From an optimization exercise on the open Yosys and OpenROAD flow, aimed at small area, a short achievable clock period and few clock cycles per item; shortcuts taken in it are not production practice. Not every run is shown, and edits may drop behaviour that the tests do not exercise. No functional check of the RTL was part of any run shown here.

## flow/design.v

```verilog
module ntt_fa(input a, input b, input c, output s, output co);
  assign s = a ^ b ^ c;
  assign co = (a & b) | (c & (a ^ b));
endmodule
module ntt_ha(input a, input b, output s, output co);
  assign s = a ^ b;
  assign co = a & b;
endmodule
module ntt_16point(
    input wire clk,
    input wire rst,
    input wire start,
    input wire [111:0] data_in,
    output reg done,
    output wire [6:0] result_0,
    output wire [6:0] result_1,
    output wire [6:0] result_2,
    output wire [6:0] result_3,
    output wire [6:0] result_4,
    output wire [6:0] result_5,
    output wire [6:0] result_6,
    output wire [6:0] result_7,
    output wire [6:0] result_8,
    output wire [6:0] result_9,
    output wire [6:0] result_10,
    output wire [6:0] result_11,
    output wire [6:0] result_12,
    output wire [6:0] result_13,
    output wire [6:0] result_14,
    output wire [6:0] result_15
);
  wire n1, n2, n3, n4, n5, n6, n7, n8, n9, n10, n11, n12, n13, n14, n15, n16, n17, n18, n19, n20;
  wire n21, n22, n23, n24, n25, n26, n27, n28, i29, i30, i31, i32, i33, i34, i35, n36, n37, n38, n39, n40;
  wire n41, n42, n43, n44, n45, n46, n47, n48, n49, i50, i51, i52, i53, i54, i55, i56, n57, n58, n59, n60;
  wire n61, n62, n63, n64, n65, n66, n67, n68, n69, n70, n71, n72, n73, n74, n75, n76, n77, n78, n79, n80;
  wire n81, n82, n83, n84, n85, n86, i87, i88, i89, i90, i91, i92, i93, i94, n95, n96, n97, n98, n99, n100;
  wire n101, n102, n103, n104, n105, n106, n107, n108, n109, n110, n111, n112, n113, n114, n115, n116, n117, n118, n119, n120;
  wire n121, n122, n123, n124, n125, n126, i127, i128, i129, i130, i131, i132, i133, i134, n135, n136, n137, n138, n139, n140;
  wire n141, n142, n143, n144, n145, n146, n147, n148, n149, n150, n151, n152, n153, n154, n155, n156, n157, n158, n159, n160;
  wire n161, n162, n163, n164, n165, n166, n167, n168, n169, n170, n171, n172, n173, n174, n175, n176, n177, n178, i179, i180;
  wire i181, i182, i183, i184, i185, n186, n187, n188, n189, n190, n191, n192, n193, n194, n195, n196, n197, n198, n199, i200;
  wire i201, i202, i203, i204, i205, i206, n207, n208, n209, n210, n211, n212, n213, n214, n215, n216, n217, n218, n219, n220;
  wire n221, n222, n223, n224, n225, n226, n227, n228, n229, n230, n231, n232, n233, n234, n235, n236, i237, i238, i239, i240;
  wire i241, i242, i243, i244, n245, n246, n247, n248, n249, n250, n251, n252, n253, n254, n255, n256, n257, n258, n259, n260;
  wire n261, n262, n263, n264, n265, n266, n267, n268, n269, n270, n271, n272, n273, n274, n275, n276, i277, i278, i279, i280;
  wire i281, i282, i283, i284, n285, n286, n287, n288, n289, n290, n291, n292, n293, n294, n295, n296, n297, n298, n299, n300;
  wire n301, n302, n303, n304, n305, n306, n307, n308, n309, n310, n311, n312, n313, n314, n315, n316, n317, n318, n319, n320;
  wire n321, n322, n323, n324, n325, n326, n327, n328, i329, i330, i331, i332, i333, i334, i335, n336, n337, n338, n339, n340;
  wire n341, n342, n343, n344, n345, n346, n347, n348, n349, i350, i351, i352, i353, i354, i355, i356, n357, n358, n359, n360;
  wire n361, n362, n363, n364, n365, n366, n367, n368, n369, n370, n371, n372, n373, n374, n375, n376, n377, n378, n379, n380;
  wire n381, n382, n383, n384, n385, n386, i387, i388, i389, i390, i391, i392, i393, i394, n395, n396, n397, n398, n399, n400;
  wire n401, n402, n403, n404, n405, n406, n407, n408, n409, n410, n411, n412, n413, n414, n415, n416, n417, n418, n419, n420;
  wire n421, n422, n423, n424, n425, n426, i427, i428, i429, i430, i431, i432, i433, i434, n435, n436, n437, n438, n439, n440;
  wire n441, n442, n443, n444, n445, n446, n447, n448, n449, n450, n451, n452, n453, n454, n455, n456, n457, n458, n459, n460;
  wire n461, n462, n463, n464, n465, n466, n467, n468, n469, n470, n471, n472, n473, n474, n475, n476, n477, n478, i479, i480;
  wire i481, i482, i483, i484, i485, n486, n487, n488, n489, n490, n491, n492, n493, n494, n495, n496, n497, n498, n499, i500;
  wire i501, i502, i503, i504, i505, i506, n507, n508, n509, n510, n511, n512, n513, n514, n515, n516, n517, n518, n519, n520;
  wire n521, n522, n523, n524, n525, n526, n527, n528, n529, n530, n531, n532, n533, n534, n535, n536, i537, i538, i539, i540;
  wire i541, i542, i543, i544, n545, n546, n547, n548, n549, n550, n551, n552, n553, n554, n555, n556, n557, n558, n559, n560;
  wire n561, n562, n563, n564, n565, n566, n567, n568, n569, n570, n571, n572, n573, n574, n575, n576, i577, i578, i579, i580;
  wire i581, i582, i583, i584, n585, n586, n587, n588, n589, n590, n591, n592, n593, n594, n595, n596, n597, n598, n599, n600;
  wire i601, i602, i603, n604, n605, n606, n607, n608, n609, n610, n611, n612, n613, n614, n615, n616, n617, n618, n619, n620;
  wire n621, n622, n623, n624, n625, n626, n627, n628, n629, n630, n631, n632, n633, n634, n635, n636, n637, n638, n639, i640;
  wire i641, i642, n643, n644, n645, n646, n647, n648, n649, n650, n651, n652, n653, n654, n655, n656, n657, n658, n659, n660;
  wire n661, n662, n663, n664, n665, n666, n667, n668, n669, n670, n671, n672, n673, n674, n675, n676, n677, n678, i679, i680;
  wire i681, n682, n683, n684, n685, n686, n687, n688, n689, n690, n691, n692, n693, n694, n695, n696, n697, n698, n699, n700;
  wire n701, n702, n703, n704, n705, n706, n707, n708, n709, n710, n711, n712, n713, n714, n715, n716, n717, i718, i719, i720;
  wire n721, n722, n723, n724, n725, n726, n727, n728, n729, n730, n731, n732, n733, n734, n735, n736, n737, n738, n739, n740;
  wire n741, n742, n743, n744, n745, n746, n747, n748, n749, n750, n751, n752, n753, n754, n755, n756, i757, i758, i759, n760;
  wire n761, n762, n763, n764, n765, n766, n767, n768, n769, n770, n771, n772, n773, n774, n775, n776, n777, n778, n779, n780;
  wire n781, n782, n783, n784, n785, n786, n787, n788, n789, n790, n791, n792, n793, n794, n795, i796, i797, i798, i799, i800;
  wire i801, n802, n803, n804, n805, n806, n807, n808, n809, n810, n811, n812, n813, n814, n815, n816, n817, n818, n819, i820;
  wire i821, i822, n823, n824, n825, n826, n827, n828, n829, n830, n831, n832, n833, n834, n835, n836, n837, n838, n839, n840;
  wire n841, n842, n843, n844, n845, n846, n847, n848, n849, n850, n851, n852, n853, n854, n855, n856, i857, i858, i859, i860;
  wire n861, n862, n863, n864, n865, n866, n867, n868, n869, n870, n871, n872, n873, n874, n875, n876, n877, n878, n879, n880;
  wire n881, n882, n883, n884, n885, n886, n887, n888, i889, i890, i891, n892, n893, n894, n895, n896, n897, n898, n899, n900;
  wire n901, n902, n903, n904, n905, n906, n907, n908, n909, n910, n911, n912, n913, n914, n915, n916, n917, n918, n919, n920;
  wire n921, n922, n923, n924, n925, n926, n927, i928, i929, i930, i931, i932, i933, n934, n935, n936, n937, n938, n939, n940;
  wire n941, n942, n943, n944, n945, n946, n947, n948, n949, n950, n951, n952, n953, n954, n955, n956, n957, n958, n959, n960;
  wire n961, n962, n963, n964, n965, n966, n967, n968, n969, i970, i971, n972, n973, n974, n975, n976, n977, n978, n979, n980;
  wire n981, n982, n983, i984, i985, i986, i987, i988, i989, n990, n991, n992, n993, n994, n995, n996, n997, n998, n999, n1000;
  wire n1001, n1002, n1003, n1004, n1005, n1006, n1007, i1008, i1009, i1010, n1011, n1012, n1013, n1014, n1015, n1016, n1017, n1018, n1019, n1020;
  wire n1021, n1022, n1023, n1024, n1025, n1026, n1027, n1028, n1029, n1030, n1031, n1032, n1033, n1034, n1035, n1036, n1037, n1038, n1039, n1040;
  wire n1041, n1042, n1043, n1044, n1045, n1046, i1047, i1048, n1049, n1050, n1051, n1052, n1053, n1054, n1055, n1056, n1057, n1058, n1059, n1060;
  wire i1061, i1062, i1063, n1064, n1065, n1066, n1067, n1068, n1069, n1070, n1071, n1072, n1073, n1074, n1075, n1076, n1077, n1078, n1079, n1080;
  wire n1081, n1082, n1083, n1084, n1085, n1086, n1087, n1088, n1089, n1090, n1091, n1092, n1093, n1094, n1095, n1096, n1097, n1098, n1099, n1100;
  wire n1101, n1102, n1103, n1104, n1105, i1106, i1107, i1108, i1109, n1110, n1111, n1112, n1113, n1114, n1115, n1116, n1117, n1118, n1119, n1120;
  wire n1121, n1122, n1123, n1124, n1125, n1126, n1127, n1128, n1129, n1130, n1131, n1132, n1133, n1134, n1135, n1136, n1137, n1138, n1139, n1140;
  wire n1141, n1142, n1143, n1144, n1145, n1146, n1147, n1148, n1149, n1150, n1151, n1152, n1153, n1154, n1155, n1156, n1157, i1163, i1164, i1165;
  wire i1166, i1167, i1168, i1169, i1170, i1171, n1172, n1173, n1174, n1175, n1176, n1177, n1178, n1179, n1185, n1186, n1187, n1188, n1189, n1190;
  wire n1191, n1192, i1198, i1199, i1200, i1201, i1202, i1203, i1204, i1205, i1206, n1207, n1208, n1209, n1210, n1211, n1212, n1213, n1214, n1220;
  wire n1221, n1222, n1223, n1224, n1225, n1226, n1227, i1233, i1234, i1235, i1236, i1237, i1238, i1239, i1240, i1241, n1242, n1243, n1244, n1245;
  wire n1246, n1247, n1248, n1249, n1255, n1256, n1257, n1258, n1259, n1260, i1266, i1267, i1268, i1269, i1270, i1271, i1272, i1273, n1274, n1275;
  wire n1276, n1277, n1278, n1279, n1285, n1286, n1287, n1288, n1289, n1290, n1291, n1292, i1298, i1299, i1300, i1301, i1302, i1303, i1304, i1305;
  wire n1306, n1307, n1308, n1309, n1310, n1311, n1312, n1313, n1319, n1320, n1321, n1322, n1323, n1324, n1325, n1326, i1332, i1333, i1334, i1335;
  wire i1336, i1337, i1338, i1339, i1340, n1341, n1342, n1343, n1344, n1345, n1346, n1347, n1348, n1354, n1355, n1356, n1357, n1358, n1359, i1365;
  wire i1366, i1367, i1368, i1369, i1370, i1371, i1372, n1373, n1374, n1375, n1376, n1377, n1378, n1384, n1385, n1386, n1387, n1388, n1389, n1390;
  wire n1391, i1397, i1398, i1399, i1400, i1401, i1402, i1403, i1404, i1405, n1406, n1407, n1408, n1409, n1410, n1411, n1412, n1413, n1496, n1497;
  wire n1498, n1499, n1500, n1501, n1502, n1503, n1504, n1505, n1506, n1507, n1508, n1509, n1510, n1511, n1512, n1513, n1514, n1515, i1516, i1517;
  wire i1518, i1519, i1520, n1521, n1522, n1523, n1524, n1525, n1526, n1527, n1528, n1529, n1530, i1531, i1532, i1533, i1534, i1535, n1536, n1537;
  wire n1538, n1539, n1540, n1541, n1542, n1543, n1544, n1545, n1546, n1547, n1548, n1549, n1550, n1551, n1552, n1553, n1554, n1555, n1556, n1557;
  wire n1558, n1559, n1560, n1561, n1562, n1563, n1564, n1565, i1566, i1567, i1568, i1569, i1570, n1571, n1572, n1573, n1574, n1575, n1576, n1577;
  wire n1578, n1579, n1580, n1581, n1582, n1583, n1584, n1585, n1586, n1587, n1588, n1589, n1590, n1591, n1592, n1593, n1594, n1595, n1596, n1597;
  wire n1598, i1599, n1600, n1601, n1602, n1603, n1604, n1605, n1606, n1607, n1608, n1609, x1610, i1611, m1612, m1613, m1614, m1615, m1616, m1617;
  wire m1618, i1619, i1620, i1621, i1622, i1623, i1624, i1625, i1626, i1627, i1628, n1629, n1630, n1631, n1632, n1633, n1634, n1635, n1636, n1637;
  wire n1638, n1639, n1640, n1641, n1642, n1643, n1644, n1645, n1646, n1647, n1648, n1649, n1650, n1651, n1652, n1653, n1654, n1655, n1656, n1657;
  wire n1658, n1659, n1660, x1661, i1662, i1663, i1664, i1665, i1666, n1667, n1668, n1669, n1670, n1671, n1672, n1673, n1674, n1675, n1676, n1677;
  wire n1678, n1679, n1680, n1681, n1682, n1683, n1684, n1685, n1686, n1687, n1688, n1689, n1690, n1691, n1692, n1693, n1694, i1695, n1696, n1697;
  wire n1698, n1699, n1700, n1701, n1702, n1703, n1704, n1705, x1706, i1707, m1708, m1709, m1710, m1711, m1712, m1713, m1714, i1715, i1716, i1717;
  wire i1718, i1719, i1720, i1721, i1722, i1723, i1724, n1725, n1726, n1727, n1728, n1729, n1730, n1731, n1732, n1733, n1734, n1735, n1736, n1737;
  wire n1738, n1739, n1740, n1741, n1742, n1743, n1744, n1745, n1746, n1747, n1748, n1749, n1750, n1751, n1752, n1753, n1754, n1755, n1756, x1757;
  wire i1758, i1759, i1760, i1761, i1762, n1763, n1764, n1765, n1766, n1767, n1768, n1769, n1770, n1771, n1772, n1773, n1774, n1775, n1776, n1777;
  wire n1778, n1779, n1780, n1781, n1782, n1783, n1784, n1785, n1786, n1787, n1788, n1789, n1790, i1791, n1792, n1793, n1794, n1795, n1796, n1797;
  wire n1798, n1799, n1800, n1801, x1802, i1803, m1804, m1805, m1806, m1807, m1808, m1809, m1810, n1811, n1812, n1813, n1814, n1815, n1816, n1817;
  wire n1818, n1819, n1820, n1821, n1822, n1823, n1824, n1825, n1826, n1827, n1828, n1829, n1830, n1831, n1832, n1833, n1834, n1835, n1836, n1837;
  wire n1838, n1839, n1840, n1841, n1842, x1843, i1844, i1845, i1846, i1847, i1848, n1849, n1850, n1851, n1852, n1853, n1854, n1855, n1856, n1857;
  wire n1858, n1859, n1860, n1861, n1862, n1863, n1864, n1865, n1866, n1867, n1868, n1869, n1870, n1871, n1872, n1873, n1874, n1875, n1876, n1877;
  wire n1878, n1879, n1880, i1881, n1882, n1883, n1884, n1885, n1886, n1887, n1888, n1889, n1890, n1891, x1892, i1893, m1894, m1895, m1896, m1897;
  wire m1898, m1899, m1900, n1901, n1902, n1903, n1904, n1905, n1906, n1907, n1908, n1909, n1910, n1911, n1912, n1913, n1914, n1915, n1916, n1917;
  wire n1918, n1919, n1920, i1921, i1922, i1923, i1924, i1925, n1926, n1927, n1928, n1929, n1930, n1931, n1932, n1933, n1934, n1935, i1936, i1937;
  wire i1938, i1939, n1940, n1941, n1942, n1943, n1944, n1945, n1946, n1947, n1948, n1949, n1950, n1951, n1952, n1953, n1954, n1955, n1956, n1957;
  wire n1958, n1959, n1960, n1961, n1962, n1963, n1964, n1965, n1966, n1967, n1968, n1969, n1970, n1971, n1972, n1973, n1974, n1975, n1976, n1977;
  wire n1978, n1979, n1980, n1981, n1982, n1983, x1984, i1985, i1986, i1987, i1988, i1989, n1990, n1991, n1992, n1993, n1994, n1995, n1996, n1997;
  wire n1998, n1999, n2000, n2001, n2002, n2003, n2004, n2005, n2006, n2007, n2008, n2009, n2010, n2011, n2012, n2013, i2014, n2015, n2016, n2017;
  wire n2018, n2019, n2020, n2021, n2022, n2023, n2024, x2025, i2026, m2027, m2028, m2029, m2030, m2031, m2032, m2033, i2034, i2035, i2036, i2037;
  wire i2038, i2039, i2040, i2041, i2042, i2043, n2044, n2045, n2046, n2047, n2048, n2049, n2050, n2051, n2052, n2053, n2054, n2055, n2056, n2057;
  wire n2058, n2059, n2060, n2061, n2062, n2063, i2064, i2065, i2066, i2067, i2068, n2069, n2070, n2071, n2072, n2073, n2074, n2075, n2076, n2077;
  wire n2078, n2079, n2080, n2081, n2082, n2083, n2084, n2085, n2086, n2087, n2088, n2089, n2090, i2091, n2092, n2093, n2094, n2095, n2096, n2097;
  wire i2098, n2099, n2100, n2101, n2102, n2103, n2104, n2105, n2106, n2107, n2108, x2109, i2110, m2111, m2112, m2113, m2114, m2115, m2116, m2117;
  wire i2118, i2119, i2120, i2121, i2122, i2123, i2124, i2125, i2126, i2127, n2128, n2129, n2130, n2131, n2132, n2133, n2134, n2135, n2136, n2137;
  wire n2138, n2139, n2140, n2141, n2142, n2143, n2144, n2145, n2146, n2147, n2148, n2149, n2150, n2151, n2152, n2153, n2154, n2155, n2156, n2157;
  wire n2158, n2159, x2160, i2161, i2162, i2163, i2164, i2165, n2166, n2167, n2168, n2169, n2170, n2171, n2172, n2173, n2174, n2175, n2176, n2177;
  wire n2178, n2179, n2180, n2181, n2182, n2183, n2184, n2185, n2186, n2187, n2188, n2189, n2190, n2191, n2192, n2193, n2194, n2195, n2196, n2197;
  wire i2198, n2199, n2200, n2201, n2202, n2203, n2204, n2205, n2206, n2207, n2208, x2209, i2210, m2211, m2212, m2213, m2214, m2215, m2216, m2217;
  wire n2218, n2219, n2220, n2221, n2222, n2223, n2224, n2225, n2226, n2227, n2228, n2229, n2230, n2231, n2232, n2233, n2234, n2235, n2236, n2237;
  wire i2238, i2239, i2240, i2241, i2242, n2243, n2244, n2245, n2246, n2247, n2248, n2249, n2250, n2251, n2252, n2253, n2254, n2255, n2256, n2257;
  wire n2258, n2259, n2260, n2261, n2262, n2263, n2264, n2265, n2266, n2267, n2268, n2269, n2270, n2271, n2272, n2273, n2274, i2275, n2276, n2277;
  wire n2278, n2279, n2280, n2281, n2282, n2283, n2284, n2285, x2286, i2287, m2288, m2289, m2290, m2291, m2292, m2293, m2294, n2295, n2296, n2297;
  wire n2298, n2299, n2300, n2301, n2302, n2303, n2304, n2305, n2306, n2307, n2308, n2309, n2310, n2311, n2312, n2313, n2314, i2315, i2316, i2317;
  wire i2318, n2319, n2320, n2321, n2322, n2323, n2324, n2325, n2326, n2327, n2328, i2329, i2330, i2331, i2332, i2333, n2334, n2335, n2336, n2337;
  wire n2338, n2339, n2340, n2341, n2342, n2343, n2344, n2345, n2346, n2347, n2348, n2349, n2350, n2351, n2352, n2353, n2354, n2355, n2356, n2357;
  wire n2358, n2359, n2360, n2361, n2362, n2363, n2364, n2365, n2366, n2367, n2368, n2369, n2370, n2371, n2372, n2373, n2374, n2375, n2376, n2377;
  wire n2378, n2379, n2380, n2381, x2382, i2383, i2384, i2385, i2386, i2387, n2388, n2389, n2390, n2391, n2392, n2393, n2394, n2395, n2396, n2397;
  wire n2398, n2399, n2400, n2401, n2402, n2403, n2404, n2405, n2406, n2407, i2408, n2409, n2410, n2411, n2412, n2413, n2414, n2415, n2416, i2417;
  wire n2418, n2419, n2420, n2421, n2422, n2423, n2424, n2425, n2426, n2427, x2428, i2429, m2430, m2431, m2432, m2433, m2434, m2435, m2436, i2437;
  wire i2438, i2439, i2440, i2441, i2442, i2443, i2444, i2445, i2446, n2447, n2448, n2449, n2450, n2451, n2452, n2453, n2454, n2455, n2456, n2457;
  wire n2458, n2459, n2460, n2461, n2462, n2463, n2464, n2465, n2466, n2467, n2468, n2469, n2470, n2471, n2472, n2473, n2474, n2475, n2476, n2477;
  wire n2478, n2479, n2480, x2481, i2482, i2483, i2484, i2485, i2486, n2487, n2488, n2489, n2490, n2491, n2492, n2493, n2494, n2495, n2496, n2497;
  wire n2498, n2499, n2500, n2501, n2502, n2503, n2504, n2505, n2506, n2507, n2508, n2509, n2510, n2511, n2512, n2513, n2514, n2515, n2516, n2517;
  wire n2518, i2519, n2520, n2521, n2522, n2523, n2524, n2525, n2526, n2527, n2528, n2529, x2530, i2531, m2532, m2533, m2534, m2535, m2536, m2537;
  wire m2538, i2539, i2540, i2541, i2542, i2543, i2544, i2545, i2546, i2547, i2548, n2549, n2550, n2551, n2552, n2553, n2554, n2555, n2556, n2557;
  wire n2558, n2559, n2560, n2561, n2562, n2563, n2564, n2565, n2566, n2567, n2568, n2569, n2570, n2571, n2572, n2573, n2574, n2575, n2576, n2577;
  wire n2578, n2579, n2580, x2581, i2582, i2583, i2584, i2585, i2586, n2587, n2588, n2589, n2590, n2591, n2592, n2593, n2594, n2595, n2596, n2597;
  wire n2598, n2599, n2600, n2601, n2602, n2603, n2604, n2605, n2606, n2607, n2608, n2609, n2610, i2611, n2612, n2613, n2614, n2615, n2616, n2617;
  wire n2618, n2619, n2620, n2621, x2622, i2623, m2624, m2625, m2626, m2627, m2628, m2629, m2630, n2631, n2632, n2633, n2634, n2635, n2636, n2637;
  wire n2638, n2639, n2640, n2641, n2642, n2643, n2644, n2645, n2646, n2647, n2648, n2649, n2650, i2651, i2652, i2653, i2654, i2655, n2656, n2657;
  wire n2658, n2659, n2660, n2661, n2662, n2663, n2664, n2665, n2666, n2667, n2668, n2669, n2670, n2671, n2672, n2673, n2674, n2675, n2676, n2677;
  wire n2678, n2679, n2680, n2681, n2682, n2683, n2684, n2685, i2686, n2687, n2688, n2689, n2690, n2691, n2692, n2693, n2694, n2695, n2696, x2697;
  wire i2698, m2699, m2700, m2701, m2702, m2703, m2704, m2705, n2706, n2707, n2708, n2709, n2710, n2711, n2712, n2713, n2714, n2715, n2716, n2717;
  wire n2718, n2719, n2720, n2721, n2722, n2723, n2724, n2725, i2726, i2727, i2728, i2729, i2730, n2731, n2732, n2733, n2734, n2735, n2736, n2737;
  wire n2738, n2739, n2740, i2741, i2742, i2743, i2744, i2745, n2746, n2747, n2748, n2749, n2750, n2751, n2752, n2753, n2754, n2755, n2756, n2757;
  wire n2758, n2759, n2760, n2761, n2762, n2763, n2764, n2765, n2766, n2767, n2768, n2769, n2770, n2771, n2772, n2773, n2774, n2775, n2776, n2777;
  wire n2778, n2779, n2780, n2781, n2782, n2783, n2784, n2785, n2786, n2787, n2788, n2789, n2790, n2791, x2792, i2793, i2794, i2795, i2796, i2797;
  wire n2798, n2799, n2800, n2801, n2802, n2803, n2804, n2805, n2806, n2807, n2808, n2809, n2810, n2811, n2812, n2813, n2814, n2815, n2816, n2817;
  wire n2818, n2819, n2820, n2821, n2822, n2823, n2824, n2825, n2826, n2827, n2828, n2829, i2830, n2831, n2832, n2833, n2834, n2835, n2836, n2837;
  wire n2838, n2839, n2840, x2841, i2842, m2843, m2844, m2845, m2846, m2847, m2848, m2849, i2850, i2851, i2852, i2853, i2854, i2855, i2856, i2857;
  wire i2858, i2859, n2860, n2861, n2862, n2863, n2864, n2865, n2866, n2867, n2868, n2869, n2870, n2871, n2872, n2873, n2874, n2875, n2876, n2877;
  wire n2878, n2879, n2880, n2881, n2882, n2883, n2884, n2885, n2886, n2887, n2888, n2889, n2890, n2891, x2892, i2893, i2894, i2895, i2896, i2897;
  wire n2898, n2899, n2900, n2901, n2902, n2903, n2904, n2905, n2906, n2907, n2908, n2909, n2910, n2911, n2912, n2913, n2914, n2915, n2916, n2917;
  wire n2918, n2919, n2920, n2921, n2922, n2923, n2924, n2925, n2926, n2927, n2928, n2929, i2930, n2931, n2932, n2933, n2934, n2935, n2936, n2937;
  wire n2938, n2939, n2940, x2941, i2942, m2943, m2944, m2945, m2946, m2947, m2948, m2949, i2950, i2951, i2952, i2953, i2954, i2955, i2956, i2957;
  wire i2958, i2959, n2960, n2961, n2962, n2963, n2964, n2965, n2966, n2967, n2968, n2969, n2970, n2971, n2972, n2973, n2974, n2975, n2976, n2977;
  wire n2978, n2979, n2980, n2981, n2982, n2983, n2984, n2985, n2986, n2987, n2988, n2989, n2990, n2991, x2992, i2993, i2994, i2995, i2996, i2997;
  wire n2998, n2999, n3000, n3001, n3002, n3003, n3004, n3005, n3006, n3007, n3008, n3009, n3010, n3011, n3012, n3013, n3014, n3015, n3016, n3017;
  wire n3018, n3019, n3020, n3021, i3022, n3023, n3024, n3025, n3026, n3027, n3028, n3029, n3030, n3031, n3032, x3033, i3034, m3035, m3036, m3037;
  wire m3038, m3039, m3040, m3041, n3042, n3043, n3044, n3045, n3046, n3047, n3048, n3049, n3050, n3051, n3052, n3053, n3054, n3055, n3056, n3057;
  wire n3058, n3059, n3060, n3061, n3062, n3063, n3064, n3065, n3066, n3067, n3068, n3069, n3070, n3071, n3072, n3073, n3074, n3075, n3076, n3077;
  wire n3078, n3079, x3080, i3081, i3082, i3083, i3084, i3085, n3086, n3087, n3088, n3089, n3090, n3091, n3092, n3093, n3094, n3095, n3096, n3097;
  wire n3098, n3099, n3100, n3101, n3102, n3103, n3104, n3105, i3106, n3107, n3108, n3109, n3110, n3111, n3112, n3113, n3114, i3115, n3116, n3117;
  wire n3118, n3119, n3120, n3121, n3122, n3123, n3124, n3125, x3126, i3127, m3128, m3129, m3130, m3131, m3132, m3133, m3134;
  reg r1158, r1159, r1160, r1161, r1162, r1180, r1181, r1182, r1183, r1184, r1193, r1194, r1195, r1196, r1197, r1215, r1216, r1217, r1218, r1219;
  reg r1228, r1229, r1230, r1231, r1232, r1250, r1251, r1252, r1253, r1254, r1261, r1262, r1263, r1264, r1265, r1280, r1281, r1282, r1283, r1284;
  reg r1293, r1294, r1295, r1296, r1297, r1314, r1315, r1316, r1317, r1318, r1327, r1328, r1329, r1330, r1331, r1349, r1350, r1351, r1352, r1353;
  reg r1360, r1361, r1362, r1363, r1364, r1379, r1380, r1381, r1382, r1383, r1392, r1393, r1394, r1395, r1396, r1414, r1415, r1416, r1417, r1418;
  reg r1419, r1420, r1421, r1422, r1423, r1424, r1425, r1426, r1427, r1428, r1429, r1430, r1431, r1432, r1433, r1434, r1435, r1436, r1437, r1438;
  reg r1439, r1440, r1441, r1442, r1443, r1444, r1445, r1446, r1447, r1448, r1449, r1450, r1451, r1452, r1453, r1454, r1455, r1456, r1457, r1458;
  reg r1459, r1460, r1461, r1462, r1463, r1464, r1465, r1466, r1467, r1468, r1469, r1470, r1471, r1472, r1473, r1474, r1475, r1476, r1477, r1478;
  reg r1479, r1480, r1481, r1482, r1483, r1484, r1485, r1486, r1487, r1488, r1489, r1490, r1491, r1492, r1493, r1494, r1495;
  ntt_ha u1 (.a(data_in[0]), .b(data_in[56]), .s(n1), .co(n2));
  ntt_fa u2 (.a(data_in[1]), .b(data_in[57]), .c(n2), .s(n3), .co(n4));
  ntt_fa u3 (.a(data_in[2]), .b(data_in[58]), .c(n4), .s(n5), .co(n6));
  ntt_fa u4 (.a(data_in[3]), .b(data_in[59]), .c(n6), .s(n7), .co(n8));
  ntt_fa u5 (.a(data_in[4]), .b(data_in[60]), .c(n8), .s(n9), .co(n10));
  ntt_fa u6 (.a(data_in[5]), .b(data_in[61]), .c(n10), .s(n11), .co(n12));
  ntt_fa u7 (.a(data_in[6]), .b(data_in[62]), .c(n12), .s(n13), .co(n14));
  ntt_ha u8 (.a(data_in[28]), .b(data_in[84]), .s(n15), .co(n16));
  ntt_fa u9 (.a(data_in[29]), .b(data_in[85]), .c(n16), .s(n17), .co(n18));
  ntt_fa u10 (.a(data_in[30]), .b(data_in[86]), .c(n18), .s(n19), .co(n20));
  ntt_fa u11 (.a(data_in[31]), .b(data_in[87]), .c(n20), .s(n21), .co(n22));
  ntt_fa u12 (.a(data_in[32]), .b(data_in[88]), .c(n22), .s(n23), .co(n24));
  ntt_fa u13 (.a(data_in[33]), .b(data_in[89]), .c(n24), .s(n25), .co(n26));
  ntt_fa u14 (.a(data_in[34]), .b(data_in[90]), .c(n26), .s(n27), .co(n28));
  assign i29 = ~data_in[56];
  assign i30 = ~data_in[57];
  assign i31 = ~data_in[58];
  assign i32 = ~data_in[59];
  assign i33 = ~data_in[60];
  assign i34 = ~data_in[61];
  assign i35 = ~data_in[62];
  ntt_ha u22 (.a(data_in[0]), .b(i29), .s(n36), .co(n37));
  ntt_fa u23 (.a(data_in[1]), .b(i30), .c(n37), .s(n38), .co(n39));
  ntt_fa u24 (.a(data_in[2]), .b(i31), .c(n39), .s(n40), .co(n41));
  ntt_fa u25 (.a(data_in[3]), .b(i32), .c(n41), .s(n42), .co(n43));
  ntt_fa u26 (.a(data_in[4]), .b(i33), .c(n43), .s(n44), .co(n45));
  ntt_fa u27 (.a(data_in[5]), .b(i34), .c(n45), .s(n46), .co(n47));
  ntt_fa u28 (.a(data_in[6]), .b(i35), .c(n47), .s(n48), .co(n49));
  assign i50 = ~data_in[84];
  assign i51 = ~data_in[85];
  assign i52 = ~data_in[86];
  assign i53 = ~data_in[87];
  assign i54 = ~data_in[88];
  assign i55 = ~data_in[89];
  assign i56 = ~data_in[90];
  ntt_ha u36 (.a(data_in[28]), .b(i50), .s(n57), .co(n58));
  ntt_fa u37 (.a(data_in[29]), .b(i51), .c(n58), .s(n59), .co(n60));
  ntt_fa u38 (.a(data_in[30]), .b(i52), .c(n60), .s(n61), .co(n62));
  ntt_fa u39 (.a(data_in[31]), .b(i53), .c(n62), .s(n63), .co(n64));
  ntt_fa u40 (.a(data_in[32]), .b(i54), .c(n64), .s(n65), .co(n66));
  ntt_fa u41 (.a(data_in[33]), .b(i55), .c(n66), .s(n67), .co(n68));
  ntt_fa u42 (.a(data_in[34]), .b(i56), .c(n68), .s(n69), .co(n70));
  ntt_ha u43 (.a(n1), .b(n15), .s(n71), .co(n72));
  ntt_fa u44 (.a(n3), .b(n17), .c(n72), .s(n73), .co(n74));
  ntt_fa u45 (.a(n5), .b(n19), .c(n74), .s(n75), .co(n76));
  ntt_fa u46 (.a(n7), .b(n21), .c(n76), .s(n77), .co(n78));
  ntt_fa u47 (.a(n9), .b(n23), .c(n78), .s(n79), .co(n80));
  ntt_fa u48 (.a(n11), .b(n25), .c(n80), .s(n81), .co(n82));
  ntt_fa u49 (.a(n13), .b(n27), .c(n82), .s(n83), .co(n84));
  ntt_fa u50 (.a(n14), .b(n28), .c(n84), .s(n85), .co(n86));
  assign i87 = ~n15;
  assign i88 = ~n17;
  assign i89 = ~n19;
  assign i90 = ~n21;
  assign i91 = ~n23;
  assign i92 = ~n25;
  assign i93 = ~n27;
  assign i94 = ~n28;
  ntt_ha u59 (.a(n1), .b(i87), .s(n95), .co(n96));
  ntt_fa u60 (.a(n3), .b(i88), .c(n96), .s(n97), .co(n98));
  ntt_fa u61 (.a(n5), .b(i89), .c(n98), .s(n99), .co(n100));
  ntt_fa u62 (.a(n7), .b(i90), .c(n100), .s(n101), .co(n102));
  ntt_fa u63 (.a(n9), .b(i91), .c(n102), .s(n103), .co(n104));
  ntt_fa u64 (.a(n11), .b(i92), .c(n104), .s(n105), .co(n106));
  ntt_fa u65 (.a(n13), .b(i93), .c(n106), .s(n107), .co(n108));
  ntt_fa u66 (.a(n14), .b(i94), .c(n108), .s(n109), .co(n110));
  ntt_ha u67 (.a(n36), .b(n57), .s(n111), .co(n112));
  ntt_fa u68 (.a(n38), .b(n59), .c(n112), .s(n113), .co(n114));
  ntt_fa u69 (.a(n40), .b(n61), .c(n114), .s(n115), .co(n116));
  ntt_fa u70 (.a(n42), .b(n63), .c(n116), .s(n117), .co(n118));
  ntt_fa u71 (.a(n44), .b(n65), .c(n118), .s(n119), .co(n120));
  ntt_fa u72 (.a(n46), .b(n67), .c(n120), .s(n121), .co(n122));
  ntt_fa u73 (.a(n48), .b(n69), .c(n122), .s(n123), .co(n124));
  ntt_fa u74 (.a(n49), .b(n70), .c(n124), .s(n125), .co(n126));
  assign i127 = ~n57;
  assign i128 = ~n59;
  assign i129 = ~n61;
  assign i130 = ~n63;
  assign i131 = ~n65;
  assign i132 = ~n67;
  assign i133 = ~n69;
  assign i134 = ~n70;
  ntt_ha u83 (.a(n36), .b(i127), .s(n135), .co(n136));
  ntt_fa u84 (.a(n38), .b(i128), .c(n136), .s(n137), .co(n138));
  ntt_fa u85 (.a(n40), .b(i129), .c(n138), .s(n139), .co(n140));
  ntt_fa u86 (.a(n42), .b(i130), .c(n140), .s(n141), .co(n142));
  ntt_fa u87 (.a(n44), .b(i131), .c(n142), .s(n143), .co(n144));
  ntt_fa u88 (.a(n46), .b(i132), .c(n144), .s(n145), .co(n146));
  ntt_fa u89 (.a(n48), .b(i133), .c(n146), .s(n147), .co(n148));
  ntt_fa u90 (.a(n49), .b(i134), .c(n148), .s(n149), .co(n150));
  ntt_ha u91 (.a(data_in[7]), .b(data_in[63]), .s(n151), .co(n152));
  ntt_fa u92 (.a(data_in[8]), .b(data_in[64]), .c(n152), .s(n153), .co(n154));
  ntt_fa u93 (.a(data_in[9]), .b(data_in[65]), .c(n154), .s(n155), .co(n156));
  ntt_fa u94 (.a(data_in[10]), .b(data_in[66]), .c(n156), .s(n157), .co(n158));
  ntt_fa u95 (.a(data_in[11]), .b(data_in[67]), .c(n158), .s(n159), .co(n160));
  ntt_fa u96 (.a(data_in[12]), .b(data_in[68]), .c(n160), .s(n161), .co(n162));
  ntt_fa u97 (.a(data_in[13]), .b(data_in[69]), .c(n162), .s(n163), .co(n164));
  ntt_ha u98 (.a(data_in[35]), .b(data_in[91]), .s(n165), .co(n166));
  ntt_fa u99 (.a(data_in[36]), .b(data_in[92]), .c(n166), .s(n167), .co(n168));
  ntt_fa u100 (.a(data_in[37]), .b(data_in[93]), .c(n168), .s(n169), .co(n170));
  ntt_fa u101 (.a(data_in[38]), .b(data_in[94]), .c(n170), .s(n171), .co(n172));
  ntt_fa u102 (.a(data_in[39]), .b(data_in[95]), .c(n172), .s(n173), .co(n174));
  ntt_fa u103 (.a(data_in[40]), .b(data_in[96]), .c(n174), .s(n175), .co(n176));
  ntt_fa u104 (.a(data_in[41]), .b(data_in[97]), .c(n176), .s(n177), .co(n178));
  assign i179 = ~data_in[63];
  assign i180 = ~data_in[64];
  assign i181 = ~data_in[65];
  assign i182 = ~data_in[66];
  assign i183 = ~data_in[67];
  assign i184 = ~data_in[68];
  assign i185 = ~data_in[69];
  ntt_ha u112 (.a(data_in[7]), .b(i179), .s(n186), .co(n187));
  ntt_fa u113 (.a(data_in[8]), .b(i180), .c(n187), .s(n188), .co(n189));
  ntt_fa u114 (.a(data_in[9]), .b(i181), .c(n189), .s(n190), .co(n191));
  ntt_fa u115 (.a(data_in[10]), .b(i182), .c(n191), .s(n192), .co(n193));
  ntt_fa u116 (.a(data_in[11]), .b(i183), .c(n193), .s(n194), .co(n195));
  ntt_fa u117 (.a(data_in[12]), .b(i184), .c(n195), .s(n196), .co(n197));
  ntt_fa u118 (.a(data_in[13]), .b(i185), .c(n197), .s(n198), .co(n199));
  assign i200 = ~data_in[91];
  assign i201 = ~data_in[92];
  assign i202 = ~data_in[93];
  assign i203 = ~data_in[94];
  assign i204 = ~data_in[95];
  assign i205 = ~data_in[96];
  assign i206 = ~data_in[97];
  ntt_ha u126 (.a(data_in[35]), .b(i200), .s(n207), .co(n208));
  ntt_fa u127 (.a(data_in[36]), .b(i201), .c(n208), .s(n209), .co(n210));
  ntt_fa u128 (.a(data_in[37]), .b(i202), .c(n210), .s(n211), .co(n212));
  ntt_fa u129 (.a(data_in[38]), .b(i203), .c(n212), .s(n213), .co(n214));
  ntt_fa u130 (.a(data_in[39]), .b(i204), .c(n214), .s(n215), .co(n216));
  ntt_fa u131 (.a(data_in[40]), .b(i205), .c(n216), .s(n217), .co(n218));
  ntt_fa u132 (.a(data_in[41]), .b(i206), .c(n218), .s(n219), .co(n220));
  ntt_ha u133 (.a(n151), .b(n165), .s(n221), .co(n222));
  ntt_fa u134 (.a(n153), .b(n167), .c(n222), .s(n223), .co(n224));
  ntt_fa u135 (.a(n155), .b(n169), .c(n224), .s(n225), .co(n226));
  ntt_fa u136 (.a(n157), .b(n171), .c(n226), .s(n227), .co(n228));
  ntt_fa u137 (.a(n159), .b(n173), .c(n228), .s(n229), .co(n230));
  ntt_fa u138 (.a(n161), .b(n175), .c(n230), .s(n231), .co(n232));
  ntt_fa u139 (.a(n163), .b(n177), .c(n232), .s(n233), .co(n234));
  ntt_fa u140 (.a(n164), .b(n178), .c(n234), .s(n235), .co(n236));
  assign i237 = ~n165;
  assign i238 = ~n167;
  assign i239 = ~n169;
  assign i240 = ~n171;
  assign i241 = ~n173;
  assign i242 = ~n175;
  assign i243 = ~n177;
  assign i244 = ~n178;
  ntt_ha u149 (.a(n151), .b(i237), .s(n245), .co(n246));
  ntt_fa u150 (.a(n153), .b(i238), .c(n246), .s(n247), .co(n248));
  ntt_fa u151 (.a(n155), .b(i239), .c(n248), .s(n249), .co(n250));
  ntt_fa u152 (.a(n157), .b(i240), .c(n250), .s(n251), .co(n252));
  ntt_fa u153 (.a(n159), .b(i241), .c(n252), .s(n253), .co(n254));
  ntt_fa u154 (.a(n161), .b(i242), .c(n254), .s(n255), .co(n256));
  ntt_fa u155 (.a(n163), .b(i243), .c(n256), .s(n257), .co(n258));
  ntt_fa u156 (.a(n164), .b(i244), .c(n258), .s(n259), .co(n260));
  ntt_ha u157 (.a(n186), .b(n207), .s(n261), .co(n262));
  ntt_fa u158 (.a(n188), .b(n209), .c(n262), .s(n263), .co(n264));
  ntt_fa u159 (.a(n190), .b(n211), .c(n264), .s(n265), .co(n266));
  ntt_fa u160 (.a(n192), .b(n213), .c(n266), .s(n267), .co(n268));
  ntt_fa u161 (.a(n194), .b(n215), .c(n268), .s(n269), .co(n270));
  ntt_fa u162 (.a(n196), .b(n217), .c(n270), .s(n271), .co(n272));
  ntt_fa u163 (.a(n198), .b(n219), .c(n272), .s(n273), .co(n274));
  ntt_fa u164 (.a(n199), .b(n220), .c(n274), .s(n275), .co(n276));
  assign i277 = ~n207;
  assign i278 = ~n209;
  assign i279 = ~n211;
  assign i280 = ~n213;
  assign i281 = ~n215;
  assign i282 = ~n217;
  assign i283 = ~n219;
  assign i284 = ~n220;
  ntt_ha u173 (.a(n186), .b(i277), .s(n285), .co(n286));
  ntt_fa u174 (.a(n188), .b(i278), .c(n286), .s(n287), .co(n288));
  ntt_fa u175 (.a(n190), .b(i279), .c(n288), .s(n289), .co(n290));
  ntt_fa u176 (.a(n192), .b(i280), .c(n290), .s(n291), .co(n292));
  ntt_fa u177 (.a(n194), .b(i281), .c(n292), .s(n293), .co(n294));
  ntt_fa u178 (.a(n196), .b(i282), .c(n294), .s(n295), .co(n296));
  ntt_fa u179 (.a(n198), .b(i283), .c(n296), .s(n297), .co(n298));
  ntt_fa u180 (.a(n199), .b(i284), .c(n298), .s(n299), .co(n300));
  ntt_ha u181 (.a(data_in[14]), .b(data_in[70]), .s(n301), .co(n302));
  ntt_fa u182 (.a(data_in[15]), .b(data_in[71]), .c(n302), .s(n303), .co(n304));
  ntt_fa u183 (.a(data_in[16]), .b(data_in[72]), .c(n304), .s(n305), .co(n306));
  ntt_fa u184 (.a(data_in[17]), .b(data_in[73]), .c(n306), .s(n307), .co(n308));
  ntt_fa u185 (.a(data_in[18]), .b(data_in[74]), .c(n308), .s(n309), .co(n310));
  ntt_fa u186 (.a(data_in[19]), .b(data_in[75]), .c(n310), .s(n311), .co(n312));
  ntt_fa u187 (.a(data_in[20]), .b(data_in[76]), .c(n312), .s(n313), .co(n314));
  ntt_ha u188 (.a(data_in[42]), .b(data_in[98]), .s(n315), .co(n316));
  ntt_fa u189 (.a(data_in[43]), .b(data_in[99]), .c(n316), .s(n317), .co(n318));
  ntt_fa u190 (.a(data_in[44]), .b(data_in[100]), .c(n318), .s(n319), .co(n320));
  ntt_fa u191 (.a(data_in[45]), .b(data_in[101]), .c(n320), .s(n321), .co(n322));
  ntt_fa u192 (.a(data_in[46]), .b(data_in[102]), .c(n322), .s(n323), .co(n324));
  ntt_fa u193 (.a(data_in[47]), .b(data_in[103]), .c(n324), .s(n325), .co(n326));
  ntt_fa u194 (.a(data_in[48]), .b(data_in[104]), .c(n326), .s(n327), .co(n328));
  assign i329 = ~data_in[70];
  assign i330 = ~data_in[71];
  assign i331 = ~data_in[72];
  assign i332 = ~data_in[73];
  assign i333 = ~data_in[74];
  assign i334 = ~data_in[75];
  assign i335 = ~data_in[76];
  ntt_ha u202 (.a(data_in[14]), .b(i329), .s(n336), .co(n337));
  ntt_fa u203 (.a(data_in[15]), .b(i330), .c(n337), .s(n338), .co(n339));
  ntt_fa u204 (.a(data_in[16]), .b(i331), .c(n339), .s(n340), .co(n341));
  ntt_fa u205 (.a(data_in[17]), .b(i332), .c(n341), .s(n342), .co(n343));
  ntt_fa u206 (.a(data_in[18]), .b(i333), .c(n343), .s(n344), .co(n345));
  ntt_fa u207 (.a(data_in[19]), .b(i334), .c(n345), .s(n346), .co(n347));
  ntt_fa u208 (.a(data_in[20]), .b(i335), .c(n347), .s(n348), .co(n349));
  assign i350 = ~data_in[98];
  assign i351 = ~data_in[99];
  assign i352 = ~data_in[100];
  assign i353 = ~data_in[101];
  assign i354 = ~data_in[102];
  assign i355 = ~data_in[103];
  assign i356 = ~data_in[104];
  ntt_ha u216 (.a(data_in[42]), .b(i350), .s(n357), .co(n358));
  ntt_fa u217 (.a(data_in[43]), .b(i351), .c(n358), .s(n359), .co(n360));
  ntt_fa u218 (.a(data_in[44]), .b(i352), .c(n360), .s(n361), .co(n362));
  ntt_fa u219 (.a(data_in[45]), .b(i353), .c(n362), .s(n363), .co(n364));
  ntt_fa u220 (.a(data_in[46]), .b(i354), .c(n364), .s(n365), .co(n366));
  ntt_fa u221 (.a(data_in[47]), .b(i355), .c(n366), .s(n367), .co(n368));
  ntt_fa u222 (.a(data_in[48]), .b(i356), .c(n368), .s(n369), .co(n370));
  ntt_ha u223 (.a(n301), .b(n315), .s(n371), .co(n372));
  ntt_fa u224 (.a(n303), .b(n317), .c(n372), .s(n373), .co(n374));
  ntt_fa u225 (.a(n305), .b(n319), .c(n374), .s(n375), .co(n376));
  ntt_fa u226 (.a(n307), .b(n321), .c(n376), .s(n377), .co(n378));
  ntt_fa u227 (.a(n309), .b(n323), .c(n378), .s(n379), .co(n380));
  ntt_fa u228 (.a(n311), .b(n325), .c(n380), .s(n381), .co(n382));
  ntt_fa u229 (.a(n313), .b(n327), .c(n382), .s(n383), .co(n384));
  ntt_fa u230 (.a(n314), .b(n328), .c(n384), .s(n385), .co(n386));
  assign i387 = ~n315;
  assign i388 = ~n317;
  assign i389 = ~n319;
  assign i390 = ~n321;
  assign i391 = ~n323;
  assign i392 = ~n325;
  assign i393 = ~n327;
  assign i394 = ~n328;
  ntt_ha u239 (.a(n301), .b(i387), .s(n395), .co(n396));
  ntt_fa u240 (.a(n303), .b(i388), .c(n396), .s(n397), .co(n398));
  ntt_fa u241 (.a(n305), .b(i389), .c(n398), .s(n399), .co(n400));
  ntt_fa u242 (.a(n307), .b(i390), .c(n400), .s(n401), .co(n402));
  ntt_fa u243 (.a(n309), .b(i391), .c(n402), .s(n403), .co(n404));
  ntt_fa u244 (.a(n311), .b(i392), .c(n404), .s(n405), .co(n406));
  ntt_fa u245 (.a(n313), .b(i393), .c(n406), .s(n407), .co(n408));
  ntt_fa u246 (.a(n314), .b(i394), .c(n408), .s(n409), .co(n410));
  ntt_ha u247 (.a(n336), .b(n357), .s(n411), .co(n412));
  ntt_fa u248 (.a(n338), .b(n359), .c(n412), .s(n413), .co(n414));
  ntt_fa u249 (.a(n340), .b(n361), .c(n414), .s(n415), .co(n416));
  ntt_fa u250 (.a(n342), .b(n363), .c(n416), .s(n417), .co(n418));
  ntt_fa u251 (.a(n344), .b(n365), .c(n418), .s(n419), .co(n420));
  ntt_fa u252 (.a(n346), .b(n367), .c(n420), .s(n421), .co(n422));
  ntt_fa u253 (.a(n348), .b(n369), .c(n422), .s(n423), .co(n424));
  ntt_fa u254 (.a(n349), .b(n370), .c(n424), .s(n425), .co(n426));
  assign i427 = ~n357;
  assign i428 = ~n359;
  assign i429 = ~n361;
  assign i430 = ~n363;
  assign i431 = ~n365;
  assign i432 = ~n367;
  assign i433 = ~n369;
  assign i434 = ~n370;
  ntt_ha u263 (.a(n336), .b(i427), .s(n435), .co(n436));
  ntt_fa u264 (.a(n338), .b(i428), .c(n436), .s(n437), .co(n438));
  ntt_fa u265 (.a(n340), .b(i429), .c(n438), .s(n439), .co(n440));
  ntt_fa u266 (.a(n342), .b(i430), .c(n440), .s(n441), .co(n442));
  ntt_fa u267 (.a(n344), .b(i431), .c(n442), .s(n443), .co(n444));
  ntt_fa u268 (.a(n346), .b(i432), .c(n444), .s(n445), .co(n446));
  ntt_fa u269 (.a(n348), .b(i433), .c(n446), .s(n447), .co(n448));
  ntt_fa u270 (.a(n349), .b(i434), .c(n448), .s(n449), .co(n450));
  ntt_ha u271 (.a(data_in[21]), .b(data_in[77]), .s(n451), .co(n452));
  ntt_fa u272 (.a(data_in[22]), .b(data_in[78]), .c(n452), .s(n453), .co(n454));
  ntt_fa u273 (.a(data_in[23]), .b(data_in[79]), .c(n454), .s(n455), .co(n456));
  ntt_fa u274 (.a(data_in[24]), .b(data_in[80]), .c(n456), .s(n457), .co(n458));
  ntt_fa u275 (.a(data_in[25]), .b(data_in[81]), .c(n458), .s(n459), .co(n460));
  ntt_fa u276 (.a(data_in[26]), .b(data_in[82]), .c(n460), .s(n461), .co(n462));
  ntt_fa u277 (.a(data_in[27]), .b(data_in[83]), .c(n462), .s(n463), .co(n464));
  ntt_ha u278 (.a(data_in[49]), .b(data_in[105]), .s(n465), .co(n466));
  ntt_fa u279 (.a(data_in[50]), .b(data_in[106]), .c(n466), .s(n467), .co(n468));
  ntt_fa u280 (.a(data_in[51]), .b(data_in[107]), .c(n468), .s(n469), .co(n470));
  ntt_fa u281 (.a(data_in[52]), .b(data_in[108]), .c(n470), .s(n471), .co(n472));
  ntt_fa u282 (.a(data_in[53]), .b(data_in[109]), .c(n472), .s(n473), .co(n474));
  ntt_fa u283 (.a(data_in[54]), .b(data_in[110]), .c(n474), .s(n475), .co(n476));
  ntt_fa u284 (.a(data_in[55]), .b(data_in[111]), .c(n476), .s(n477), .co(n478));
  assign i479 = ~data_in[77];
  assign i480 = ~data_in[78];
  assign i481 = ~data_in[79];
  assign i482 = ~data_in[80];
  assign i483 = ~data_in[81];
  assign i484 = ~data_in[82];
  assign i485 = ~data_in[83];
  ntt_ha u292 (.a(data_in[21]), .b(i479), .s(n486), .co(n487));
  ntt_fa u293 (.a(data_in[22]), .b(i480), .c(n487), .s(n488), .co(n489));
  ntt_fa u294 (.a(data_in[23]), .b(i481), .c(n489), .s(n490), .co(n491));
  ntt_fa u295 (.a(data_in[24]), .b(i482), .c(n491), .s(n492), .co(n493));
  ntt_fa u296 (.a(data_in[25]), .b(i483), .c(n493), .s(n494), .co(n495));
  ntt_fa u297 (.a(data_in[26]), .b(i484), .c(n495), .s(n496), .co(n497));
  ntt_fa u298 (.a(data_in[27]), .b(i485), .c(n497), .s(n498), .co(n499));
  assign i500 = ~data_in[105];
  assign i501 = ~data_in[106];
  assign i502 = ~data_in[107];
  assign i503 = ~data_in[108];
  assign i504 = ~data_in[109];
  assign i505 = ~data_in[110];
  assign i506 = ~data_in[111];
  ntt_ha u306 (.a(data_in[49]), .b(i500), .s(n507), .co(n508));
  ntt_fa u307 (.a(data_in[50]), .b(i501), .c(n508), .s(n509), .co(n510));
  ntt_fa u308 (.a(data_in[51]), .b(i502), .c(n510), .s(n511), .co(n512));
  ntt_fa u309 (.a(data_in[52]), .b(i503), .c(n512), .s(n513), .co(n514));
  ntt_fa u310 (.a(data_in[53]), .b(i504), .c(n514), .s(n515), .co(n516));
  ntt_fa u311 (.a(data_in[54]), .b(i505), .c(n516), .s(n517), .co(n518));
  ntt_fa u312 (.a(data_in[55]), .b(i506), .c(n518), .s(n519), .co(n520));
  ntt_ha u313 (.a(n451), .b(n465), .s(n521), .co(n522));
  ntt_fa u314 (.a(n453), .b(n467), .c(n522), .s(n523), .co(n524));
  ntt_fa u315 (.a(n455), .b(n469), .c(n524), .s(n525), .co(n526));
  ntt_fa u316 (.a(n457), .b(n471), .c(n526), .s(n527), .co(n528));
  ntt_fa u317 (.a(n459), .b(n473), .c(n528), .s(n529), .co(n530));
  ntt_fa u318 (.a(n461), .b(n475), .c(n530), .s(n531), .co(n532));
  ntt_fa u319 (.a(n463), .b(n477), .c(n532), .s(n533), .co(n534));
  ntt_fa u320 (.a(n464), .b(n478), .c(n534), .s(n535), .co(n536));
  assign i537 = ~n465;
  assign i538 = ~n467;
  assign i539 = ~n469;
  assign i540 = ~n471;
  assign i541 = ~n473;
  assign i542 = ~n475;
  assign i543 = ~n477;
  assign i544 = ~n478;
  ntt_ha u329 (.a(n451), .b(i537), .s(n545), .co(n546));
  ntt_fa u330 (.a(n453), .b(i538), .c(n546), .s(n547), .co(n548));
  ntt_fa u331 (.a(n455), .b(i539), .c(n548), .s(n549), .co(n550));
  ntt_fa u332 (.a(n457), .b(i540), .c(n550), .s(n551), .co(n552));
  ntt_fa u333 (.a(n459), .b(i541), .c(n552), .s(n553), .co(n554));
  ntt_fa u334 (.a(n461), .b(i542), .c(n554), .s(n555), .co(n556));
  ntt_fa u335 (.a(n463), .b(i543), .c(n556), .s(n557), .co(n558));
  ntt_fa u336 (.a(n464), .b(i544), .c(n558), .s(n559), .co(n560));
  ntt_ha u337 (.a(n486), .b(n507), .s(n561), .co(n562));
  ntt_fa u338 (.a(n488), .b(n509), .c(n562), .s(n563), .co(n564));
  ntt_fa u339 (.a(n490), .b(n511), .c(n564), .s(n565), .co(n566));
  ntt_fa u340 (.a(n492), .b(n513), .c(n566), .s(n567), .co(n568));
  ntt_fa u341 (.a(n494), .b(n515), .c(n568), .s(n569), .co(n570));
  ntt_fa u342 (.a(n496), .b(n517), .c(n570), .s(n571), .co(n572));
  ntt_fa u343 (.a(n498), .b(n519), .c(n572), .s(n573), .co(n574));
  ntt_fa u344 (.a(n499), .b(n520), .c(n574), .s(n575), .co(n576));
  assign i577 = ~n507;
  assign i578 = ~n509;
  assign i579 = ~n511;
  assign i580 = ~n513;
  assign i581 = ~n515;
  assign i582 = ~n517;
  assign i583 = ~n519;
  assign i584 = ~n520;
  ntt_ha u353 (.a(n486), .b(i577), .s(n585), .co(n586));
  ntt_fa u354 (.a(n488), .b(i578), .c(n586), .s(n587), .co(n588));
  ntt_fa u355 (.a(n490), .b(i579), .c(n588), .s(n589), .co(n590));
  ntt_fa u356 (.a(n492), .b(i580), .c(n590), .s(n591), .co(n592));
  ntt_fa u357 (.a(n494), .b(i581), .c(n592), .s(n593), .co(n594));
  ntt_fa u358 (.a(n496), .b(i582), .c(n594), .s(n595), .co(n596));
  ntt_fa u359 (.a(n498), .b(i583), .c(n596), .s(n597), .co(n598));
  ntt_fa u360 (.a(n499), .b(i584), .c(n598), .s(n599), .co(n600));
  assign i601 = ~n75;
  assign i602 = ~n77;
  assign i603 = ~n79;
  ntt_fa u364 (.a(i601), .b(i602), .c(i603), .s(n604), .co(n605));
  ntt_fa u365 (.a(n81), .b(n604), .c(n83), .s(n606), .co(n607));
  ntt_fa u366 (.a(i603), .b(n81), .c(n605), .s(n608), .co(n609));
  ntt_fa u367 (.a(n608), .b(n86), .c(n85), .s(n610), .co(n611));
  ntt_fa u368 (.a(n83), .b(n609), .c(n86), .s(n612), .co(n613));
  ntt_fa u369 (.a(n81), .b(n85), .c(n613), .s(n614), .co(n615));
  ntt_fa u370 (.a(n71), .b(i602), .c(n81), .s(n616), .co(n617));
  ntt_fa u371 (.a(n616), .b(n86), .c(n615), .s(n618), .co(n619));
  ntt_fa u372 (.a(n73), .b(i601), .c(i603), .s(n620), .co(n621));
  ntt_fa u373 (.a(n620), .b(n617), .c(n619), .s(n622), .co(n623));
  ntt_ha u374 (.a(i602), .b(n83), .s(n624), .co(n625));
  ntt_fa u375 (.a(n85), .b(n606), .c(n625), .s(n626), .co(n627));
  ntt_fa u376 (.a(n607), .b(n610), .c(n627), .s(n628), .co(n629));
  ntt_fa u377 (.a(n611), .b(n612), .c(n629), .s(n630), .co(n631));
  ntt_ha u378 (.a(n614), .b(n631), .s(n632), .co(n633));
  ntt_ha u379 (.a(n618), .b(n633), .s(n634), .co(n635));
  ntt_ha u380 (.a(n622), .b(n635), .s(n636), .co(n637));
  ntt_fa u381 (.a(n621), .b(n623), .c(n637), .s(n638), .co(n639));
  assign i640 = ~n99;
  assign i641 = ~n101;
  assign i642 = ~n103;
  ntt_fa u385 (.a(i640), .b(i641), .c(i642), .s(n643), .co(n644));
  ntt_fa u386 (.a(n105), .b(n643), .c(n107), .s(n645), .co(n646));
  ntt_fa u387 (.a(i642), .b(n105), .c(n644), .s(n647), .co(n648));
  ntt_fa u388 (.a(n647), .b(n110), .c(n109), .s(n649), .co(n650));
  ntt_fa u389 (.a(n107), .b(n648), .c(n110), .s(n651), .co(n652));
  ntt_fa u390 (.a(n105), .b(n109), .c(n652), .s(n653), .co(n654));
  ntt_fa u391 (.a(n95), .b(i641), .c(n105), .s(n655), .co(n656));
  ntt_fa u392 (.a(n655), .b(n110), .c(n654), .s(n657), .co(n658));
  ntt_fa u393 (.a(n97), .b(i640), .c(i642), .s(n659), .co(n660));
  ntt_fa u394 (.a(n659), .b(n656), .c(n658), .s(n661), .co(n662));
  ntt_ha u395 (.a(i641), .b(n107), .s(n663), .co(n664));
  ntt_fa u396 (.a(n109), .b(n645), .c(n664), .s(n665), .co(n666));
  ntt_fa u397 (.a(n646), .b(n649), .c(n666), .s(n667), .co(n668));
  ntt_fa u398 (.a(n650), .b(n651), .c(n668), .s(n669), .co(n670));
  ntt_ha u399 (.a(n653), .b(n670), .s(n671), .co(n672));
  ntt_ha u400 (.a(n657), .b(n672), .s(n673), .co(n674));
  ntt_ha u401 (.a(n661), .b(n674), .s(n675), .co(n676));
  ntt_fa u402 (.a(n660), .b(n662), .c(n676), .s(n677), .co(n678));
  assign i679 = ~n115;
  assign i680 = ~n117;
  assign i681 = ~n119;
  ntt_fa u406 (.a(i679), .b(i680), .c(i681), .s(n682), .co(n683));
  ntt_fa u407 (.a(n121), .b(n682), .c(n123), .s(n684), .co(n685));
  ntt_fa u408 (.a(i681), .b(n121), .c(n683), .s(n686), .co(n687));
  ntt_fa u409 (.a(n686), .b(n126), .c(n125), .s(n688), .co(n689));
  ntt_fa u410 (.a(n123), .b(n687), .c(n126), .s(n690), .co(n691));
  ntt_fa u411 (.a(n121), .b(n125), .c(n691), .s(n692), .co(n693));
  ntt_fa u412 (.a(n111), .b(i680), .c(n121), .s(n694), .co(n695));
  ntt_fa u413 (.a(n694), .b(n126), .c(n693), .s(n696), .co(n697));
  ntt_fa u414 (.a(n113), .b(i679), .c(i681), .s(n698), .co(n699));
  ntt_fa u415 (.a(n698), .b(n695), .c(n697), .s(n700), .co(n701));
  ntt_ha u416 (.a(i680), .b(n123), .s(n702), .co(n703));
  ntt_fa u417 (.a(n125), .b(n684), .c(n703), .s(n704), .co(n705));
  ntt_fa u418 (.a(n685), .b(n688), .c(n705), .s(n706), .co(n707));
  ntt_fa u419 (.a(n689), .b(n690), .c(n707), .s(n708), .co(n709));
  ntt_ha u420 (.a(n692), .b(n709), .s(n710), .co(n711));
  ntt_ha u421 (.a(n696), .b(n711), .s(n712), .co(n713));
  ntt_ha u422 (.a(n700), .b(n713), .s(n714), .co(n715));
  ntt_fa u423 (.a(n699), .b(n701), .c(n715), .s(n716), .co(n717));
  assign i718 = ~n139;
  assign i719 = ~n141;
  assign i720 = ~n143;
  ntt_fa u427 (.a(i718), .b(i719), .c(i720), .s(n721), .co(n722));
  ntt_fa u428 (.a(n145), .b(n721), .c(n147), .s(n723), .co(n724));
  ntt_fa u429 (.a(i720), .b(n145), .c(n722), .s(n725), .co(n726));
  ntt_fa u430 (.a(n725), .b(n150), .c(n149), .s(n727), .co(n728));
  ntt_fa u431 (.a(n147), .b(n726), .c(n150), .s(n729), .co(n730));
  ntt_fa u432 (.a(n145), .b(n149), .c(n730), .s(n731), .co(n732));
  ntt_fa u433 (.a(n135), .b(i719), .c(n145), .s(n733), .co(n734));
  ntt_fa u434 (.a(n733), .b(n150), .c(n732), .s(n735), .co(n736));
  ntt_fa u435 (.a(n137), .b(i718), .c(i720), .s(n737), .co(n738));
  ntt_fa u436 (.a(n737), .b(n734), .c(n736), .s(n739), .co(n740));
  ntt_ha u437 (.a(i719), .b(n147), .s(n741), .co(n742));
  ntt_fa u438 (.a(n149), .b(n723), .c(n742), .s(n743), .co(n744));
  ntt_fa u439 (.a(n724), .b(n727), .c(n744), .s(n745), .co(n746));
  ntt_fa u440 (.a(n728), .b(n729), .c(n746), .s(n747), .co(n748));
  ntt_ha u441 (.a(n731), .b(n748), .s(n749), .co(n750));
  ntt_ha u442 (.a(n735), .b(n750), .s(n751), .co(n752));
  ntt_ha u443 (.a(n739), .b(n752), .s(n753), .co(n754));
  ntt_fa u444 (.a(n738), .b(n740), .c(n754), .s(n755), .co(n756));
  assign i757 = ~n225;
  assign i758 = ~n227;
  assign i759 = ~n229;
  ntt_fa u448 (.a(i757), .b(i758), .c(i759), .s(n760), .co(n761));
  ntt_fa u449 (.a(n231), .b(n760), .c(n233), .s(n762), .co(n763));
  ntt_fa u450 (.a(i759), .b(n231), .c(n761), .s(n764), .co(n765));
  ntt_fa u451 (.a(n764), .b(n236), .c(n235), .s(n766), .co(n767));
  ntt_fa u452 (.a(n233), .b(n765), .c(n236), .s(n768), .co(n769));
  ntt_fa u453 (.a(n231), .b(n235), .c(n769), .s(n770), .co(n771));
  ntt_fa u454 (.a(n221), .b(i758), .c(n231), .s(n772), .co(n773));
  ntt_fa u455 (.a(n772), .b(n236), .c(n771), .s(n774), .co(n775));
  ntt_fa u456 (.a(n223), .b(i757), .c(i759), .s(n776), .co(n777));
  ntt_fa u457 (.a(n776), .b(n773), .c(n775), .s(n778), .co(n779));
  ntt_ha u458 (.a(i758), .b(n233), .s(n780), .co(n781));
  ntt_fa u459 (.a(n235), .b(n762), .c(n781), .s(n782), .co(n783));
  ntt_fa u460 (.a(n763), .b(n766), .c(n783), .s(n784), .co(n785));
  ntt_fa u461 (.a(n767), .b(n768), .c(n785), .s(n786), .co(n787));
  ntt_ha u462 (.a(n770), .b(n787), .s(n788), .co(n789));
  ntt_ha u463 (.a(n774), .b(n789), .s(n790), .co(n791));
  ntt_ha u464 (.a(n778), .b(n791), .s(n792), .co(n793));
  ntt_fa u465 (.a(n777), .b(n779), .c(n793), .s(n794), .co(n795));
  assign i796 = ~n249;
  assign i797 = ~n251;
  assign i798 = ~n253;
  assign i799 = ~n255;
  assign i800 = ~n257;
  assign i801 = ~n259;
  ntt_fa u472 (.a(n245), .b(n247), .c(i800), .s(n802), .co(n803));
  ntt_fa u473 (.a(n247), .b(n260), .c(i801), .s(n804), .co(n805));
  ntt_ha u474 (.a(i796), .b(n260), .s(n806), .co(n807));
  ntt_ha u475 (.a(i797), .b(n807), .s(n808), .co(n809));
  ntt_ha u476 (.a(i798), .b(n809), .s(n810), .co(n811));
  ntt_fa u477 (.a(n245), .b(i799), .c(n811), .s(n812), .co(n813));
  ntt_ha u478 (.a(n802), .b(n813), .s(n814), .co(n815));
  ntt_fa u479 (.a(n803), .b(n804), .c(n815), .s(n816), .co(n817));
  ntt_ha u480 (.a(n805), .b(n817), .s(n818), .co(n819));
  assign i820 = ~n261;
  assign i821 = ~n273;
  assign i822 = ~n275;
  ntt_fa u484 (.a(i820), .b(n265), .c(i821), .s(n823), .co(n824));
  ntt_fa u485 (.a(i820), .b(n263), .c(n267), .s(n825), .co(n826));
  ntt_fa u486 (.a(n825), .b(i822), .c(n824), .s(n827), .co(n828));
  ntt_fa u487 (.a(i820), .b(n265), .c(n269), .s(n829), .co(n830));
  ntt_fa u488 (.a(n826), .b(n829), .c(n276), .s(n831), .co(n832));
  ntt_fa u489 (.a(n267), .b(n271), .c(n830), .s(n833), .co(n834));
  ntt_fa u490 (.a(n833), .b(n276), .c(n832), .s(n835), .co(n836));
  ntt_fa u491 (.a(i820), .b(n269), .c(n834), .s(n837), .co(n838));
  ntt_fa u492 (.a(i821), .b(n276), .c(n837), .s(n839), .co(n840));
  ntt_fa u493 (.a(n271), .b(n838), .c(i822), .s(n841), .co(n842));
  ntt_ha u494 (.a(n276), .b(n823), .s(n843), .co(n844));
  ntt_ha u495 (.a(n827), .b(n844), .s(n845), .co(n846));
  ntt_fa u496 (.a(n831), .b(n828), .c(n846), .s(n847), .co(n848));
  ntt_ha u497 (.a(n835), .b(n848), .s(n849), .co(n850));
  ntt_fa u498 (.a(n839), .b(n836), .c(n850), .s(n851), .co(n852));
  ntt_fa u499 (.a(n840), .b(n841), .c(n852), .s(n853), .co(n854));
  ntt_ha u500 (.a(n842), .b(n854), .s(n855), .co(n856));
  assign i857 = ~n285;
  assign i858 = ~n287;
  assign i859 = ~n289;
  assign i860 = ~n291;
  ntt_fa u505 (.a(i858), .b(n293), .c(n295), .s(n861), .co(n862));
  ntt_fa u506 (.a(i859), .b(n297), .c(n862), .s(n863), .co(n864));
  ntt_fa u507 (.a(i857), .b(i860), .c(n300), .s(n865), .co(n866));
  ntt_fa u508 (.a(n299), .b(n864), .c(n865), .s(n867), .co(n868));
  ntt_fa u509 (.a(i858), .b(n293), .c(n300), .s(n869), .co(n870));
  ntt_fa u510 (.a(n866), .b(n869), .c(n868), .s(n871), .co(n872));
  ntt_fa u511 (.a(i859), .b(n293), .c(n870), .s(n873), .co(n874));
  ntt_ha u512 (.a(i857), .b(n295), .s(n875), .co(n876));
  ntt_fa u513 (.a(n297), .b(n861), .c(n876), .s(n877), .co(n878));
  ntt_fa u514 (.a(n299), .b(n863), .c(n878), .s(n879), .co(n880));
  ntt_ha u515 (.a(n867), .b(n880), .s(n881), .co(n882));
  ntt_ha u516 (.a(n871), .b(n882), .s(n883), .co(n884));
  ntt_fa u517 (.a(n873), .b(n872), .c(n884), .s(n885), .co(n886));
  ntt_fa u518 (.a(i860), .b(n874), .c(n886), .s(n887), .co(n888));
  assign i889 = ~n375;
  assign i890 = ~n377;
  assign i891 = ~n379;
  ntt_fa u522 (.a(i889), .b(i890), .c(i891), .s(n892), .co(n893));
  ntt_fa u523 (.a(n381), .b(n892), .c(n383), .s(n894), .co(n895));
  ntt_fa u524 (.a(i891), .b(n381), .c(n893), .s(n896), .co(n897));
  ntt_fa u525 (.a(n896), .b(n386), .c(n385), .s(n898), .co(n899));
  ntt_fa u526 (.a(n383), .b(n897), .c(n386), .s(n900), .co(n901));
  ntt_fa u527 (.a(n381), .b(n385), .c(n901), .s(n902), .co(n903));
  ntt_fa u528 (.a(n371), .b(i890), .c(n381), .s(n904), .co(n905));
  ntt_fa u529 (.a(n904), .b(n386), .c(n903), .s(n906), .co(n907));
  ntt_fa u530 (.a(n373), .b(i889), .c(i891), .s(n908), .co(n909));
  ntt_fa u531 (.a(n908), .b(n905), .c(n907), .s(n910), .co(n911));
  ntt_ha u532 (.a(i890), .b(n383), .s(n912), .co(n913));
  ntt_fa u533 (.a(n385), .b(n894), .c(n913), .s(n914), .co(n915));
  ntt_fa u534 (.a(n895), .b(n898), .c(n915), .s(n916), .co(n917));
  ntt_fa u535 (.a(n899), .b(n900), .c(n917), .s(n918), .co(n919));
  ntt_ha u536 (.a(n902), .b(n919), .s(n920), .co(n921));
  ntt_ha u537 (.a(n906), .b(n921), .s(n922), .co(n923));
  ntt_ha u538 (.a(n910), .b(n923), .s(n924), .co(n925));
  ntt_fa u539 (.a(n909), .b(n911), .c(n925), .s(n926), .co(n927));
  assign i928 = ~n395;
  assign i929 = ~n397;
  assign i930 = ~n405;
  assign i931 = ~n407;
  assign i932 = ~n409;
  assign i933 = ~n410;
  ntt_fa u546 (.a(n399), .b(n401), .c(n403), .s(n934), .co(n935));
  ntt_fa u547 (.a(n934), .b(i930), .c(i931), .s(n936), .co(n937));
  ntt_fa u548 (.a(n403), .b(n935), .c(i930), .s(n938), .co(n939));
  ntt_fa u549 (.a(n938), .b(i933), .c(i932), .s(n940), .co(n941));
  ntt_fa u550 (.a(i931), .b(n939), .c(i933), .s(n942), .co(n943));
  ntt_fa u551 (.a(i930), .b(i932), .c(n943), .s(n944), .co(n945));
  ntt_fa u552 (.a(i928), .b(n401), .c(i930), .s(n946), .co(n947));
  ntt_fa u553 (.a(n946), .b(i933), .c(n945), .s(n948), .co(n949));
  ntt_fa u554 (.a(i929), .b(n399), .c(n403), .s(n950), .co(n951));
  ntt_fa u555 (.a(n950), .b(n947), .c(n949), .s(n952), .co(n953));
  ntt_ha u556 (.a(n401), .b(i931), .s(n954), .co(n955));
  ntt_fa u557 (.a(i932), .b(n936), .c(n955), .s(n956), .co(n957));
  ntt_fa u558 (.a(n937), .b(n940), .c(n957), .s(n958), .co(n959));
  ntt_fa u559 (.a(n941), .b(n942), .c(n959), .s(n960), .co(n961));
  ntt_ha u560 (.a(n944), .b(n961), .s(n962), .co(n963));
  ntt_ha u561 (.a(n948), .b(n963), .s(n964), .co(n965));
  ntt_ha u562 (.a(n952), .b(n965), .s(n966), .co(n967));
  ntt_fa u563 (.a(n951), .b(n953), .c(n967), .s(n968), .co(n969));
  assign i970 = ~n411;
  assign i971 = ~n426;
  ntt_ha u566 (.a(n415), .b(i971), .s(n972), .co(n973));
  ntt_ha u567 (.a(n417), .b(n973), .s(n974), .co(n975));
  ntt_ha u568 (.a(n419), .b(n975), .s(n976), .co(n977));
  ntt_fa u569 (.a(i970), .b(n421), .c(n977), .s(n978), .co(n979));
  ntt_fa u570 (.a(i970), .b(n423), .c(n979), .s(n980), .co(n981));
  ntt_fa u571 (.a(n425), .b(i971), .c(n981), .s(n982), .co(n983));
  assign i984 = ~n439;
  assign i985 = ~n441;
  assign i986 = ~n443;
  assign i987 = ~n445;
  assign i988 = ~n447;
  assign i989 = ~n449;
  ntt_fa u578 (.a(n435), .b(n437), .c(i988), .s(n990), .co(n991));
  ntt_fa u579 (.a(n437), .b(n450), .c(i989), .s(n992), .co(n993));
  ntt_ha u580 (.a(i984), .b(n450), .s(n994), .co(n995));
  ntt_ha u581 (.a(i985), .b(n995), .s(n996), .co(n997));
  ntt_ha u582 (.a(i986), .b(n997), .s(n998), .co(n999));
  ntt_fa u583 (.a(n435), .b(i987), .c(n999), .s(n1000), .co(n1001));
  ntt_ha u584 (.a(n990), .b(n1001), .s(n1002), .co(n1003));
  ntt_fa u585 (.a(n991), .b(n992), .c(n1003), .s(n1004), .co(n1005));
  ntt_ha u586 (.a(n993), .b(n1005), .s(n1006), .co(n1007));
  assign i1008 = ~n525;
  assign i1009 = ~n527;
  assign i1010 = ~n529;
  ntt_fa u590 (.a(i1008), .b(i1009), .c(i1010), .s(n1011), .co(n1012));
  ntt_fa u591 (.a(n531), .b(n1011), .c(n533), .s(n1013), .co(n1014));
  ntt_fa u592 (.a(i1010), .b(n531), .c(n1012), .s(n1015), .co(n1016));
  ntt_fa u593 (.a(n1015), .b(n536), .c(n535), .s(n1017), .co(n1018));
  ntt_fa u594 (.a(n533), .b(n1016), .c(n536), .s(n1019), .co(n1020));
  ntt_fa u595 (.a(n531), .b(n535), .c(n1020), .s(n1021), .co(n1022));
  ntt_fa u596 (.a(n521), .b(i1009), .c(n531), .s(n1023), .co(n1024));
  ntt_fa u597 (.a(n1023), .b(n536), .c(n1022), .s(n1025), .co(n1026));
  ntt_fa u598 (.a(n523), .b(i1008), .c(i1010), .s(n1027), .co(n1028));
  ntt_fa u599 (.a(n1027), .b(n1024), .c(n1026), .s(n1029), .co(n1030));
  ntt_ha u600 (.a(i1009), .b(n533), .s(n1031), .co(n1032));
  ntt_fa u601 (.a(n535), .b(n1013), .c(n1032), .s(n1033), .co(n1034));
  ntt_fa u602 (.a(n1014), .b(n1017), .c(n1034), .s(n1035), .co(n1036));
  ntt_fa u603 (.a(n1018), .b(n1019), .c(n1036), .s(n1037), .co(n1038));
  ntt_ha u604 (.a(n1021), .b(n1038), .s(n1039), .co(n1040));
  ntt_ha u605 (.a(n1025), .b(n1040), .s(n1041), .co(n1042));
  ntt_ha u606 (.a(n1029), .b(n1042), .s(n1043), .co(n1044));
  ntt_fa u607 (.a(n1028), .b(n1030), .c(n1044), .s(n1045), .co(n1046));
  assign i1047 = ~n545;
  assign i1048 = ~n560;
  ntt_ha u610 (.a(n549), .b(i1048), .s(n1049), .co(n1050));
  ntt_ha u611 (.a(n551), .b(n1050), .s(n1051), .co(n1052));
  ntt_ha u612 (.a(n553), .b(n1052), .s(n1053), .co(n1054));
  ntt_fa u613 (.a(i1047), .b(n555), .c(n1054), .s(n1055), .co(n1056));
  ntt_fa u614 (.a(i1047), .b(n557), .c(n1056), .s(n1057), .co(n1058));
  ntt_fa u615 (.a(n559), .b(i1048), .c(n1058), .s(n1059), .co(n1060));
  assign i1061 = ~n561;
  assign i1062 = ~n563;
  assign i1063 = ~n573;
  ntt_fa u619 (.a(n567), .b(n569), .c(n575), .s(n1064), .co(n1065));
  ntt_fa u620 (.a(n565), .b(n567), .c(n571), .s(n1066), .co(n1067));
  ntt_fa u621 (.a(n1066), .b(i1063), .c(n576), .s(n1068), .co(n1069));
  ntt_fa u622 (.a(i1061), .b(n569), .c(n1067), .s(n1070), .co(n1071));
  ntt_fa u623 (.a(i1063), .b(n575), .c(n1070), .s(n1072), .co(n1073));
  ntt_fa u624 (.a(i1061), .b(i1062), .c(n571), .s(n1074), .co(n1075));
  ntt_fa u625 (.a(n1074), .b(i1063), .c(n576), .s(n1076), .co(n1077));
  ntt_fa u626 (.a(n1071), .b(n1076), .c(n1073), .s(n1078), .co(n1079));
  ntt_fa u627 (.a(i1061), .b(i1062), .c(n565), .s(n1080), .co(n1081));
  ntt_fa u628 (.a(n1080), .b(n1075), .c(n1077), .s(n1082), .co(n1083));
  ntt_fa u629 (.a(i1062), .b(n1081), .c(n569), .s(n1084), .co(n1085));
  ntt_fa u630 (.a(n1084), .b(i1063), .c(n1083), .s(n1086), .co(n1087));
  ntt_fa u631 (.a(n565), .b(n567), .c(n571), .s(n1088), .co(n1089));
  ntt_fa u632 (.a(n1085), .b(n1088), .c(n1087), .s(n1090), .co(n1091));
  ntt_ha u633 (.a(n1065), .b(n1068), .s(n1092), .co(n1093));
  ntt_fa u634 (.a(n1069), .b(n1072), .c(n1093), .s(n1094), .co(n1095));
  ntt_ha u635 (.a(n1078), .b(n1095), .s(n1096), .co(n1097));
  ntt_fa u636 (.a(n1082), .b(n1079), .c(n1097), .s(n1098), .co(n1099));
  ntt_ha u637 (.a(n1086), .b(n1099), .s(n1100), .co(n1101));
  ntt_ha u638 (.a(n1090), .b(n1101), .s(n1102), .co(n1103));
  ntt_fa u639 (.a(n1089), .b(n1091), .c(n1103), .s(n1104), .co(n1105));
  assign i1106 = ~n589;
  assign i1107 = ~n591;
  assign i1108 = ~n593;
  assign i1109 = ~n595;
  ntt_fa u644 (.a(n585), .b(i1107), .c(n597), .s(n1110), .co(n1111));
  ntt_fa u645 (.a(n585), .b(n587), .c(i1106), .s(n1112), .co(n1113));
  ntt_fa u646 (.a(i1107), .b(n1112), .c(i1108), .s(n1114), .co(n1115));
  ntt_fa u647 (.a(n1114), .b(n599), .c(n1111), .s(n1116), .co(n1117));
  ntt_fa u648 (.a(n587), .b(i1106), .c(n1113), .s(n1118), .co(n1119));
  ntt_fa u649 (.a(i1108), .b(n1118), .c(i1109), .s(n1120), .co(n1121));
  ntt_fa u650 (.a(n1115), .b(n1120), .c(n600), .s(n1122), .co(n1123));
  ntt_fa u651 (.a(i1107), .b(n1119), .c(i1109), .s(n1124), .co(n1125));
  ntt_fa u652 (.a(n597), .b(n1121), .c(n1124), .s(n1126), .co(n1127));
  ntt_fa u653 (.a(i1106), .b(i1108), .c(n1125), .s(n1128), .co(n1129));
  ntt_fa u654 (.a(n599), .b(n1127), .c(n1128), .s(n1130), .co(n1131));
  ntt_fa u655 (.a(n585), .b(i1106), .c(i1109), .s(n1132), .co(n1133));
  ntt_fa u656 (.a(n1132), .b(n600), .c(n1129), .s(n1134), .co(n1135));
  ntt_fa u657 (.a(n587), .b(n1133), .c(n1135), .s(n1136), .co(n1137));
  ntt_ha u658 (.a(n1117), .b(n1122), .s(n1138), .co(n1139));
  ntt_fa u659 (.a(n1126), .b(n1123), .c(n1139), .s(n1140), .co(n1141));
  ntt_ha u660 (.a(n1130), .b(n1141), .s(n1142), .co(n1143));
  ntt_fa u661 (.a(n1131), .b(n1134), .c(n1143), .s(n1144), .co(n1145));
  ntt_ha u662 (.a(n1136), .b(n1145), .s(n1146), .co(n1147));
  ntt_ha u663 (.a(n1137), .b(n1147), .s(n1148), .co(n1149));
  ntt_ha u664 (.a(n624), .b(n912), .s(n1150), .co(n1151));
  ntt_fa u665 (.a(n626), .b(n914), .c(n1151), .s(n1152), .co(n1153));
  ntt_fa u666 (.a(n628), .b(n916), .c(n1153), .s(n1154), .co(n1155));
  ntt_fa u667 (.a(n630), .b(n918), .c(n1155), .s(n1156), .co(n1157));
  assign i1163 = ~n912;
  assign i1164 = ~n914;
  assign i1165 = ~n916;
  assign i1166 = ~n918;
  assign i1167 = ~n920;
  assign i1168 = ~n922;
  assign i1169 = ~n924;
  assign i1170 = ~n926;
  assign i1171 = ~n927;
  ntt_ha u682 (.a(n624), .b(i1163), .s(n1172), .co(n1173));
  ntt_fa u683 (.a(n626), .b(i1164), .c(n1173), .s(n1174), .co(n1175));
  ntt_fa u684 (.a(n628), .b(i1165), .c(n1175), .s(n1176), .co(n1177));
  ntt_fa u685 (.a(n630), .b(i1166), .c(n1177), .s(n1178), .co(n1179));
  ntt_ha u691 (.a(n780), .b(n1031), .s(n1185), .co(n1186));
  ntt_fa u692 (.a(n782), .b(n1033), .c(n1186), .s(n1187), .co(n1188));
  ntt_fa u693 (.a(n784), .b(n1035), .c(n1188), .s(n1189), .co(n1190));
  ntt_fa u694 (.a(n786), .b(n1037), .c(n1190), .s(n1191), .co(n1192));
  assign i1198 = ~n1031;
  assign i1199 = ~n1033;
  assign i1200 = ~n1035;
  assign i1201 = ~n1037;
  assign i1202 = ~n1039;
  assign i1203 = ~n1041;
  assign i1204 = ~n1043;
  assign i1205 = ~n1045;
  assign i1206 = ~n1046;
  ntt_ha u709 (.a(n780), .b(i1198), .s(n1207), .co(n1208));
  ntt_fa u710 (.a(n782), .b(i1199), .c(n1208), .s(n1209), .co(n1210));
  ntt_fa u711 (.a(n784), .b(i1200), .c(n1210), .s(n1211), .co(n1212));
  ntt_fa u712 (.a(n786), .b(i1201), .c(n1212), .s(n1213), .co(n1214));
  ntt_ha u718 (.a(n663), .b(n954), .s(n1220), .co(n1221));
  ntt_fa u719 (.a(n665), .b(n956), .c(n1221), .s(n1222), .co(n1223));
  ntt_fa u720 (.a(n667), .b(n958), .c(n1223), .s(n1224), .co(n1225));
  ntt_fa u721 (.a(n669), .b(n960), .c(n1225), .s(n1226), .co(n1227));
  assign i1233 = ~n954;
  assign i1234 = ~n956;
  assign i1235 = ~n958;
  assign i1236 = ~n960;
  assign i1237 = ~n962;
  assign i1238 = ~n964;
  assign i1239 = ~n966;
  assign i1240 = ~n968;
  assign i1241 = ~n969;
  ntt_ha u736 (.a(n663), .b(i1233), .s(n1242), .co(n1243));
  ntt_fa u737 (.a(n665), .b(i1234), .c(n1243), .s(n1244), .co(n1245));
  ntt_fa u738 (.a(n667), .b(i1235), .c(n1245), .s(n1246), .co(n1247));
  ntt_fa u739 (.a(n669), .b(i1236), .c(n1247), .s(n1248), .co(n1249));
  ntt_ha u745 (.a(n806), .b(n1049), .s(n1255), .co(n1256));
  ntt_fa u746 (.a(n808), .b(n1051), .c(n1256), .s(n1257), .co(n1258));
  ntt_fa u747 (.a(n810), .b(n1053), .c(n1258), .s(n1259), .co(n1260));
  assign i1266 = ~n547;
  assign i1267 = ~n1049;
  assign i1268 = ~n1051;
  assign i1269 = ~n1053;
  assign i1270 = ~n1055;
  assign i1271 = ~n1057;
  assign i1272 = ~n1059;
  assign i1273 = ~n1060;
  ntt_ha u761 (.a(n806), .b(i1267), .s(n1274), .co(n1275));
  ntt_fa u762 (.a(n808), .b(i1268), .c(n1275), .s(n1276), .co(n1277));
  ntt_fa u763 (.a(n810), .b(i1269), .c(n1277), .s(n1278), .co(n1279));
  ntt_ha u769 (.a(n702), .b(n413), .s(n1285), .co(n1286));
  ntt_fa u770 (.a(n704), .b(n972), .c(n1286), .s(n1287), .co(n1288));
  ntt_fa u771 (.a(n706), .b(n974), .c(n1288), .s(n1289), .co(n1290));
  ntt_fa u772 (.a(n708), .b(n976), .c(n1290), .s(n1291), .co(n1292));
  assign i1298 = ~n413;
  assign i1299 = ~n972;
  assign i1300 = ~n974;
  assign i1301 = ~n976;
  assign i1302 = ~n978;
  assign i1303 = ~n980;
  assign i1304 = ~n982;
  assign i1305 = ~n983;
  ntt_ha u786 (.a(n702), .b(i1298), .s(n1306), .co(n1307));
  ntt_fa u787 (.a(n704), .b(i1299), .c(n1307), .s(n1308), .co(n1309));
  ntt_fa u788 (.a(n706), .b(i1300), .c(n1309), .s(n1310), .co(n1311));
  ntt_fa u789 (.a(n708), .b(i1301), .c(n1311), .s(n1312), .co(n1313));
  ntt_ha u795 (.a(n263), .b(n1064), .s(n1319), .co(n1320));
  ntt_fa u796 (.a(n843), .b(n1092), .c(n1320), .s(n1321), .co(n1322));
  ntt_fa u797 (.a(n845), .b(n1094), .c(n1322), .s(n1323), .co(n1324));
  ntt_fa u798 (.a(n847), .b(n1096), .c(n1324), .s(n1325), .co(n1326));
  assign i1332 = ~n1064;
  assign i1333 = ~n1092;
  assign i1334 = ~n1094;
  assign i1335 = ~n1096;
  assign i1336 = ~n1098;
  assign i1337 = ~n1100;
  assign i1338 = ~n1102;
  assign i1339 = ~n1104;
  assign i1340 = ~n1105;
  ntt_ha u813 (.a(n263), .b(i1332), .s(n1341), .co(n1342));
  ntt_fa u814 (.a(n843), .b(i1333), .c(n1342), .s(n1343), .co(n1344));
  ntt_fa u815 (.a(n845), .b(i1334), .c(n1344), .s(n1345), .co(n1346));
  ntt_fa u816 (.a(n847), .b(i1335), .c(n1346), .s(n1347), .co(n1348));
  ntt_ha u822 (.a(n743), .b(n994), .s(n1354), .co(n1355));
  ntt_fa u823 (.a(n745), .b(n996), .c(n1355), .s(n1356), .co(n1357));
  ntt_fa u824 (.a(n747), .b(n998), .c(n1357), .s(n1358), .co(n1359));
  assign i1365 = ~n994;
  assign i1366 = ~n996;
  assign i1367 = ~n998;
  assign i1368 = ~n1000;
  assign i1369 = ~n1002;
  assign i1370 = ~n1004;
  assign i1371 = ~n1006;
  assign i1372 = ~n1007;
  ntt_ha u838 (.a(n743), .b(i1365), .s(n1373), .co(n1374));
  ntt_fa u839 (.a(n745), .b(i1366), .c(n1374), .s(n1375), .co(n1376));
  ntt_fa u840 (.a(n747), .b(i1367), .c(n1376), .s(n1377), .co(n1378));
  ntt_ha u846 (.a(n875), .b(n1110), .s(n1384), .co(n1385));
  ntt_fa u847 (.a(n877), .b(n1116), .c(n1385), .s(n1386), .co(n1387));
  ntt_fa u848 (.a(n879), .b(n1138), .c(n1387), .s(n1388), .co(n1389));
  ntt_fa u849 (.a(n881), .b(n1140), .c(n1389), .s(n1390), .co(n1391));
  assign i1397 = ~n1110;
  assign i1398 = ~n1116;
  assign i1399 = ~n1138;
  assign i1400 = ~n1140;
  assign i1401 = ~n1142;
  assign i1402 = ~n1144;
  assign i1403 = ~n1146;
  assign i1404 = ~n1148;
  assign i1405 = ~n1149;
  ntt_ha u864 (.a(n875), .b(i1397), .s(n1406), .co(n1407));
  ntt_fa u865 (.a(n877), .b(i1398), .c(n1407), .s(n1408), .co(n1409));
  ntt_fa u866 (.a(n879), .b(i1399), .c(n1409), .s(n1410), .co(n1411));
  ntt_fa u867 (.a(n881), .b(i1400), .c(n1411), .s(n1412), .co(n1413));
  ntt_fa u950 (.a(r1419), .b(r1458), .c(r1162), .s(n1496), .co(n1497));
  ntt_fa u951 (.a(r1420), .b(r1459), .c(n1497), .s(n1498), .co(n1499));
  ntt_fa u952 (.a(r1421), .b(r1460), .c(n1499), .s(n1500), .co(n1501));
  ntt_fa u953 (.a(r1422), .b(r1461), .c(n1501), .s(n1502), .co(n1503));
  ntt_fa u954 (.a(r1423), .b(r1462), .c(n1503), .s(n1504), .co(n1505));
  ntt_fa u955 (.a(r1439), .b(r1477), .c(r1197), .s(n1506), .co(n1507));
  ntt_fa u956 (.a(r1440), .b(r1478), .c(n1507), .s(n1508), .co(n1509));
  ntt_fa u957 (.a(r1441), .b(r1479), .c(n1509), .s(n1510), .co(n1511));
  ntt_fa u958 (.a(r1442), .b(r1480), .c(n1511), .s(n1512), .co(n1513));
  ntt_fa u959 (.a(r1443), .b(r1481), .c(n1513), .s(n1514), .co(n1515));
  assign i1516 = ~r1458;
  assign i1517 = ~r1459;
  assign i1518 = ~r1460;
  assign i1519 = ~r1461;
  assign i1520 = ~r1462;
  ntt_fa u965 (.a(r1419), .b(i1516), .c(r1184), .s(n1521), .co(n1522));
  ntt_fa u966 (.a(r1420), .b(i1517), .c(n1522), .s(n1523), .co(n1524));
  ntt_fa u967 (.a(r1421), .b(i1518), .c(n1524), .s(n1525), .co(n1526));
  ntt_fa u968 (.a(r1422), .b(i1519), .c(n1526), .s(n1527), .co(n1528));
  ntt_fa u969 (.a(r1423), .b(i1520), .c(n1528), .s(n1529), .co(n1530));
  assign i1531 = ~r1477;
  assign i1532 = ~r1478;
  assign i1533 = ~r1479;
  assign i1534 = ~r1480;
  assign i1535 = ~r1481;
  ntt_fa u975 (.a(r1439), .b(i1531), .c(r1219), .s(n1536), .co(n1537));
  ntt_fa u976 (.a(r1440), .b(i1532), .c(n1537), .s(n1538), .co(n1539));
  ntt_fa u977 (.a(r1441), .b(i1533), .c(n1539), .s(n1540), .co(n1541));
  ntt_fa u978 (.a(r1442), .b(i1534), .c(n1541), .s(n1542), .co(n1543));
  ntt_fa u979 (.a(r1443), .b(i1535), .c(n1543), .s(n1544), .co(n1545));
  ntt_ha u980 (.a(r1158), .b(r1193), .s(n1546), .co(n1547));
  ntt_fa u981 (.a(r1159), .b(r1194), .c(n1547), .s(n1548), .co(n1549));
  ntt_fa u982 (.a(r1160), .b(r1195), .c(n1549), .s(n1550), .co(n1551));
  ntt_fa u983 (.a(r1161), .b(r1196), .c(n1551), .s(n1552), .co(n1553));
  ntt_fa u984 (.a(n1496), .b(n1506), .c(n1553), .s(n1554), .co(n1555));
  ntt_fa u985 (.a(n1498), .b(n1508), .c(n1555), .s(n1556), .co(n1557));
  ntt_fa u986 (.a(n1500), .b(n1510), .c(n1557), .s(n1558), .co(n1559));
  ntt_fa u987 (.a(n1502), .b(n1512), .c(n1559), .s(n1560), .co(n1561));
  ntt_fa u988 (.a(n1504), .b(n1514), .c(n1561), .s(n1562), .co(n1563));
  ntt_fa u989 (.a(n1505), .b(n1515), .c(n1563), .s(n1564), .co(n1565));
  assign i1566 = ~n1546;
  assign i1567 = ~n1548;
  assign i1568 = ~n1550;
  assign i1569 = ~n1552;
  assign i1570 = ~n1554;
  ntt_fa u995 (.a(i1566), .b(i1567), .c(n1558), .s(n1571), .co(n1572));
  ntt_fa u996 (.a(i1567), .b(i1568), .c(n1560), .s(n1573), .co(n1574));
  ntt_fa u997 (.a(i1568), .b(i1569), .c(n1562), .s(n1575), .co(n1576));
  ntt_fa u998 (.a(i1569), .b(i1570), .c(n1564), .s(n1577), .co(n1578));
  assign n1579 = ~(n1576 ^ n1577);
  assign n1580 = n1576 | n1577;
  ntt_fa u1000 (.a(i1570), .b(n1565), .c(n1578), .s(n1581), .co(n1582));
  assign n1583 = ~(n1580 ^ n1581);
  assign n1584 = n1580 | n1581;
  ntt_ha u1002 (.a(i1566), .b(n1556), .s(n1585), .co(n1586));
  assign n1587 = ~(n1571 ^ n1586);
  assign n1588 = n1571 | n1586;
  ntt_fa u1004 (.a(n1572), .b(n1573), .c(n1588), .s(n1589), .co(n1590));
  ntt_fa u1005 (.a(n1574), .b(n1575), .c(n1590), .s(n1591), .co(n1592));
  ntt_ha u1006 (.a(n1579), .b(n1592), .s(n1593), .co(n1594));
  ntt_ha u1007 (.a(n1583), .b(n1594), .s(n1595), .co(n1596));
  ntt_fa u1008 (.a(n1582), .b(n1584), .c(n1596), .s(n1597), .co(n1598));
  assign i1599 = ~n1585;
  ntt_ha u1010 (.a(n1587), .b(n1585), .s(n1600), .co(n1601));
  ntt_ha u1011 (.a(n1589), .b(n1601), .s(n1602), .co(n1603));
  ntt_ha u1012 (.a(n1591), .b(n1603), .s(n1604), .co(n1605));
  ntt_ha u1013 (.a(n1593), .b(n1605), .s(n1606), .co(n1607));
  assign n1608 = ~(n1595 ^ n1607);
  assign n1609 = n1595 | n1607;
  assign x1610 = n1597 ^ n1609;
  assign i1611 = ~x1610;
  assign m1612 = n1598 ? n1585 : i1599;
  assign m1613 = n1598 ? n1587 : n1600;
  assign m1614 = n1598 ? n1589 : n1602;
  assign m1615 = n1598 ? n1591 : n1604;
  assign m1616 = n1598 ? n1593 : n1606;
  assign m1617 = n1598 ? n1595 : n1608;
  assign m1618 = n1598 ? n1597 : i1611;
  assign i1619 = ~r1215;
  assign i1620 = ~r1216;
  assign i1621 = ~r1217;
  assign i1622 = ~r1218;
  assign i1623 = ~n1536;
  assign i1624 = ~n1538;
  assign i1625 = ~n1540;
  assign i1626 = ~n1542;
  assign i1627 = ~n1544;
  assign i1628 = ~n1545;
  assign n1629 = ~(n1521 ^ i1623);
  assign n1630 = n1521 | i1623;
  ntt_fa u1035 (.a(n1630), .b(n1523), .c(i1624), .s(n1631), .co(n1632));
  ntt_fa u1036 (.a(n1525), .b(n1632), .c(i1625), .s(n1633), .co(n1634));
  ntt_fa u1037 (.a(n1527), .b(i1626), .c(n1634), .s(n1635), .co(n1636));
  ntt_fa u1038 (.a(n1529), .b(i1627), .c(n1636), .s(n1637), .co(n1638));
  ntt_fa u1039 (.a(n1530), .b(i1628), .c(n1638), .s(n1639), .co(n1640));
  ntt_ha u1040 (.a(r1180), .b(i1619), .s(n1641), .co(n1642));
  ntt_fa u1041 (.a(r1181), .b(i1620), .c(n1642), .s(n1643), .co(n1644));
  ntt_fa u1042 (.a(r1182), .b(i1621), .c(n1644), .s(n1645), .co(n1646));
  ntt_fa u1043 (.a(r1183), .b(i1622), .c(n1646), .s(n1647), .co(n1648));
  ntt_ha u1044 (.a(n1629), .b(n1648), .s(n1649), .co(n1650));
  ntt_ha u1045 (.a(n1631), .b(n1650), .s(n1651), .co(n1652));
  ntt_ha u1046 (.a(n1633), .b(n1652), .s(n1653), .co(n1654));
  ntt_ha u1047 (.a(n1635), .b(n1654), .s(n1655), .co(n1656));
  ntt_ha u1048 (.a(n1637), .b(n1656), .s(n1657), .co(n1658));
  ntt_ha u1049 (.a(n1639), .b(n1658), .s(n1659), .co(n1660));
  assign x1661 = n1640 ^ n1660;
  assign i1662 = ~n1641;
  assign i1663 = ~n1643;
  assign i1664 = ~n1645;
  assign i1665 = ~n1647;
  assign i1666 = ~n1649;
  ntt_fa u1056 (.a(i1662), .b(i1663), .c(n1653), .s(n1667), .co(n1668));
  ntt_fa u1057 (.a(i1663), .b(i1664), .c(n1655), .s(n1669), .co(n1670));
  ntt_fa u1058 (.a(i1664), .b(i1665), .c(n1657), .s(n1671), .co(n1672));
  ntt_fa u1059 (.a(i1665), .b(i1666), .c(n1659), .s(n1673), .co(n1674));
  assign n1675 = ~(n1672 ^ n1673);
  assign n1676 = n1672 | n1673;
  ntt_fa u1061 (.a(i1666), .b(x1661), .c(n1674), .s(n1677), .co(n1678));
  assign n1679 = ~(n1676 ^ n1677);
  assign n1680 = n1676 | n1677;
  ntt_ha u1063 (.a(i1662), .b(n1651), .s(n1681), .co(n1682));
  ntt_ha u1064 (.a(n1667), .b(n1682), .s(n1683), .co(n1684));
  ntt_fa u1065 (.a(n1668), .b(n1669), .c(n1684), .s(n1685), .co(n1686));
  ntt_fa u1066 (.a(n1670), .b(n1671), .c(n1686), .s(n1687), .co(n1688));
  ntt_ha u1067 (.a(n1675), .b(n1688), .s(n1689), .co(n1690));
  ntt_ha u1068 (.a(n1679), .b(n1690), .s(n1691), .co(n1692));
  ntt_fa u1069 (.a(n1678), .b(n1680), .c(n1692), .s(n1693), .co(n1694));
  assign i1695 = ~n1681;
  ntt_ha u1071 (.a(n1683), .b(n1681), .s(n1696), .co(n1697));
  ntt_ha u1072 (.a(n1685), .b(n1697), .s(n1698), .co(n1699));
  ntt_ha u1073 (.a(n1687), .b(n1699), .s(n1700), .co(n1701));
  ntt_ha u1074 (.a(n1689), .b(n1701), .s(n1702), .co(n1703));
  assign n1704 = ~(n1691 ^ n1703);
  assign n1705 = n1691 | n1703;
  assign x1706 = n1693 ^ n1705;
  assign i1707 = ~x1706;
  assign m1708 = n1694 ? n1681 : i1695;
  assign m1709 = n1694 ? n1683 : n1696;
  assign m1710 = n1694 ? n1685 : n1698;
  assign m1711 = n1694 ? n1687 : n1700;
  assign m1712 = n1694 ? n1689 : n1702;
  assign m1713 = n1694 ? n1691 : n1704;
  assign m1714 = n1694 ? n1693 : i1707;
  assign i1715 = ~r1193;
  assign i1716 = ~r1194;
  assign i1717 = ~r1195;
  assign i1718 = ~r1196;
  assign i1719 = ~n1506;
  assign i1720 = ~n1508;
  assign i1721 = ~n1510;
  assign i1722 = ~n1512;
  assign i1723 = ~n1514;
  assign i1724 = ~n1515;
  assign n1725 = ~(n1496 ^ i1719);
  assign n1726 = n1496 | i1719;
  ntt_fa u1096 (.a(n1726), .b(n1498), .c(i1720), .s(n1727), .co(n1728));
  ntt_fa u1097 (.a(n1500), .b(i1721), .c(n1728), .s(n1729), .co(n1730));
  ntt_fa u1098 (.a(n1502), .b(i1722), .c(n1730), .s(n1731), .co(n1732));
  ntt_fa u1099 (.a(n1504), .b(i1723), .c(n1732), .s(n1733), .co(n1734));
  ntt_fa u1100 (.a(n1505), .b(i1724), .c(n1734), .s(n1735), .co(n1736));
  ntt_ha u1101 (.a(r1158), .b(i1715), .s(n1737), .co(n1738));
  ntt_fa u1102 (.a(r1159), .b(i1716), .c(n1738), .s(n1739), .co(n1740));
  ntt_fa u1103 (.a(r1160), .b(i1717), .c(n1740), .s(n1741), .co(n1742));
  ntt_fa u1104 (.a(r1161), .b(i1718), .c(n1742), .s(n1743), .co(n1744));
  ntt_ha u1105 (.a(n1725), .b(n1744), .s(n1745), .co(n1746));
  ntt_ha u1106 (.a(n1727), .b(n1746), .s(n1747), .co(n1748));
  ntt_ha u1107 (.a(n1729), .b(n1748), .s(n1749), .co(n1750));
  ntt_ha u1108 (.a(n1731), .b(n1750), .s(n1751), .co(n1752));
  ntt_ha u1109 (.a(n1733), .b(n1752), .s(n1753), .co(n1754));
  ntt_ha u1110 (.a(n1735), .b(n1754), .s(n1755), .co(n1756));
  assign x1757 = n1736 ^ n1756;
  assign i1758 = ~n1737;
  assign i1759 = ~n1739;
  assign i1760 = ~n1741;
  assign i1761 = ~n1743;
  assign i1762 = ~n1745;
  ntt_fa u1117 (.a(i1758), .b(i1759), .c(n1749), .s(n1763), .co(n1764));
  ntt_fa u1118 (.a(i1759), .b(i1760), .c(n1751), .s(n1765), .co(n1766));
  ntt_fa u1119 (.a(i1760), .b(i1761), .c(n1753), .s(n1767), .co(n1768));
  ntt_fa u1120 (.a(i1761), .b(i1762), .c(n1755), .s(n1769), .co(n1770));
  assign n1771 = ~(n1768 ^ n1769);
  assign n1772 = n1768 | n1769;
  ntt_fa u1122 (.a(i1762), .b(x1757), .c(n1770), .s(n1773), .co(n1774));
  assign n1775 = ~(n1772 ^ n1773);
  assign n1776 = n1772 | n1773;
  ntt_ha u1124 (.a(i1758), .b(n1747), .s(n1777), .co(n1778));
  ntt_ha u1125 (.a(n1763), .b(n1778), .s(n1779), .co(n1780));
  ntt_fa u1126 (.a(n1764), .b(n1765), .c(n1780), .s(n1781), .co(n1782));
  ntt_fa u1127 (.a(n1766), .b(n1767), .c(n1782), .s(n1783), .co(n1784));
  ntt_ha u1128 (.a(n1771), .b(n1784), .s(n1785), .co(n1786));
  ntt_ha u1129 (.a(n1775), .b(n1786), .s(n1787), .co(n1788));
  ntt_fa u1130 (.a(n1774), .b(n1776), .c(n1788), .s(n1789), .co(n1790));
  assign i1791 = ~n1777;
  ntt_ha u1132 (.a(n1779), .b(n1777), .s(n1792), .co(n1793));
  ntt_ha u1133 (.a(n1781), .b(n1793), .s(n1794), .co(n1795));
  ntt_ha u1134 (.a(n1783), .b(n1795), .s(n1796), .co(n1797));
  ntt_ha u1135 (.a(n1785), .b(n1797), .s(n1798), .co(n1799));
  assign n1800 = ~(n1787 ^ n1799);
  assign n1801 = n1787 | n1799;
  assign x1802 = n1789 ^ n1801;
  assign i1803 = ~x1802;
  assign m1804 = n1790 ? n1777 : i1791;
  assign m1805 = n1790 ? n1779 : n1792;
  assign m1806 = n1790 ? n1781 : n1794;
  assign m1807 = n1790 ? n1783 : n1796;
  assign m1808 = n1790 ? n1785 : n1798;
  assign m1809 = n1790 ? n1787 : n1800;
  assign m1810 = n1790 ? n1789 : i1803;
  assign n1811 = ~(n1521 ^ n1536);
  assign n1812 = n1521 | n1536;
  ntt_fa u1147 (.a(n1812), .b(n1523), .c(n1538), .s(n1813), .co(n1814));
  ntt_fa u1148 (.a(n1525), .b(n1540), .c(n1814), .s(n1815), .co(n1816));
  ntt_fa u1149 (.a(n1527), .b(n1542), .c(n1816), .s(n1817), .co(n1818));
  ntt_fa u1150 (.a(n1529), .b(n1544), .c(n1818), .s(n1819), .co(n1820));
  ntt_fa u1151 (.a(n1530), .b(n1545), .c(n1820), .s(n1821), .co(n1822));
  ntt_ha u1152 (.a(r1180), .b(r1215), .s(n1823), .co(n1824));
  ntt_fa u1153 (.a(r1181), .b(r1216), .c(n1824), .s(n1825), .co(n1826));
  ntt_fa u1154 (.a(r1182), .b(r1217), .c(n1826), .s(n1827), .co(n1828));
  ntt_fa u1155 (.a(r1183), .b(r1218), .c(n1828), .s(n1829), .co(n1830));
  ntt_ha u1156 (.a(n1811), .b(n1830), .s(n1831), .co(n1832));
  ntt_ha u1157 (.a(n1813), .b(n1832), .s(n1833), .co(n1834));
  ntt_ha u1158 (.a(n1815), .b(n1834), .s(n1835), .co(n1836));
  ntt_ha u1159 (.a(n1817), .b(n1836), .s(n1837), .co(n1838));
  ntt_ha u1160 (.a(n1819), .b(n1838), .s(n1839), .co(n1840));
  ntt_ha u1161 (.a(n1821), .b(n1840), .s(n1841), .co(n1842));
  assign x1843 = n1822 ^ n1842;
  assign i1844 = ~n1823;
  assign i1845 = ~n1825;
  assign i1846 = ~n1827;
  assign i1847 = ~n1829;
  assign i1848 = ~n1831;
  assign n1849 = ~(i1844 ^ n1833);
  assign n1850 = i1844 | n1833;
  ntt_fa u1169 (.a(i1844), .b(i1845), .c(n1850), .s(n1851), .co(n1852));
  ntt_fa u1170 (.a(i1845), .b(i1846), .c(n1852), .s(n1853), .co(n1854));
  assign n1855 = ~(n1837 ^ n1853);
  assign n1856 = n1837 | n1853;
  ntt_fa u1172 (.a(i1846), .b(i1847), .c(n1854), .s(n1857), .co(n1858));
  ntt_fa u1173 (.a(n1839), .b(n1856), .c(n1857), .s(n1859), .co(n1860));
  ntt_fa u1174 (.a(i1847), .b(i1848), .c(n1858), .s(n1861), .co(n1862));
  ntt_fa u1175 (.a(n1841), .b(n1860), .c(n1861), .s(n1863), .co(n1864));
  ntt_fa u1176 (.a(i1848), .b(x1843), .c(n1862), .s(n1865), .co(n1866));
  assign n1867 = ~(n1864 ^ n1865);
  assign n1868 = n1864 | n1865;
  ntt_ha u1178 (.a(n1835), .b(n1851), .s(n1869), .co(n1870));
  ntt_ha u1179 (.a(n1855), .b(n1870), .s(n1871), .co(n1872));
  assign n1873 = ~(n1859 ^ n1872);
  assign n1874 = n1859 | n1872;
  ntt_ha u1181 (.a(n1863), .b(n1874), .s(n1875), .co(n1876));
  ntt_ha u1182 (.a(n1867), .b(n1876), .s(n1877), .co(n1878));
  ntt_fa u1183 (.a(n1866), .b(n1868), .c(n1878), .s(n1879), .co(n1880));
  assign i1881 = ~n1849;
  ntt_ha u1185 (.a(n1869), .b(n1849), .s(n1882), .co(n1883));
  ntt_ha u1186 (.a(n1871), .b(n1883), .s(n1884), .co(n1885));
  ntt_ha u1187 (.a(n1873), .b(n1885), .s(n1886), .co(n1887));
  ntt_ha u1188 (.a(n1875), .b(n1887), .s(n1888), .co(n1889));
  assign n1890 = ~(n1877 ^ n1889);
  assign n1891 = n1877 | n1889;
  assign x1892 = n1879 ^ n1891;
  assign i1893 = ~x1892;
  assign m1894 = n1880 ? n1849 : i1881;
  assign m1895 = n1880 ? n1869 : n1882;
  assign m1896 = n1880 ? n1871 : n1884;
  assign m1897 = n1880 ? n1873 : n1886;
  assign m1898 = n1880 ? n1875 : n1888;
  assign m1899 = n1880 ? n1877 : n1890;
  assign m1900 = n1880 ? n1879 : i1893;
  ntt_fa u1199 (.a(r1424), .b(r1463), .c(r1232), .s(n1901), .co(n1902));
  ntt_fa u1200 (.a(r1425), .b(r1464), .c(n1902), .s(n1903), .co(n1904));
  ntt_fa u1201 (.a(r1426), .b(r1465), .c(n1904), .s(n1905), .co(n1906));
  ntt_fa u1202 (.a(r1427), .b(r1466), .c(n1906), .s(n1907), .co(n1908));
  ntt_fa u1203 (.a(r1428), .b(r1467), .c(n1908), .s(n1909), .co(n1910));
  ntt_fa u1204 (.a(r1444), .b(r1482), .c(r1265), .s(n1911), .co(n1912));
  ntt_fa u1205 (.a(r1445), .b(r1483), .c(n1912), .s(n1913), .co(n1914));
  ntt_fa u1206 (.a(r1446), .b(r1484), .c(n1914), .s(n1915), .co(n1916));
  ntt_fa u1207 (.a(r1447), .b(r1485), .c(n1916), .s(n1917), .co(n1918));
  ntt_ha u1208 (.a(r1448), .b(n1918), .s(n1919), .co(n1920));
  assign i1921 = ~r1463;
  assign i1922 = ~r1464;
  assign i1923 = ~r1465;
  assign i1924 = ~r1466;
  assign i1925 = ~r1467;
  ntt_fa u1214 (.a(r1424), .b(i1921), .c(r1254), .s(n1926), .co(n1927));
  ntt_fa u1215 (.a(r1425), .b(i1922), .c(n1927), .s(n1928), .co(n1929));
  ntt_fa u1216 (.a(r1426), .b(i1923), .c(n1929), .s(n1930), .co(n1931));
  ntt_fa u1217 (.a(r1427), .b(i1924), .c(n1931), .s(n1932), .co(n1933));
  ntt_fa u1218 (.a(r1428), .b(i1925), .c(n1933), .s(n1934), .co(n1935));
  assign i1936 = ~r1482;
  assign i1937 = ~r1483;
  assign i1938 = ~r1484;
  assign i1939 = ~r1485;
  ntt_fa u1223 (.a(r1444), .b(i1936), .c(r1284), .s(n1940), .co(n1941));
  ntt_fa u1224 (.a(r1445), .b(i1937), .c(n1941), .s(n1942), .co(n1943));
  ntt_fa u1225 (.a(r1446), .b(i1938), .c(n1943), .s(n1944), .co(n1945));
  ntt_fa u1226 (.a(r1447), .b(i1939), .c(n1945), .s(n1946), .co(n1947));
  ntt_ha u1227 (.a(r1448), .b(n1947), .s(n1948), .co(n1949));
  assign n1950 = ~(r1231 ^ r1264);
  assign n1951 = r1231 | r1264;
  ntt_fa u1229 (.a(n1951), .b(n1901), .c(n1911), .s(n1952), .co(n1953));
  ntt_fa u1230 (.a(n1903), .b(n1913), .c(n1953), .s(n1954), .co(n1955));
  ntt_fa u1231 (.a(n1905), .b(n1915), .c(n1955), .s(n1956), .co(n1957));
  ntt_fa u1232 (.a(n1907), .b(n1917), .c(n1957), .s(n1958), .co(n1959));
  ntt_fa u1233 (.a(n1919), .b(n1909), .c(n1959), .s(n1960), .co(n1961));
  ntt_fa u1234 (.a(n1920), .b(n1910), .c(n1961), .s(n1962), .co(n1963));
  ntt_ha u1235 (.a(r1228), .b(r1261), .s(n1964), .co(n1965));
  ntt_fa u1236 (.a(r1229), .b(r1262), .c(n1965), .s(n1966), .co(n1967));
  ntt_fa u1237 (.a(r1230), .b(r1263), .c(n1967), .s(n1968), .co(n1969));
  ntt_ha u1238 (.a(n1950), .b(n1969), .s(n1970), .co(n1971));
  ntt_ha u1239 (.a(n1952), .b(n1971), .s(n1972), .co(n1973));
  ntt_ha u1240 (.a(n1954), .b(n1973), .s(n1974), .co(n1975));
  ntt_ha u1241 (.a(n1956), .b(n1975), .s(n1976), .co(n1977));
  ntt_ha u1242 (.a(n1958), .b(n1977), .s(n1978), .co(n1979));
  ntt_ha u1243 (.a(n1960), .b(n1979), .s(n1980), .co(n1981));
  ntt_ha u1244 (.a(n1962), .b(n1981), .s(n1982), .co(n1983));
  assign x1984 = n1963 ^ n1983;
  assign i1985 = ~n1964;
  assign i1986 = ~n1966;
  assign i1987 = ~n1968;
  assign i1988 = ~n1970;
  assign i1989 = ~n1972;
  assign n1990 = ~(i1985 ^ n1974);
  assign n1991 = i1985 | n1974;
  ntt_fa u1252 (.a(i1985), .b(i1986), .c(n1991), .s(n1992), .co(n1993));
  ntt_fa u1253 (.a(i1986), .b(i1987), .c(n1993), .s(n1994), .co(n1995));
  ntt_fa u1254 (.a(i1987), .b(i1988), .c(n1995), .s(n1996), .co(n1997));
  ntt_fa u1255 (.a(i1988), .b(i1989), .c(n1997), .s(n1998), .co(n1999));
  ntt_fa u1256 (.a(i1989), .b(x1984), .c(n1999), .s(n2000), .co(n2001));
  ntt_ha u1257 (.a(n1976), .b(n1992), .s(n2002), .co(n2003));
  ntt_fa u1258 (.a(n1978), .b(n1994), .c(n2003), .s(n2004), .co(n2005));
  ntt_fa u1259 (.a(n1980), .b(n1996), .c(n2005), .s(n2006), .co(n2007));
  ntt_fa u1260 (.a(n1982), .b(n1998), .c(n2007), .s(n2008), .co(n2009));
  assign n2010 = ~(n2000 ^ n2009);
  assign n2011 = n2000 | n2009;
  ntt_ha u1262 (.a(n2001), .b(n2011), .s(n2012), .co(n2013));
  assign i2014 = ~n1990;
  ntt_ha u1264 (.a(n2002), .b(n1990), .s(n2015), .co(n2016));
  ntt_ha u1265 (.a(n2004), .b(n2016), .s(n2017), .co(n2018));
  ntt_ha u1266 (.a(n2006), .b(n2018), .s(n2019), .co(n2020));
  ntt_ha u1267 (.a(n2008), .b(n2020), .s(n2021), .co(n2022));
  assign n2023 = ~(n2010 ^ n2022);
  assign n2024 = n2010 | n2022;
  assign x2025 = n2012 ^ n2024;
  assign i2026 = ~x2025;
  assign m2027 = n2013 ? n1990 : i2014;
  assign m2028 = n2013 ? n2002 : n2015;
  assign m2029 = n2013 ? n2004 : n2017;
  assign m2030 = n2013 ? n2006 : n2019;
  assign m2031 = n2013 ? n2008 : n2021;
  assign m2032 = n2013 ? n2010 : n2023;
  assign m2033 = n2013 ? n2012 : i2026;
  assign i2034 = ~r1280;
  assign i2035 = ~r1281;
  assign i2036 = ~r1282;
  assign i2037 = ~r1283;
  assign i2038 = ~n1940;
  assign i2039 = ~n1942;
  assign i2040 = ~n1944;
  assign i2041 = ~n1946;
  assign i2042 = ~n1948;
  assign i2043 = ~n1949;
  ntt_ha u1288 (.a(r1250), .b(i2034), .s(n2044), .co(n2045));
  ntt_fa u1289 (.a(r1251), .b(i2035), .c(n2045), .s(n2046), .co(n2047));
  ntt_fa u1290 (.a(r1252), .b(i2036), .c(n2047), .s(n2048), .co(n2049));
  ntt_fa u1291 (.a(r1253), .b(i2037), .c(n2049), .s(n2050), .co(n2051));
  ntt_fa u1292 (.a(n1926), .b(i2038), .c(n2051), .s(n2052), .co(n2053));
  ntt_fa u1293 (.a(n1928), .b(i2039), .c(n2053), .s(n2054), .co(n2055));
  ntt_fa u1294 (.a(n1930), .b(i2040), .c(n2055), .s(n2056), .co(n2057));
  ntt_fa u1295 (.a(n1932), .b(i2041), .c(n2057), .s(n2058), .co(n2059));
  ntt_fa u1296 (.a(i2042), .b(n1934), .c(n2059), .s(n2060), .co(n2061));
  ntt_fa u1297 (.a(i2043), .b(n1935), .c(n2061), .s(n2062), .co(n2063));
  assign i2064 = ~n2044;
  assign i2065 = ~n2046;
  assign i2066 = ~n2048;
  assign i2067 = ~n2050;
  assign i2068 = ~n2052;
  assign n2069 = ~(i2064 ^ n2054);
  assign n2070 = i2064 | n2054;
  ntt_fa u1304 (.a(i2064), .b(i2065), .c(n2070), .s(n2071), .co(n2072));
  assign n2073 = ~(n2056 ^ n2071);
  assign n2074 = n2056 | n2071;
  ntt_fa u1306 (.a(i2065), .b(i2066), .c(n2072), .s(n2075), .co(n2076));
  ntt_fa u1307 (.a(n2074), .b(n2058), .c(n2075), .s(n2077), .co(n2078));
  ntt_fa u1308 (.a(i2066), .b(i2067), .c(n2076), .s(n2079), .co(n2080));
  ntt_fa u1309 (.a(n2060), .b(n2078), .c(n2079), .s(n2081), .co(n2082));
  ntt_fa u1310 (.a(i2067), .b(i2068), .c(n2080), .s(n2083), .co(n2084));
  ntt_fa u1311 (.a(n2062), .b(n2082), .c(n2083), .s(n2085), .co(n2086));
  ntt_fa u1312 (.a(i2068), .b(n2063), .c(n2084), .s(n2087), .co(n2088));
  assign n2089 = ~(n2086 ^ n2087);
  assign n2090 = n2086 | n2087;
  assign i2091 = ~n2081;
  ntt_ha u1315 (.a(n2085), .b(n2081), .s(n2092), .co(n2093));
  ntt_ha u1316 (.a(n2089), .b(n2093), .s(n2094), .co(n2095));
  ntt_fa u1317 (.a(n2088), .b(n2090), .c(n2095), .s(n2096), .co(n2097));
  assign i2098 = ~n2069;
  ntt_ha u1319 (.a(n2073), .b(n2069), .s(n2099), .co(n2100));
  ntt_ha u1320 (.a(n2077), .b(n2100), .s(n2101), .co(n2102));
  ntt_ha u1321 (.a(i2091), .b(n2102), .s(n2103), .co(n2104));
  ntt_ha u1322 (.a(n2092), .b(n2104), .s(n2105), .co(n2106));
  assign n2107 = ~(n2094 ^ n2106);
  assign n2108 = n2094 | n2106;
  assign x2109 = n2096 ^ n2108;
  assign i2110 = ~x2109;
  assign m2111 = n2097 ? n2069 : i2098;
  assign m2112 = n2097 ? n2073 : n2099;
  assign m2113 = n2097 ? n2077 : n2101;
  assign m2114 = n2097 ? i2091 : n2103;
  assign m2115 = n2097 ? n2092 : n2105;
  assign m2116 = n2097 ? n2094 : n2107;
  assign m2117 = n2097 ? n2096 : i2110;
  assign i2118 = ~r1261;
  assign i2119 = ~r1262;
  assign i2120 = ~r1263;
  assign i2121 = ~r1264;
  assign i2122 = ~n1911;
  assign i2123 = ~n1913;
  assign i2124 = ~n1915;
  assign i2125 = ~n1917;
  assign i2126 = ~n1919;
  assign i2127 = ~n1920;
  assign n2128 = ~(n1901 ^ i2122);
  assign n2129 = n1901 | i2122;
  ntt_fa u1344 (.a(n2129), .b(n1903), .c(i2123), .s(n2130), .co(n2131));
  ntt_fa u1345 (.a(n1905), .b(i2124), .c(n2131), .s(n2132), .co(n2133));
  ntt_fa u1346 (.a(n1907), .b(i2125), .c(n2133), .s(n2134), .co(n2135));
  ntt_fa u1347 (.a(i2126), .b(n1909), .c(n2135), .s(n2136), .co(n2137));
  ntt_fa u1348 (.a(i2127), .b(n1910), .c(n2137), .s(n2138), .co(n2139));
  ntt_ha u1349 (.a(r1228), .b(i2118), .s(n2140), .co(n2141));
  ntt_fa u1350 (.a(r1229), .b(i2119), .c(n2141), .s(n2142), .co(n2143));
  ntt_fa u1351 (.a(r1230), .b(i2120), .c(n2143), .s(n2144), .co(n2145));
  ntt_fa u1352 (.a(r1231), .b(i2121), .c(n2145), .s(n2146), .co(n2147));
  ntt_ha u1353 (.a(n2128), .b(n2147), .s(n2148), .co(n2149));
  ntt_ha u1354 (.a(n2130), .b(n2149), .s(n2150), .co(n2151));
  ntt_ha u1355 (.a(n2132), .b(n2151), .s(n2152), .co(n2153));
  ntt_ha u1356 (.a(n2134), .b(n2153), .s(n2154), .co(n2155));
  ntt_ha u1357 (.a(n2136), .b(n2155), .s(n2156), .co(n2157));
  ntt_ha u1358 (.a(n2138), .b(n2157), .s(n2158), .co(n2159));
  assign x2160 = n2139 ^ n2159;
  assign i2161 = ~n2140;
  assign i2162 = ~n2142;
  assign i2163 = ~n2144;
  assign i2164 = ~n2146;
  assign i2165 = ~n2148;
  assign n2166 = ~(i2161 ^ n2150);
  assign n2167 = i2161 | n2150;
  ntt_fa u1366 (.a(i2161), .b(i2162), .c(n2167), .s(n2168), .co(n2169));
  ntt_fa u1367 (.a(i2162), .b(i2163), .c(n2154), .s(n2170), .co(n2171));
  assign n2172 = ~(n2169 ^ n2170);
  assign n2173 = n2169 | n2170;
  ntt_fa u1369 (.a(i2163), .b(i2164), .c(n2156), .s(n2174), .co(n2175));
  ntt_fa u1370 (.a(n2171), .b(n2173), .c(n2174), .s(n2176), .co(n2177));
  ntt_fa u1371 (.a(i2164), .b(i2165), .c(n2158), .s(n2178), .co(n2179));
  ntt_fa u1372 (.a(n2175), .b(n2177), .c(n2178), .s(n2180), .co(n2181));
  ntt_fa u1373 (.a(i2165), .b(x2160), .c(n2179), .s(n2182), .co(n2183));
  assign n2184 = ~(n2181 ^ n2182);
  assign n2185 = n2181 | n2182;
  ntt_ha u1375 (.a(n2152), .b(n2168), .s(n2186), .co(n2187));
  ntt_ha u1376 (.a(n2172), .b(n2187), .s(n2188), .co(n2189));
  ntt_ha u1377 (.a(n2176), .b(n2189), .s(n2190), .co(n2191));
  ntt_ha u1378 (.a(n2180), .b(n2191), .s(n2192), .co(n2193));
  ntt_ha u1379 (.a(n2184), .b(n2193), .s(n2194), .co(n2195));
  ntt_fa u1380 (.a(n2183), .b(n2185), .c(n2195), .s(n2196), .co(n2197));
  assign i2198 = ~n2166;
  ntt_ha u1382 (.a(n2186), .b(n2166), .s(n2199), .co(n2200));
  ntt_ha u1383 (.a(n2188), .b(n2200), .s(n2201), .co(n2202));
  ntt_ha u1384 (.a(n2190), .b(n2202), .s(n2203), .co(n2204));
  ntt_ha u1385 (.a(n2192), .b(n2204), .s(n2205), .co(n2206));
  assign n2207 = ~(n2194 ^ n2206);
  assign n2208 = n2194 | n2206;
  assign x2209 = n2196 ^ n2208;
  assign i2210 = ~x2209;
  assign m2211 = n2197 ? n2166 : i2198;
  assign m2212 = n2197 ? n2186 : n2199;
  assign m2213 = n2197 ? n2188 : n2201;
  assign m2214 = n2197 ? n2190 : n2203;
  assign m2215 = n2197 ? n2192 : n2205;
  assign m2216 = n2197 ? n2194 : n2207;
  assign m2217 = n2197 ? n2196 : i2210;
  ntt_ha u1396 (.a(r1250), .b(r1280), .s(n2218), .co(n2219));
  ntt_fa u1397 (.a(r1251), .b(r1281), .c(n2219), .s(n2220), .co(n2221));
  ntt_fa u1398 (.a(r1252), .b(r1282), .c(n2221), .s(n2222), .co(n2223));
  ntt_fa u1399 (.a(r1253), .b(r1283), .c(n2223), .s(n2224), .co(n2225));
  ntt_fa u1400 (.a(n1926), .b(n1940), .c(n2225), .s(n2226), .co(n2227));
  ntt_fa u1401 (.a(n1928), .b(n1942), .c(n2227), .s(n2228), .co(n2229));
  ntt_fa u1402 (.a(n1930), .b(n1944), .c(n2229), .s(n2230), .co(n2231));
  ntt_fa u1403 (.a(n1932), .b(n1946), .c(n2231), .s(n2232), .co(n2233));
  ntt_fa u1404 (.a(n1948), .b(n1934), .c(n2233), .s(n2234), .co(n2235));
  ntt_fa u1405 (.a(n1949), .b(n1935), .c(n2235), .s(n2236), .co(n2237));
  assign i2238 = ~n2218;
  assign i2239 = ~n2220;
  assign i2240 = ~n2222;
  assign i2241 = ~n2224;
  assign i2242 = ~n2226;
  assign n2243 = ~(i2238 ^ n2228);
  assign n2244 = i2238 | n2228;
  ntt_fa u1412 (.a(i2238), .b(i2239), .c(n2244), .s(n2245), .co(n2246));
  ntt_fa u1413 (.a(i2239), .b(i2240), .c(n2246), .s(n2247), .co(n2248));
  assign n2249 = ~(n2232 ^ n2247);
  assign n2250 = n2232 | n2247;
  ntt_fa u1415 (.a(i2240), .b(i2241), .c(n2248), .s(n2251), .co(n2252));
  ntt_fa u1416 (.a(n2250), .b(n2234), .c(n2251), .s(n2253), .co(n2254));
  ntt_fa u1417 (.a(i2241), .b(i2242), .c(n2252), .s(n2255), .co(n2256));
  ntt_fa u1418 (.a(n2236), .b(n2254), .c(n2255), .s(n2257), .co(n2258));
  ntt_fa u1419 (.a(i2242), .b(n2237), .c(n2256), .s(n2259), .co(n2260));
  assign n2261 = ~(n2258 ^ n2259);
  assign n2262 = n2258 | n2259;
  ntt_ha u1421 (.a(n2230), .b(n2245), .s(n2263), .co(n2264));
  ntt_ha u1422 (.a(n2249), .b(n2264), .s(n2265), .co(n2266));
  ntt_ha u1423 (.a(n2253), .b(n2266), .s(n2267), .co(n2268));
  assign n2269 = ~(n2257 ^ n2268);
  assign n2270 = n2257 | n2268;
  ntt_ha u1425 (.a(n2261), .b(n2270), .s(n2271), .co(n2272));
  ntt_fa u1426 (.a(n2260), .b(n2262), .c(n2272), .s(n2273), .co(n2274));
  assign i2275 = ~n2243;
  ntt_ha u1428 (.a(n2263), .b(n2243), .s(n2276), .co(n2277));
  ntt_ha u1429 (.a(n2265), .b(n2277), .s(n2278), .co(n2279));
  ntt_ha u1430 (.a(n2267), .b(n2279), .s(n2280), .co(n2281));
  ntt_ha u1431 (.a(n2269), .b(n2281), .s(n2282), .co(n2283));
  assign n2284 = ~(n2271 ^ n2283);
  assign n2285 = n2271 | n2283;
  assign x2286 = n2273 ^ n2285;
  assign i2287 = ~x2286;
  assign m2288 = n2274 ? n2243 : i2275;
  assign m2289 = n2274 ? n2263 : n2276;
  assign m2290 = n2274 ? n2265 : n2278;
  assign m2291 = n2274 ? n2267 : n2280;
  assign m2292 = n2274 ? n2269 : n2282;
  assign m2293 = n2274 ? n2271 : n2284;
  assign m2294 = n2274 ? n2273 : i2287;
  ntt_fa u1442 (.a(r1429), .b(r1468), .c(r1297), .s(n2295), .co(n2296));
  ntt_fa u1443 (.a(r1430), .b(r1469), .c(n2296), .s(n2297), .co(n2298));
  ntt_fa u1444 (.a(r1431), .b(r1470), .c(n2298), .s(n2299), .co(n2300));
  ntt_fa u1445 (.a(r1432), .b(r1471), .c(n2300), .s(n2301), .co(n2302));
  ntt_ha u1446 (.a(r1433), .b(n2302), .s(n2303), .co(n2304));
  ntt_fa u1447 (.a(r1449), .b(r1486), .c(r1331), .s(n2305), .co(n2306));
  ntt_fa u1448 (.a(r1450), .b(r1487), .c(n2306), .s(n2307), .co(n2308));
  ntt_fa u1449 (.a(r1451), .b(r1488), .c(n2308), .s(n2309), .co(n2310));
  ntt_fa u1450 (.a(r1452), .b(r1489), .c(n2310), .s(n2311), .co(n2312));
  ntt_fa u1451 (.a(r1453), .b(r1490), .c(n2312), .s(n2313), .co(n2314));
  assign i2315 = ~r1468;
  assign i2316 = ~r1469;
  assign i2317 = ~r1470;
  assign i2318 = ~r1471;
  ntt_fa u1456 (.a(r1429), .b(i2315), .c(r1318), .s(n2319), .co(n2320));
  ntt_fa u1457 (.a(r1430), .b(i2316), .c(n2320), .s(n2321), .co(n2322));
  ntt_fa u1458 (.a(r1431), .b(i2317), .c(n2322), .s(n2323), .co(n2324));
  ntt_fa u1459 (.a(r1432), .b(i2318), .c(n2324), .s(n2325), .co(n2326));
  ntt_ha u1460 (.a(r1433), .b(n2326), .s(n2327), .co(n2328));
  assign i2329 = ~r1486;
  assign i2330 = ~r1487;
  assign i2331 = ~r1488;
  assign i2332 = ~r1489;
  assign i2333 = ~r1490;
  ntt_fa u1466 (.a(r1449), .b(i2329), .c(r1353), .s(n2334), .co(n2335));
  ntt_fa u1467 (.a(r1450), .b(i2330), .c(n2335), .s(n2336), .co(n2337));
  ntt_fa u1468 (.a(r1451), .b(i2331), .c(n2337), .s(n2338), .co(n2339));
  ntt_fa u1469 (.a(r1452), .b(i2332), .c(n2339), .s(n2340), .co(n2341));
  ntt_fa u1470 (.a(r1453), .b(i2333), .c(n2341), .s(n2342), .co(n2343));
  assign n2344 = ~(r1294 ^ r1328);
  assign n2345 = r1294 | r1328;
  ntt_fa u1472 (.a(r1295), .b(r1329), .c(n2345), .s(n2346), .co(n2347));
  ntt_fa u1473 (.a(r1296), .b(r1330), .c(n2347), .s(n2348), .co(n2349));
  ntt_fa u1474 (.a(n2295), .b(n2305), .c(n2349), .s(n2350), .co(n2351));
  ntt_fa u1475 (.a(n2297), .b(n2307), .c(n2351), .s(n2352), .co(n2353));
  ntt_fa u1476 (.a(n2299), .b(n2309), .c(n2353), .s(n2354), .co(n2355));
  ntt_fa u1477 (.a(n2301), .b(n2311), .c(n2355), .s(n2356), .co(n2357));
  ntt_fa u1478 (.a(n2303), .b(n2313), .c(n2357), .s(n2358), .co(n2359));
  ntt_fa u1479 (.a(n2304), .b(n2314), .c(n2359), .s(n2360), .co(n2361));
  ntt_ha u1480 (.a(r1293), .b(r1327), .s(n2362), .co(n2363));
  ntt_ha u1481 (.a(n2344), .b(n2363), .s(n2364), .co(n2365));
  ntt_ha u1482 (.a(n2346), .b(n2365), .s(n2366), .co(n2367));
  ntt_ha u1483 (.a(n2348), .b(n2367), .s(n2368), .co(n2369));
  assign n2370 = ~(n2350 ^ n2369);
  assign n2371 = n2350 | n2369;
  ntt_ha u1485 (.a(n2352), .b(n2371), .s(n2372), .co(n2373));
  ntt_ha u1486 (.a(n2354), .b(n2373), .s(n2374), .co(n2375));
  ntt_ha u1487 (.a(n2356), .b(n2375), .s(n2376), .co(n2377));
  ntt_ha u1488 (.a(n2358), .b(n2377), .s(n2378), .co(n2379));
  ntt_ha u1489 (.a(n2360), .b(n2379), .s(n2380), .co(n2381));
  assign x2382 = n2361 ^ n2381;
  assign i2383 = ~n2362;
  assign i2384 = ~n2364;
  assign i2385 = ~n2366;
  assign i2386 = ~n2368;
  assign i2387 = ~n2370;
  assign n2388 = ~(i2383 ^ n2372);
  assign n2389 = i2383 | n2372;
  ntt_fa u1497 (.a(i2383), .b(i2384), .c(n2389), .s(n2390), .co(n2391));
  assign n2392 = ~(n2374 ^ n2390);
  assign n2393 = n2374 | n2390;
  ntt_fa u1499 (.a(i2384), .b(i2385), .c(n2391), .s(n2394), .co(n2395));
  ntt_fa u1500 (.a(n2393), .b(n2376), .c(n2394), .s(n2396), .co(n2397));
  ntt_fa u1501 (.a(i2385), .b(i2386), .c(n2395), .s(n2398), .co(n2399));
  ntt_fa u1502 (.a(n2378), .b(n2397), .c(n2398), .s(n2400), .co(n2401));
  ntt_fa u1503 (.a(i2386), .b(i2387), .c(n2399), .s(n2402), .co(n2403));
  ntt_fa u1504 (.a(n2380), .b(n2401), .c(n2402), .s(n2404), .co(n2405));
  ntt_fa u1505 (.a(i2387), .b(x2382), .c(n2403), .s(n2406), .co(n2407));
  assign i2408 = ~n2396;
  assign n2409 = ~(n2400 ^ n2396);
  assign n2410 = n2400 | n2396;
  assign n2411 = ~(n2404 ^ n2410);
  assign n2412 = n2404 | n2410;
  ntt_fa u1509 (.a(n2405), .b(n2406), .c(n2412), .s(n2413), .co(n2414));
  ntt_ha u1510 (.a(n2407), .b(n2414), .s(n2415), .co(n2416));
  assign i2417 = ~n2388;
  ntt_ha u1512 (.a(n2392), .b(n2388), .s(n2418), .co(n2419));
  ntt_ha u1513 (.a(i2408), .b(n2419), .s(n2420), .co(n2421));
  ntt_ha u1514 (.a(n2409), .b(n2421), .s(n2422), .co(n2423));
  ntt_ha u1515 (.a(n2411), .b(n2423), .s(n2424), .co(n2425));
  assign n2426 = ~(n2413 ^ n2425);
  assign n2427 = n2413 | n2425;
  assign x2428 = n2415 ^ n2427;
  assign i2429 = ~x2428;
  assign m2430 = n2416 ? n2388 : i2417;
  assign m2431 = n2416 ? n2392 : n2418;
  assign m2432 = n2416 ? i2408 : n2420;
  assign m2433 = n2416 ? n2409 : n2422;
  assign m2434 = n2416 ? n2411 : n2424;
  assign m2435 = n2416 ? n2413 : n2426;
  assign m2436 = n2416 ? n2415 : i2429;
  assign i2437 = ~r1349;
  assign i2438 = ~r1350;
  assign i2439 = ~r1351;
  assign i2440 = ~r1352;
  assign i2441 = ~n2334;
  assign i2442 = ~n2336;
  assign i2443 = ~n2338;
  assign i2444 = ~n2340;
  assign i2445 = ~n2342;
  assign i2446 = ~n2343;
  assign n2447 = ~(r1317 ^ i2440);
  assign n2448 = r1317 | i2440;
  ntt_fa u1537 (.a(n2448), .b(n2319), .c(i2441), .s(n2449), .co(n2450));
  ntt_fa u1538 (.a(n2321), .b(i2442), .c(n2450), .s(n2451), .co(n2452));
  ntt_fa u1539 (.a(n2323), .b(n2452), .c(i2443), .s(n2453), .co(n2454));
  ntt_fa u1540 (.a(n2325), .b(i2444), .c(n2454), .s(n2455), .co(n2456));
  ntt_fa u1541 (.a(n2327), .b(i2445), .c(n2456), .s(n2457), .co(n2458));
  ntt_fa u1542 (.a(n2328), .b(i2446), .c(n2458), .s(n2459), .co(n2460));
  ntt_ha u1543 (.a(r1314), .b(i2437), .s(n2461), .co(n2462));
  ntt_fa u1544 (.a(r1315), .b(i2438), .c(n2462), .s(n2463), .co(n2464));
  ntt_fa u1545 (.a(r1316), .b(i2439), .c(n2464), .s(n2465), .co(n2466));
  ntt_ha u1546 (.a(n2447), .b(n2466), .s(n2467), .co(n2468));
  ntt_ha u1547 (.a(n2449), .b(n2468), .s(n2469), .co(n2470));
  ntt_ha u1548 (.a(n2451), .b(n2470), .s(n2471), .co(n2472));
  ntt_ha u1549 (.a(n2453), .b(n2472), .s(n2473), .co(n2474));
  ntt_ha u1550 (.a(n2455), .b(n2474), .s(n2475), .co(n2476));
  ntt_ha u1551 (.a(n2457), .b(n2476), .s(n2477), .co(n2478));
  ntt_ha u1552 (.a(n2459), .b(n2478), .s(n2479), .co(n2480));
  assign x2481 = n2460 ^ n2480;
  assign i2482 = ~n2461;
  assign i2483 = ~n2463;
  assign i2484 = ~n2465;
  assign i2485 = ~n2467;
  assign i2486 = ~n2469;
  ntt_fa u1559 (.a(i2482), .b(i2483), .c(n2473), .s(n2487), .co(n2488));
  ntt_fa u1560 (.a(i2483), .b(i2484), .c(n2475), .s(n2489), .co(n2490));
  assign n2491 = ~(n2488 ^ n2489);
  assign n2492 = n2488 | n2489;
  ntt_fa u1562 (.a(i2484), .b(i2485), .c(n2477), .s(n2493), .co(n2494));
  ntt_fa u1563 (.a(n2490), .b(n2492), .c(n2493), .s(n2495), .co(n2496));
  ntt_fa u1564 (.a(i2485), .b(i2486), .c(n2479), .s(n2497), .co(n2498));
  ntt_fa u1565 (.a(n2494), .b(n2496), .c(n2497), .s(n2499), .co(n2500));
  ntt_fa u1566 (.a(i2486), .b(x2481), .c(n2498), .s(n2501), .co(n2502));
  assign n2503 = ~(n2500 ^ n2501);
  assign n2504 = n2500 | n2501;
  ntt_ha u1568 (.a(i2482), .b(n2471), .s(n2505), .co(n2506));
  assign n2507 = ~(n2487 ^ n2506);
  assign n2508 = n2487 | n2506;
  ntt_ha u1570 (.a(n2491), .b(n2508), .s(n2509), .co(n2510));
  ntt_ha u1571 (.a(n2495), .b(n2510), .s(n2511), .co(n2512));
  ntt_ha u1572 (.a(n2499), .b(n2512), .s(n2513), .co(n2514));
  ntt_ha u1573 (.a(n2503), .b(n2514), .s(n2515), .co(n2516));
  ntt_fa u1574 (.a(n2502), .b(n2504), .c(n2516), .s(n2517), .co(n2518));
  assign i2519 = ~n2505;
  ntt_ha u1576 (.a(n2507), .b(n2505), .s(n2520), .co(n2521));
  ntt_ha u1577 (.a(n2509), .b(n2521), .s(n2522), .co(n2523));
  ntt_ha u1578 (.a(n2511), .b(n2523), .s(n2524), .co(n2525));
  ntt_ha u1579 (.a(n2513), .b(n2525), .s(n2526), .co(n2527));
  assign n2528 = ~(n2515 ^ n2527);
  assign n2529 = n2515 | n2527;
  assign x2530 = n2517 ^ n2529;
  assign i2531 = ~x2530;
  assign m2532 = n2518 ? n2505 : i2519;
  assign m2533 = n2518 ? n2507 : n2520;
  assign m2534 = n2518 ? n2509 : n2522;
  assign m2535 = n2518 ? n2511 : n2524;
  assign m2536 = n2518 ? n2513 : n2526;
  assign m2537 = n2518 ? n2515 : n2528;
  assign m2538 = n2518 ? n2517 : i2531;
  assign i2539 = ~r1327;
  assign i2540 = ~r1328;
  assign i2541 = ~r1329;
  assign i2542 = ~r1330;
  assign i2543 = ~n2305;
  assign i2544 = ~n2307;
  assign i2545 = ~n2309;
  assign i2546 = ~n2311;
  assign i2547 = ~n2313;
  assign i2548 = ~n2314;
  assign n2549 = ~(n2295 ^ i2543);
  assign n2550 = n2295 | i2543;
  ntt_fa u1601 (.a(n2550), .b(n2297), .c(i2544), .s(n2551), .co(n2552));
  ntt_fa u1602 (.a(n2299), .b(i2545), .c(n2552), .s(n2553), .co(n2554));
  ntt_fa u1603 (.a(n2301), .b(i2546), .c(n2554), .s(n2555), .co(n2556));
  ntt_fa u1604 (.a(n2303), .b(i2547), .c(n2556), .s(n2557), .co(n2558));
  ntt_fa u1605 (.a(n2304), .b(i2548), .c(n2558), .s(n2559), .co(n2560));
  ntt_ha u1606 (.a(r1293), .b(i2539), .s(n2561), .co(n2562));
  ntt_fa u1607 (.a(r1294), .b(i2540), .c(n2562), .s(n2563), .co(n2564));
  ntt_fa u1608 (.a(r1295), .b(i2541), .c(n2564), .s(n2565), .co(n2566));
  ntt_fa u1609 (.a(r1296), .b(i2542), .c(n2566), .s(n2567), .co(n2568));
  ntt_ha u1610 (.a(n2549), .b(n2568), .s(n2569), .co(n2570));
  ntt_ha u1611 (.a(n2551), .b(n2570), .s(n2571), .co(n2572));
  ntt_ha u1612 (.a(n2553), .b(n2572), .s(n2573), .co(n2574));
  ntt_ha u1613 (.a(n2555), .b(n2574), .s(n2575), .co(n2576));
  ntt_ha u1614 (.a(n2557), .b(n2576), .s(n2577), .co(n2578));
  ntt_ha u1615 (.a(n2559), .b(n2578), .s(n2579), .co(n2580));
  assign x2581 = n2560 ^ n2580;
  assign i2582 = ~n2561;
  assign i2583 = ~n2563;
  assign i2584 = ~n2565;
  assign i2585 = ~n2567;
  assign i2586 = ~n2569;
  assign n2587 = ~(i2582 ^ n2571);
  assign n2588 = i2582 | n2571;
  ntt_fa u1623 (.a(i2582), .b(i2583), .c(n2588), .s(n2589), .co(n2590));
  ntt_fa u1624 (.a(i2583), .b(i2584), .c(n2575), .s(n2591), .co(n2592));
  ntt_fa u1625 (.a(i2584), .b(i2585), .c(n2577), .s(n2593), .co(n2594));
  ntt_fa u1626 (.a(i2585), .b(i2586), .c(n2579), .s(n2595), .co(n2596));
  ntt_fa u1627 (.a(i2586), .b(x2581), .c(n2596), .s(n2597), .co(n2598));
  ntt_ha u1628 (.a(n2573), .b(n2589), .s(n2599), .co(n2600));
  ntt_fa u1629 (.a(n2590), .b(n2591), .c(n2600), .s(n2601), .co(n2602));
  ntt_fa u1630 (.a(n2592), .b(n2593), .c(n2602), .s(n2603), .co(n2604));
  ntt_fa u1631 (.a(n2594), .b(n2595), .c(n2604), .s(n2605), .co(n2606));
  assign n2607 = ~(n2597 ^ n2606);
  assign n2608 = n2597 | n2606;
  ntt_ha u1633 (.a(n2598), .b(n2608), .s(n2609), .co(n2610));
  assign i2611 = ~n2587;
  ntt_ha u1635 (.a(n2599), .b(n2587), .s(n2612), .co(n2613));
  ntt_ha u1636 (.a(n2601), .b(n2613), .s(n2614), .co(n2615));
  ntt_ha u1637 (.a(n2603), .b(n2615), .s(n2616), .co(n2617));
  ntt_ha u1638 (.a(n2605), .b(n2617), .s(n2618), .co(n2619));
  assign n2620 = ~(n2607 ^ n2619);
  assign n2621 = n2607 | n2619;
  assign x2622 = n2609 ^ n2621;
  assign i2623 = ~x2622;
  assign m2624 = n2610 ? n2587 : i2611;
  assign m2625 = n2610 ? n2599 : n2612;
  assign m2626 = n2610 ? n2601 : n2614;
  assign m2627 = n2610 ? n2603 : n2616;
  assign m2628 = n2610 ? n2605 : n2618;
  assign m2629 = n2610 ? n2607 : n2620;
  assign m2630 = n2610 ? n2609 : i2623;
  ntt_ha u1649 (.a(r1314), .b(r1349), .s(n2631), .co(n2632));
  ntt_fa u1650 (.a(r1315), .b(r1350), .c(n2632), .s(n2633), .co(n2634));
  ntt_fa u1651 (.a(r1316), .b(r1351), .c(n2634), .s(n2635), .co(n2636));
  ntt_fa u1652 (.a(r1317), .b(r1352), .c(n2636), .s(n2637), .co(n2638));
  ntt_fa u1653 (.a(n2319), .b(n2334), .c(n2638), .s(n2639), .co(n2640));
  ntt_fa u1654 (.a(n2321), .b(n2336), .c(n2640), .s(n2641), .co(n2642));
  ntt_fa u1655 (.a(n2323), .b(n2338), .c(n2642), .s(n2643), .co(n2644));
  ntt_fa u1656 (.a(n2325), .b(n2340), .c(n2644), .s(n2645), .co(n2646));
  ntt_fa u1657 (.a(n2327), .b(n2342), .c(n2646), .s(n2647), .co(n2648));
  ntt_fa u1658 (.a(n2328), .b(n2343), .c(n2648), .s(n2649), .co(n2650));
  assign i2651 = ~n2631;
  assign i2652 = ~n2633;
  assign i2653 = ~n2635;
  assign i2654 = ~n2637;
  assign i2655 = ~n2639;
  assign n2656 = ~(i2651 ^ n2641);
  assign n2657 = i2651 | n2641;
  ntt_fa u1665 (.a(i2651), .b(i2652), .c(n2657), .s(n2658), .co(n2659));
  ntt_fa u1666 (.a(i2652), .b(i2653), .c(n2659), .s(n2660), .co(n2661));
  ntt_fa u1667 (.a(i2653), .b(i2654), .c(n2661), .s(n2662), .co(n2663));
  assign n2664 = ~(n2647 ^ n2662);
  assign n2665 = n2647 | n2662;
  ntt_fa u1669 (.a(i2654), .b(i2655), .c(n2663), .s(n2666), .co(n2667));
  ntt_fa u1670 (.a(n2665), .b(n2649), .c(n2666), .s(n2668), .co(n2669));
  ntt_fa u1671 (.a(i2655), .b(n2650), .c(n2667), .s(n2670), .co(n2671));
  assign n2672 = ~(n2669 ^ n2670);
  assign n2673 = n2669 | n2670;
  ntt_ha u1673 (.a(n2643), .b(n2658), .s(n2674), .co(n2675));
  ntt_fa u1674 (.a(n2645), .b(n2660), .c(n2675), .s(n2676), .co(n2677));
  ntt_ha u1675 (.a(n2664), .b(n2677), .s(n2678), .co(n2679));
  ntt_ha u1676 (.a(n2668), .b(n2679), .s(n2680), .co(n2681));
  ntt_ha u1677 (.a(n2672), .b(n2681), .s(n2682), .co(n2683));
  ntt_fa u1678 (.a(n2671), .b(n2673), .c(n2683), .s(n2684), .co(n2685));
  assign i2686 = ~n2656;
  ntt_ha u1680 (.a(n2674), .b(n2656), .s(n2687), .co(n2688));
  ntt_ha u1681 (.a(n2676), .b(n2688), .s(n2689), .co(n2690));
  ntt_ha u1682 (.a(n2678), .b(n2690), .s(n2691), .co(n2692));
  ntt_ha u1683 (.a(n2680), .b(n2692), .s(n2693), .co(n2694));
  assign n2695 = ~(n2682 ^ n2694);
  assign n2696 = n2682 | n2694;
  assign x2697 = n2684 ^ n2696;
  assign i2698 = ~x2697;
  assign m2699 = n2685 ? n2656 : i2686;
  assign m2700 = n2685 ? n2674 : n2687;
  assign m2701 = n2685 ? n2676 : n2689;
  assign m2702 = n2685 ? n2678 : n2691;
  assign m2703 = n2685 ? n2680 : n2693;
  assign m2704 = n2685 ? n2682 : n2695;
  assign m2705 = n2685 ? n2684 : i2698;
  ntt_fa u1694 (.a(r1434), .b(r1472), .c(r1364), .s(n2706), .co(n2707));
  ntt_fa u1695 (.a(r1435), .b(r1473), .c(n2707), .s(n2708), .co(n2709));
  ntt_fa u1696 (.a(r1436), .b(r1474), .c(n2709), .s(n2710), .co(n2711));
  ntt_fa u1697 (.a(r1437), .b(r1475), .c(n2711), .s(n2712), .co(n2713));
  ntt_fa u1698 (.a(r1438), .b(r1476), .c(n2713), .s(n2714), .co(n2715));
  ntt_fa u1699 (.a(r1454), .b(r1491), .c(r1396), .s(n2716), .co(n2717));
  ntt_fa u1700 (.a(r1455), .b(r1492), .c(n2717), .s(n2718), .co(n2719));
  ntt_fa u1701 (.a(r1456), .b(r1493), .c(n2719), .s(n2720), .co(n2721));
  ntt_fa u1702 (.a(r1457), .b(r1494), .c(n2721), .s(n2722), .co(n2723));
  ntt_ha u1703 (.a(r1495), .b(n2723), .s(n2724), .co(n2725));
  assign i2726 = ~r1472;
  assign i2727 = ~r1473;
  assign i2728 = ~r1474;
  assign i2729 = ~r1475;
  assign i2730 = ~r1476;
  ntt_fa u1709 (.a(r1434), .b(i2726), .c(r1383), .s(n2731), .co(n2732));
  ntt_fa u1710 (.a(r1435), .b(i2727), .c(n2732), .s(n2733), .co(n2734));
  ntt_fa u1711 (.a(r1436), .b(i2728), .c(n2734), .s(n2735), .co(n2736));
  ntt_fa u1712 (.a(r1437), .b(i2729), .c(n2736), .s(n2737), .co(n2738));
  ntt_fa u1713 (.a(r1438), .b(i2730), .c(n2738), .s(n2739), .co(n2740));
  assign i2741 = ~r1491;
  assign i2742 = ~r1492;
  assign i2743 = ~r1493;
  assign i2744 = ~r1494;
  assign i2745 = ~r1495;
  ntt_fa u1719 (.a(r1454), .b(i2741), .c(r1418), .s(n2746), .co(n2747));
  ntt_fa u1720 (.a(r1455), .b(i2742), .c(n2747), .s(n2748), .co(n2749));
  ntt_fa u1721 (.a(r1456), .b(i2743), .c(n2749), .s(n2750), .co(n2751));
  ntt_fa u1722 (.a(r1457), .b(i2744), .c(n2751), .s(n2752), .co(n2753));
  ntt_ha u1723 (.a(i2745), .b(n2753), .s(n2754), .co(n2755));
  assign n2756 = ~(r1362 ^ r1394);
  assign n2757 = r1362 | r1394;
  ntt_fa u1725 (.a(r1363), .b(r1395), .c(n2757), .s(n2758), .co(n2759));
  ntt_fa u1726 (.a(n2706), .b(n2716), .c(n2759), .s(n2760), .co(n2761));
  ntt_fa u1727 (.a(n2708), .b(n2718), .c(n2761), .s(n2762), .co(n2763));
  ntt_fa u1728 (.a(n2710), .b(n2720), .c(n2763), .s(n2764), .co(n2765));
  ntt_fa u1729 (.a(n2712), .b(n2722), .c(n2765), .s(n2766), .co(n2767));
  ntt_fa u1730 (.a(n2724), .b(n2714), .c(n2767), .s(n2768), .co(n2769));
  ntt_fa u1731 (.a(n2725), .b(n2715), .c(n2769), .s(n2770), .co(n2771));
  ntt_ha u1732 (.a(r1360), .b(r1392), .s(n2772), .co(n2773));
  ntt_fa u1733 (.a(r1361), .b(r1393), .c(n2773), .s(n2774), .co(n2775));
  ntt_ha u1734 (.a(n2756), .b(n2775), .s(n2776), .co(n2777));
  ntt_ha u1735 (.a(n2758), .b(n2777), .s(n2778), .co(n2779));
  assign n2780 = ~(n2760 ^ n2779);
  assign n2781 = n2760 | n2779;
  ntt_ha u1737 (.a(n2762), .b(n2781), .s(n2782), .co(n2783));
  ntt_ha u1738 (.a(n2764), .b(n2783), .s(n2784), .co(n2785));
  ntt_ha u1739 (.a(n2766), .b(n2785), .s(n2786), .co(n2787));
  ntt_ha u1740 (.a(n2768), .b(n2787), .s(n2788), .co(n2789));
  ntt_ha u1741 (.a(n2770), .b(n2789), .s(n2790), .co(n2791));
  assign x2792 = n2771 ^ n2791;
  assign i2793 = ~n2772;
  assign i2794 = ~n2774;
  assign i2795 = ~n2776;
  assign i2796 = ~n2778;
  assign i2797 = ~n2780;
  ntt_fa u1748 (.a(i2793), .b(i2794), .c(n2784), .s(n2798), .co(n2799));
  ntt_fa u1749 (.a(i2794), .b(i2795), .c(n2786), .s(n2800), .co(n2801));
  assign n2802 = ~(n2799 ^ n2800);
  assign n2803 = n2799 | n2800;
  ntt_fa u1751 (.a(i2795), .b(i2796), .c(n2788), .s(n2804), .co(n2805));
  ntt_fa u1752 (.a(n2801), .b(n2803), .c(n2804), .s(n2806), .co(n2807));
  ntt_fa u1753 (.a(i2796), .b(i2797), .c(n2790), .s(n2808), .co(n2809));
  ntt_fa u1754 (.a(n2805), .b(n2807), .c(n2808), .s(n2810), .co(n2811));
  ntt_fa u1755 (.a(i2797), .b(x2792), .c(n2809), .s(n2812), .co(n2813));
  assign n2814 = ~(n2811 ^ n2812);
  assign n2815 = n2811 | n2812;
  ntt_ha u1757 (.a(i2793), .b(n2782), .s(n2816), .co(n2817));
  ntt_ha u1758 (.a(n2798), .b(n2817), .s(n2818), .co(n2819));
  ntt_ha u1759 (.a(n2802), .b(n2819), .s(n2820), .co(n2821));
  ntt_ha u1760 (.a(n2806), .b(n2821), .s(n2822), .co(n2823));
  ntt_ha u1761 (.a(n2810), .b(n2823), .s(n2824), .co(n2825));
  ntt_ha u1762 (.a(n2814), .b(n2825), .s(n2826), .co(n2827));
  ntt_fa u1763 (.a(n2813), .b(n2815), .c(n2827), .s(n2828), .co(n2829));
  assign i2830 = ~n2816;
  ntt_ha u1765 (.a(n2818), .b(n2816), .s(n2831), .co(n2832));
  ntt_ha u1766 (.a(n2820), .b(n2832), .s(n2833), .co(n2834));
  ntt_ha u1767 (.a(n2822), .b(n2834), .s(n2835), .co(n2836));
  ntt_ha u1768 (.a(n2824), .b(n2836), .s(n2837), .co(n2838));
  assign n2839 = ~(n2826 ^ n2838);
  assign n2840 = n2826 | n2838;
  assign x2841 = n2828 ^ n2840;
  assign i2842 = ~x2841;
  assign m2843 = n2829 ? n2816 : i2830;
  assign m2844 = n2829 ? n2818 : n2831;
  assign m2845 = n2829 ? n2820 : n2833;
  assign m2846 = n2829 ? n2822 : n2835;
  assign m2847 = n2829 ? n2824 : n2837;
  assign m2848 = n2829 ? n2826 : n2839;
  assign m2849 = n2829 ? n2828 : i2842;
  assign i2850 = ~r1414;
  assign i2851 = ~r1415;
  assign i2852 = ~r1416;
  assign i2853 = ~r1417;
  assign i2854 = ~n2746;
  assign i2855 = ~n2748;
  assign i2856 = ~n2750;
  assign i2857 = ~n2752;
  assign i2858 = ~n2754;
  assign i2859 = ~n2755;
  assign n2860 = ~(n2731 ^ i2854);
  assign n2861 = n2731 | i2854;
  ntt_fa u1790 (.a(n2861), .b(n2733), .c(i2855), .s(n2862), .co(n2863));
  ntt_fa u1791 (.a(n2735), .b(n2863), .c(i2856), .s(n2864), .co(n2865));
  ntt_fa u1792 (.a(n2737), .b(i2857), .c(n2865), .s(n2866), .co(n2867));
  ntt_fa u1793 (.a(i2858), .b(n2739), .c(n2867), .s(n2868), .co(n2869));
  ntt_fa u1794 (.a(i2859), .b(n2740), .c(n2869), .s(n2870), .co(n2871));
  ntt_ha u1795 (.a(r1379), .b(i2850), .s(n2872), .co(n2873));
  ntt_fa u1796 (.a(r1380), .b(i2851), .c(n2873), .s(n2874), .co(n2875));
  ntt_fa u1797 (.a(r1381), .b(i2852), .c(n2875), .s(n2876), .co(n2877));
  ntt_fa u1798 (.a(r1382), .b(i2853), .c(n2877), .s(n2878), .co(n2879));
  ntt_ha u1799 (.a(n2860), .b(n2879), .s(n2880), .co(n2881));
  ntt_ha u1800 (.a(n2862), .b(n2881), .s(n2882), .co(n2883));
  ntt_ha u1801 (.a(n2864), .b(n2883), .s(n2884), .co(n2885));
  ntt_ha u1802 (.a(n2866), .b(n2885), .s(n2886), .co(n2887));
  ntt_ha u1803 (.a(n2868), .b(n2887), .s(n2888), .co(n2889));
  ntt_ha u1804 (.a(n2870), .b(n2889), .s(n2890), .co(n2891));
  assign x2892 = n2871 ^ n2891;
  assign i2893 = ~n2872;
  assign i2894 = ~n2874;
  assign i2895 = ~n2876;
  assign i2896 = ~n2878;
  assign i2897 = ~n2880;
  ntt_fa u1811 (.a(i2893), .b(i2894), .c(n2884), .s(n2898), .co(n2899));
  ntt_fa u1812 (.a(i2894), .b(i2895), .c(n2886), .s(n2900), .co(n2901));
  assign n2902 = ~(n2899 ^ n2900);
  assign n2903 = n2899 | n2900;
  ntt_fa u1814 (.a(i2895), .b(i2896), .c(n2888), .s(n2904), .co(n2905));
  ntt_fa u1815 (.a(n2901), .b(n2903), .c(n2904), .s(n2906), .co(n2907));
  ntt_fa u1816 (.a(i2896), .b(i2897), .c(n2890), .s(n2908), .co(n2909));
  ntt_fa u1817 (.a(n2905), .b(n2907), .c(n2908), .s(n2910), .co(n2911));
  ntt_fa u1818 (.a(i2897), .b(x2892), .c(n2909), .s(n2912), .co(n2913));
  assign n2914 = ~(n2911 ^ n2912);
  assign n2915 = n2911 | n2912;
  ntt_ha u1820 (.a(i2893), .b(n2882), .s(n2916), .co(n2917));
  assign n2918 = ~(n2898 ^ n2917);
  assign n2919 = n2898 | n2917;
  ntt_ha u1822 (.a(n2902), .b(n2919), .s(n2920), .co(n2921));
  ntt_ha u1823 (.a(n2906), .b(n2921), .s(n2922), .co(n2923));
  assign n2924 = ~(n2910 ^ n2923);
  assign n2925 = n2910 | n2923;
  ntt_ha u1825 (.a(n2914), .b(n2925), .s(n2926), .co(n2927));
  ntt_fa u1826 (.a(n2913), .b(n2915), .c(n2927), .s(n2928), .co(n2929));
  assign i2930 = ~n2916;
  ntt_ha u1828 (.a(n2918), .b(n2916), .s(n2931), .co(n2932));
  ntt_ha u1829 (.a(n2920), .b(n2932), .s(n2933), .co(n2934));
  ntt_ha u1830 (.a(n2922), .b(n2934), .s(n2935), .co(n2936));
  ntt_ha u1831 (.a(n2924), .b(n2936), .s(n2937), .co(n2938));
  assign n2939 = ~(n2926 ^ n2938);
  assign n2940 = n2926 | n2938;
  assign x2941 = n2928 ^ n2940;
  assign i2942 = ~x2941;
  assign m2943 = n2929 ? n2916 : i2930;
  assign m2944 = n2929 ? n2918 : n2931;
  assign m2945 = n2929 ? n2920 : n2933;
  assign m2946 = n2929 ? n2922 : n2935;
  assign m2947 = n2929 ? n2924 : n2937;
  assign m2948 = n2929 ? n2926 : n2939;
  assign m2949 = n2929 ? n2928 : i2942;
  assign i2950 = ~r1392;
  assign i2951 = ~r1393;
  assign i2952 = ~r1394;
  assign i2953 = ~r1395;
  assign i2954 = ~n2716;
  assign i2955 = ~n2718;
  assign i2956 = ~n2720;
  assign i2957 = ~n2722;
  assign i2958 = ~n2724;
  assign i2959 = ~n2725;
  assign n2960 = ~(n2706 ^ i2954);
  assign n2961 = n2706 | i2954;
  ntt_fa u1853 (.a(n2961), .b(n2708), .c(i2955), .s(n2962), .co(n2963));
  ntt_fa u1854 (.a(n2710), .b(i2956), .c(n2963), .s(n2964), .co(n2965));
  ntt_fa u1855 (.a(n2712), .b(i2957), .c(n2965), .s(n2966), .co(n2967));
  ntt_fa u1856 (.a(i2958), .b(n2714), .c(n2967), .s(n2968), .co(n2969));
  ntt_fa u1857 (.a(i2959), .b(n2715), .c(n2969), .s(n2970), .co(n2971));
  ntt_ha u1858 (.a(r1360), .b(i2950), .s(n2972), .co(n2973));
  ntt_fa u1859 (.a(r1361), .b(i2951), .c(n2973), .s(n2974), .co(n2975));
  ntt_fa u1860 (.a(r1362), .b(i2952), .c(n2975), .s(n2976), .co(n2977));
  ntt_fa u1861 (.a(r1363), .b(i2953), .c(n2977), .s(n2978), .co(n2979));
  ntt_ha u1862 (.a(n2960), .b(n2979), .s(n2980), .co(n2981));
  ntt_ha u1863 (.a(n2962), .b(n2981), .s(n2982), .co(n2983));
  ntt_ha u1864 (.a(n2964), .b(n2983), .s(n2984), .co(n2985));
  ntt_ha u1865 (.a(n2966), .b(n2985), .s(n2986), .co(n2987));
  ntt_ha u1866 (.a(n2968), .b(n2987), .s(n2988), .co(n2989));
  ntt_ha u1867 (.a(n2970), .b(n2989), .s(n2990), .co(n2991));
  assign x2992 = n2971 ^ n2991;
  assign i2993 = ~n2972;
  assign i2994 = ~n2974;
  assign i2995 = ~n2976;
  assign i2996 = ~n2978;
  assign i2997 = ~n2980;
  ntt_fa u1874 (.a(i2993), .b(i2994), .c(n2984), .s(n2998), .co(n2999));
  ntt_fa u1875 (.a(i2994), .b(i2995), .c(n2986), .s(n3000), .co(n3001));
  ntt_fa u1876 (.a(i2995), .b(i2996), .c(n2988), .s(n3002), .co(n3003));
  ntt_fa u1877 (.a(i2996), .b(i2997), .c(n2990), .s(n3004), .co(n3005));
  ntt_fa u1878 (.a(i2997), .b(x2992), .c(n3005), .s(n3006), .co(n3007));
  ntt_ha u1879 (.a(i2993), .b(n2982), .s(n3008), .co(n3009));
  ntt_ha u1880 (.a(n2998), .b(n3009), .s(n3010), .co(n3011));
  ntt_fa u1881 (.a(n2999), .b(n3000), .c(n3011), .s(n3012), .co(n3013));
  ntt_fa u1882 (.a(n3001), .b(n3002), .c(n3013), .s(n3014), .co(n3015));
  ntt_fa u1883 (.a(n3003), .b(n3004), .c(n3015), .s(n3016), .co(n3017));
  assign n3018 = ~(n3006 ^ n3017);
  assign n3019 = n3006 | n3017;
  ntt_ha u1885 (.a(n3007), .b(n3019), .s(n3020), .co(n3021));
  assign i3022 = ~n3008;
  ntt_ha u1887 (.a(n3010), .b(n3008), .s(n3023), .co(n3024));
  ntt_ha u1888 (.a(n3012), .b(n3024), .s(n3025), .co(n3026));
  ntt_ha u1889 (.a(n3014), .b(n3026), .s(n3027), .co(n3028));
  ntt_ha u1890 (.a(n3016), .b(n3028), .s(n3029), .co(n3030));
  assign n3031 = ~(n3018 ^ n3030);
  assign n3032 = n3018 | n3030;
  assign x3033 = n3020 ^ n3032;
  assign i3034 = ~x3033;
  assign m3035 = n3021 ? n3008 : i3022;
  assign m3036 = n3021 ? n3010 : n3023;
  assign m3037 = n3021 ? n3012 : n3025;
  assign m3038 = n3021 ? n3014 : n3027;
  assign m3039 = n3021 ? n3016 : n3029;
  assign m3040 = n3021 ? n3018 : n3031;
  assign m3041 = n3021 ? n3020 : i3034;
  assign n3042 = ~(r1380 ^ r1415);
  assign n3043 = r1380 | r1415;
  ntt_fa u1902 (.a(r1381), .b(r1416), .c(n3043), .s(n3044), .co(n3045));
  ntt_fa u1903 (.a(r1382), .b(r1417), .c(n3045), .s(n3046), .co(n3047));
  ntt_fa u1904 (.a(n2731), .b(n2746), .c(n3047), .s(n3048), .co(n3049));
  ntt_fa u1905 (.a(n2733), .b(n2748), .c(n3049), .s(n3050), .co(n3051));
  ntt_fa u1906 (.a(n2735), .b(n2750), .c(n3051), .s(n3052), .co(n3053));
  ntt_fa u1907 (.a(n2737), .b(n2752), .c(n3053), .s(n3054), .co(n3055));
  ntt_fa u1908 (.a(n2754), .b(n2739), .c(n3055), .s(n3056), .co(n3057));
  ntt_fa u1909 (.a(n2755), .b(n2740), .c(n3057), .s(n3058), .co(n3059));
  ntt_ha u1910 (.a(r1379), .b(r1414), .s(n3060), .co(n3061));
  ntt_ha u1911 (.a(n3042), .b(n3061), .s(n3062), .co(n3063));
  ntt_ha u1912 (.a(n3044), .b(n3063), .s(n3064), .co(n3065));
  ntt_ha u1913 (.a(n3046), .b(n3065), .s(n3066), .co(n3067));
  ntt_ha u1914 (.a(n3048), .b(n3067), .s(n3068), .co(n3069));
  ntt_ha u1915 (.a(n3050), .b(n3069), .s(n3070), .co(n3071));
  ntt_ha u1916 (.a(n3052), .b(n3071), .s(n3072), .co(n3073));
  ntt_ha u1917 (.a(n3054), .b(n3073), .s(n3074), .co(n3075));
  ntt_ha u1918 (.a(n3056), .b(n3075), .s(n3076), .co(n3077));
  ntt_ha u1919 (.a(n3058), .b(n3077), .s(n3078), .co(n3079));
  assign x3080 = n3059 ^ n3079;
  assign i3081 = ~n3060;
  assign i3082 = ~n3062;
  assign i3083 = ~n3064;
  assign i3084 = ~n3066;
  assign i3085 = ~n3068;
  assign n3086 = ~(i3081 ^ n3070);
  assign n3087 = i3081 | n3070;
  ntt_fa u1927 (.a(i3081), .b(i3082), .c(n3087), .s(n3088), .co(n3089));
  assign n3090 = ~(n3072 ^ n3088);
  assign n3091 = n3072 | n3088;
  ntt_fa u1929 (.a(i3082), .b(i3083), .c(n3089), .s(n3092), .co(n3093));
  ntt_fa u1930 (.a(n3091), .b(n3074), .c(n3092), .s(n3094), .co(n3095));
  ntt_fa u1931 (.a(i3083), .b(i3084), .c(n3093), .s(n3096), .co(n3097));
  ntt_fa u1932 (.a(n3076), .b(n3095), .c(n3096), .s(n3098), .co(n3099));
  ntt_fa u1933 (.a(i3084), .b(i3085), .c(n3097), .s(n3100), .co(n3101));
  ntt_fa u1934 (.a(n3078), .b(n3099), .c(n3100), .s(n3102), .co(n3103));
  ntt_fa u1935 (.a(i3085), .b(x3080), .c(n3101), .s(n3104), .co(n3105));
  assign i3106 = ~n3094;
  assign n3107 = ~(n3098 ^ n3094);
  assign n3108 = n3098 | n3094;
  assign n3109 = ~(n3102 ^ n3108);
  assign n3110 = n3102 | n3108;
  ntt_fa u1939 (.a(n3103), .b(n3104), .c(n3110), .s(n3111), .co(n3112));
  ntt_ha u1940 (.a(n3105), .b(n3112), .s(n3113), .co(n3114));
  assign i3115 = ~n3086;
  ntt_ha u1942 (.a(n3090), .b(n3086), .s(n3116), .co(n3117));
  ntt_ha u1943 (.a(i3106), .b(n3117), .s(n3118), .co(n3119));
  ntt_ha u1944 (.a(n3107), .b(n3119), .s(n3120), .co(n3121));
  ntt_ha u1945 (.a(n3109), .b(n3121), .s(n3122), .co(n3123));
  assign n3124 = ~(n3111 ^ n3123);
  assign n3125 = n3111 | n3123;
  assign x3126 = n3113 ^ n3125;
  assign i3127 = ~x3126;
  assign m3128 = n3114 ? n3086 : i3115;
  assign m3129 = n3114 ? n3090 : n3116;
  assign m3130 = n3114 ? i3106 : n3118;
  assign m3131 = n3114 ? n3107 : n3120;
  assign m3132 = n3114 ? n3109 : n3122;
  assign m3133 = n3114 ? n3111 : n3124;
  assign m3134 = n3114 ? n3113 : i3127;
  always @(posedge clk) begin
    if (start) begin
      r1158 <= n1150;
      r1159 <= n1152;
      r1160 <= n1154;
      r1161 <= n1156;
      r1162 <= n1157;
      r1180 <= n1172;
      r1181 <= n1174;
      r1182 <= n1176;
      r1183 <= n1178;
      r1184 <= n1179;
      r1193 <= n1185;
      r1194 <= n1187;
      r1195 <= n1189;
      r1196 <= n1191;
      r1197 <= n1192;
      r1215 <= n1207;
      r1216 <= n1209;
      r1217 <= n1211;
      r1218 <= n1213;
      r1219 <= n1214;
      r1228 <= n1220;
      r1229 <= n1222;
      r1230 <= n1224;
      r1231 <= n1226;
      r1232 <= n1227;
      r1250 <= n1242;
      r1251 <= n1244;
      r1252 <= n1246;
      r1253 <= n1248;
      r1254 <= n1249;
      r1261 <= n547;
      r1262 <= n1255;
      r1263 <= n1257;
      r1264 <= n1259;
      r1265 <= n1260;
      r1280 <= i1266;
      r1281 <= n1274;
      r1282 <= n1276;
      r1283 <= n1278;
      r1284 <= n1279;
      r1293 <= n1285;
      r1294 <= n1287;
      r1295 <= n1289;
      r1296 <= n1291;
      r1297 <= n1292;
      r1314 <= n1306;
      r1315 <= n1308;
      r1316 <= n1310;
      r1317 <= n1312;
      r1318 <= n1313;
      r1327 <= n1319;
      r1328 <= n1321;
      r1329 <= n1323;
      r1330 <= n1325;
      r1331 <= n1326;
      r1349 <= n1341;
      r1350 <= n1343;
      r1351 <= n1345;
      r1352 <= n1347;
      r1353 <= n1348;
      r1360 <= n741;
      r1361 <= n1354;
      r1362 <= n1356;
      r1363 <= n1358;
      r1364 <= n1359;
      r1379 <= n741;
      r1380 <= n1373;
      r1381 <= n1375;
      r1382 <= n1377;
      r1383 <= n1378;
      r1392 <= n1384;
      r1393 <= n1386;
      r1394 <= n1388;
      r1395 <= n1390;
      r1396 <= n1391;
      r1414 <= n1406;
      r1415 <= n1408;
      r1416 <= n1410;
      r1417 <= n1412;
      r1418 <= n1413;
      r1419 <= n632;
      r1420 <= n634;
      r1421 <= n636;
      r1422 <= n638;
      r1423 <= n639;
      r1424 <= n671;
      r1425 <= n673;
      r1426 <= n675;
      r1427 <= n677;
      r1428 <= n678;
      r1429 <= n710;
      r1430 <= n712;
      r1431 <= n714;
      r1432 <= n716;
      r1433 <= n717;
      r1434 <= n749;
      r1435 <= n751;
      r1436 <= n753;
      r1437 <= n755;
      r1438 <= n756;
      r1439 <= n788;
      r1440 <= n790;
      r1441 <= n792;
      r1442 <= n794;
      r1443 <= n795;
      r1444 <= n812;
      r1445 <= n814;
      r1446 <= n816;
      r1447 <= n818;
      r1448 <= n819;
      r1449 <= n849;
      r1450 <= n851;
      r1451 <= n853;
      r1452 <= n855;
      r1453 <= n856;
      r1454 <= n883;
      r1455 <= n885;
      r1456 <= n887;
      r1457 <= n888;
      r1458 <= n920;
      r1459 <= n922;
      r1460 <= n924;
      r1461 <= n926;
      r1462 <= n927;
      r1463 <= n962;
      r1464 <= n964;
      r1465 <= n966;
      r1466 <= n968;
      r1467 <= n969;
      r1468 <= n978;
      r1469 <= n980;
      r1470 <= n982;
      r1471 <= n983;
      r1472 <= n1000;
      r1473 <= n1002;
      r1474 <= n1004;
      r1475 <= n1006;
      r1476 <= n1007;
      r1477 <= n1039;
      r1478 <= n1041;
      r1479 <= n1043;
      r1480 <= n1045;
      r1481 <= n1046;
      r1482 <= n1055;
      r1483 <= n1057;
      r1484 <= n1059;
      r1485 <= n1060;
      r1486 <= n1098;
      r1487 <= n1100;
      r1488 <= n1102;
      r1489 <= n1104;
      r1490 <= n1105;
      r1491 <= n1142;
      r1492 <= n1144;
      r1493 <= n1146;
      r1494 <= n1148;
      r1495 <= n1149;
    end
  end
  assign result_0 = {m1618, m1617, m1616, m1615, m1614, m1613, m1612};
  assign result_1 = {m2849, m2848, m2847, m2846, m2845, m2844, m2843};
  assign result_2 = {m2033, m2032, m2031, m2030, m2029, m2028, m2027};
  assign result_3 = {m2436, m2435, m2434, m2433, m2432, m2431, m2430};
  assign result_4 = {m1714, m1713, m1712, m1711, m1710, m1709, m1708};
  assign result_5 = {m2949, m2948, m2947, m2946, m2945, m2944, m2943};
  assign result_6 = {m2117, m2116, m2115, m2114, m2113, m2112, m2111};
  assign result_7 = {m2538, m2537, m2536, m2535, m2534, m2533, m2532};
  assign result_8 = {m1810, m1809, m1808, m1807, m1806, m1805, m1804};
  assign result_9 = {m3041, m3040, m3039, m3038, m3037, m3036, m3035};
  assign result_10 = {m2217, m2216, m2215, m2214, m2213, m2212, m2211};
  assign result_11 = {m2630, m2629, m2628, m2627, m2626, m2625, m2624};
  assign result_12 = {m1900, m1899, m1898, m1897, m1896, m1895, m1894};
  assign result_13 = {m3134, m3133, m3132, m3131, m3130, m3129, m3128};
  assign result_14 = {m2294, m2293, m2292, m2291, m2290, m2289, m2288};
  assign result_15 = {m2705, m2704, m2703, m2702, m2701, m2700, m2699};
  always @(posedge clk) begin
    if (rst) done <= 1'b0;
    else if (start) done <= 1'b1;
  end
endmodule
```

## flow/flow/run.sh

```bash
#!/bin/bash
set -euo pipefail
export BUFFER_PORTS_ARGS="-buffer_cell sky130_fd_sc_hd__buf_1"
bash standard.sh > flow_make.log 2>&1
```

## flow/standard.sh

```bash
#!/bin/bash
# synth_recipe.tcl (not shown) runs the flow's synth.tcl, then flattens the netlist and writes it again
# the make line also repeats each setting of config.mk as NAME=value (left out here)
make -C /OpenROAD-flow-scripts/flow DESIGN_CONFIG=/design/flow/config.mk WORK_HOME=/design/flow/orfs CLKGATE_MAP_FILE= SYNTH_SCRIPT=/design/flow/synth_recipe.tcl "${@:-finish}"
```

## flow/config.mk

```make
export PLATFORM = sky130hd
export DESIGN_NAME = ntt_16point
export DESIGN_NICKNAME = ntt_16point
export VERILOG_FILES = /design/flow/design.v
export SDC_FILE = /design/flow/constraint.sdc
export NUM_CORES = 4
export LEC_CHECK = 0
export CAP_MARGIN = 20
export CORE_MARGIN = 2
export CORE_UTILIZATION = 40
export SLEW_MARGIN = 20
export SYNTH_HIERARCHICAL = 1
```

## flow/constraint.sdc

```tcl
create_clock -name core_clock -period 16.0 [get_ports {clk}]
set_input_delay 3.2000 -clock core_clock [delete_from_list [all_inputs] [get_ports {clk}]]
set_output_delay 3.2000 -clock core_clock [all_outputs]
set_load 0.01 [all_outputs]
```

==> run summary, run 1 <==
flops & latches, synth=157; reg-to-reg setup timing slack=15.44 ns; Setup Crit Path Kind=reg -> out; register area share after synthesis=0.155; Reg2Reg Depth=2; CP Capture Type=output port; worst-margin pin slew=1.11 ns; reg2reg end=done; row cnt=101; Synth area leader=fa_1; number of flops mapped to enable cells by yosys=156; post-cts resize count=0; largest net degree at the start of global routing=81; Final Core Density=0.424; Netlist cell types=15; Detail Route Antenna Nets=0; final slew viol count=0; max frequency=0.0970 GHz; Post-synth top flop=edfxtp_1; Worst setup endpoint=result_0[6]; Syn Inst Count=2,238; Initial Utilization=0.402; syn_area_per_cell=13.6 um2; CP delay by family, top=adder cells; Commonest cells post-synth=772 x fa_1, 630 x inv_1, 407 x ha_1; Ys Warns=7; fillers=6,942; CP max-delay cell=fa_1; clk slew on worst S/H paths=0.07 ns; Total Wirelength=62,800 um; Critical Path AT=7.11 ns; remaining routing DRC violations=0; initial antenna violation count=24; Die H=280 um; syn_nets=3,532; ranking of synthesized cells by area=fa_1 51%, ha_1 17%, edfxtp_1 15%, inv_1 7.8%, mux2_4 3.2%; Reg area=4700 um2; vias in the first global route=18,600; hold path depth=2; Die Width=280 um; count leader, synth=fa_1; total number of vias=15,500; CTS max path bufs=2; Stages on worst setup path=20; CTS Sinks=157; Routed wire per std cell=18.7 um; async set or reset register ratio after synthesis=0; Skew-Pair Late Insertion Delay=0.43 ns; run status=timing/DRC/antenna clean; first-pass GRT wire length=102,000 um; Vias/cell=4.61; Fin Setup TNS=0 ns; grt ovf=0; Min-Delay Endpoint=done; CP max FO=7; die area=78,100 um2; Routability Congestion=0.899; WP data required=12.80 ns; CP startpoint=r1158; share of the synthesized area in the top cell type=0.509; share of layout cells above drive strength 1=0.0477; worst-path cell chain=ha_1, fa_1, fa_1, fa_1, fa_1, fa_1, fa_1, fa_1, fa_1, fa_1, fa_1, fa_1, inv_1, ha_1, inv_1, ha_1, fa_1, nand2b_4, xnor2_1, buf_1; initial DRC count=617; worst hold path class=reg -> reg; gr usage total=0.173; CP startpoint kind=register; WP buf/inv=3; I/O pin count=228; max cap viols=0; # H-tree levels=4; final hold viol count=0; most common cell type on the critical path=fa_1; Final period util=0.645; Final min period=10.31 ns; Layout area overhead=5.45%; Finished Cell Area=32,000 um2; skew final=0 ns
[run 1: modules after synthesis, one instance, submodules excluded]
| module | flops+latches | area [um2] | times used |
|---|---|---|---|
| ntt_16point | 157 | 10800 | 1 |
| ntt_fa | 0 | 20.0 | 772 |
| ntt_ha | 0 | 12.5 | 331 |
[run 1: through the flow]
stage / setup slack, ns / hold slack [ns] / std cells
after floorplan: 6.42 / 0.503 / 2238
after global placement: 6.22 / 0.454 / 3317
after detailed placement: 6.12 / 0.459 / 3317
after CTS: 5.64 / 0.479 / 3349
after global routing: 5.42 / 0.523 / 3353
final: 5.69 / 0.472 / 3356
[run 1: cells by family after synthesis]
| logic type | Yosys count | synth area share |
|---|---|---|
| AOI/OAI and AO/OA | 2 | 0.000330 |
| muxes | 78 | 0.0363 |
| DFF | 157 | 0.155 |
| adders and majority gates | 1179 | 0.677 |
| and+or+nand+nor | 20 | 0.00775 |
| buffers and inverters | 758 | 0.111 |
| xor gates and xnor gates | 44 | 0.0127 |
[run 1: routing by layer]
| metal | track usage | share of wire | up-vias |
|---|---|---|---|
| met3 | 0.0399 | 0.059 | 74 |
| met4 | 0.0436 | 0.022 | 18 |
| met1 | 0.213 | 0.39 | 8235 |
| met2 | 0.306 | 0.53 | 259 |
| li1 | - | - | 6878 |
| met5 | 0 | 0.0018 | - |
[run 1: cell type report]
| cell class | count | area share |
|---|---|---|
| antenna | 7 | 0.000547 |
| clock buffer | 18 | 0.0134 |
| clock inverter | 14 | 0.00426 |
| inverter | 630 | 0.0738 |
| multi-input combinational | 1323 | 0.696 |
| sequential | 157 | 0.147 |
| tap | 978 | 0.0382 |
| timing repair buffer | 229 | 0.0272 |
[run 1: cells in the final DEF (no fill, tap or decap), drive strengths merged]
| cell type | n |
|---|---|
| xor2 | 21 |
| ha | 407 |
| buf | 228 |
| nor2 | 2 |
| inv | 635 |
| fa | 772 |
| mux2i | 14 |
| clkbuf | 19 |
| bufinv | 1 |
| dfxtp | 1 |
| xnor2 | 23 |
| clkinv | 5 |
| clkinvlp | 3 |
| mux2 | 64 |
| nand2 | 2 |
| nand2b | 16 |
| o21ai | 2 |
| diode | 7 |
| edfxtp | 156 |
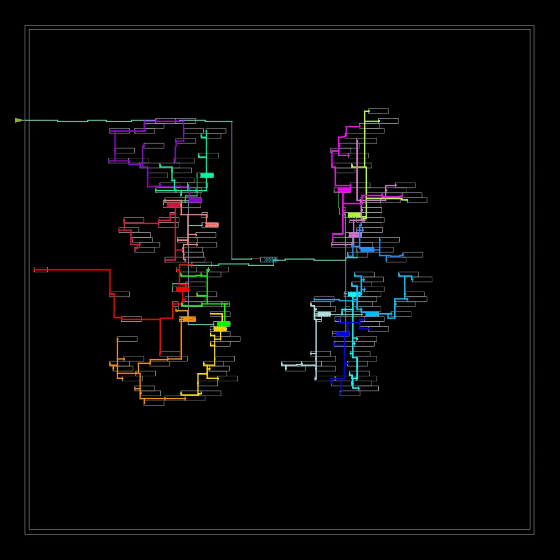
Figure 1: run 1, the clock tree on the layout.
clock root cell: clkbuf_16
Seq Cell Count: 157
CTS buffer count: 17

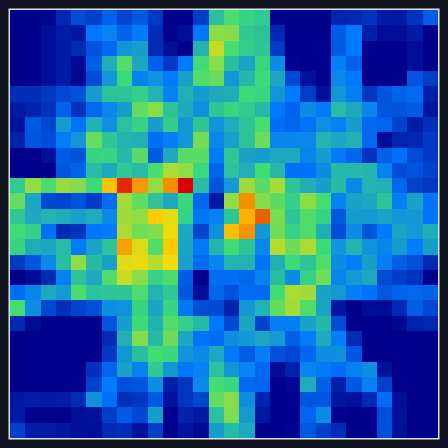
Figure 2: run 1, routed metal per tile.
The die is cut into 28 by 28 equal tiles; dark blue is low, red is high, scaled to the fullest tile. Values are wire area over tile area, all layers added.
13% of the tiles are over half the peak. The fullest tile reaches 0.50. The densest ninth of the die: centre.

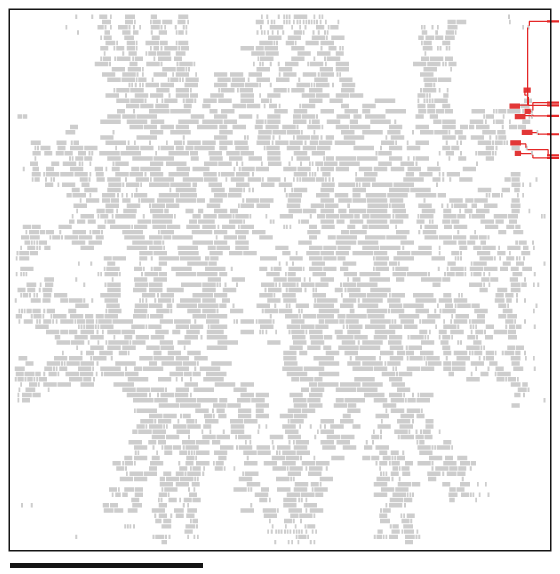
Figure 3: run 1, I/O nets highlighted.
The bar under the picture is 100 um long.
Red stands for `result_5`, direction output, end cells 7, buffers 7, wire 144 um.

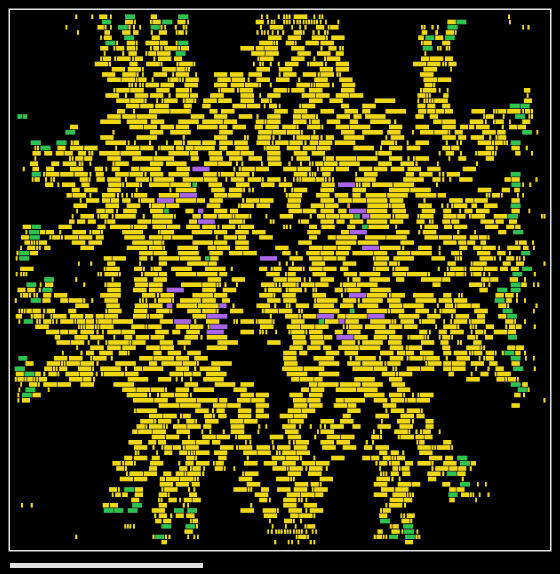
Figure 4: run 1, cell sizes after repair.
The bar under the picture is 100 um long.
Orange stands for _2 cells, cells 1, share 0.042%, most used clkinv_2. Yellow stands for _0 and _1 cells, cells 2,258, share 95%, most used fa_1. Green stands for _3 and _4 cells, cells 89, share 3.8%, most used mux2_4. Purple stands for _6 and larger, cells 23, share 0.97%, most used clkbuf_16.

## Run 2: large edit since run 1, in outline
flow/design.v: 2244 -> 2113 lines; modules unchanged: 2
  ntt_16point: edited, 2236 -> 2105 lines
==> run summary, run 2 <==
Initial Utilization=0.405 (+0.00270); Routability Congestion=0.887 (-1.4%); run status=timing/DRC/antenna clean; Post-synth top flop=edfxtp_1; Final period util=0.656 (+0.0111); Detail Route Antenna Nets=0 (unchanged); Critical R2R Launch=done; initial antenna violation count=10 (-58%); post-DP HPWL=58,700 um; skew final=0 ns (unchanged); hold path depth=2 (unchanged); initial DRC count=711 (+15%); setup violators final=0; Die Width=276 um (-1.4%); die area=76,000 um2 (-2.8%); async set or reset register ratio after synthesis=0 (unchanged); NumNets Final=3,531; Layout area overhead=5.58%; most frequent cells in the layout=783 x fa_1, 664 x inv_1, 323 x ha_1, 226 x buf_1, 156 x edfxtp_1; hold buffers post-CTS=0; CTS buffer count=17 (unchanged); area of the core=73,000 um2; slew margin rel.=0.314; # Post-CTS Setup Buffers=0; Multi-input gate area=21,300 um2; port bufs=227; worst-path cell chain=ha_1, fa_1, fa_1, fa_1, fa_1, fa_1, fa_1, fa_1, fa_1, fa_1, fa_1, fa_1, inv_1, ha_1, inv_1, ha_1, fa_1, nand2b_4, xnor2_1, buf_1; worst-margin pin slew=1.03 ns (-0.0839 ns); clk slew on worst S/H paths=0.08 ns (about the same); count leader, synth=fa_1; clock root cell=clkbuf_16; CP max FO=7 (unchanged); Final min period=10.49 ns (+0.177 ns); Commonest cells post-synth=783 x fa_1, 664 x inv_1, 323 x ha_1; Vias/cell=4.59 (-0.47%); Syn Inst Count=2,190 (-2.1%); CTS max path bufs=2 (unchanged); max frequency=0.0953 GHz (-1.7%); reg2reg end=done; largest net degree at the start of global routing=80 (-1.2%); post-cts resize count=0 (unchanged); # H-tree levels=4 (unchanged); Critical Path AT=7.29 ns (+0.18 ns); CP max-delay cell=fa_1; Min-Delay Endpoint=done; min-delay src=done; CP Capture Type=output port; Die H=276 um (-1.4%); vias in the first global route=18,300 (-2.1%); Routed wire per std cell=19.0 um (+1.6%); Setup Crit Path Kind=reg -> out; most common cell type on the critical path=fa_1; Total Wirelength=62,500 um (-0.59%); row cnt=99 (-2.0%); Reg2Reg Depth=2 (unchanged); CP startpoint kind=register; RSZ-0062 raised after global routing=no; worst hold path class=reg -> reg; WP buf/inv=3 (unchanged); Skew-Pair Late Insertion Delay=0.43 ns (about the same); Worst path max stage delay=0.55 ns; Netlist cell types=16 (+1); CP delay by family, top=adder cells; Synth area leader=fa_1; Synth Cell Area=29,500 um2; final hold viol count=0 (unchanged); number of flops mapped to enable cells by yosys=156 (unchanged); fillers=6,640 (-4.4%); syn_nets=3,411 (-3.4%); gr usage total=0.177 (+0.00462); total number of vias=15,100 (-2.6%); Ys Warns=7 (unchanged); share of layout cells above drive strength 1=0.0474 (-0.000307); ranking of synthesized cells by area=fa_1 53%, edfxtp_1 16%, ha_1 14%, inv_1 8.4%, mux2_4 3.2%; grt ovf=0 (unchanged); share of the synthesized area in the top cell type=0.531 (+0.0222); DR pass1 iterations=4; remaining routing DRC violations=0 (unchanged); CTS Sinks=157 (unchanged); most common cell after layout, fill and taps aside=fa_1; Reg area=4700 um2 (unchanged); syn_area_per_cell=13.5 um2 (-0.68%); register area share after synthesis=0.159 (+0.00447); final slew viol count=0 (unchanged); reg-to-reg setup timing slack=15.44 ns (about the same); first-pass GRT wire length=101,000 um (-0.76%); Fin Setup TNS=0 ns (unchanged); max cap viols=0 (unchanged); WP data required=12.80 ns (about the same); flops & latches, synth=157 (unchanged); TritonCTS clock tree=done
## run 2: cell types whose count changed after synthesis, sizes merged
cell | before | now
a21oi | 0 | 2
fa | 772 | 783
ha | 407 | 323
inv | 630 | 664
mux2 | 64 | 62
mux2i | 14 | 13
nand2 | 2 | 6
nand2b | 16 | 13
nor2 | 2 | 4
o21ai | 2 | 3
xor2 | 21 | 9
## run 2: cell type report
type                       instances  share of cell area
antenna                            1           0.0000803
clock buffer                      17              0.0137
clock inverter                    15             0.00542
inverter                         664              0.0800
multi-input combinational       1241               0.683
sequential                       157               0.151
tap                              959              0.0385
timing repair buffer             229              0.0279
## run 2: per-layer routing
layer / wire length [um] / up-vias / GRT usage / share of wire
met5: 100 / - / 0 / 0.0016
met3: 2390 / 49 / 0.0276 / 0.038
met1: 26400 / 8145 / 0.233 / 0.42
li1: - / 6608 / - / -
met4: 654 / 16 / 0.0255 / 0.010
met2: 32900 / 239 / 0.317 / 0.53
## run 2: worst max-delay path by stage
stage | startpoint | to | cells past startpoint
finish | r1402 | result_12[6] | 20
global route | r1457 | result_9[6] | 20
CTS | r1457 | result_1[6] | 20
detailed placement | data_in[77] | r1389 | 19
global placement | data_in[0] | r1322 | 20
floorplan | data_in[0] | r1322 | 19
## run 2: through the flow
| step | cells | setup WS [ns] | hold slack (ns) | area [um2] |
|---|---|---|---|---|
| after global placement | 3250 | 6.02 | 0.454 | 30600 |
| final | 3283 | 5.51 | 0.484 | 31200 |
| after detailed placement | 3250 | 5.91 | 0.468 | 30600 |
| after CTS | 3282 | 5.46 | 0.486 | 31200 |
| after global routing | 3283 | 5.20 | 0.540 | 31200 |
| after floorplan | 2190 | 6.33 | 0.503 | 29500 |
## run 2: kinds of logic after synthesis
family | synth area share
DFF | 0.159
and+or+nand+nor | 0.00733
adders and majority gates | 0.668
muxes | 0.0359
AOI/OAI and AO/OA | 0.000848
buffers and inverters | 0.119
xor gates and xnor gates | 0.00950
## run 2: per-module statistics from Yosys, one instance, submodules excluded
module       copies in the design  flip-flops and latches  cell area, um2  cells inside
ntt_fa                        783                       0            20.0             1
ntt_ha                        243                       0            12.5             1
ntt_16point                     1                     157           10800          1164
## run 2: tightest hold or removal path: stages, from the launching register on
cell and delay (ns):
dfxtp_1 0.34, nor2_1 0.05, nor2_1 0.07
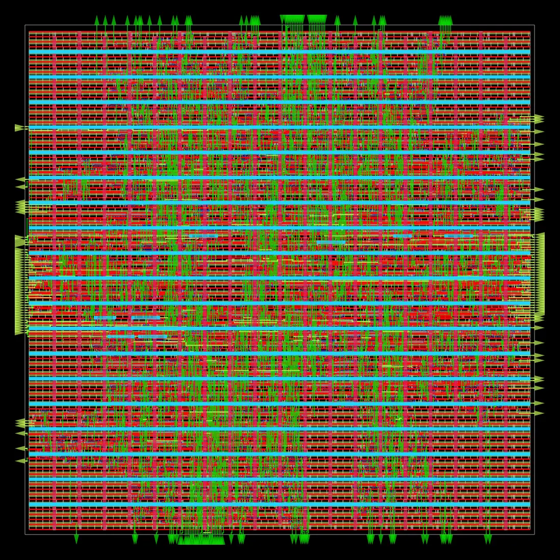
Figure 5: run 2, final layout.
Final Core Density: 0.427
Finished Cell Area: 31,200 um2
I/O pin count: 228
fin cells: 3,283

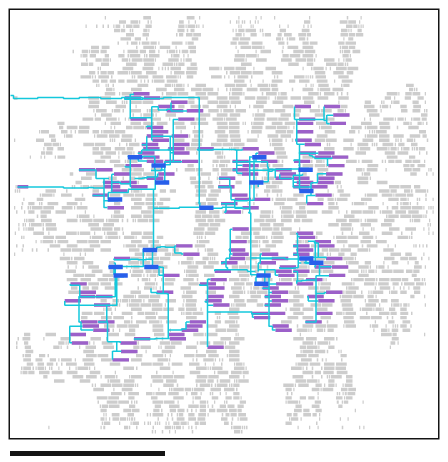
Figure 6: run 2, clock distribution.
The bar under the picture is 100 um long.
Blue stands for clock drivers, count 17. Cyan stands for clock wires, length 2,350 um. Purple stands for flip-flops, count 157.
There are 18 routed clock nets.

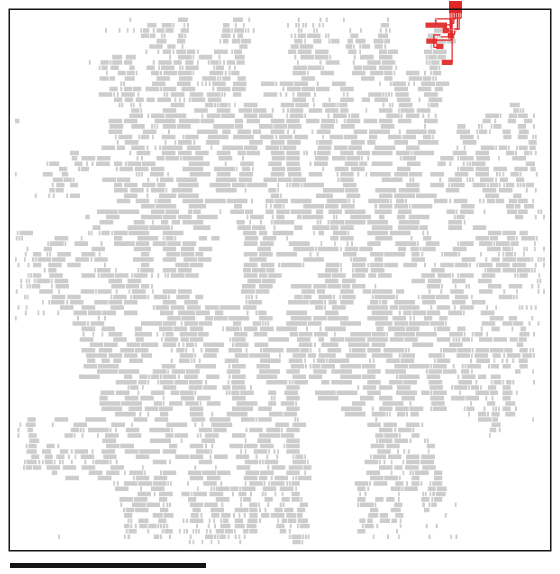
Figure 7: run 2, I/O nets highlighted.
The bar under the picture is 100 um long.
Red stands for `result_5`, direction output, end cells 7, buffers 7, wire 134 um.

re-timing with driven ports:
The flow's constraints put no driver on any port. The routed layouts listed below were extracted and timed again, unchanged, in two steps.
Step 1, drivers: a clkbuf_16 drives clk and a buf_2 each remaining input, both assumed.
Step 2 also shifts input and output timing later by t, the mid clock arrival at the registers, as if the neighbouring blocks saw the same clock.
a / b / c = ideal / step 1 / step 2; a / b = the first two.
run	t (ns)	setup slack, ns	worst setup path at the end	pins driven straight from the clock port
run 1	0.484	5.687 / 5.632 / 6.116	register to output	1
run 2	0.489	5.511 / 5.456 / 5.908	input to register	1
After both steps setup and hold are still met in every run listed.
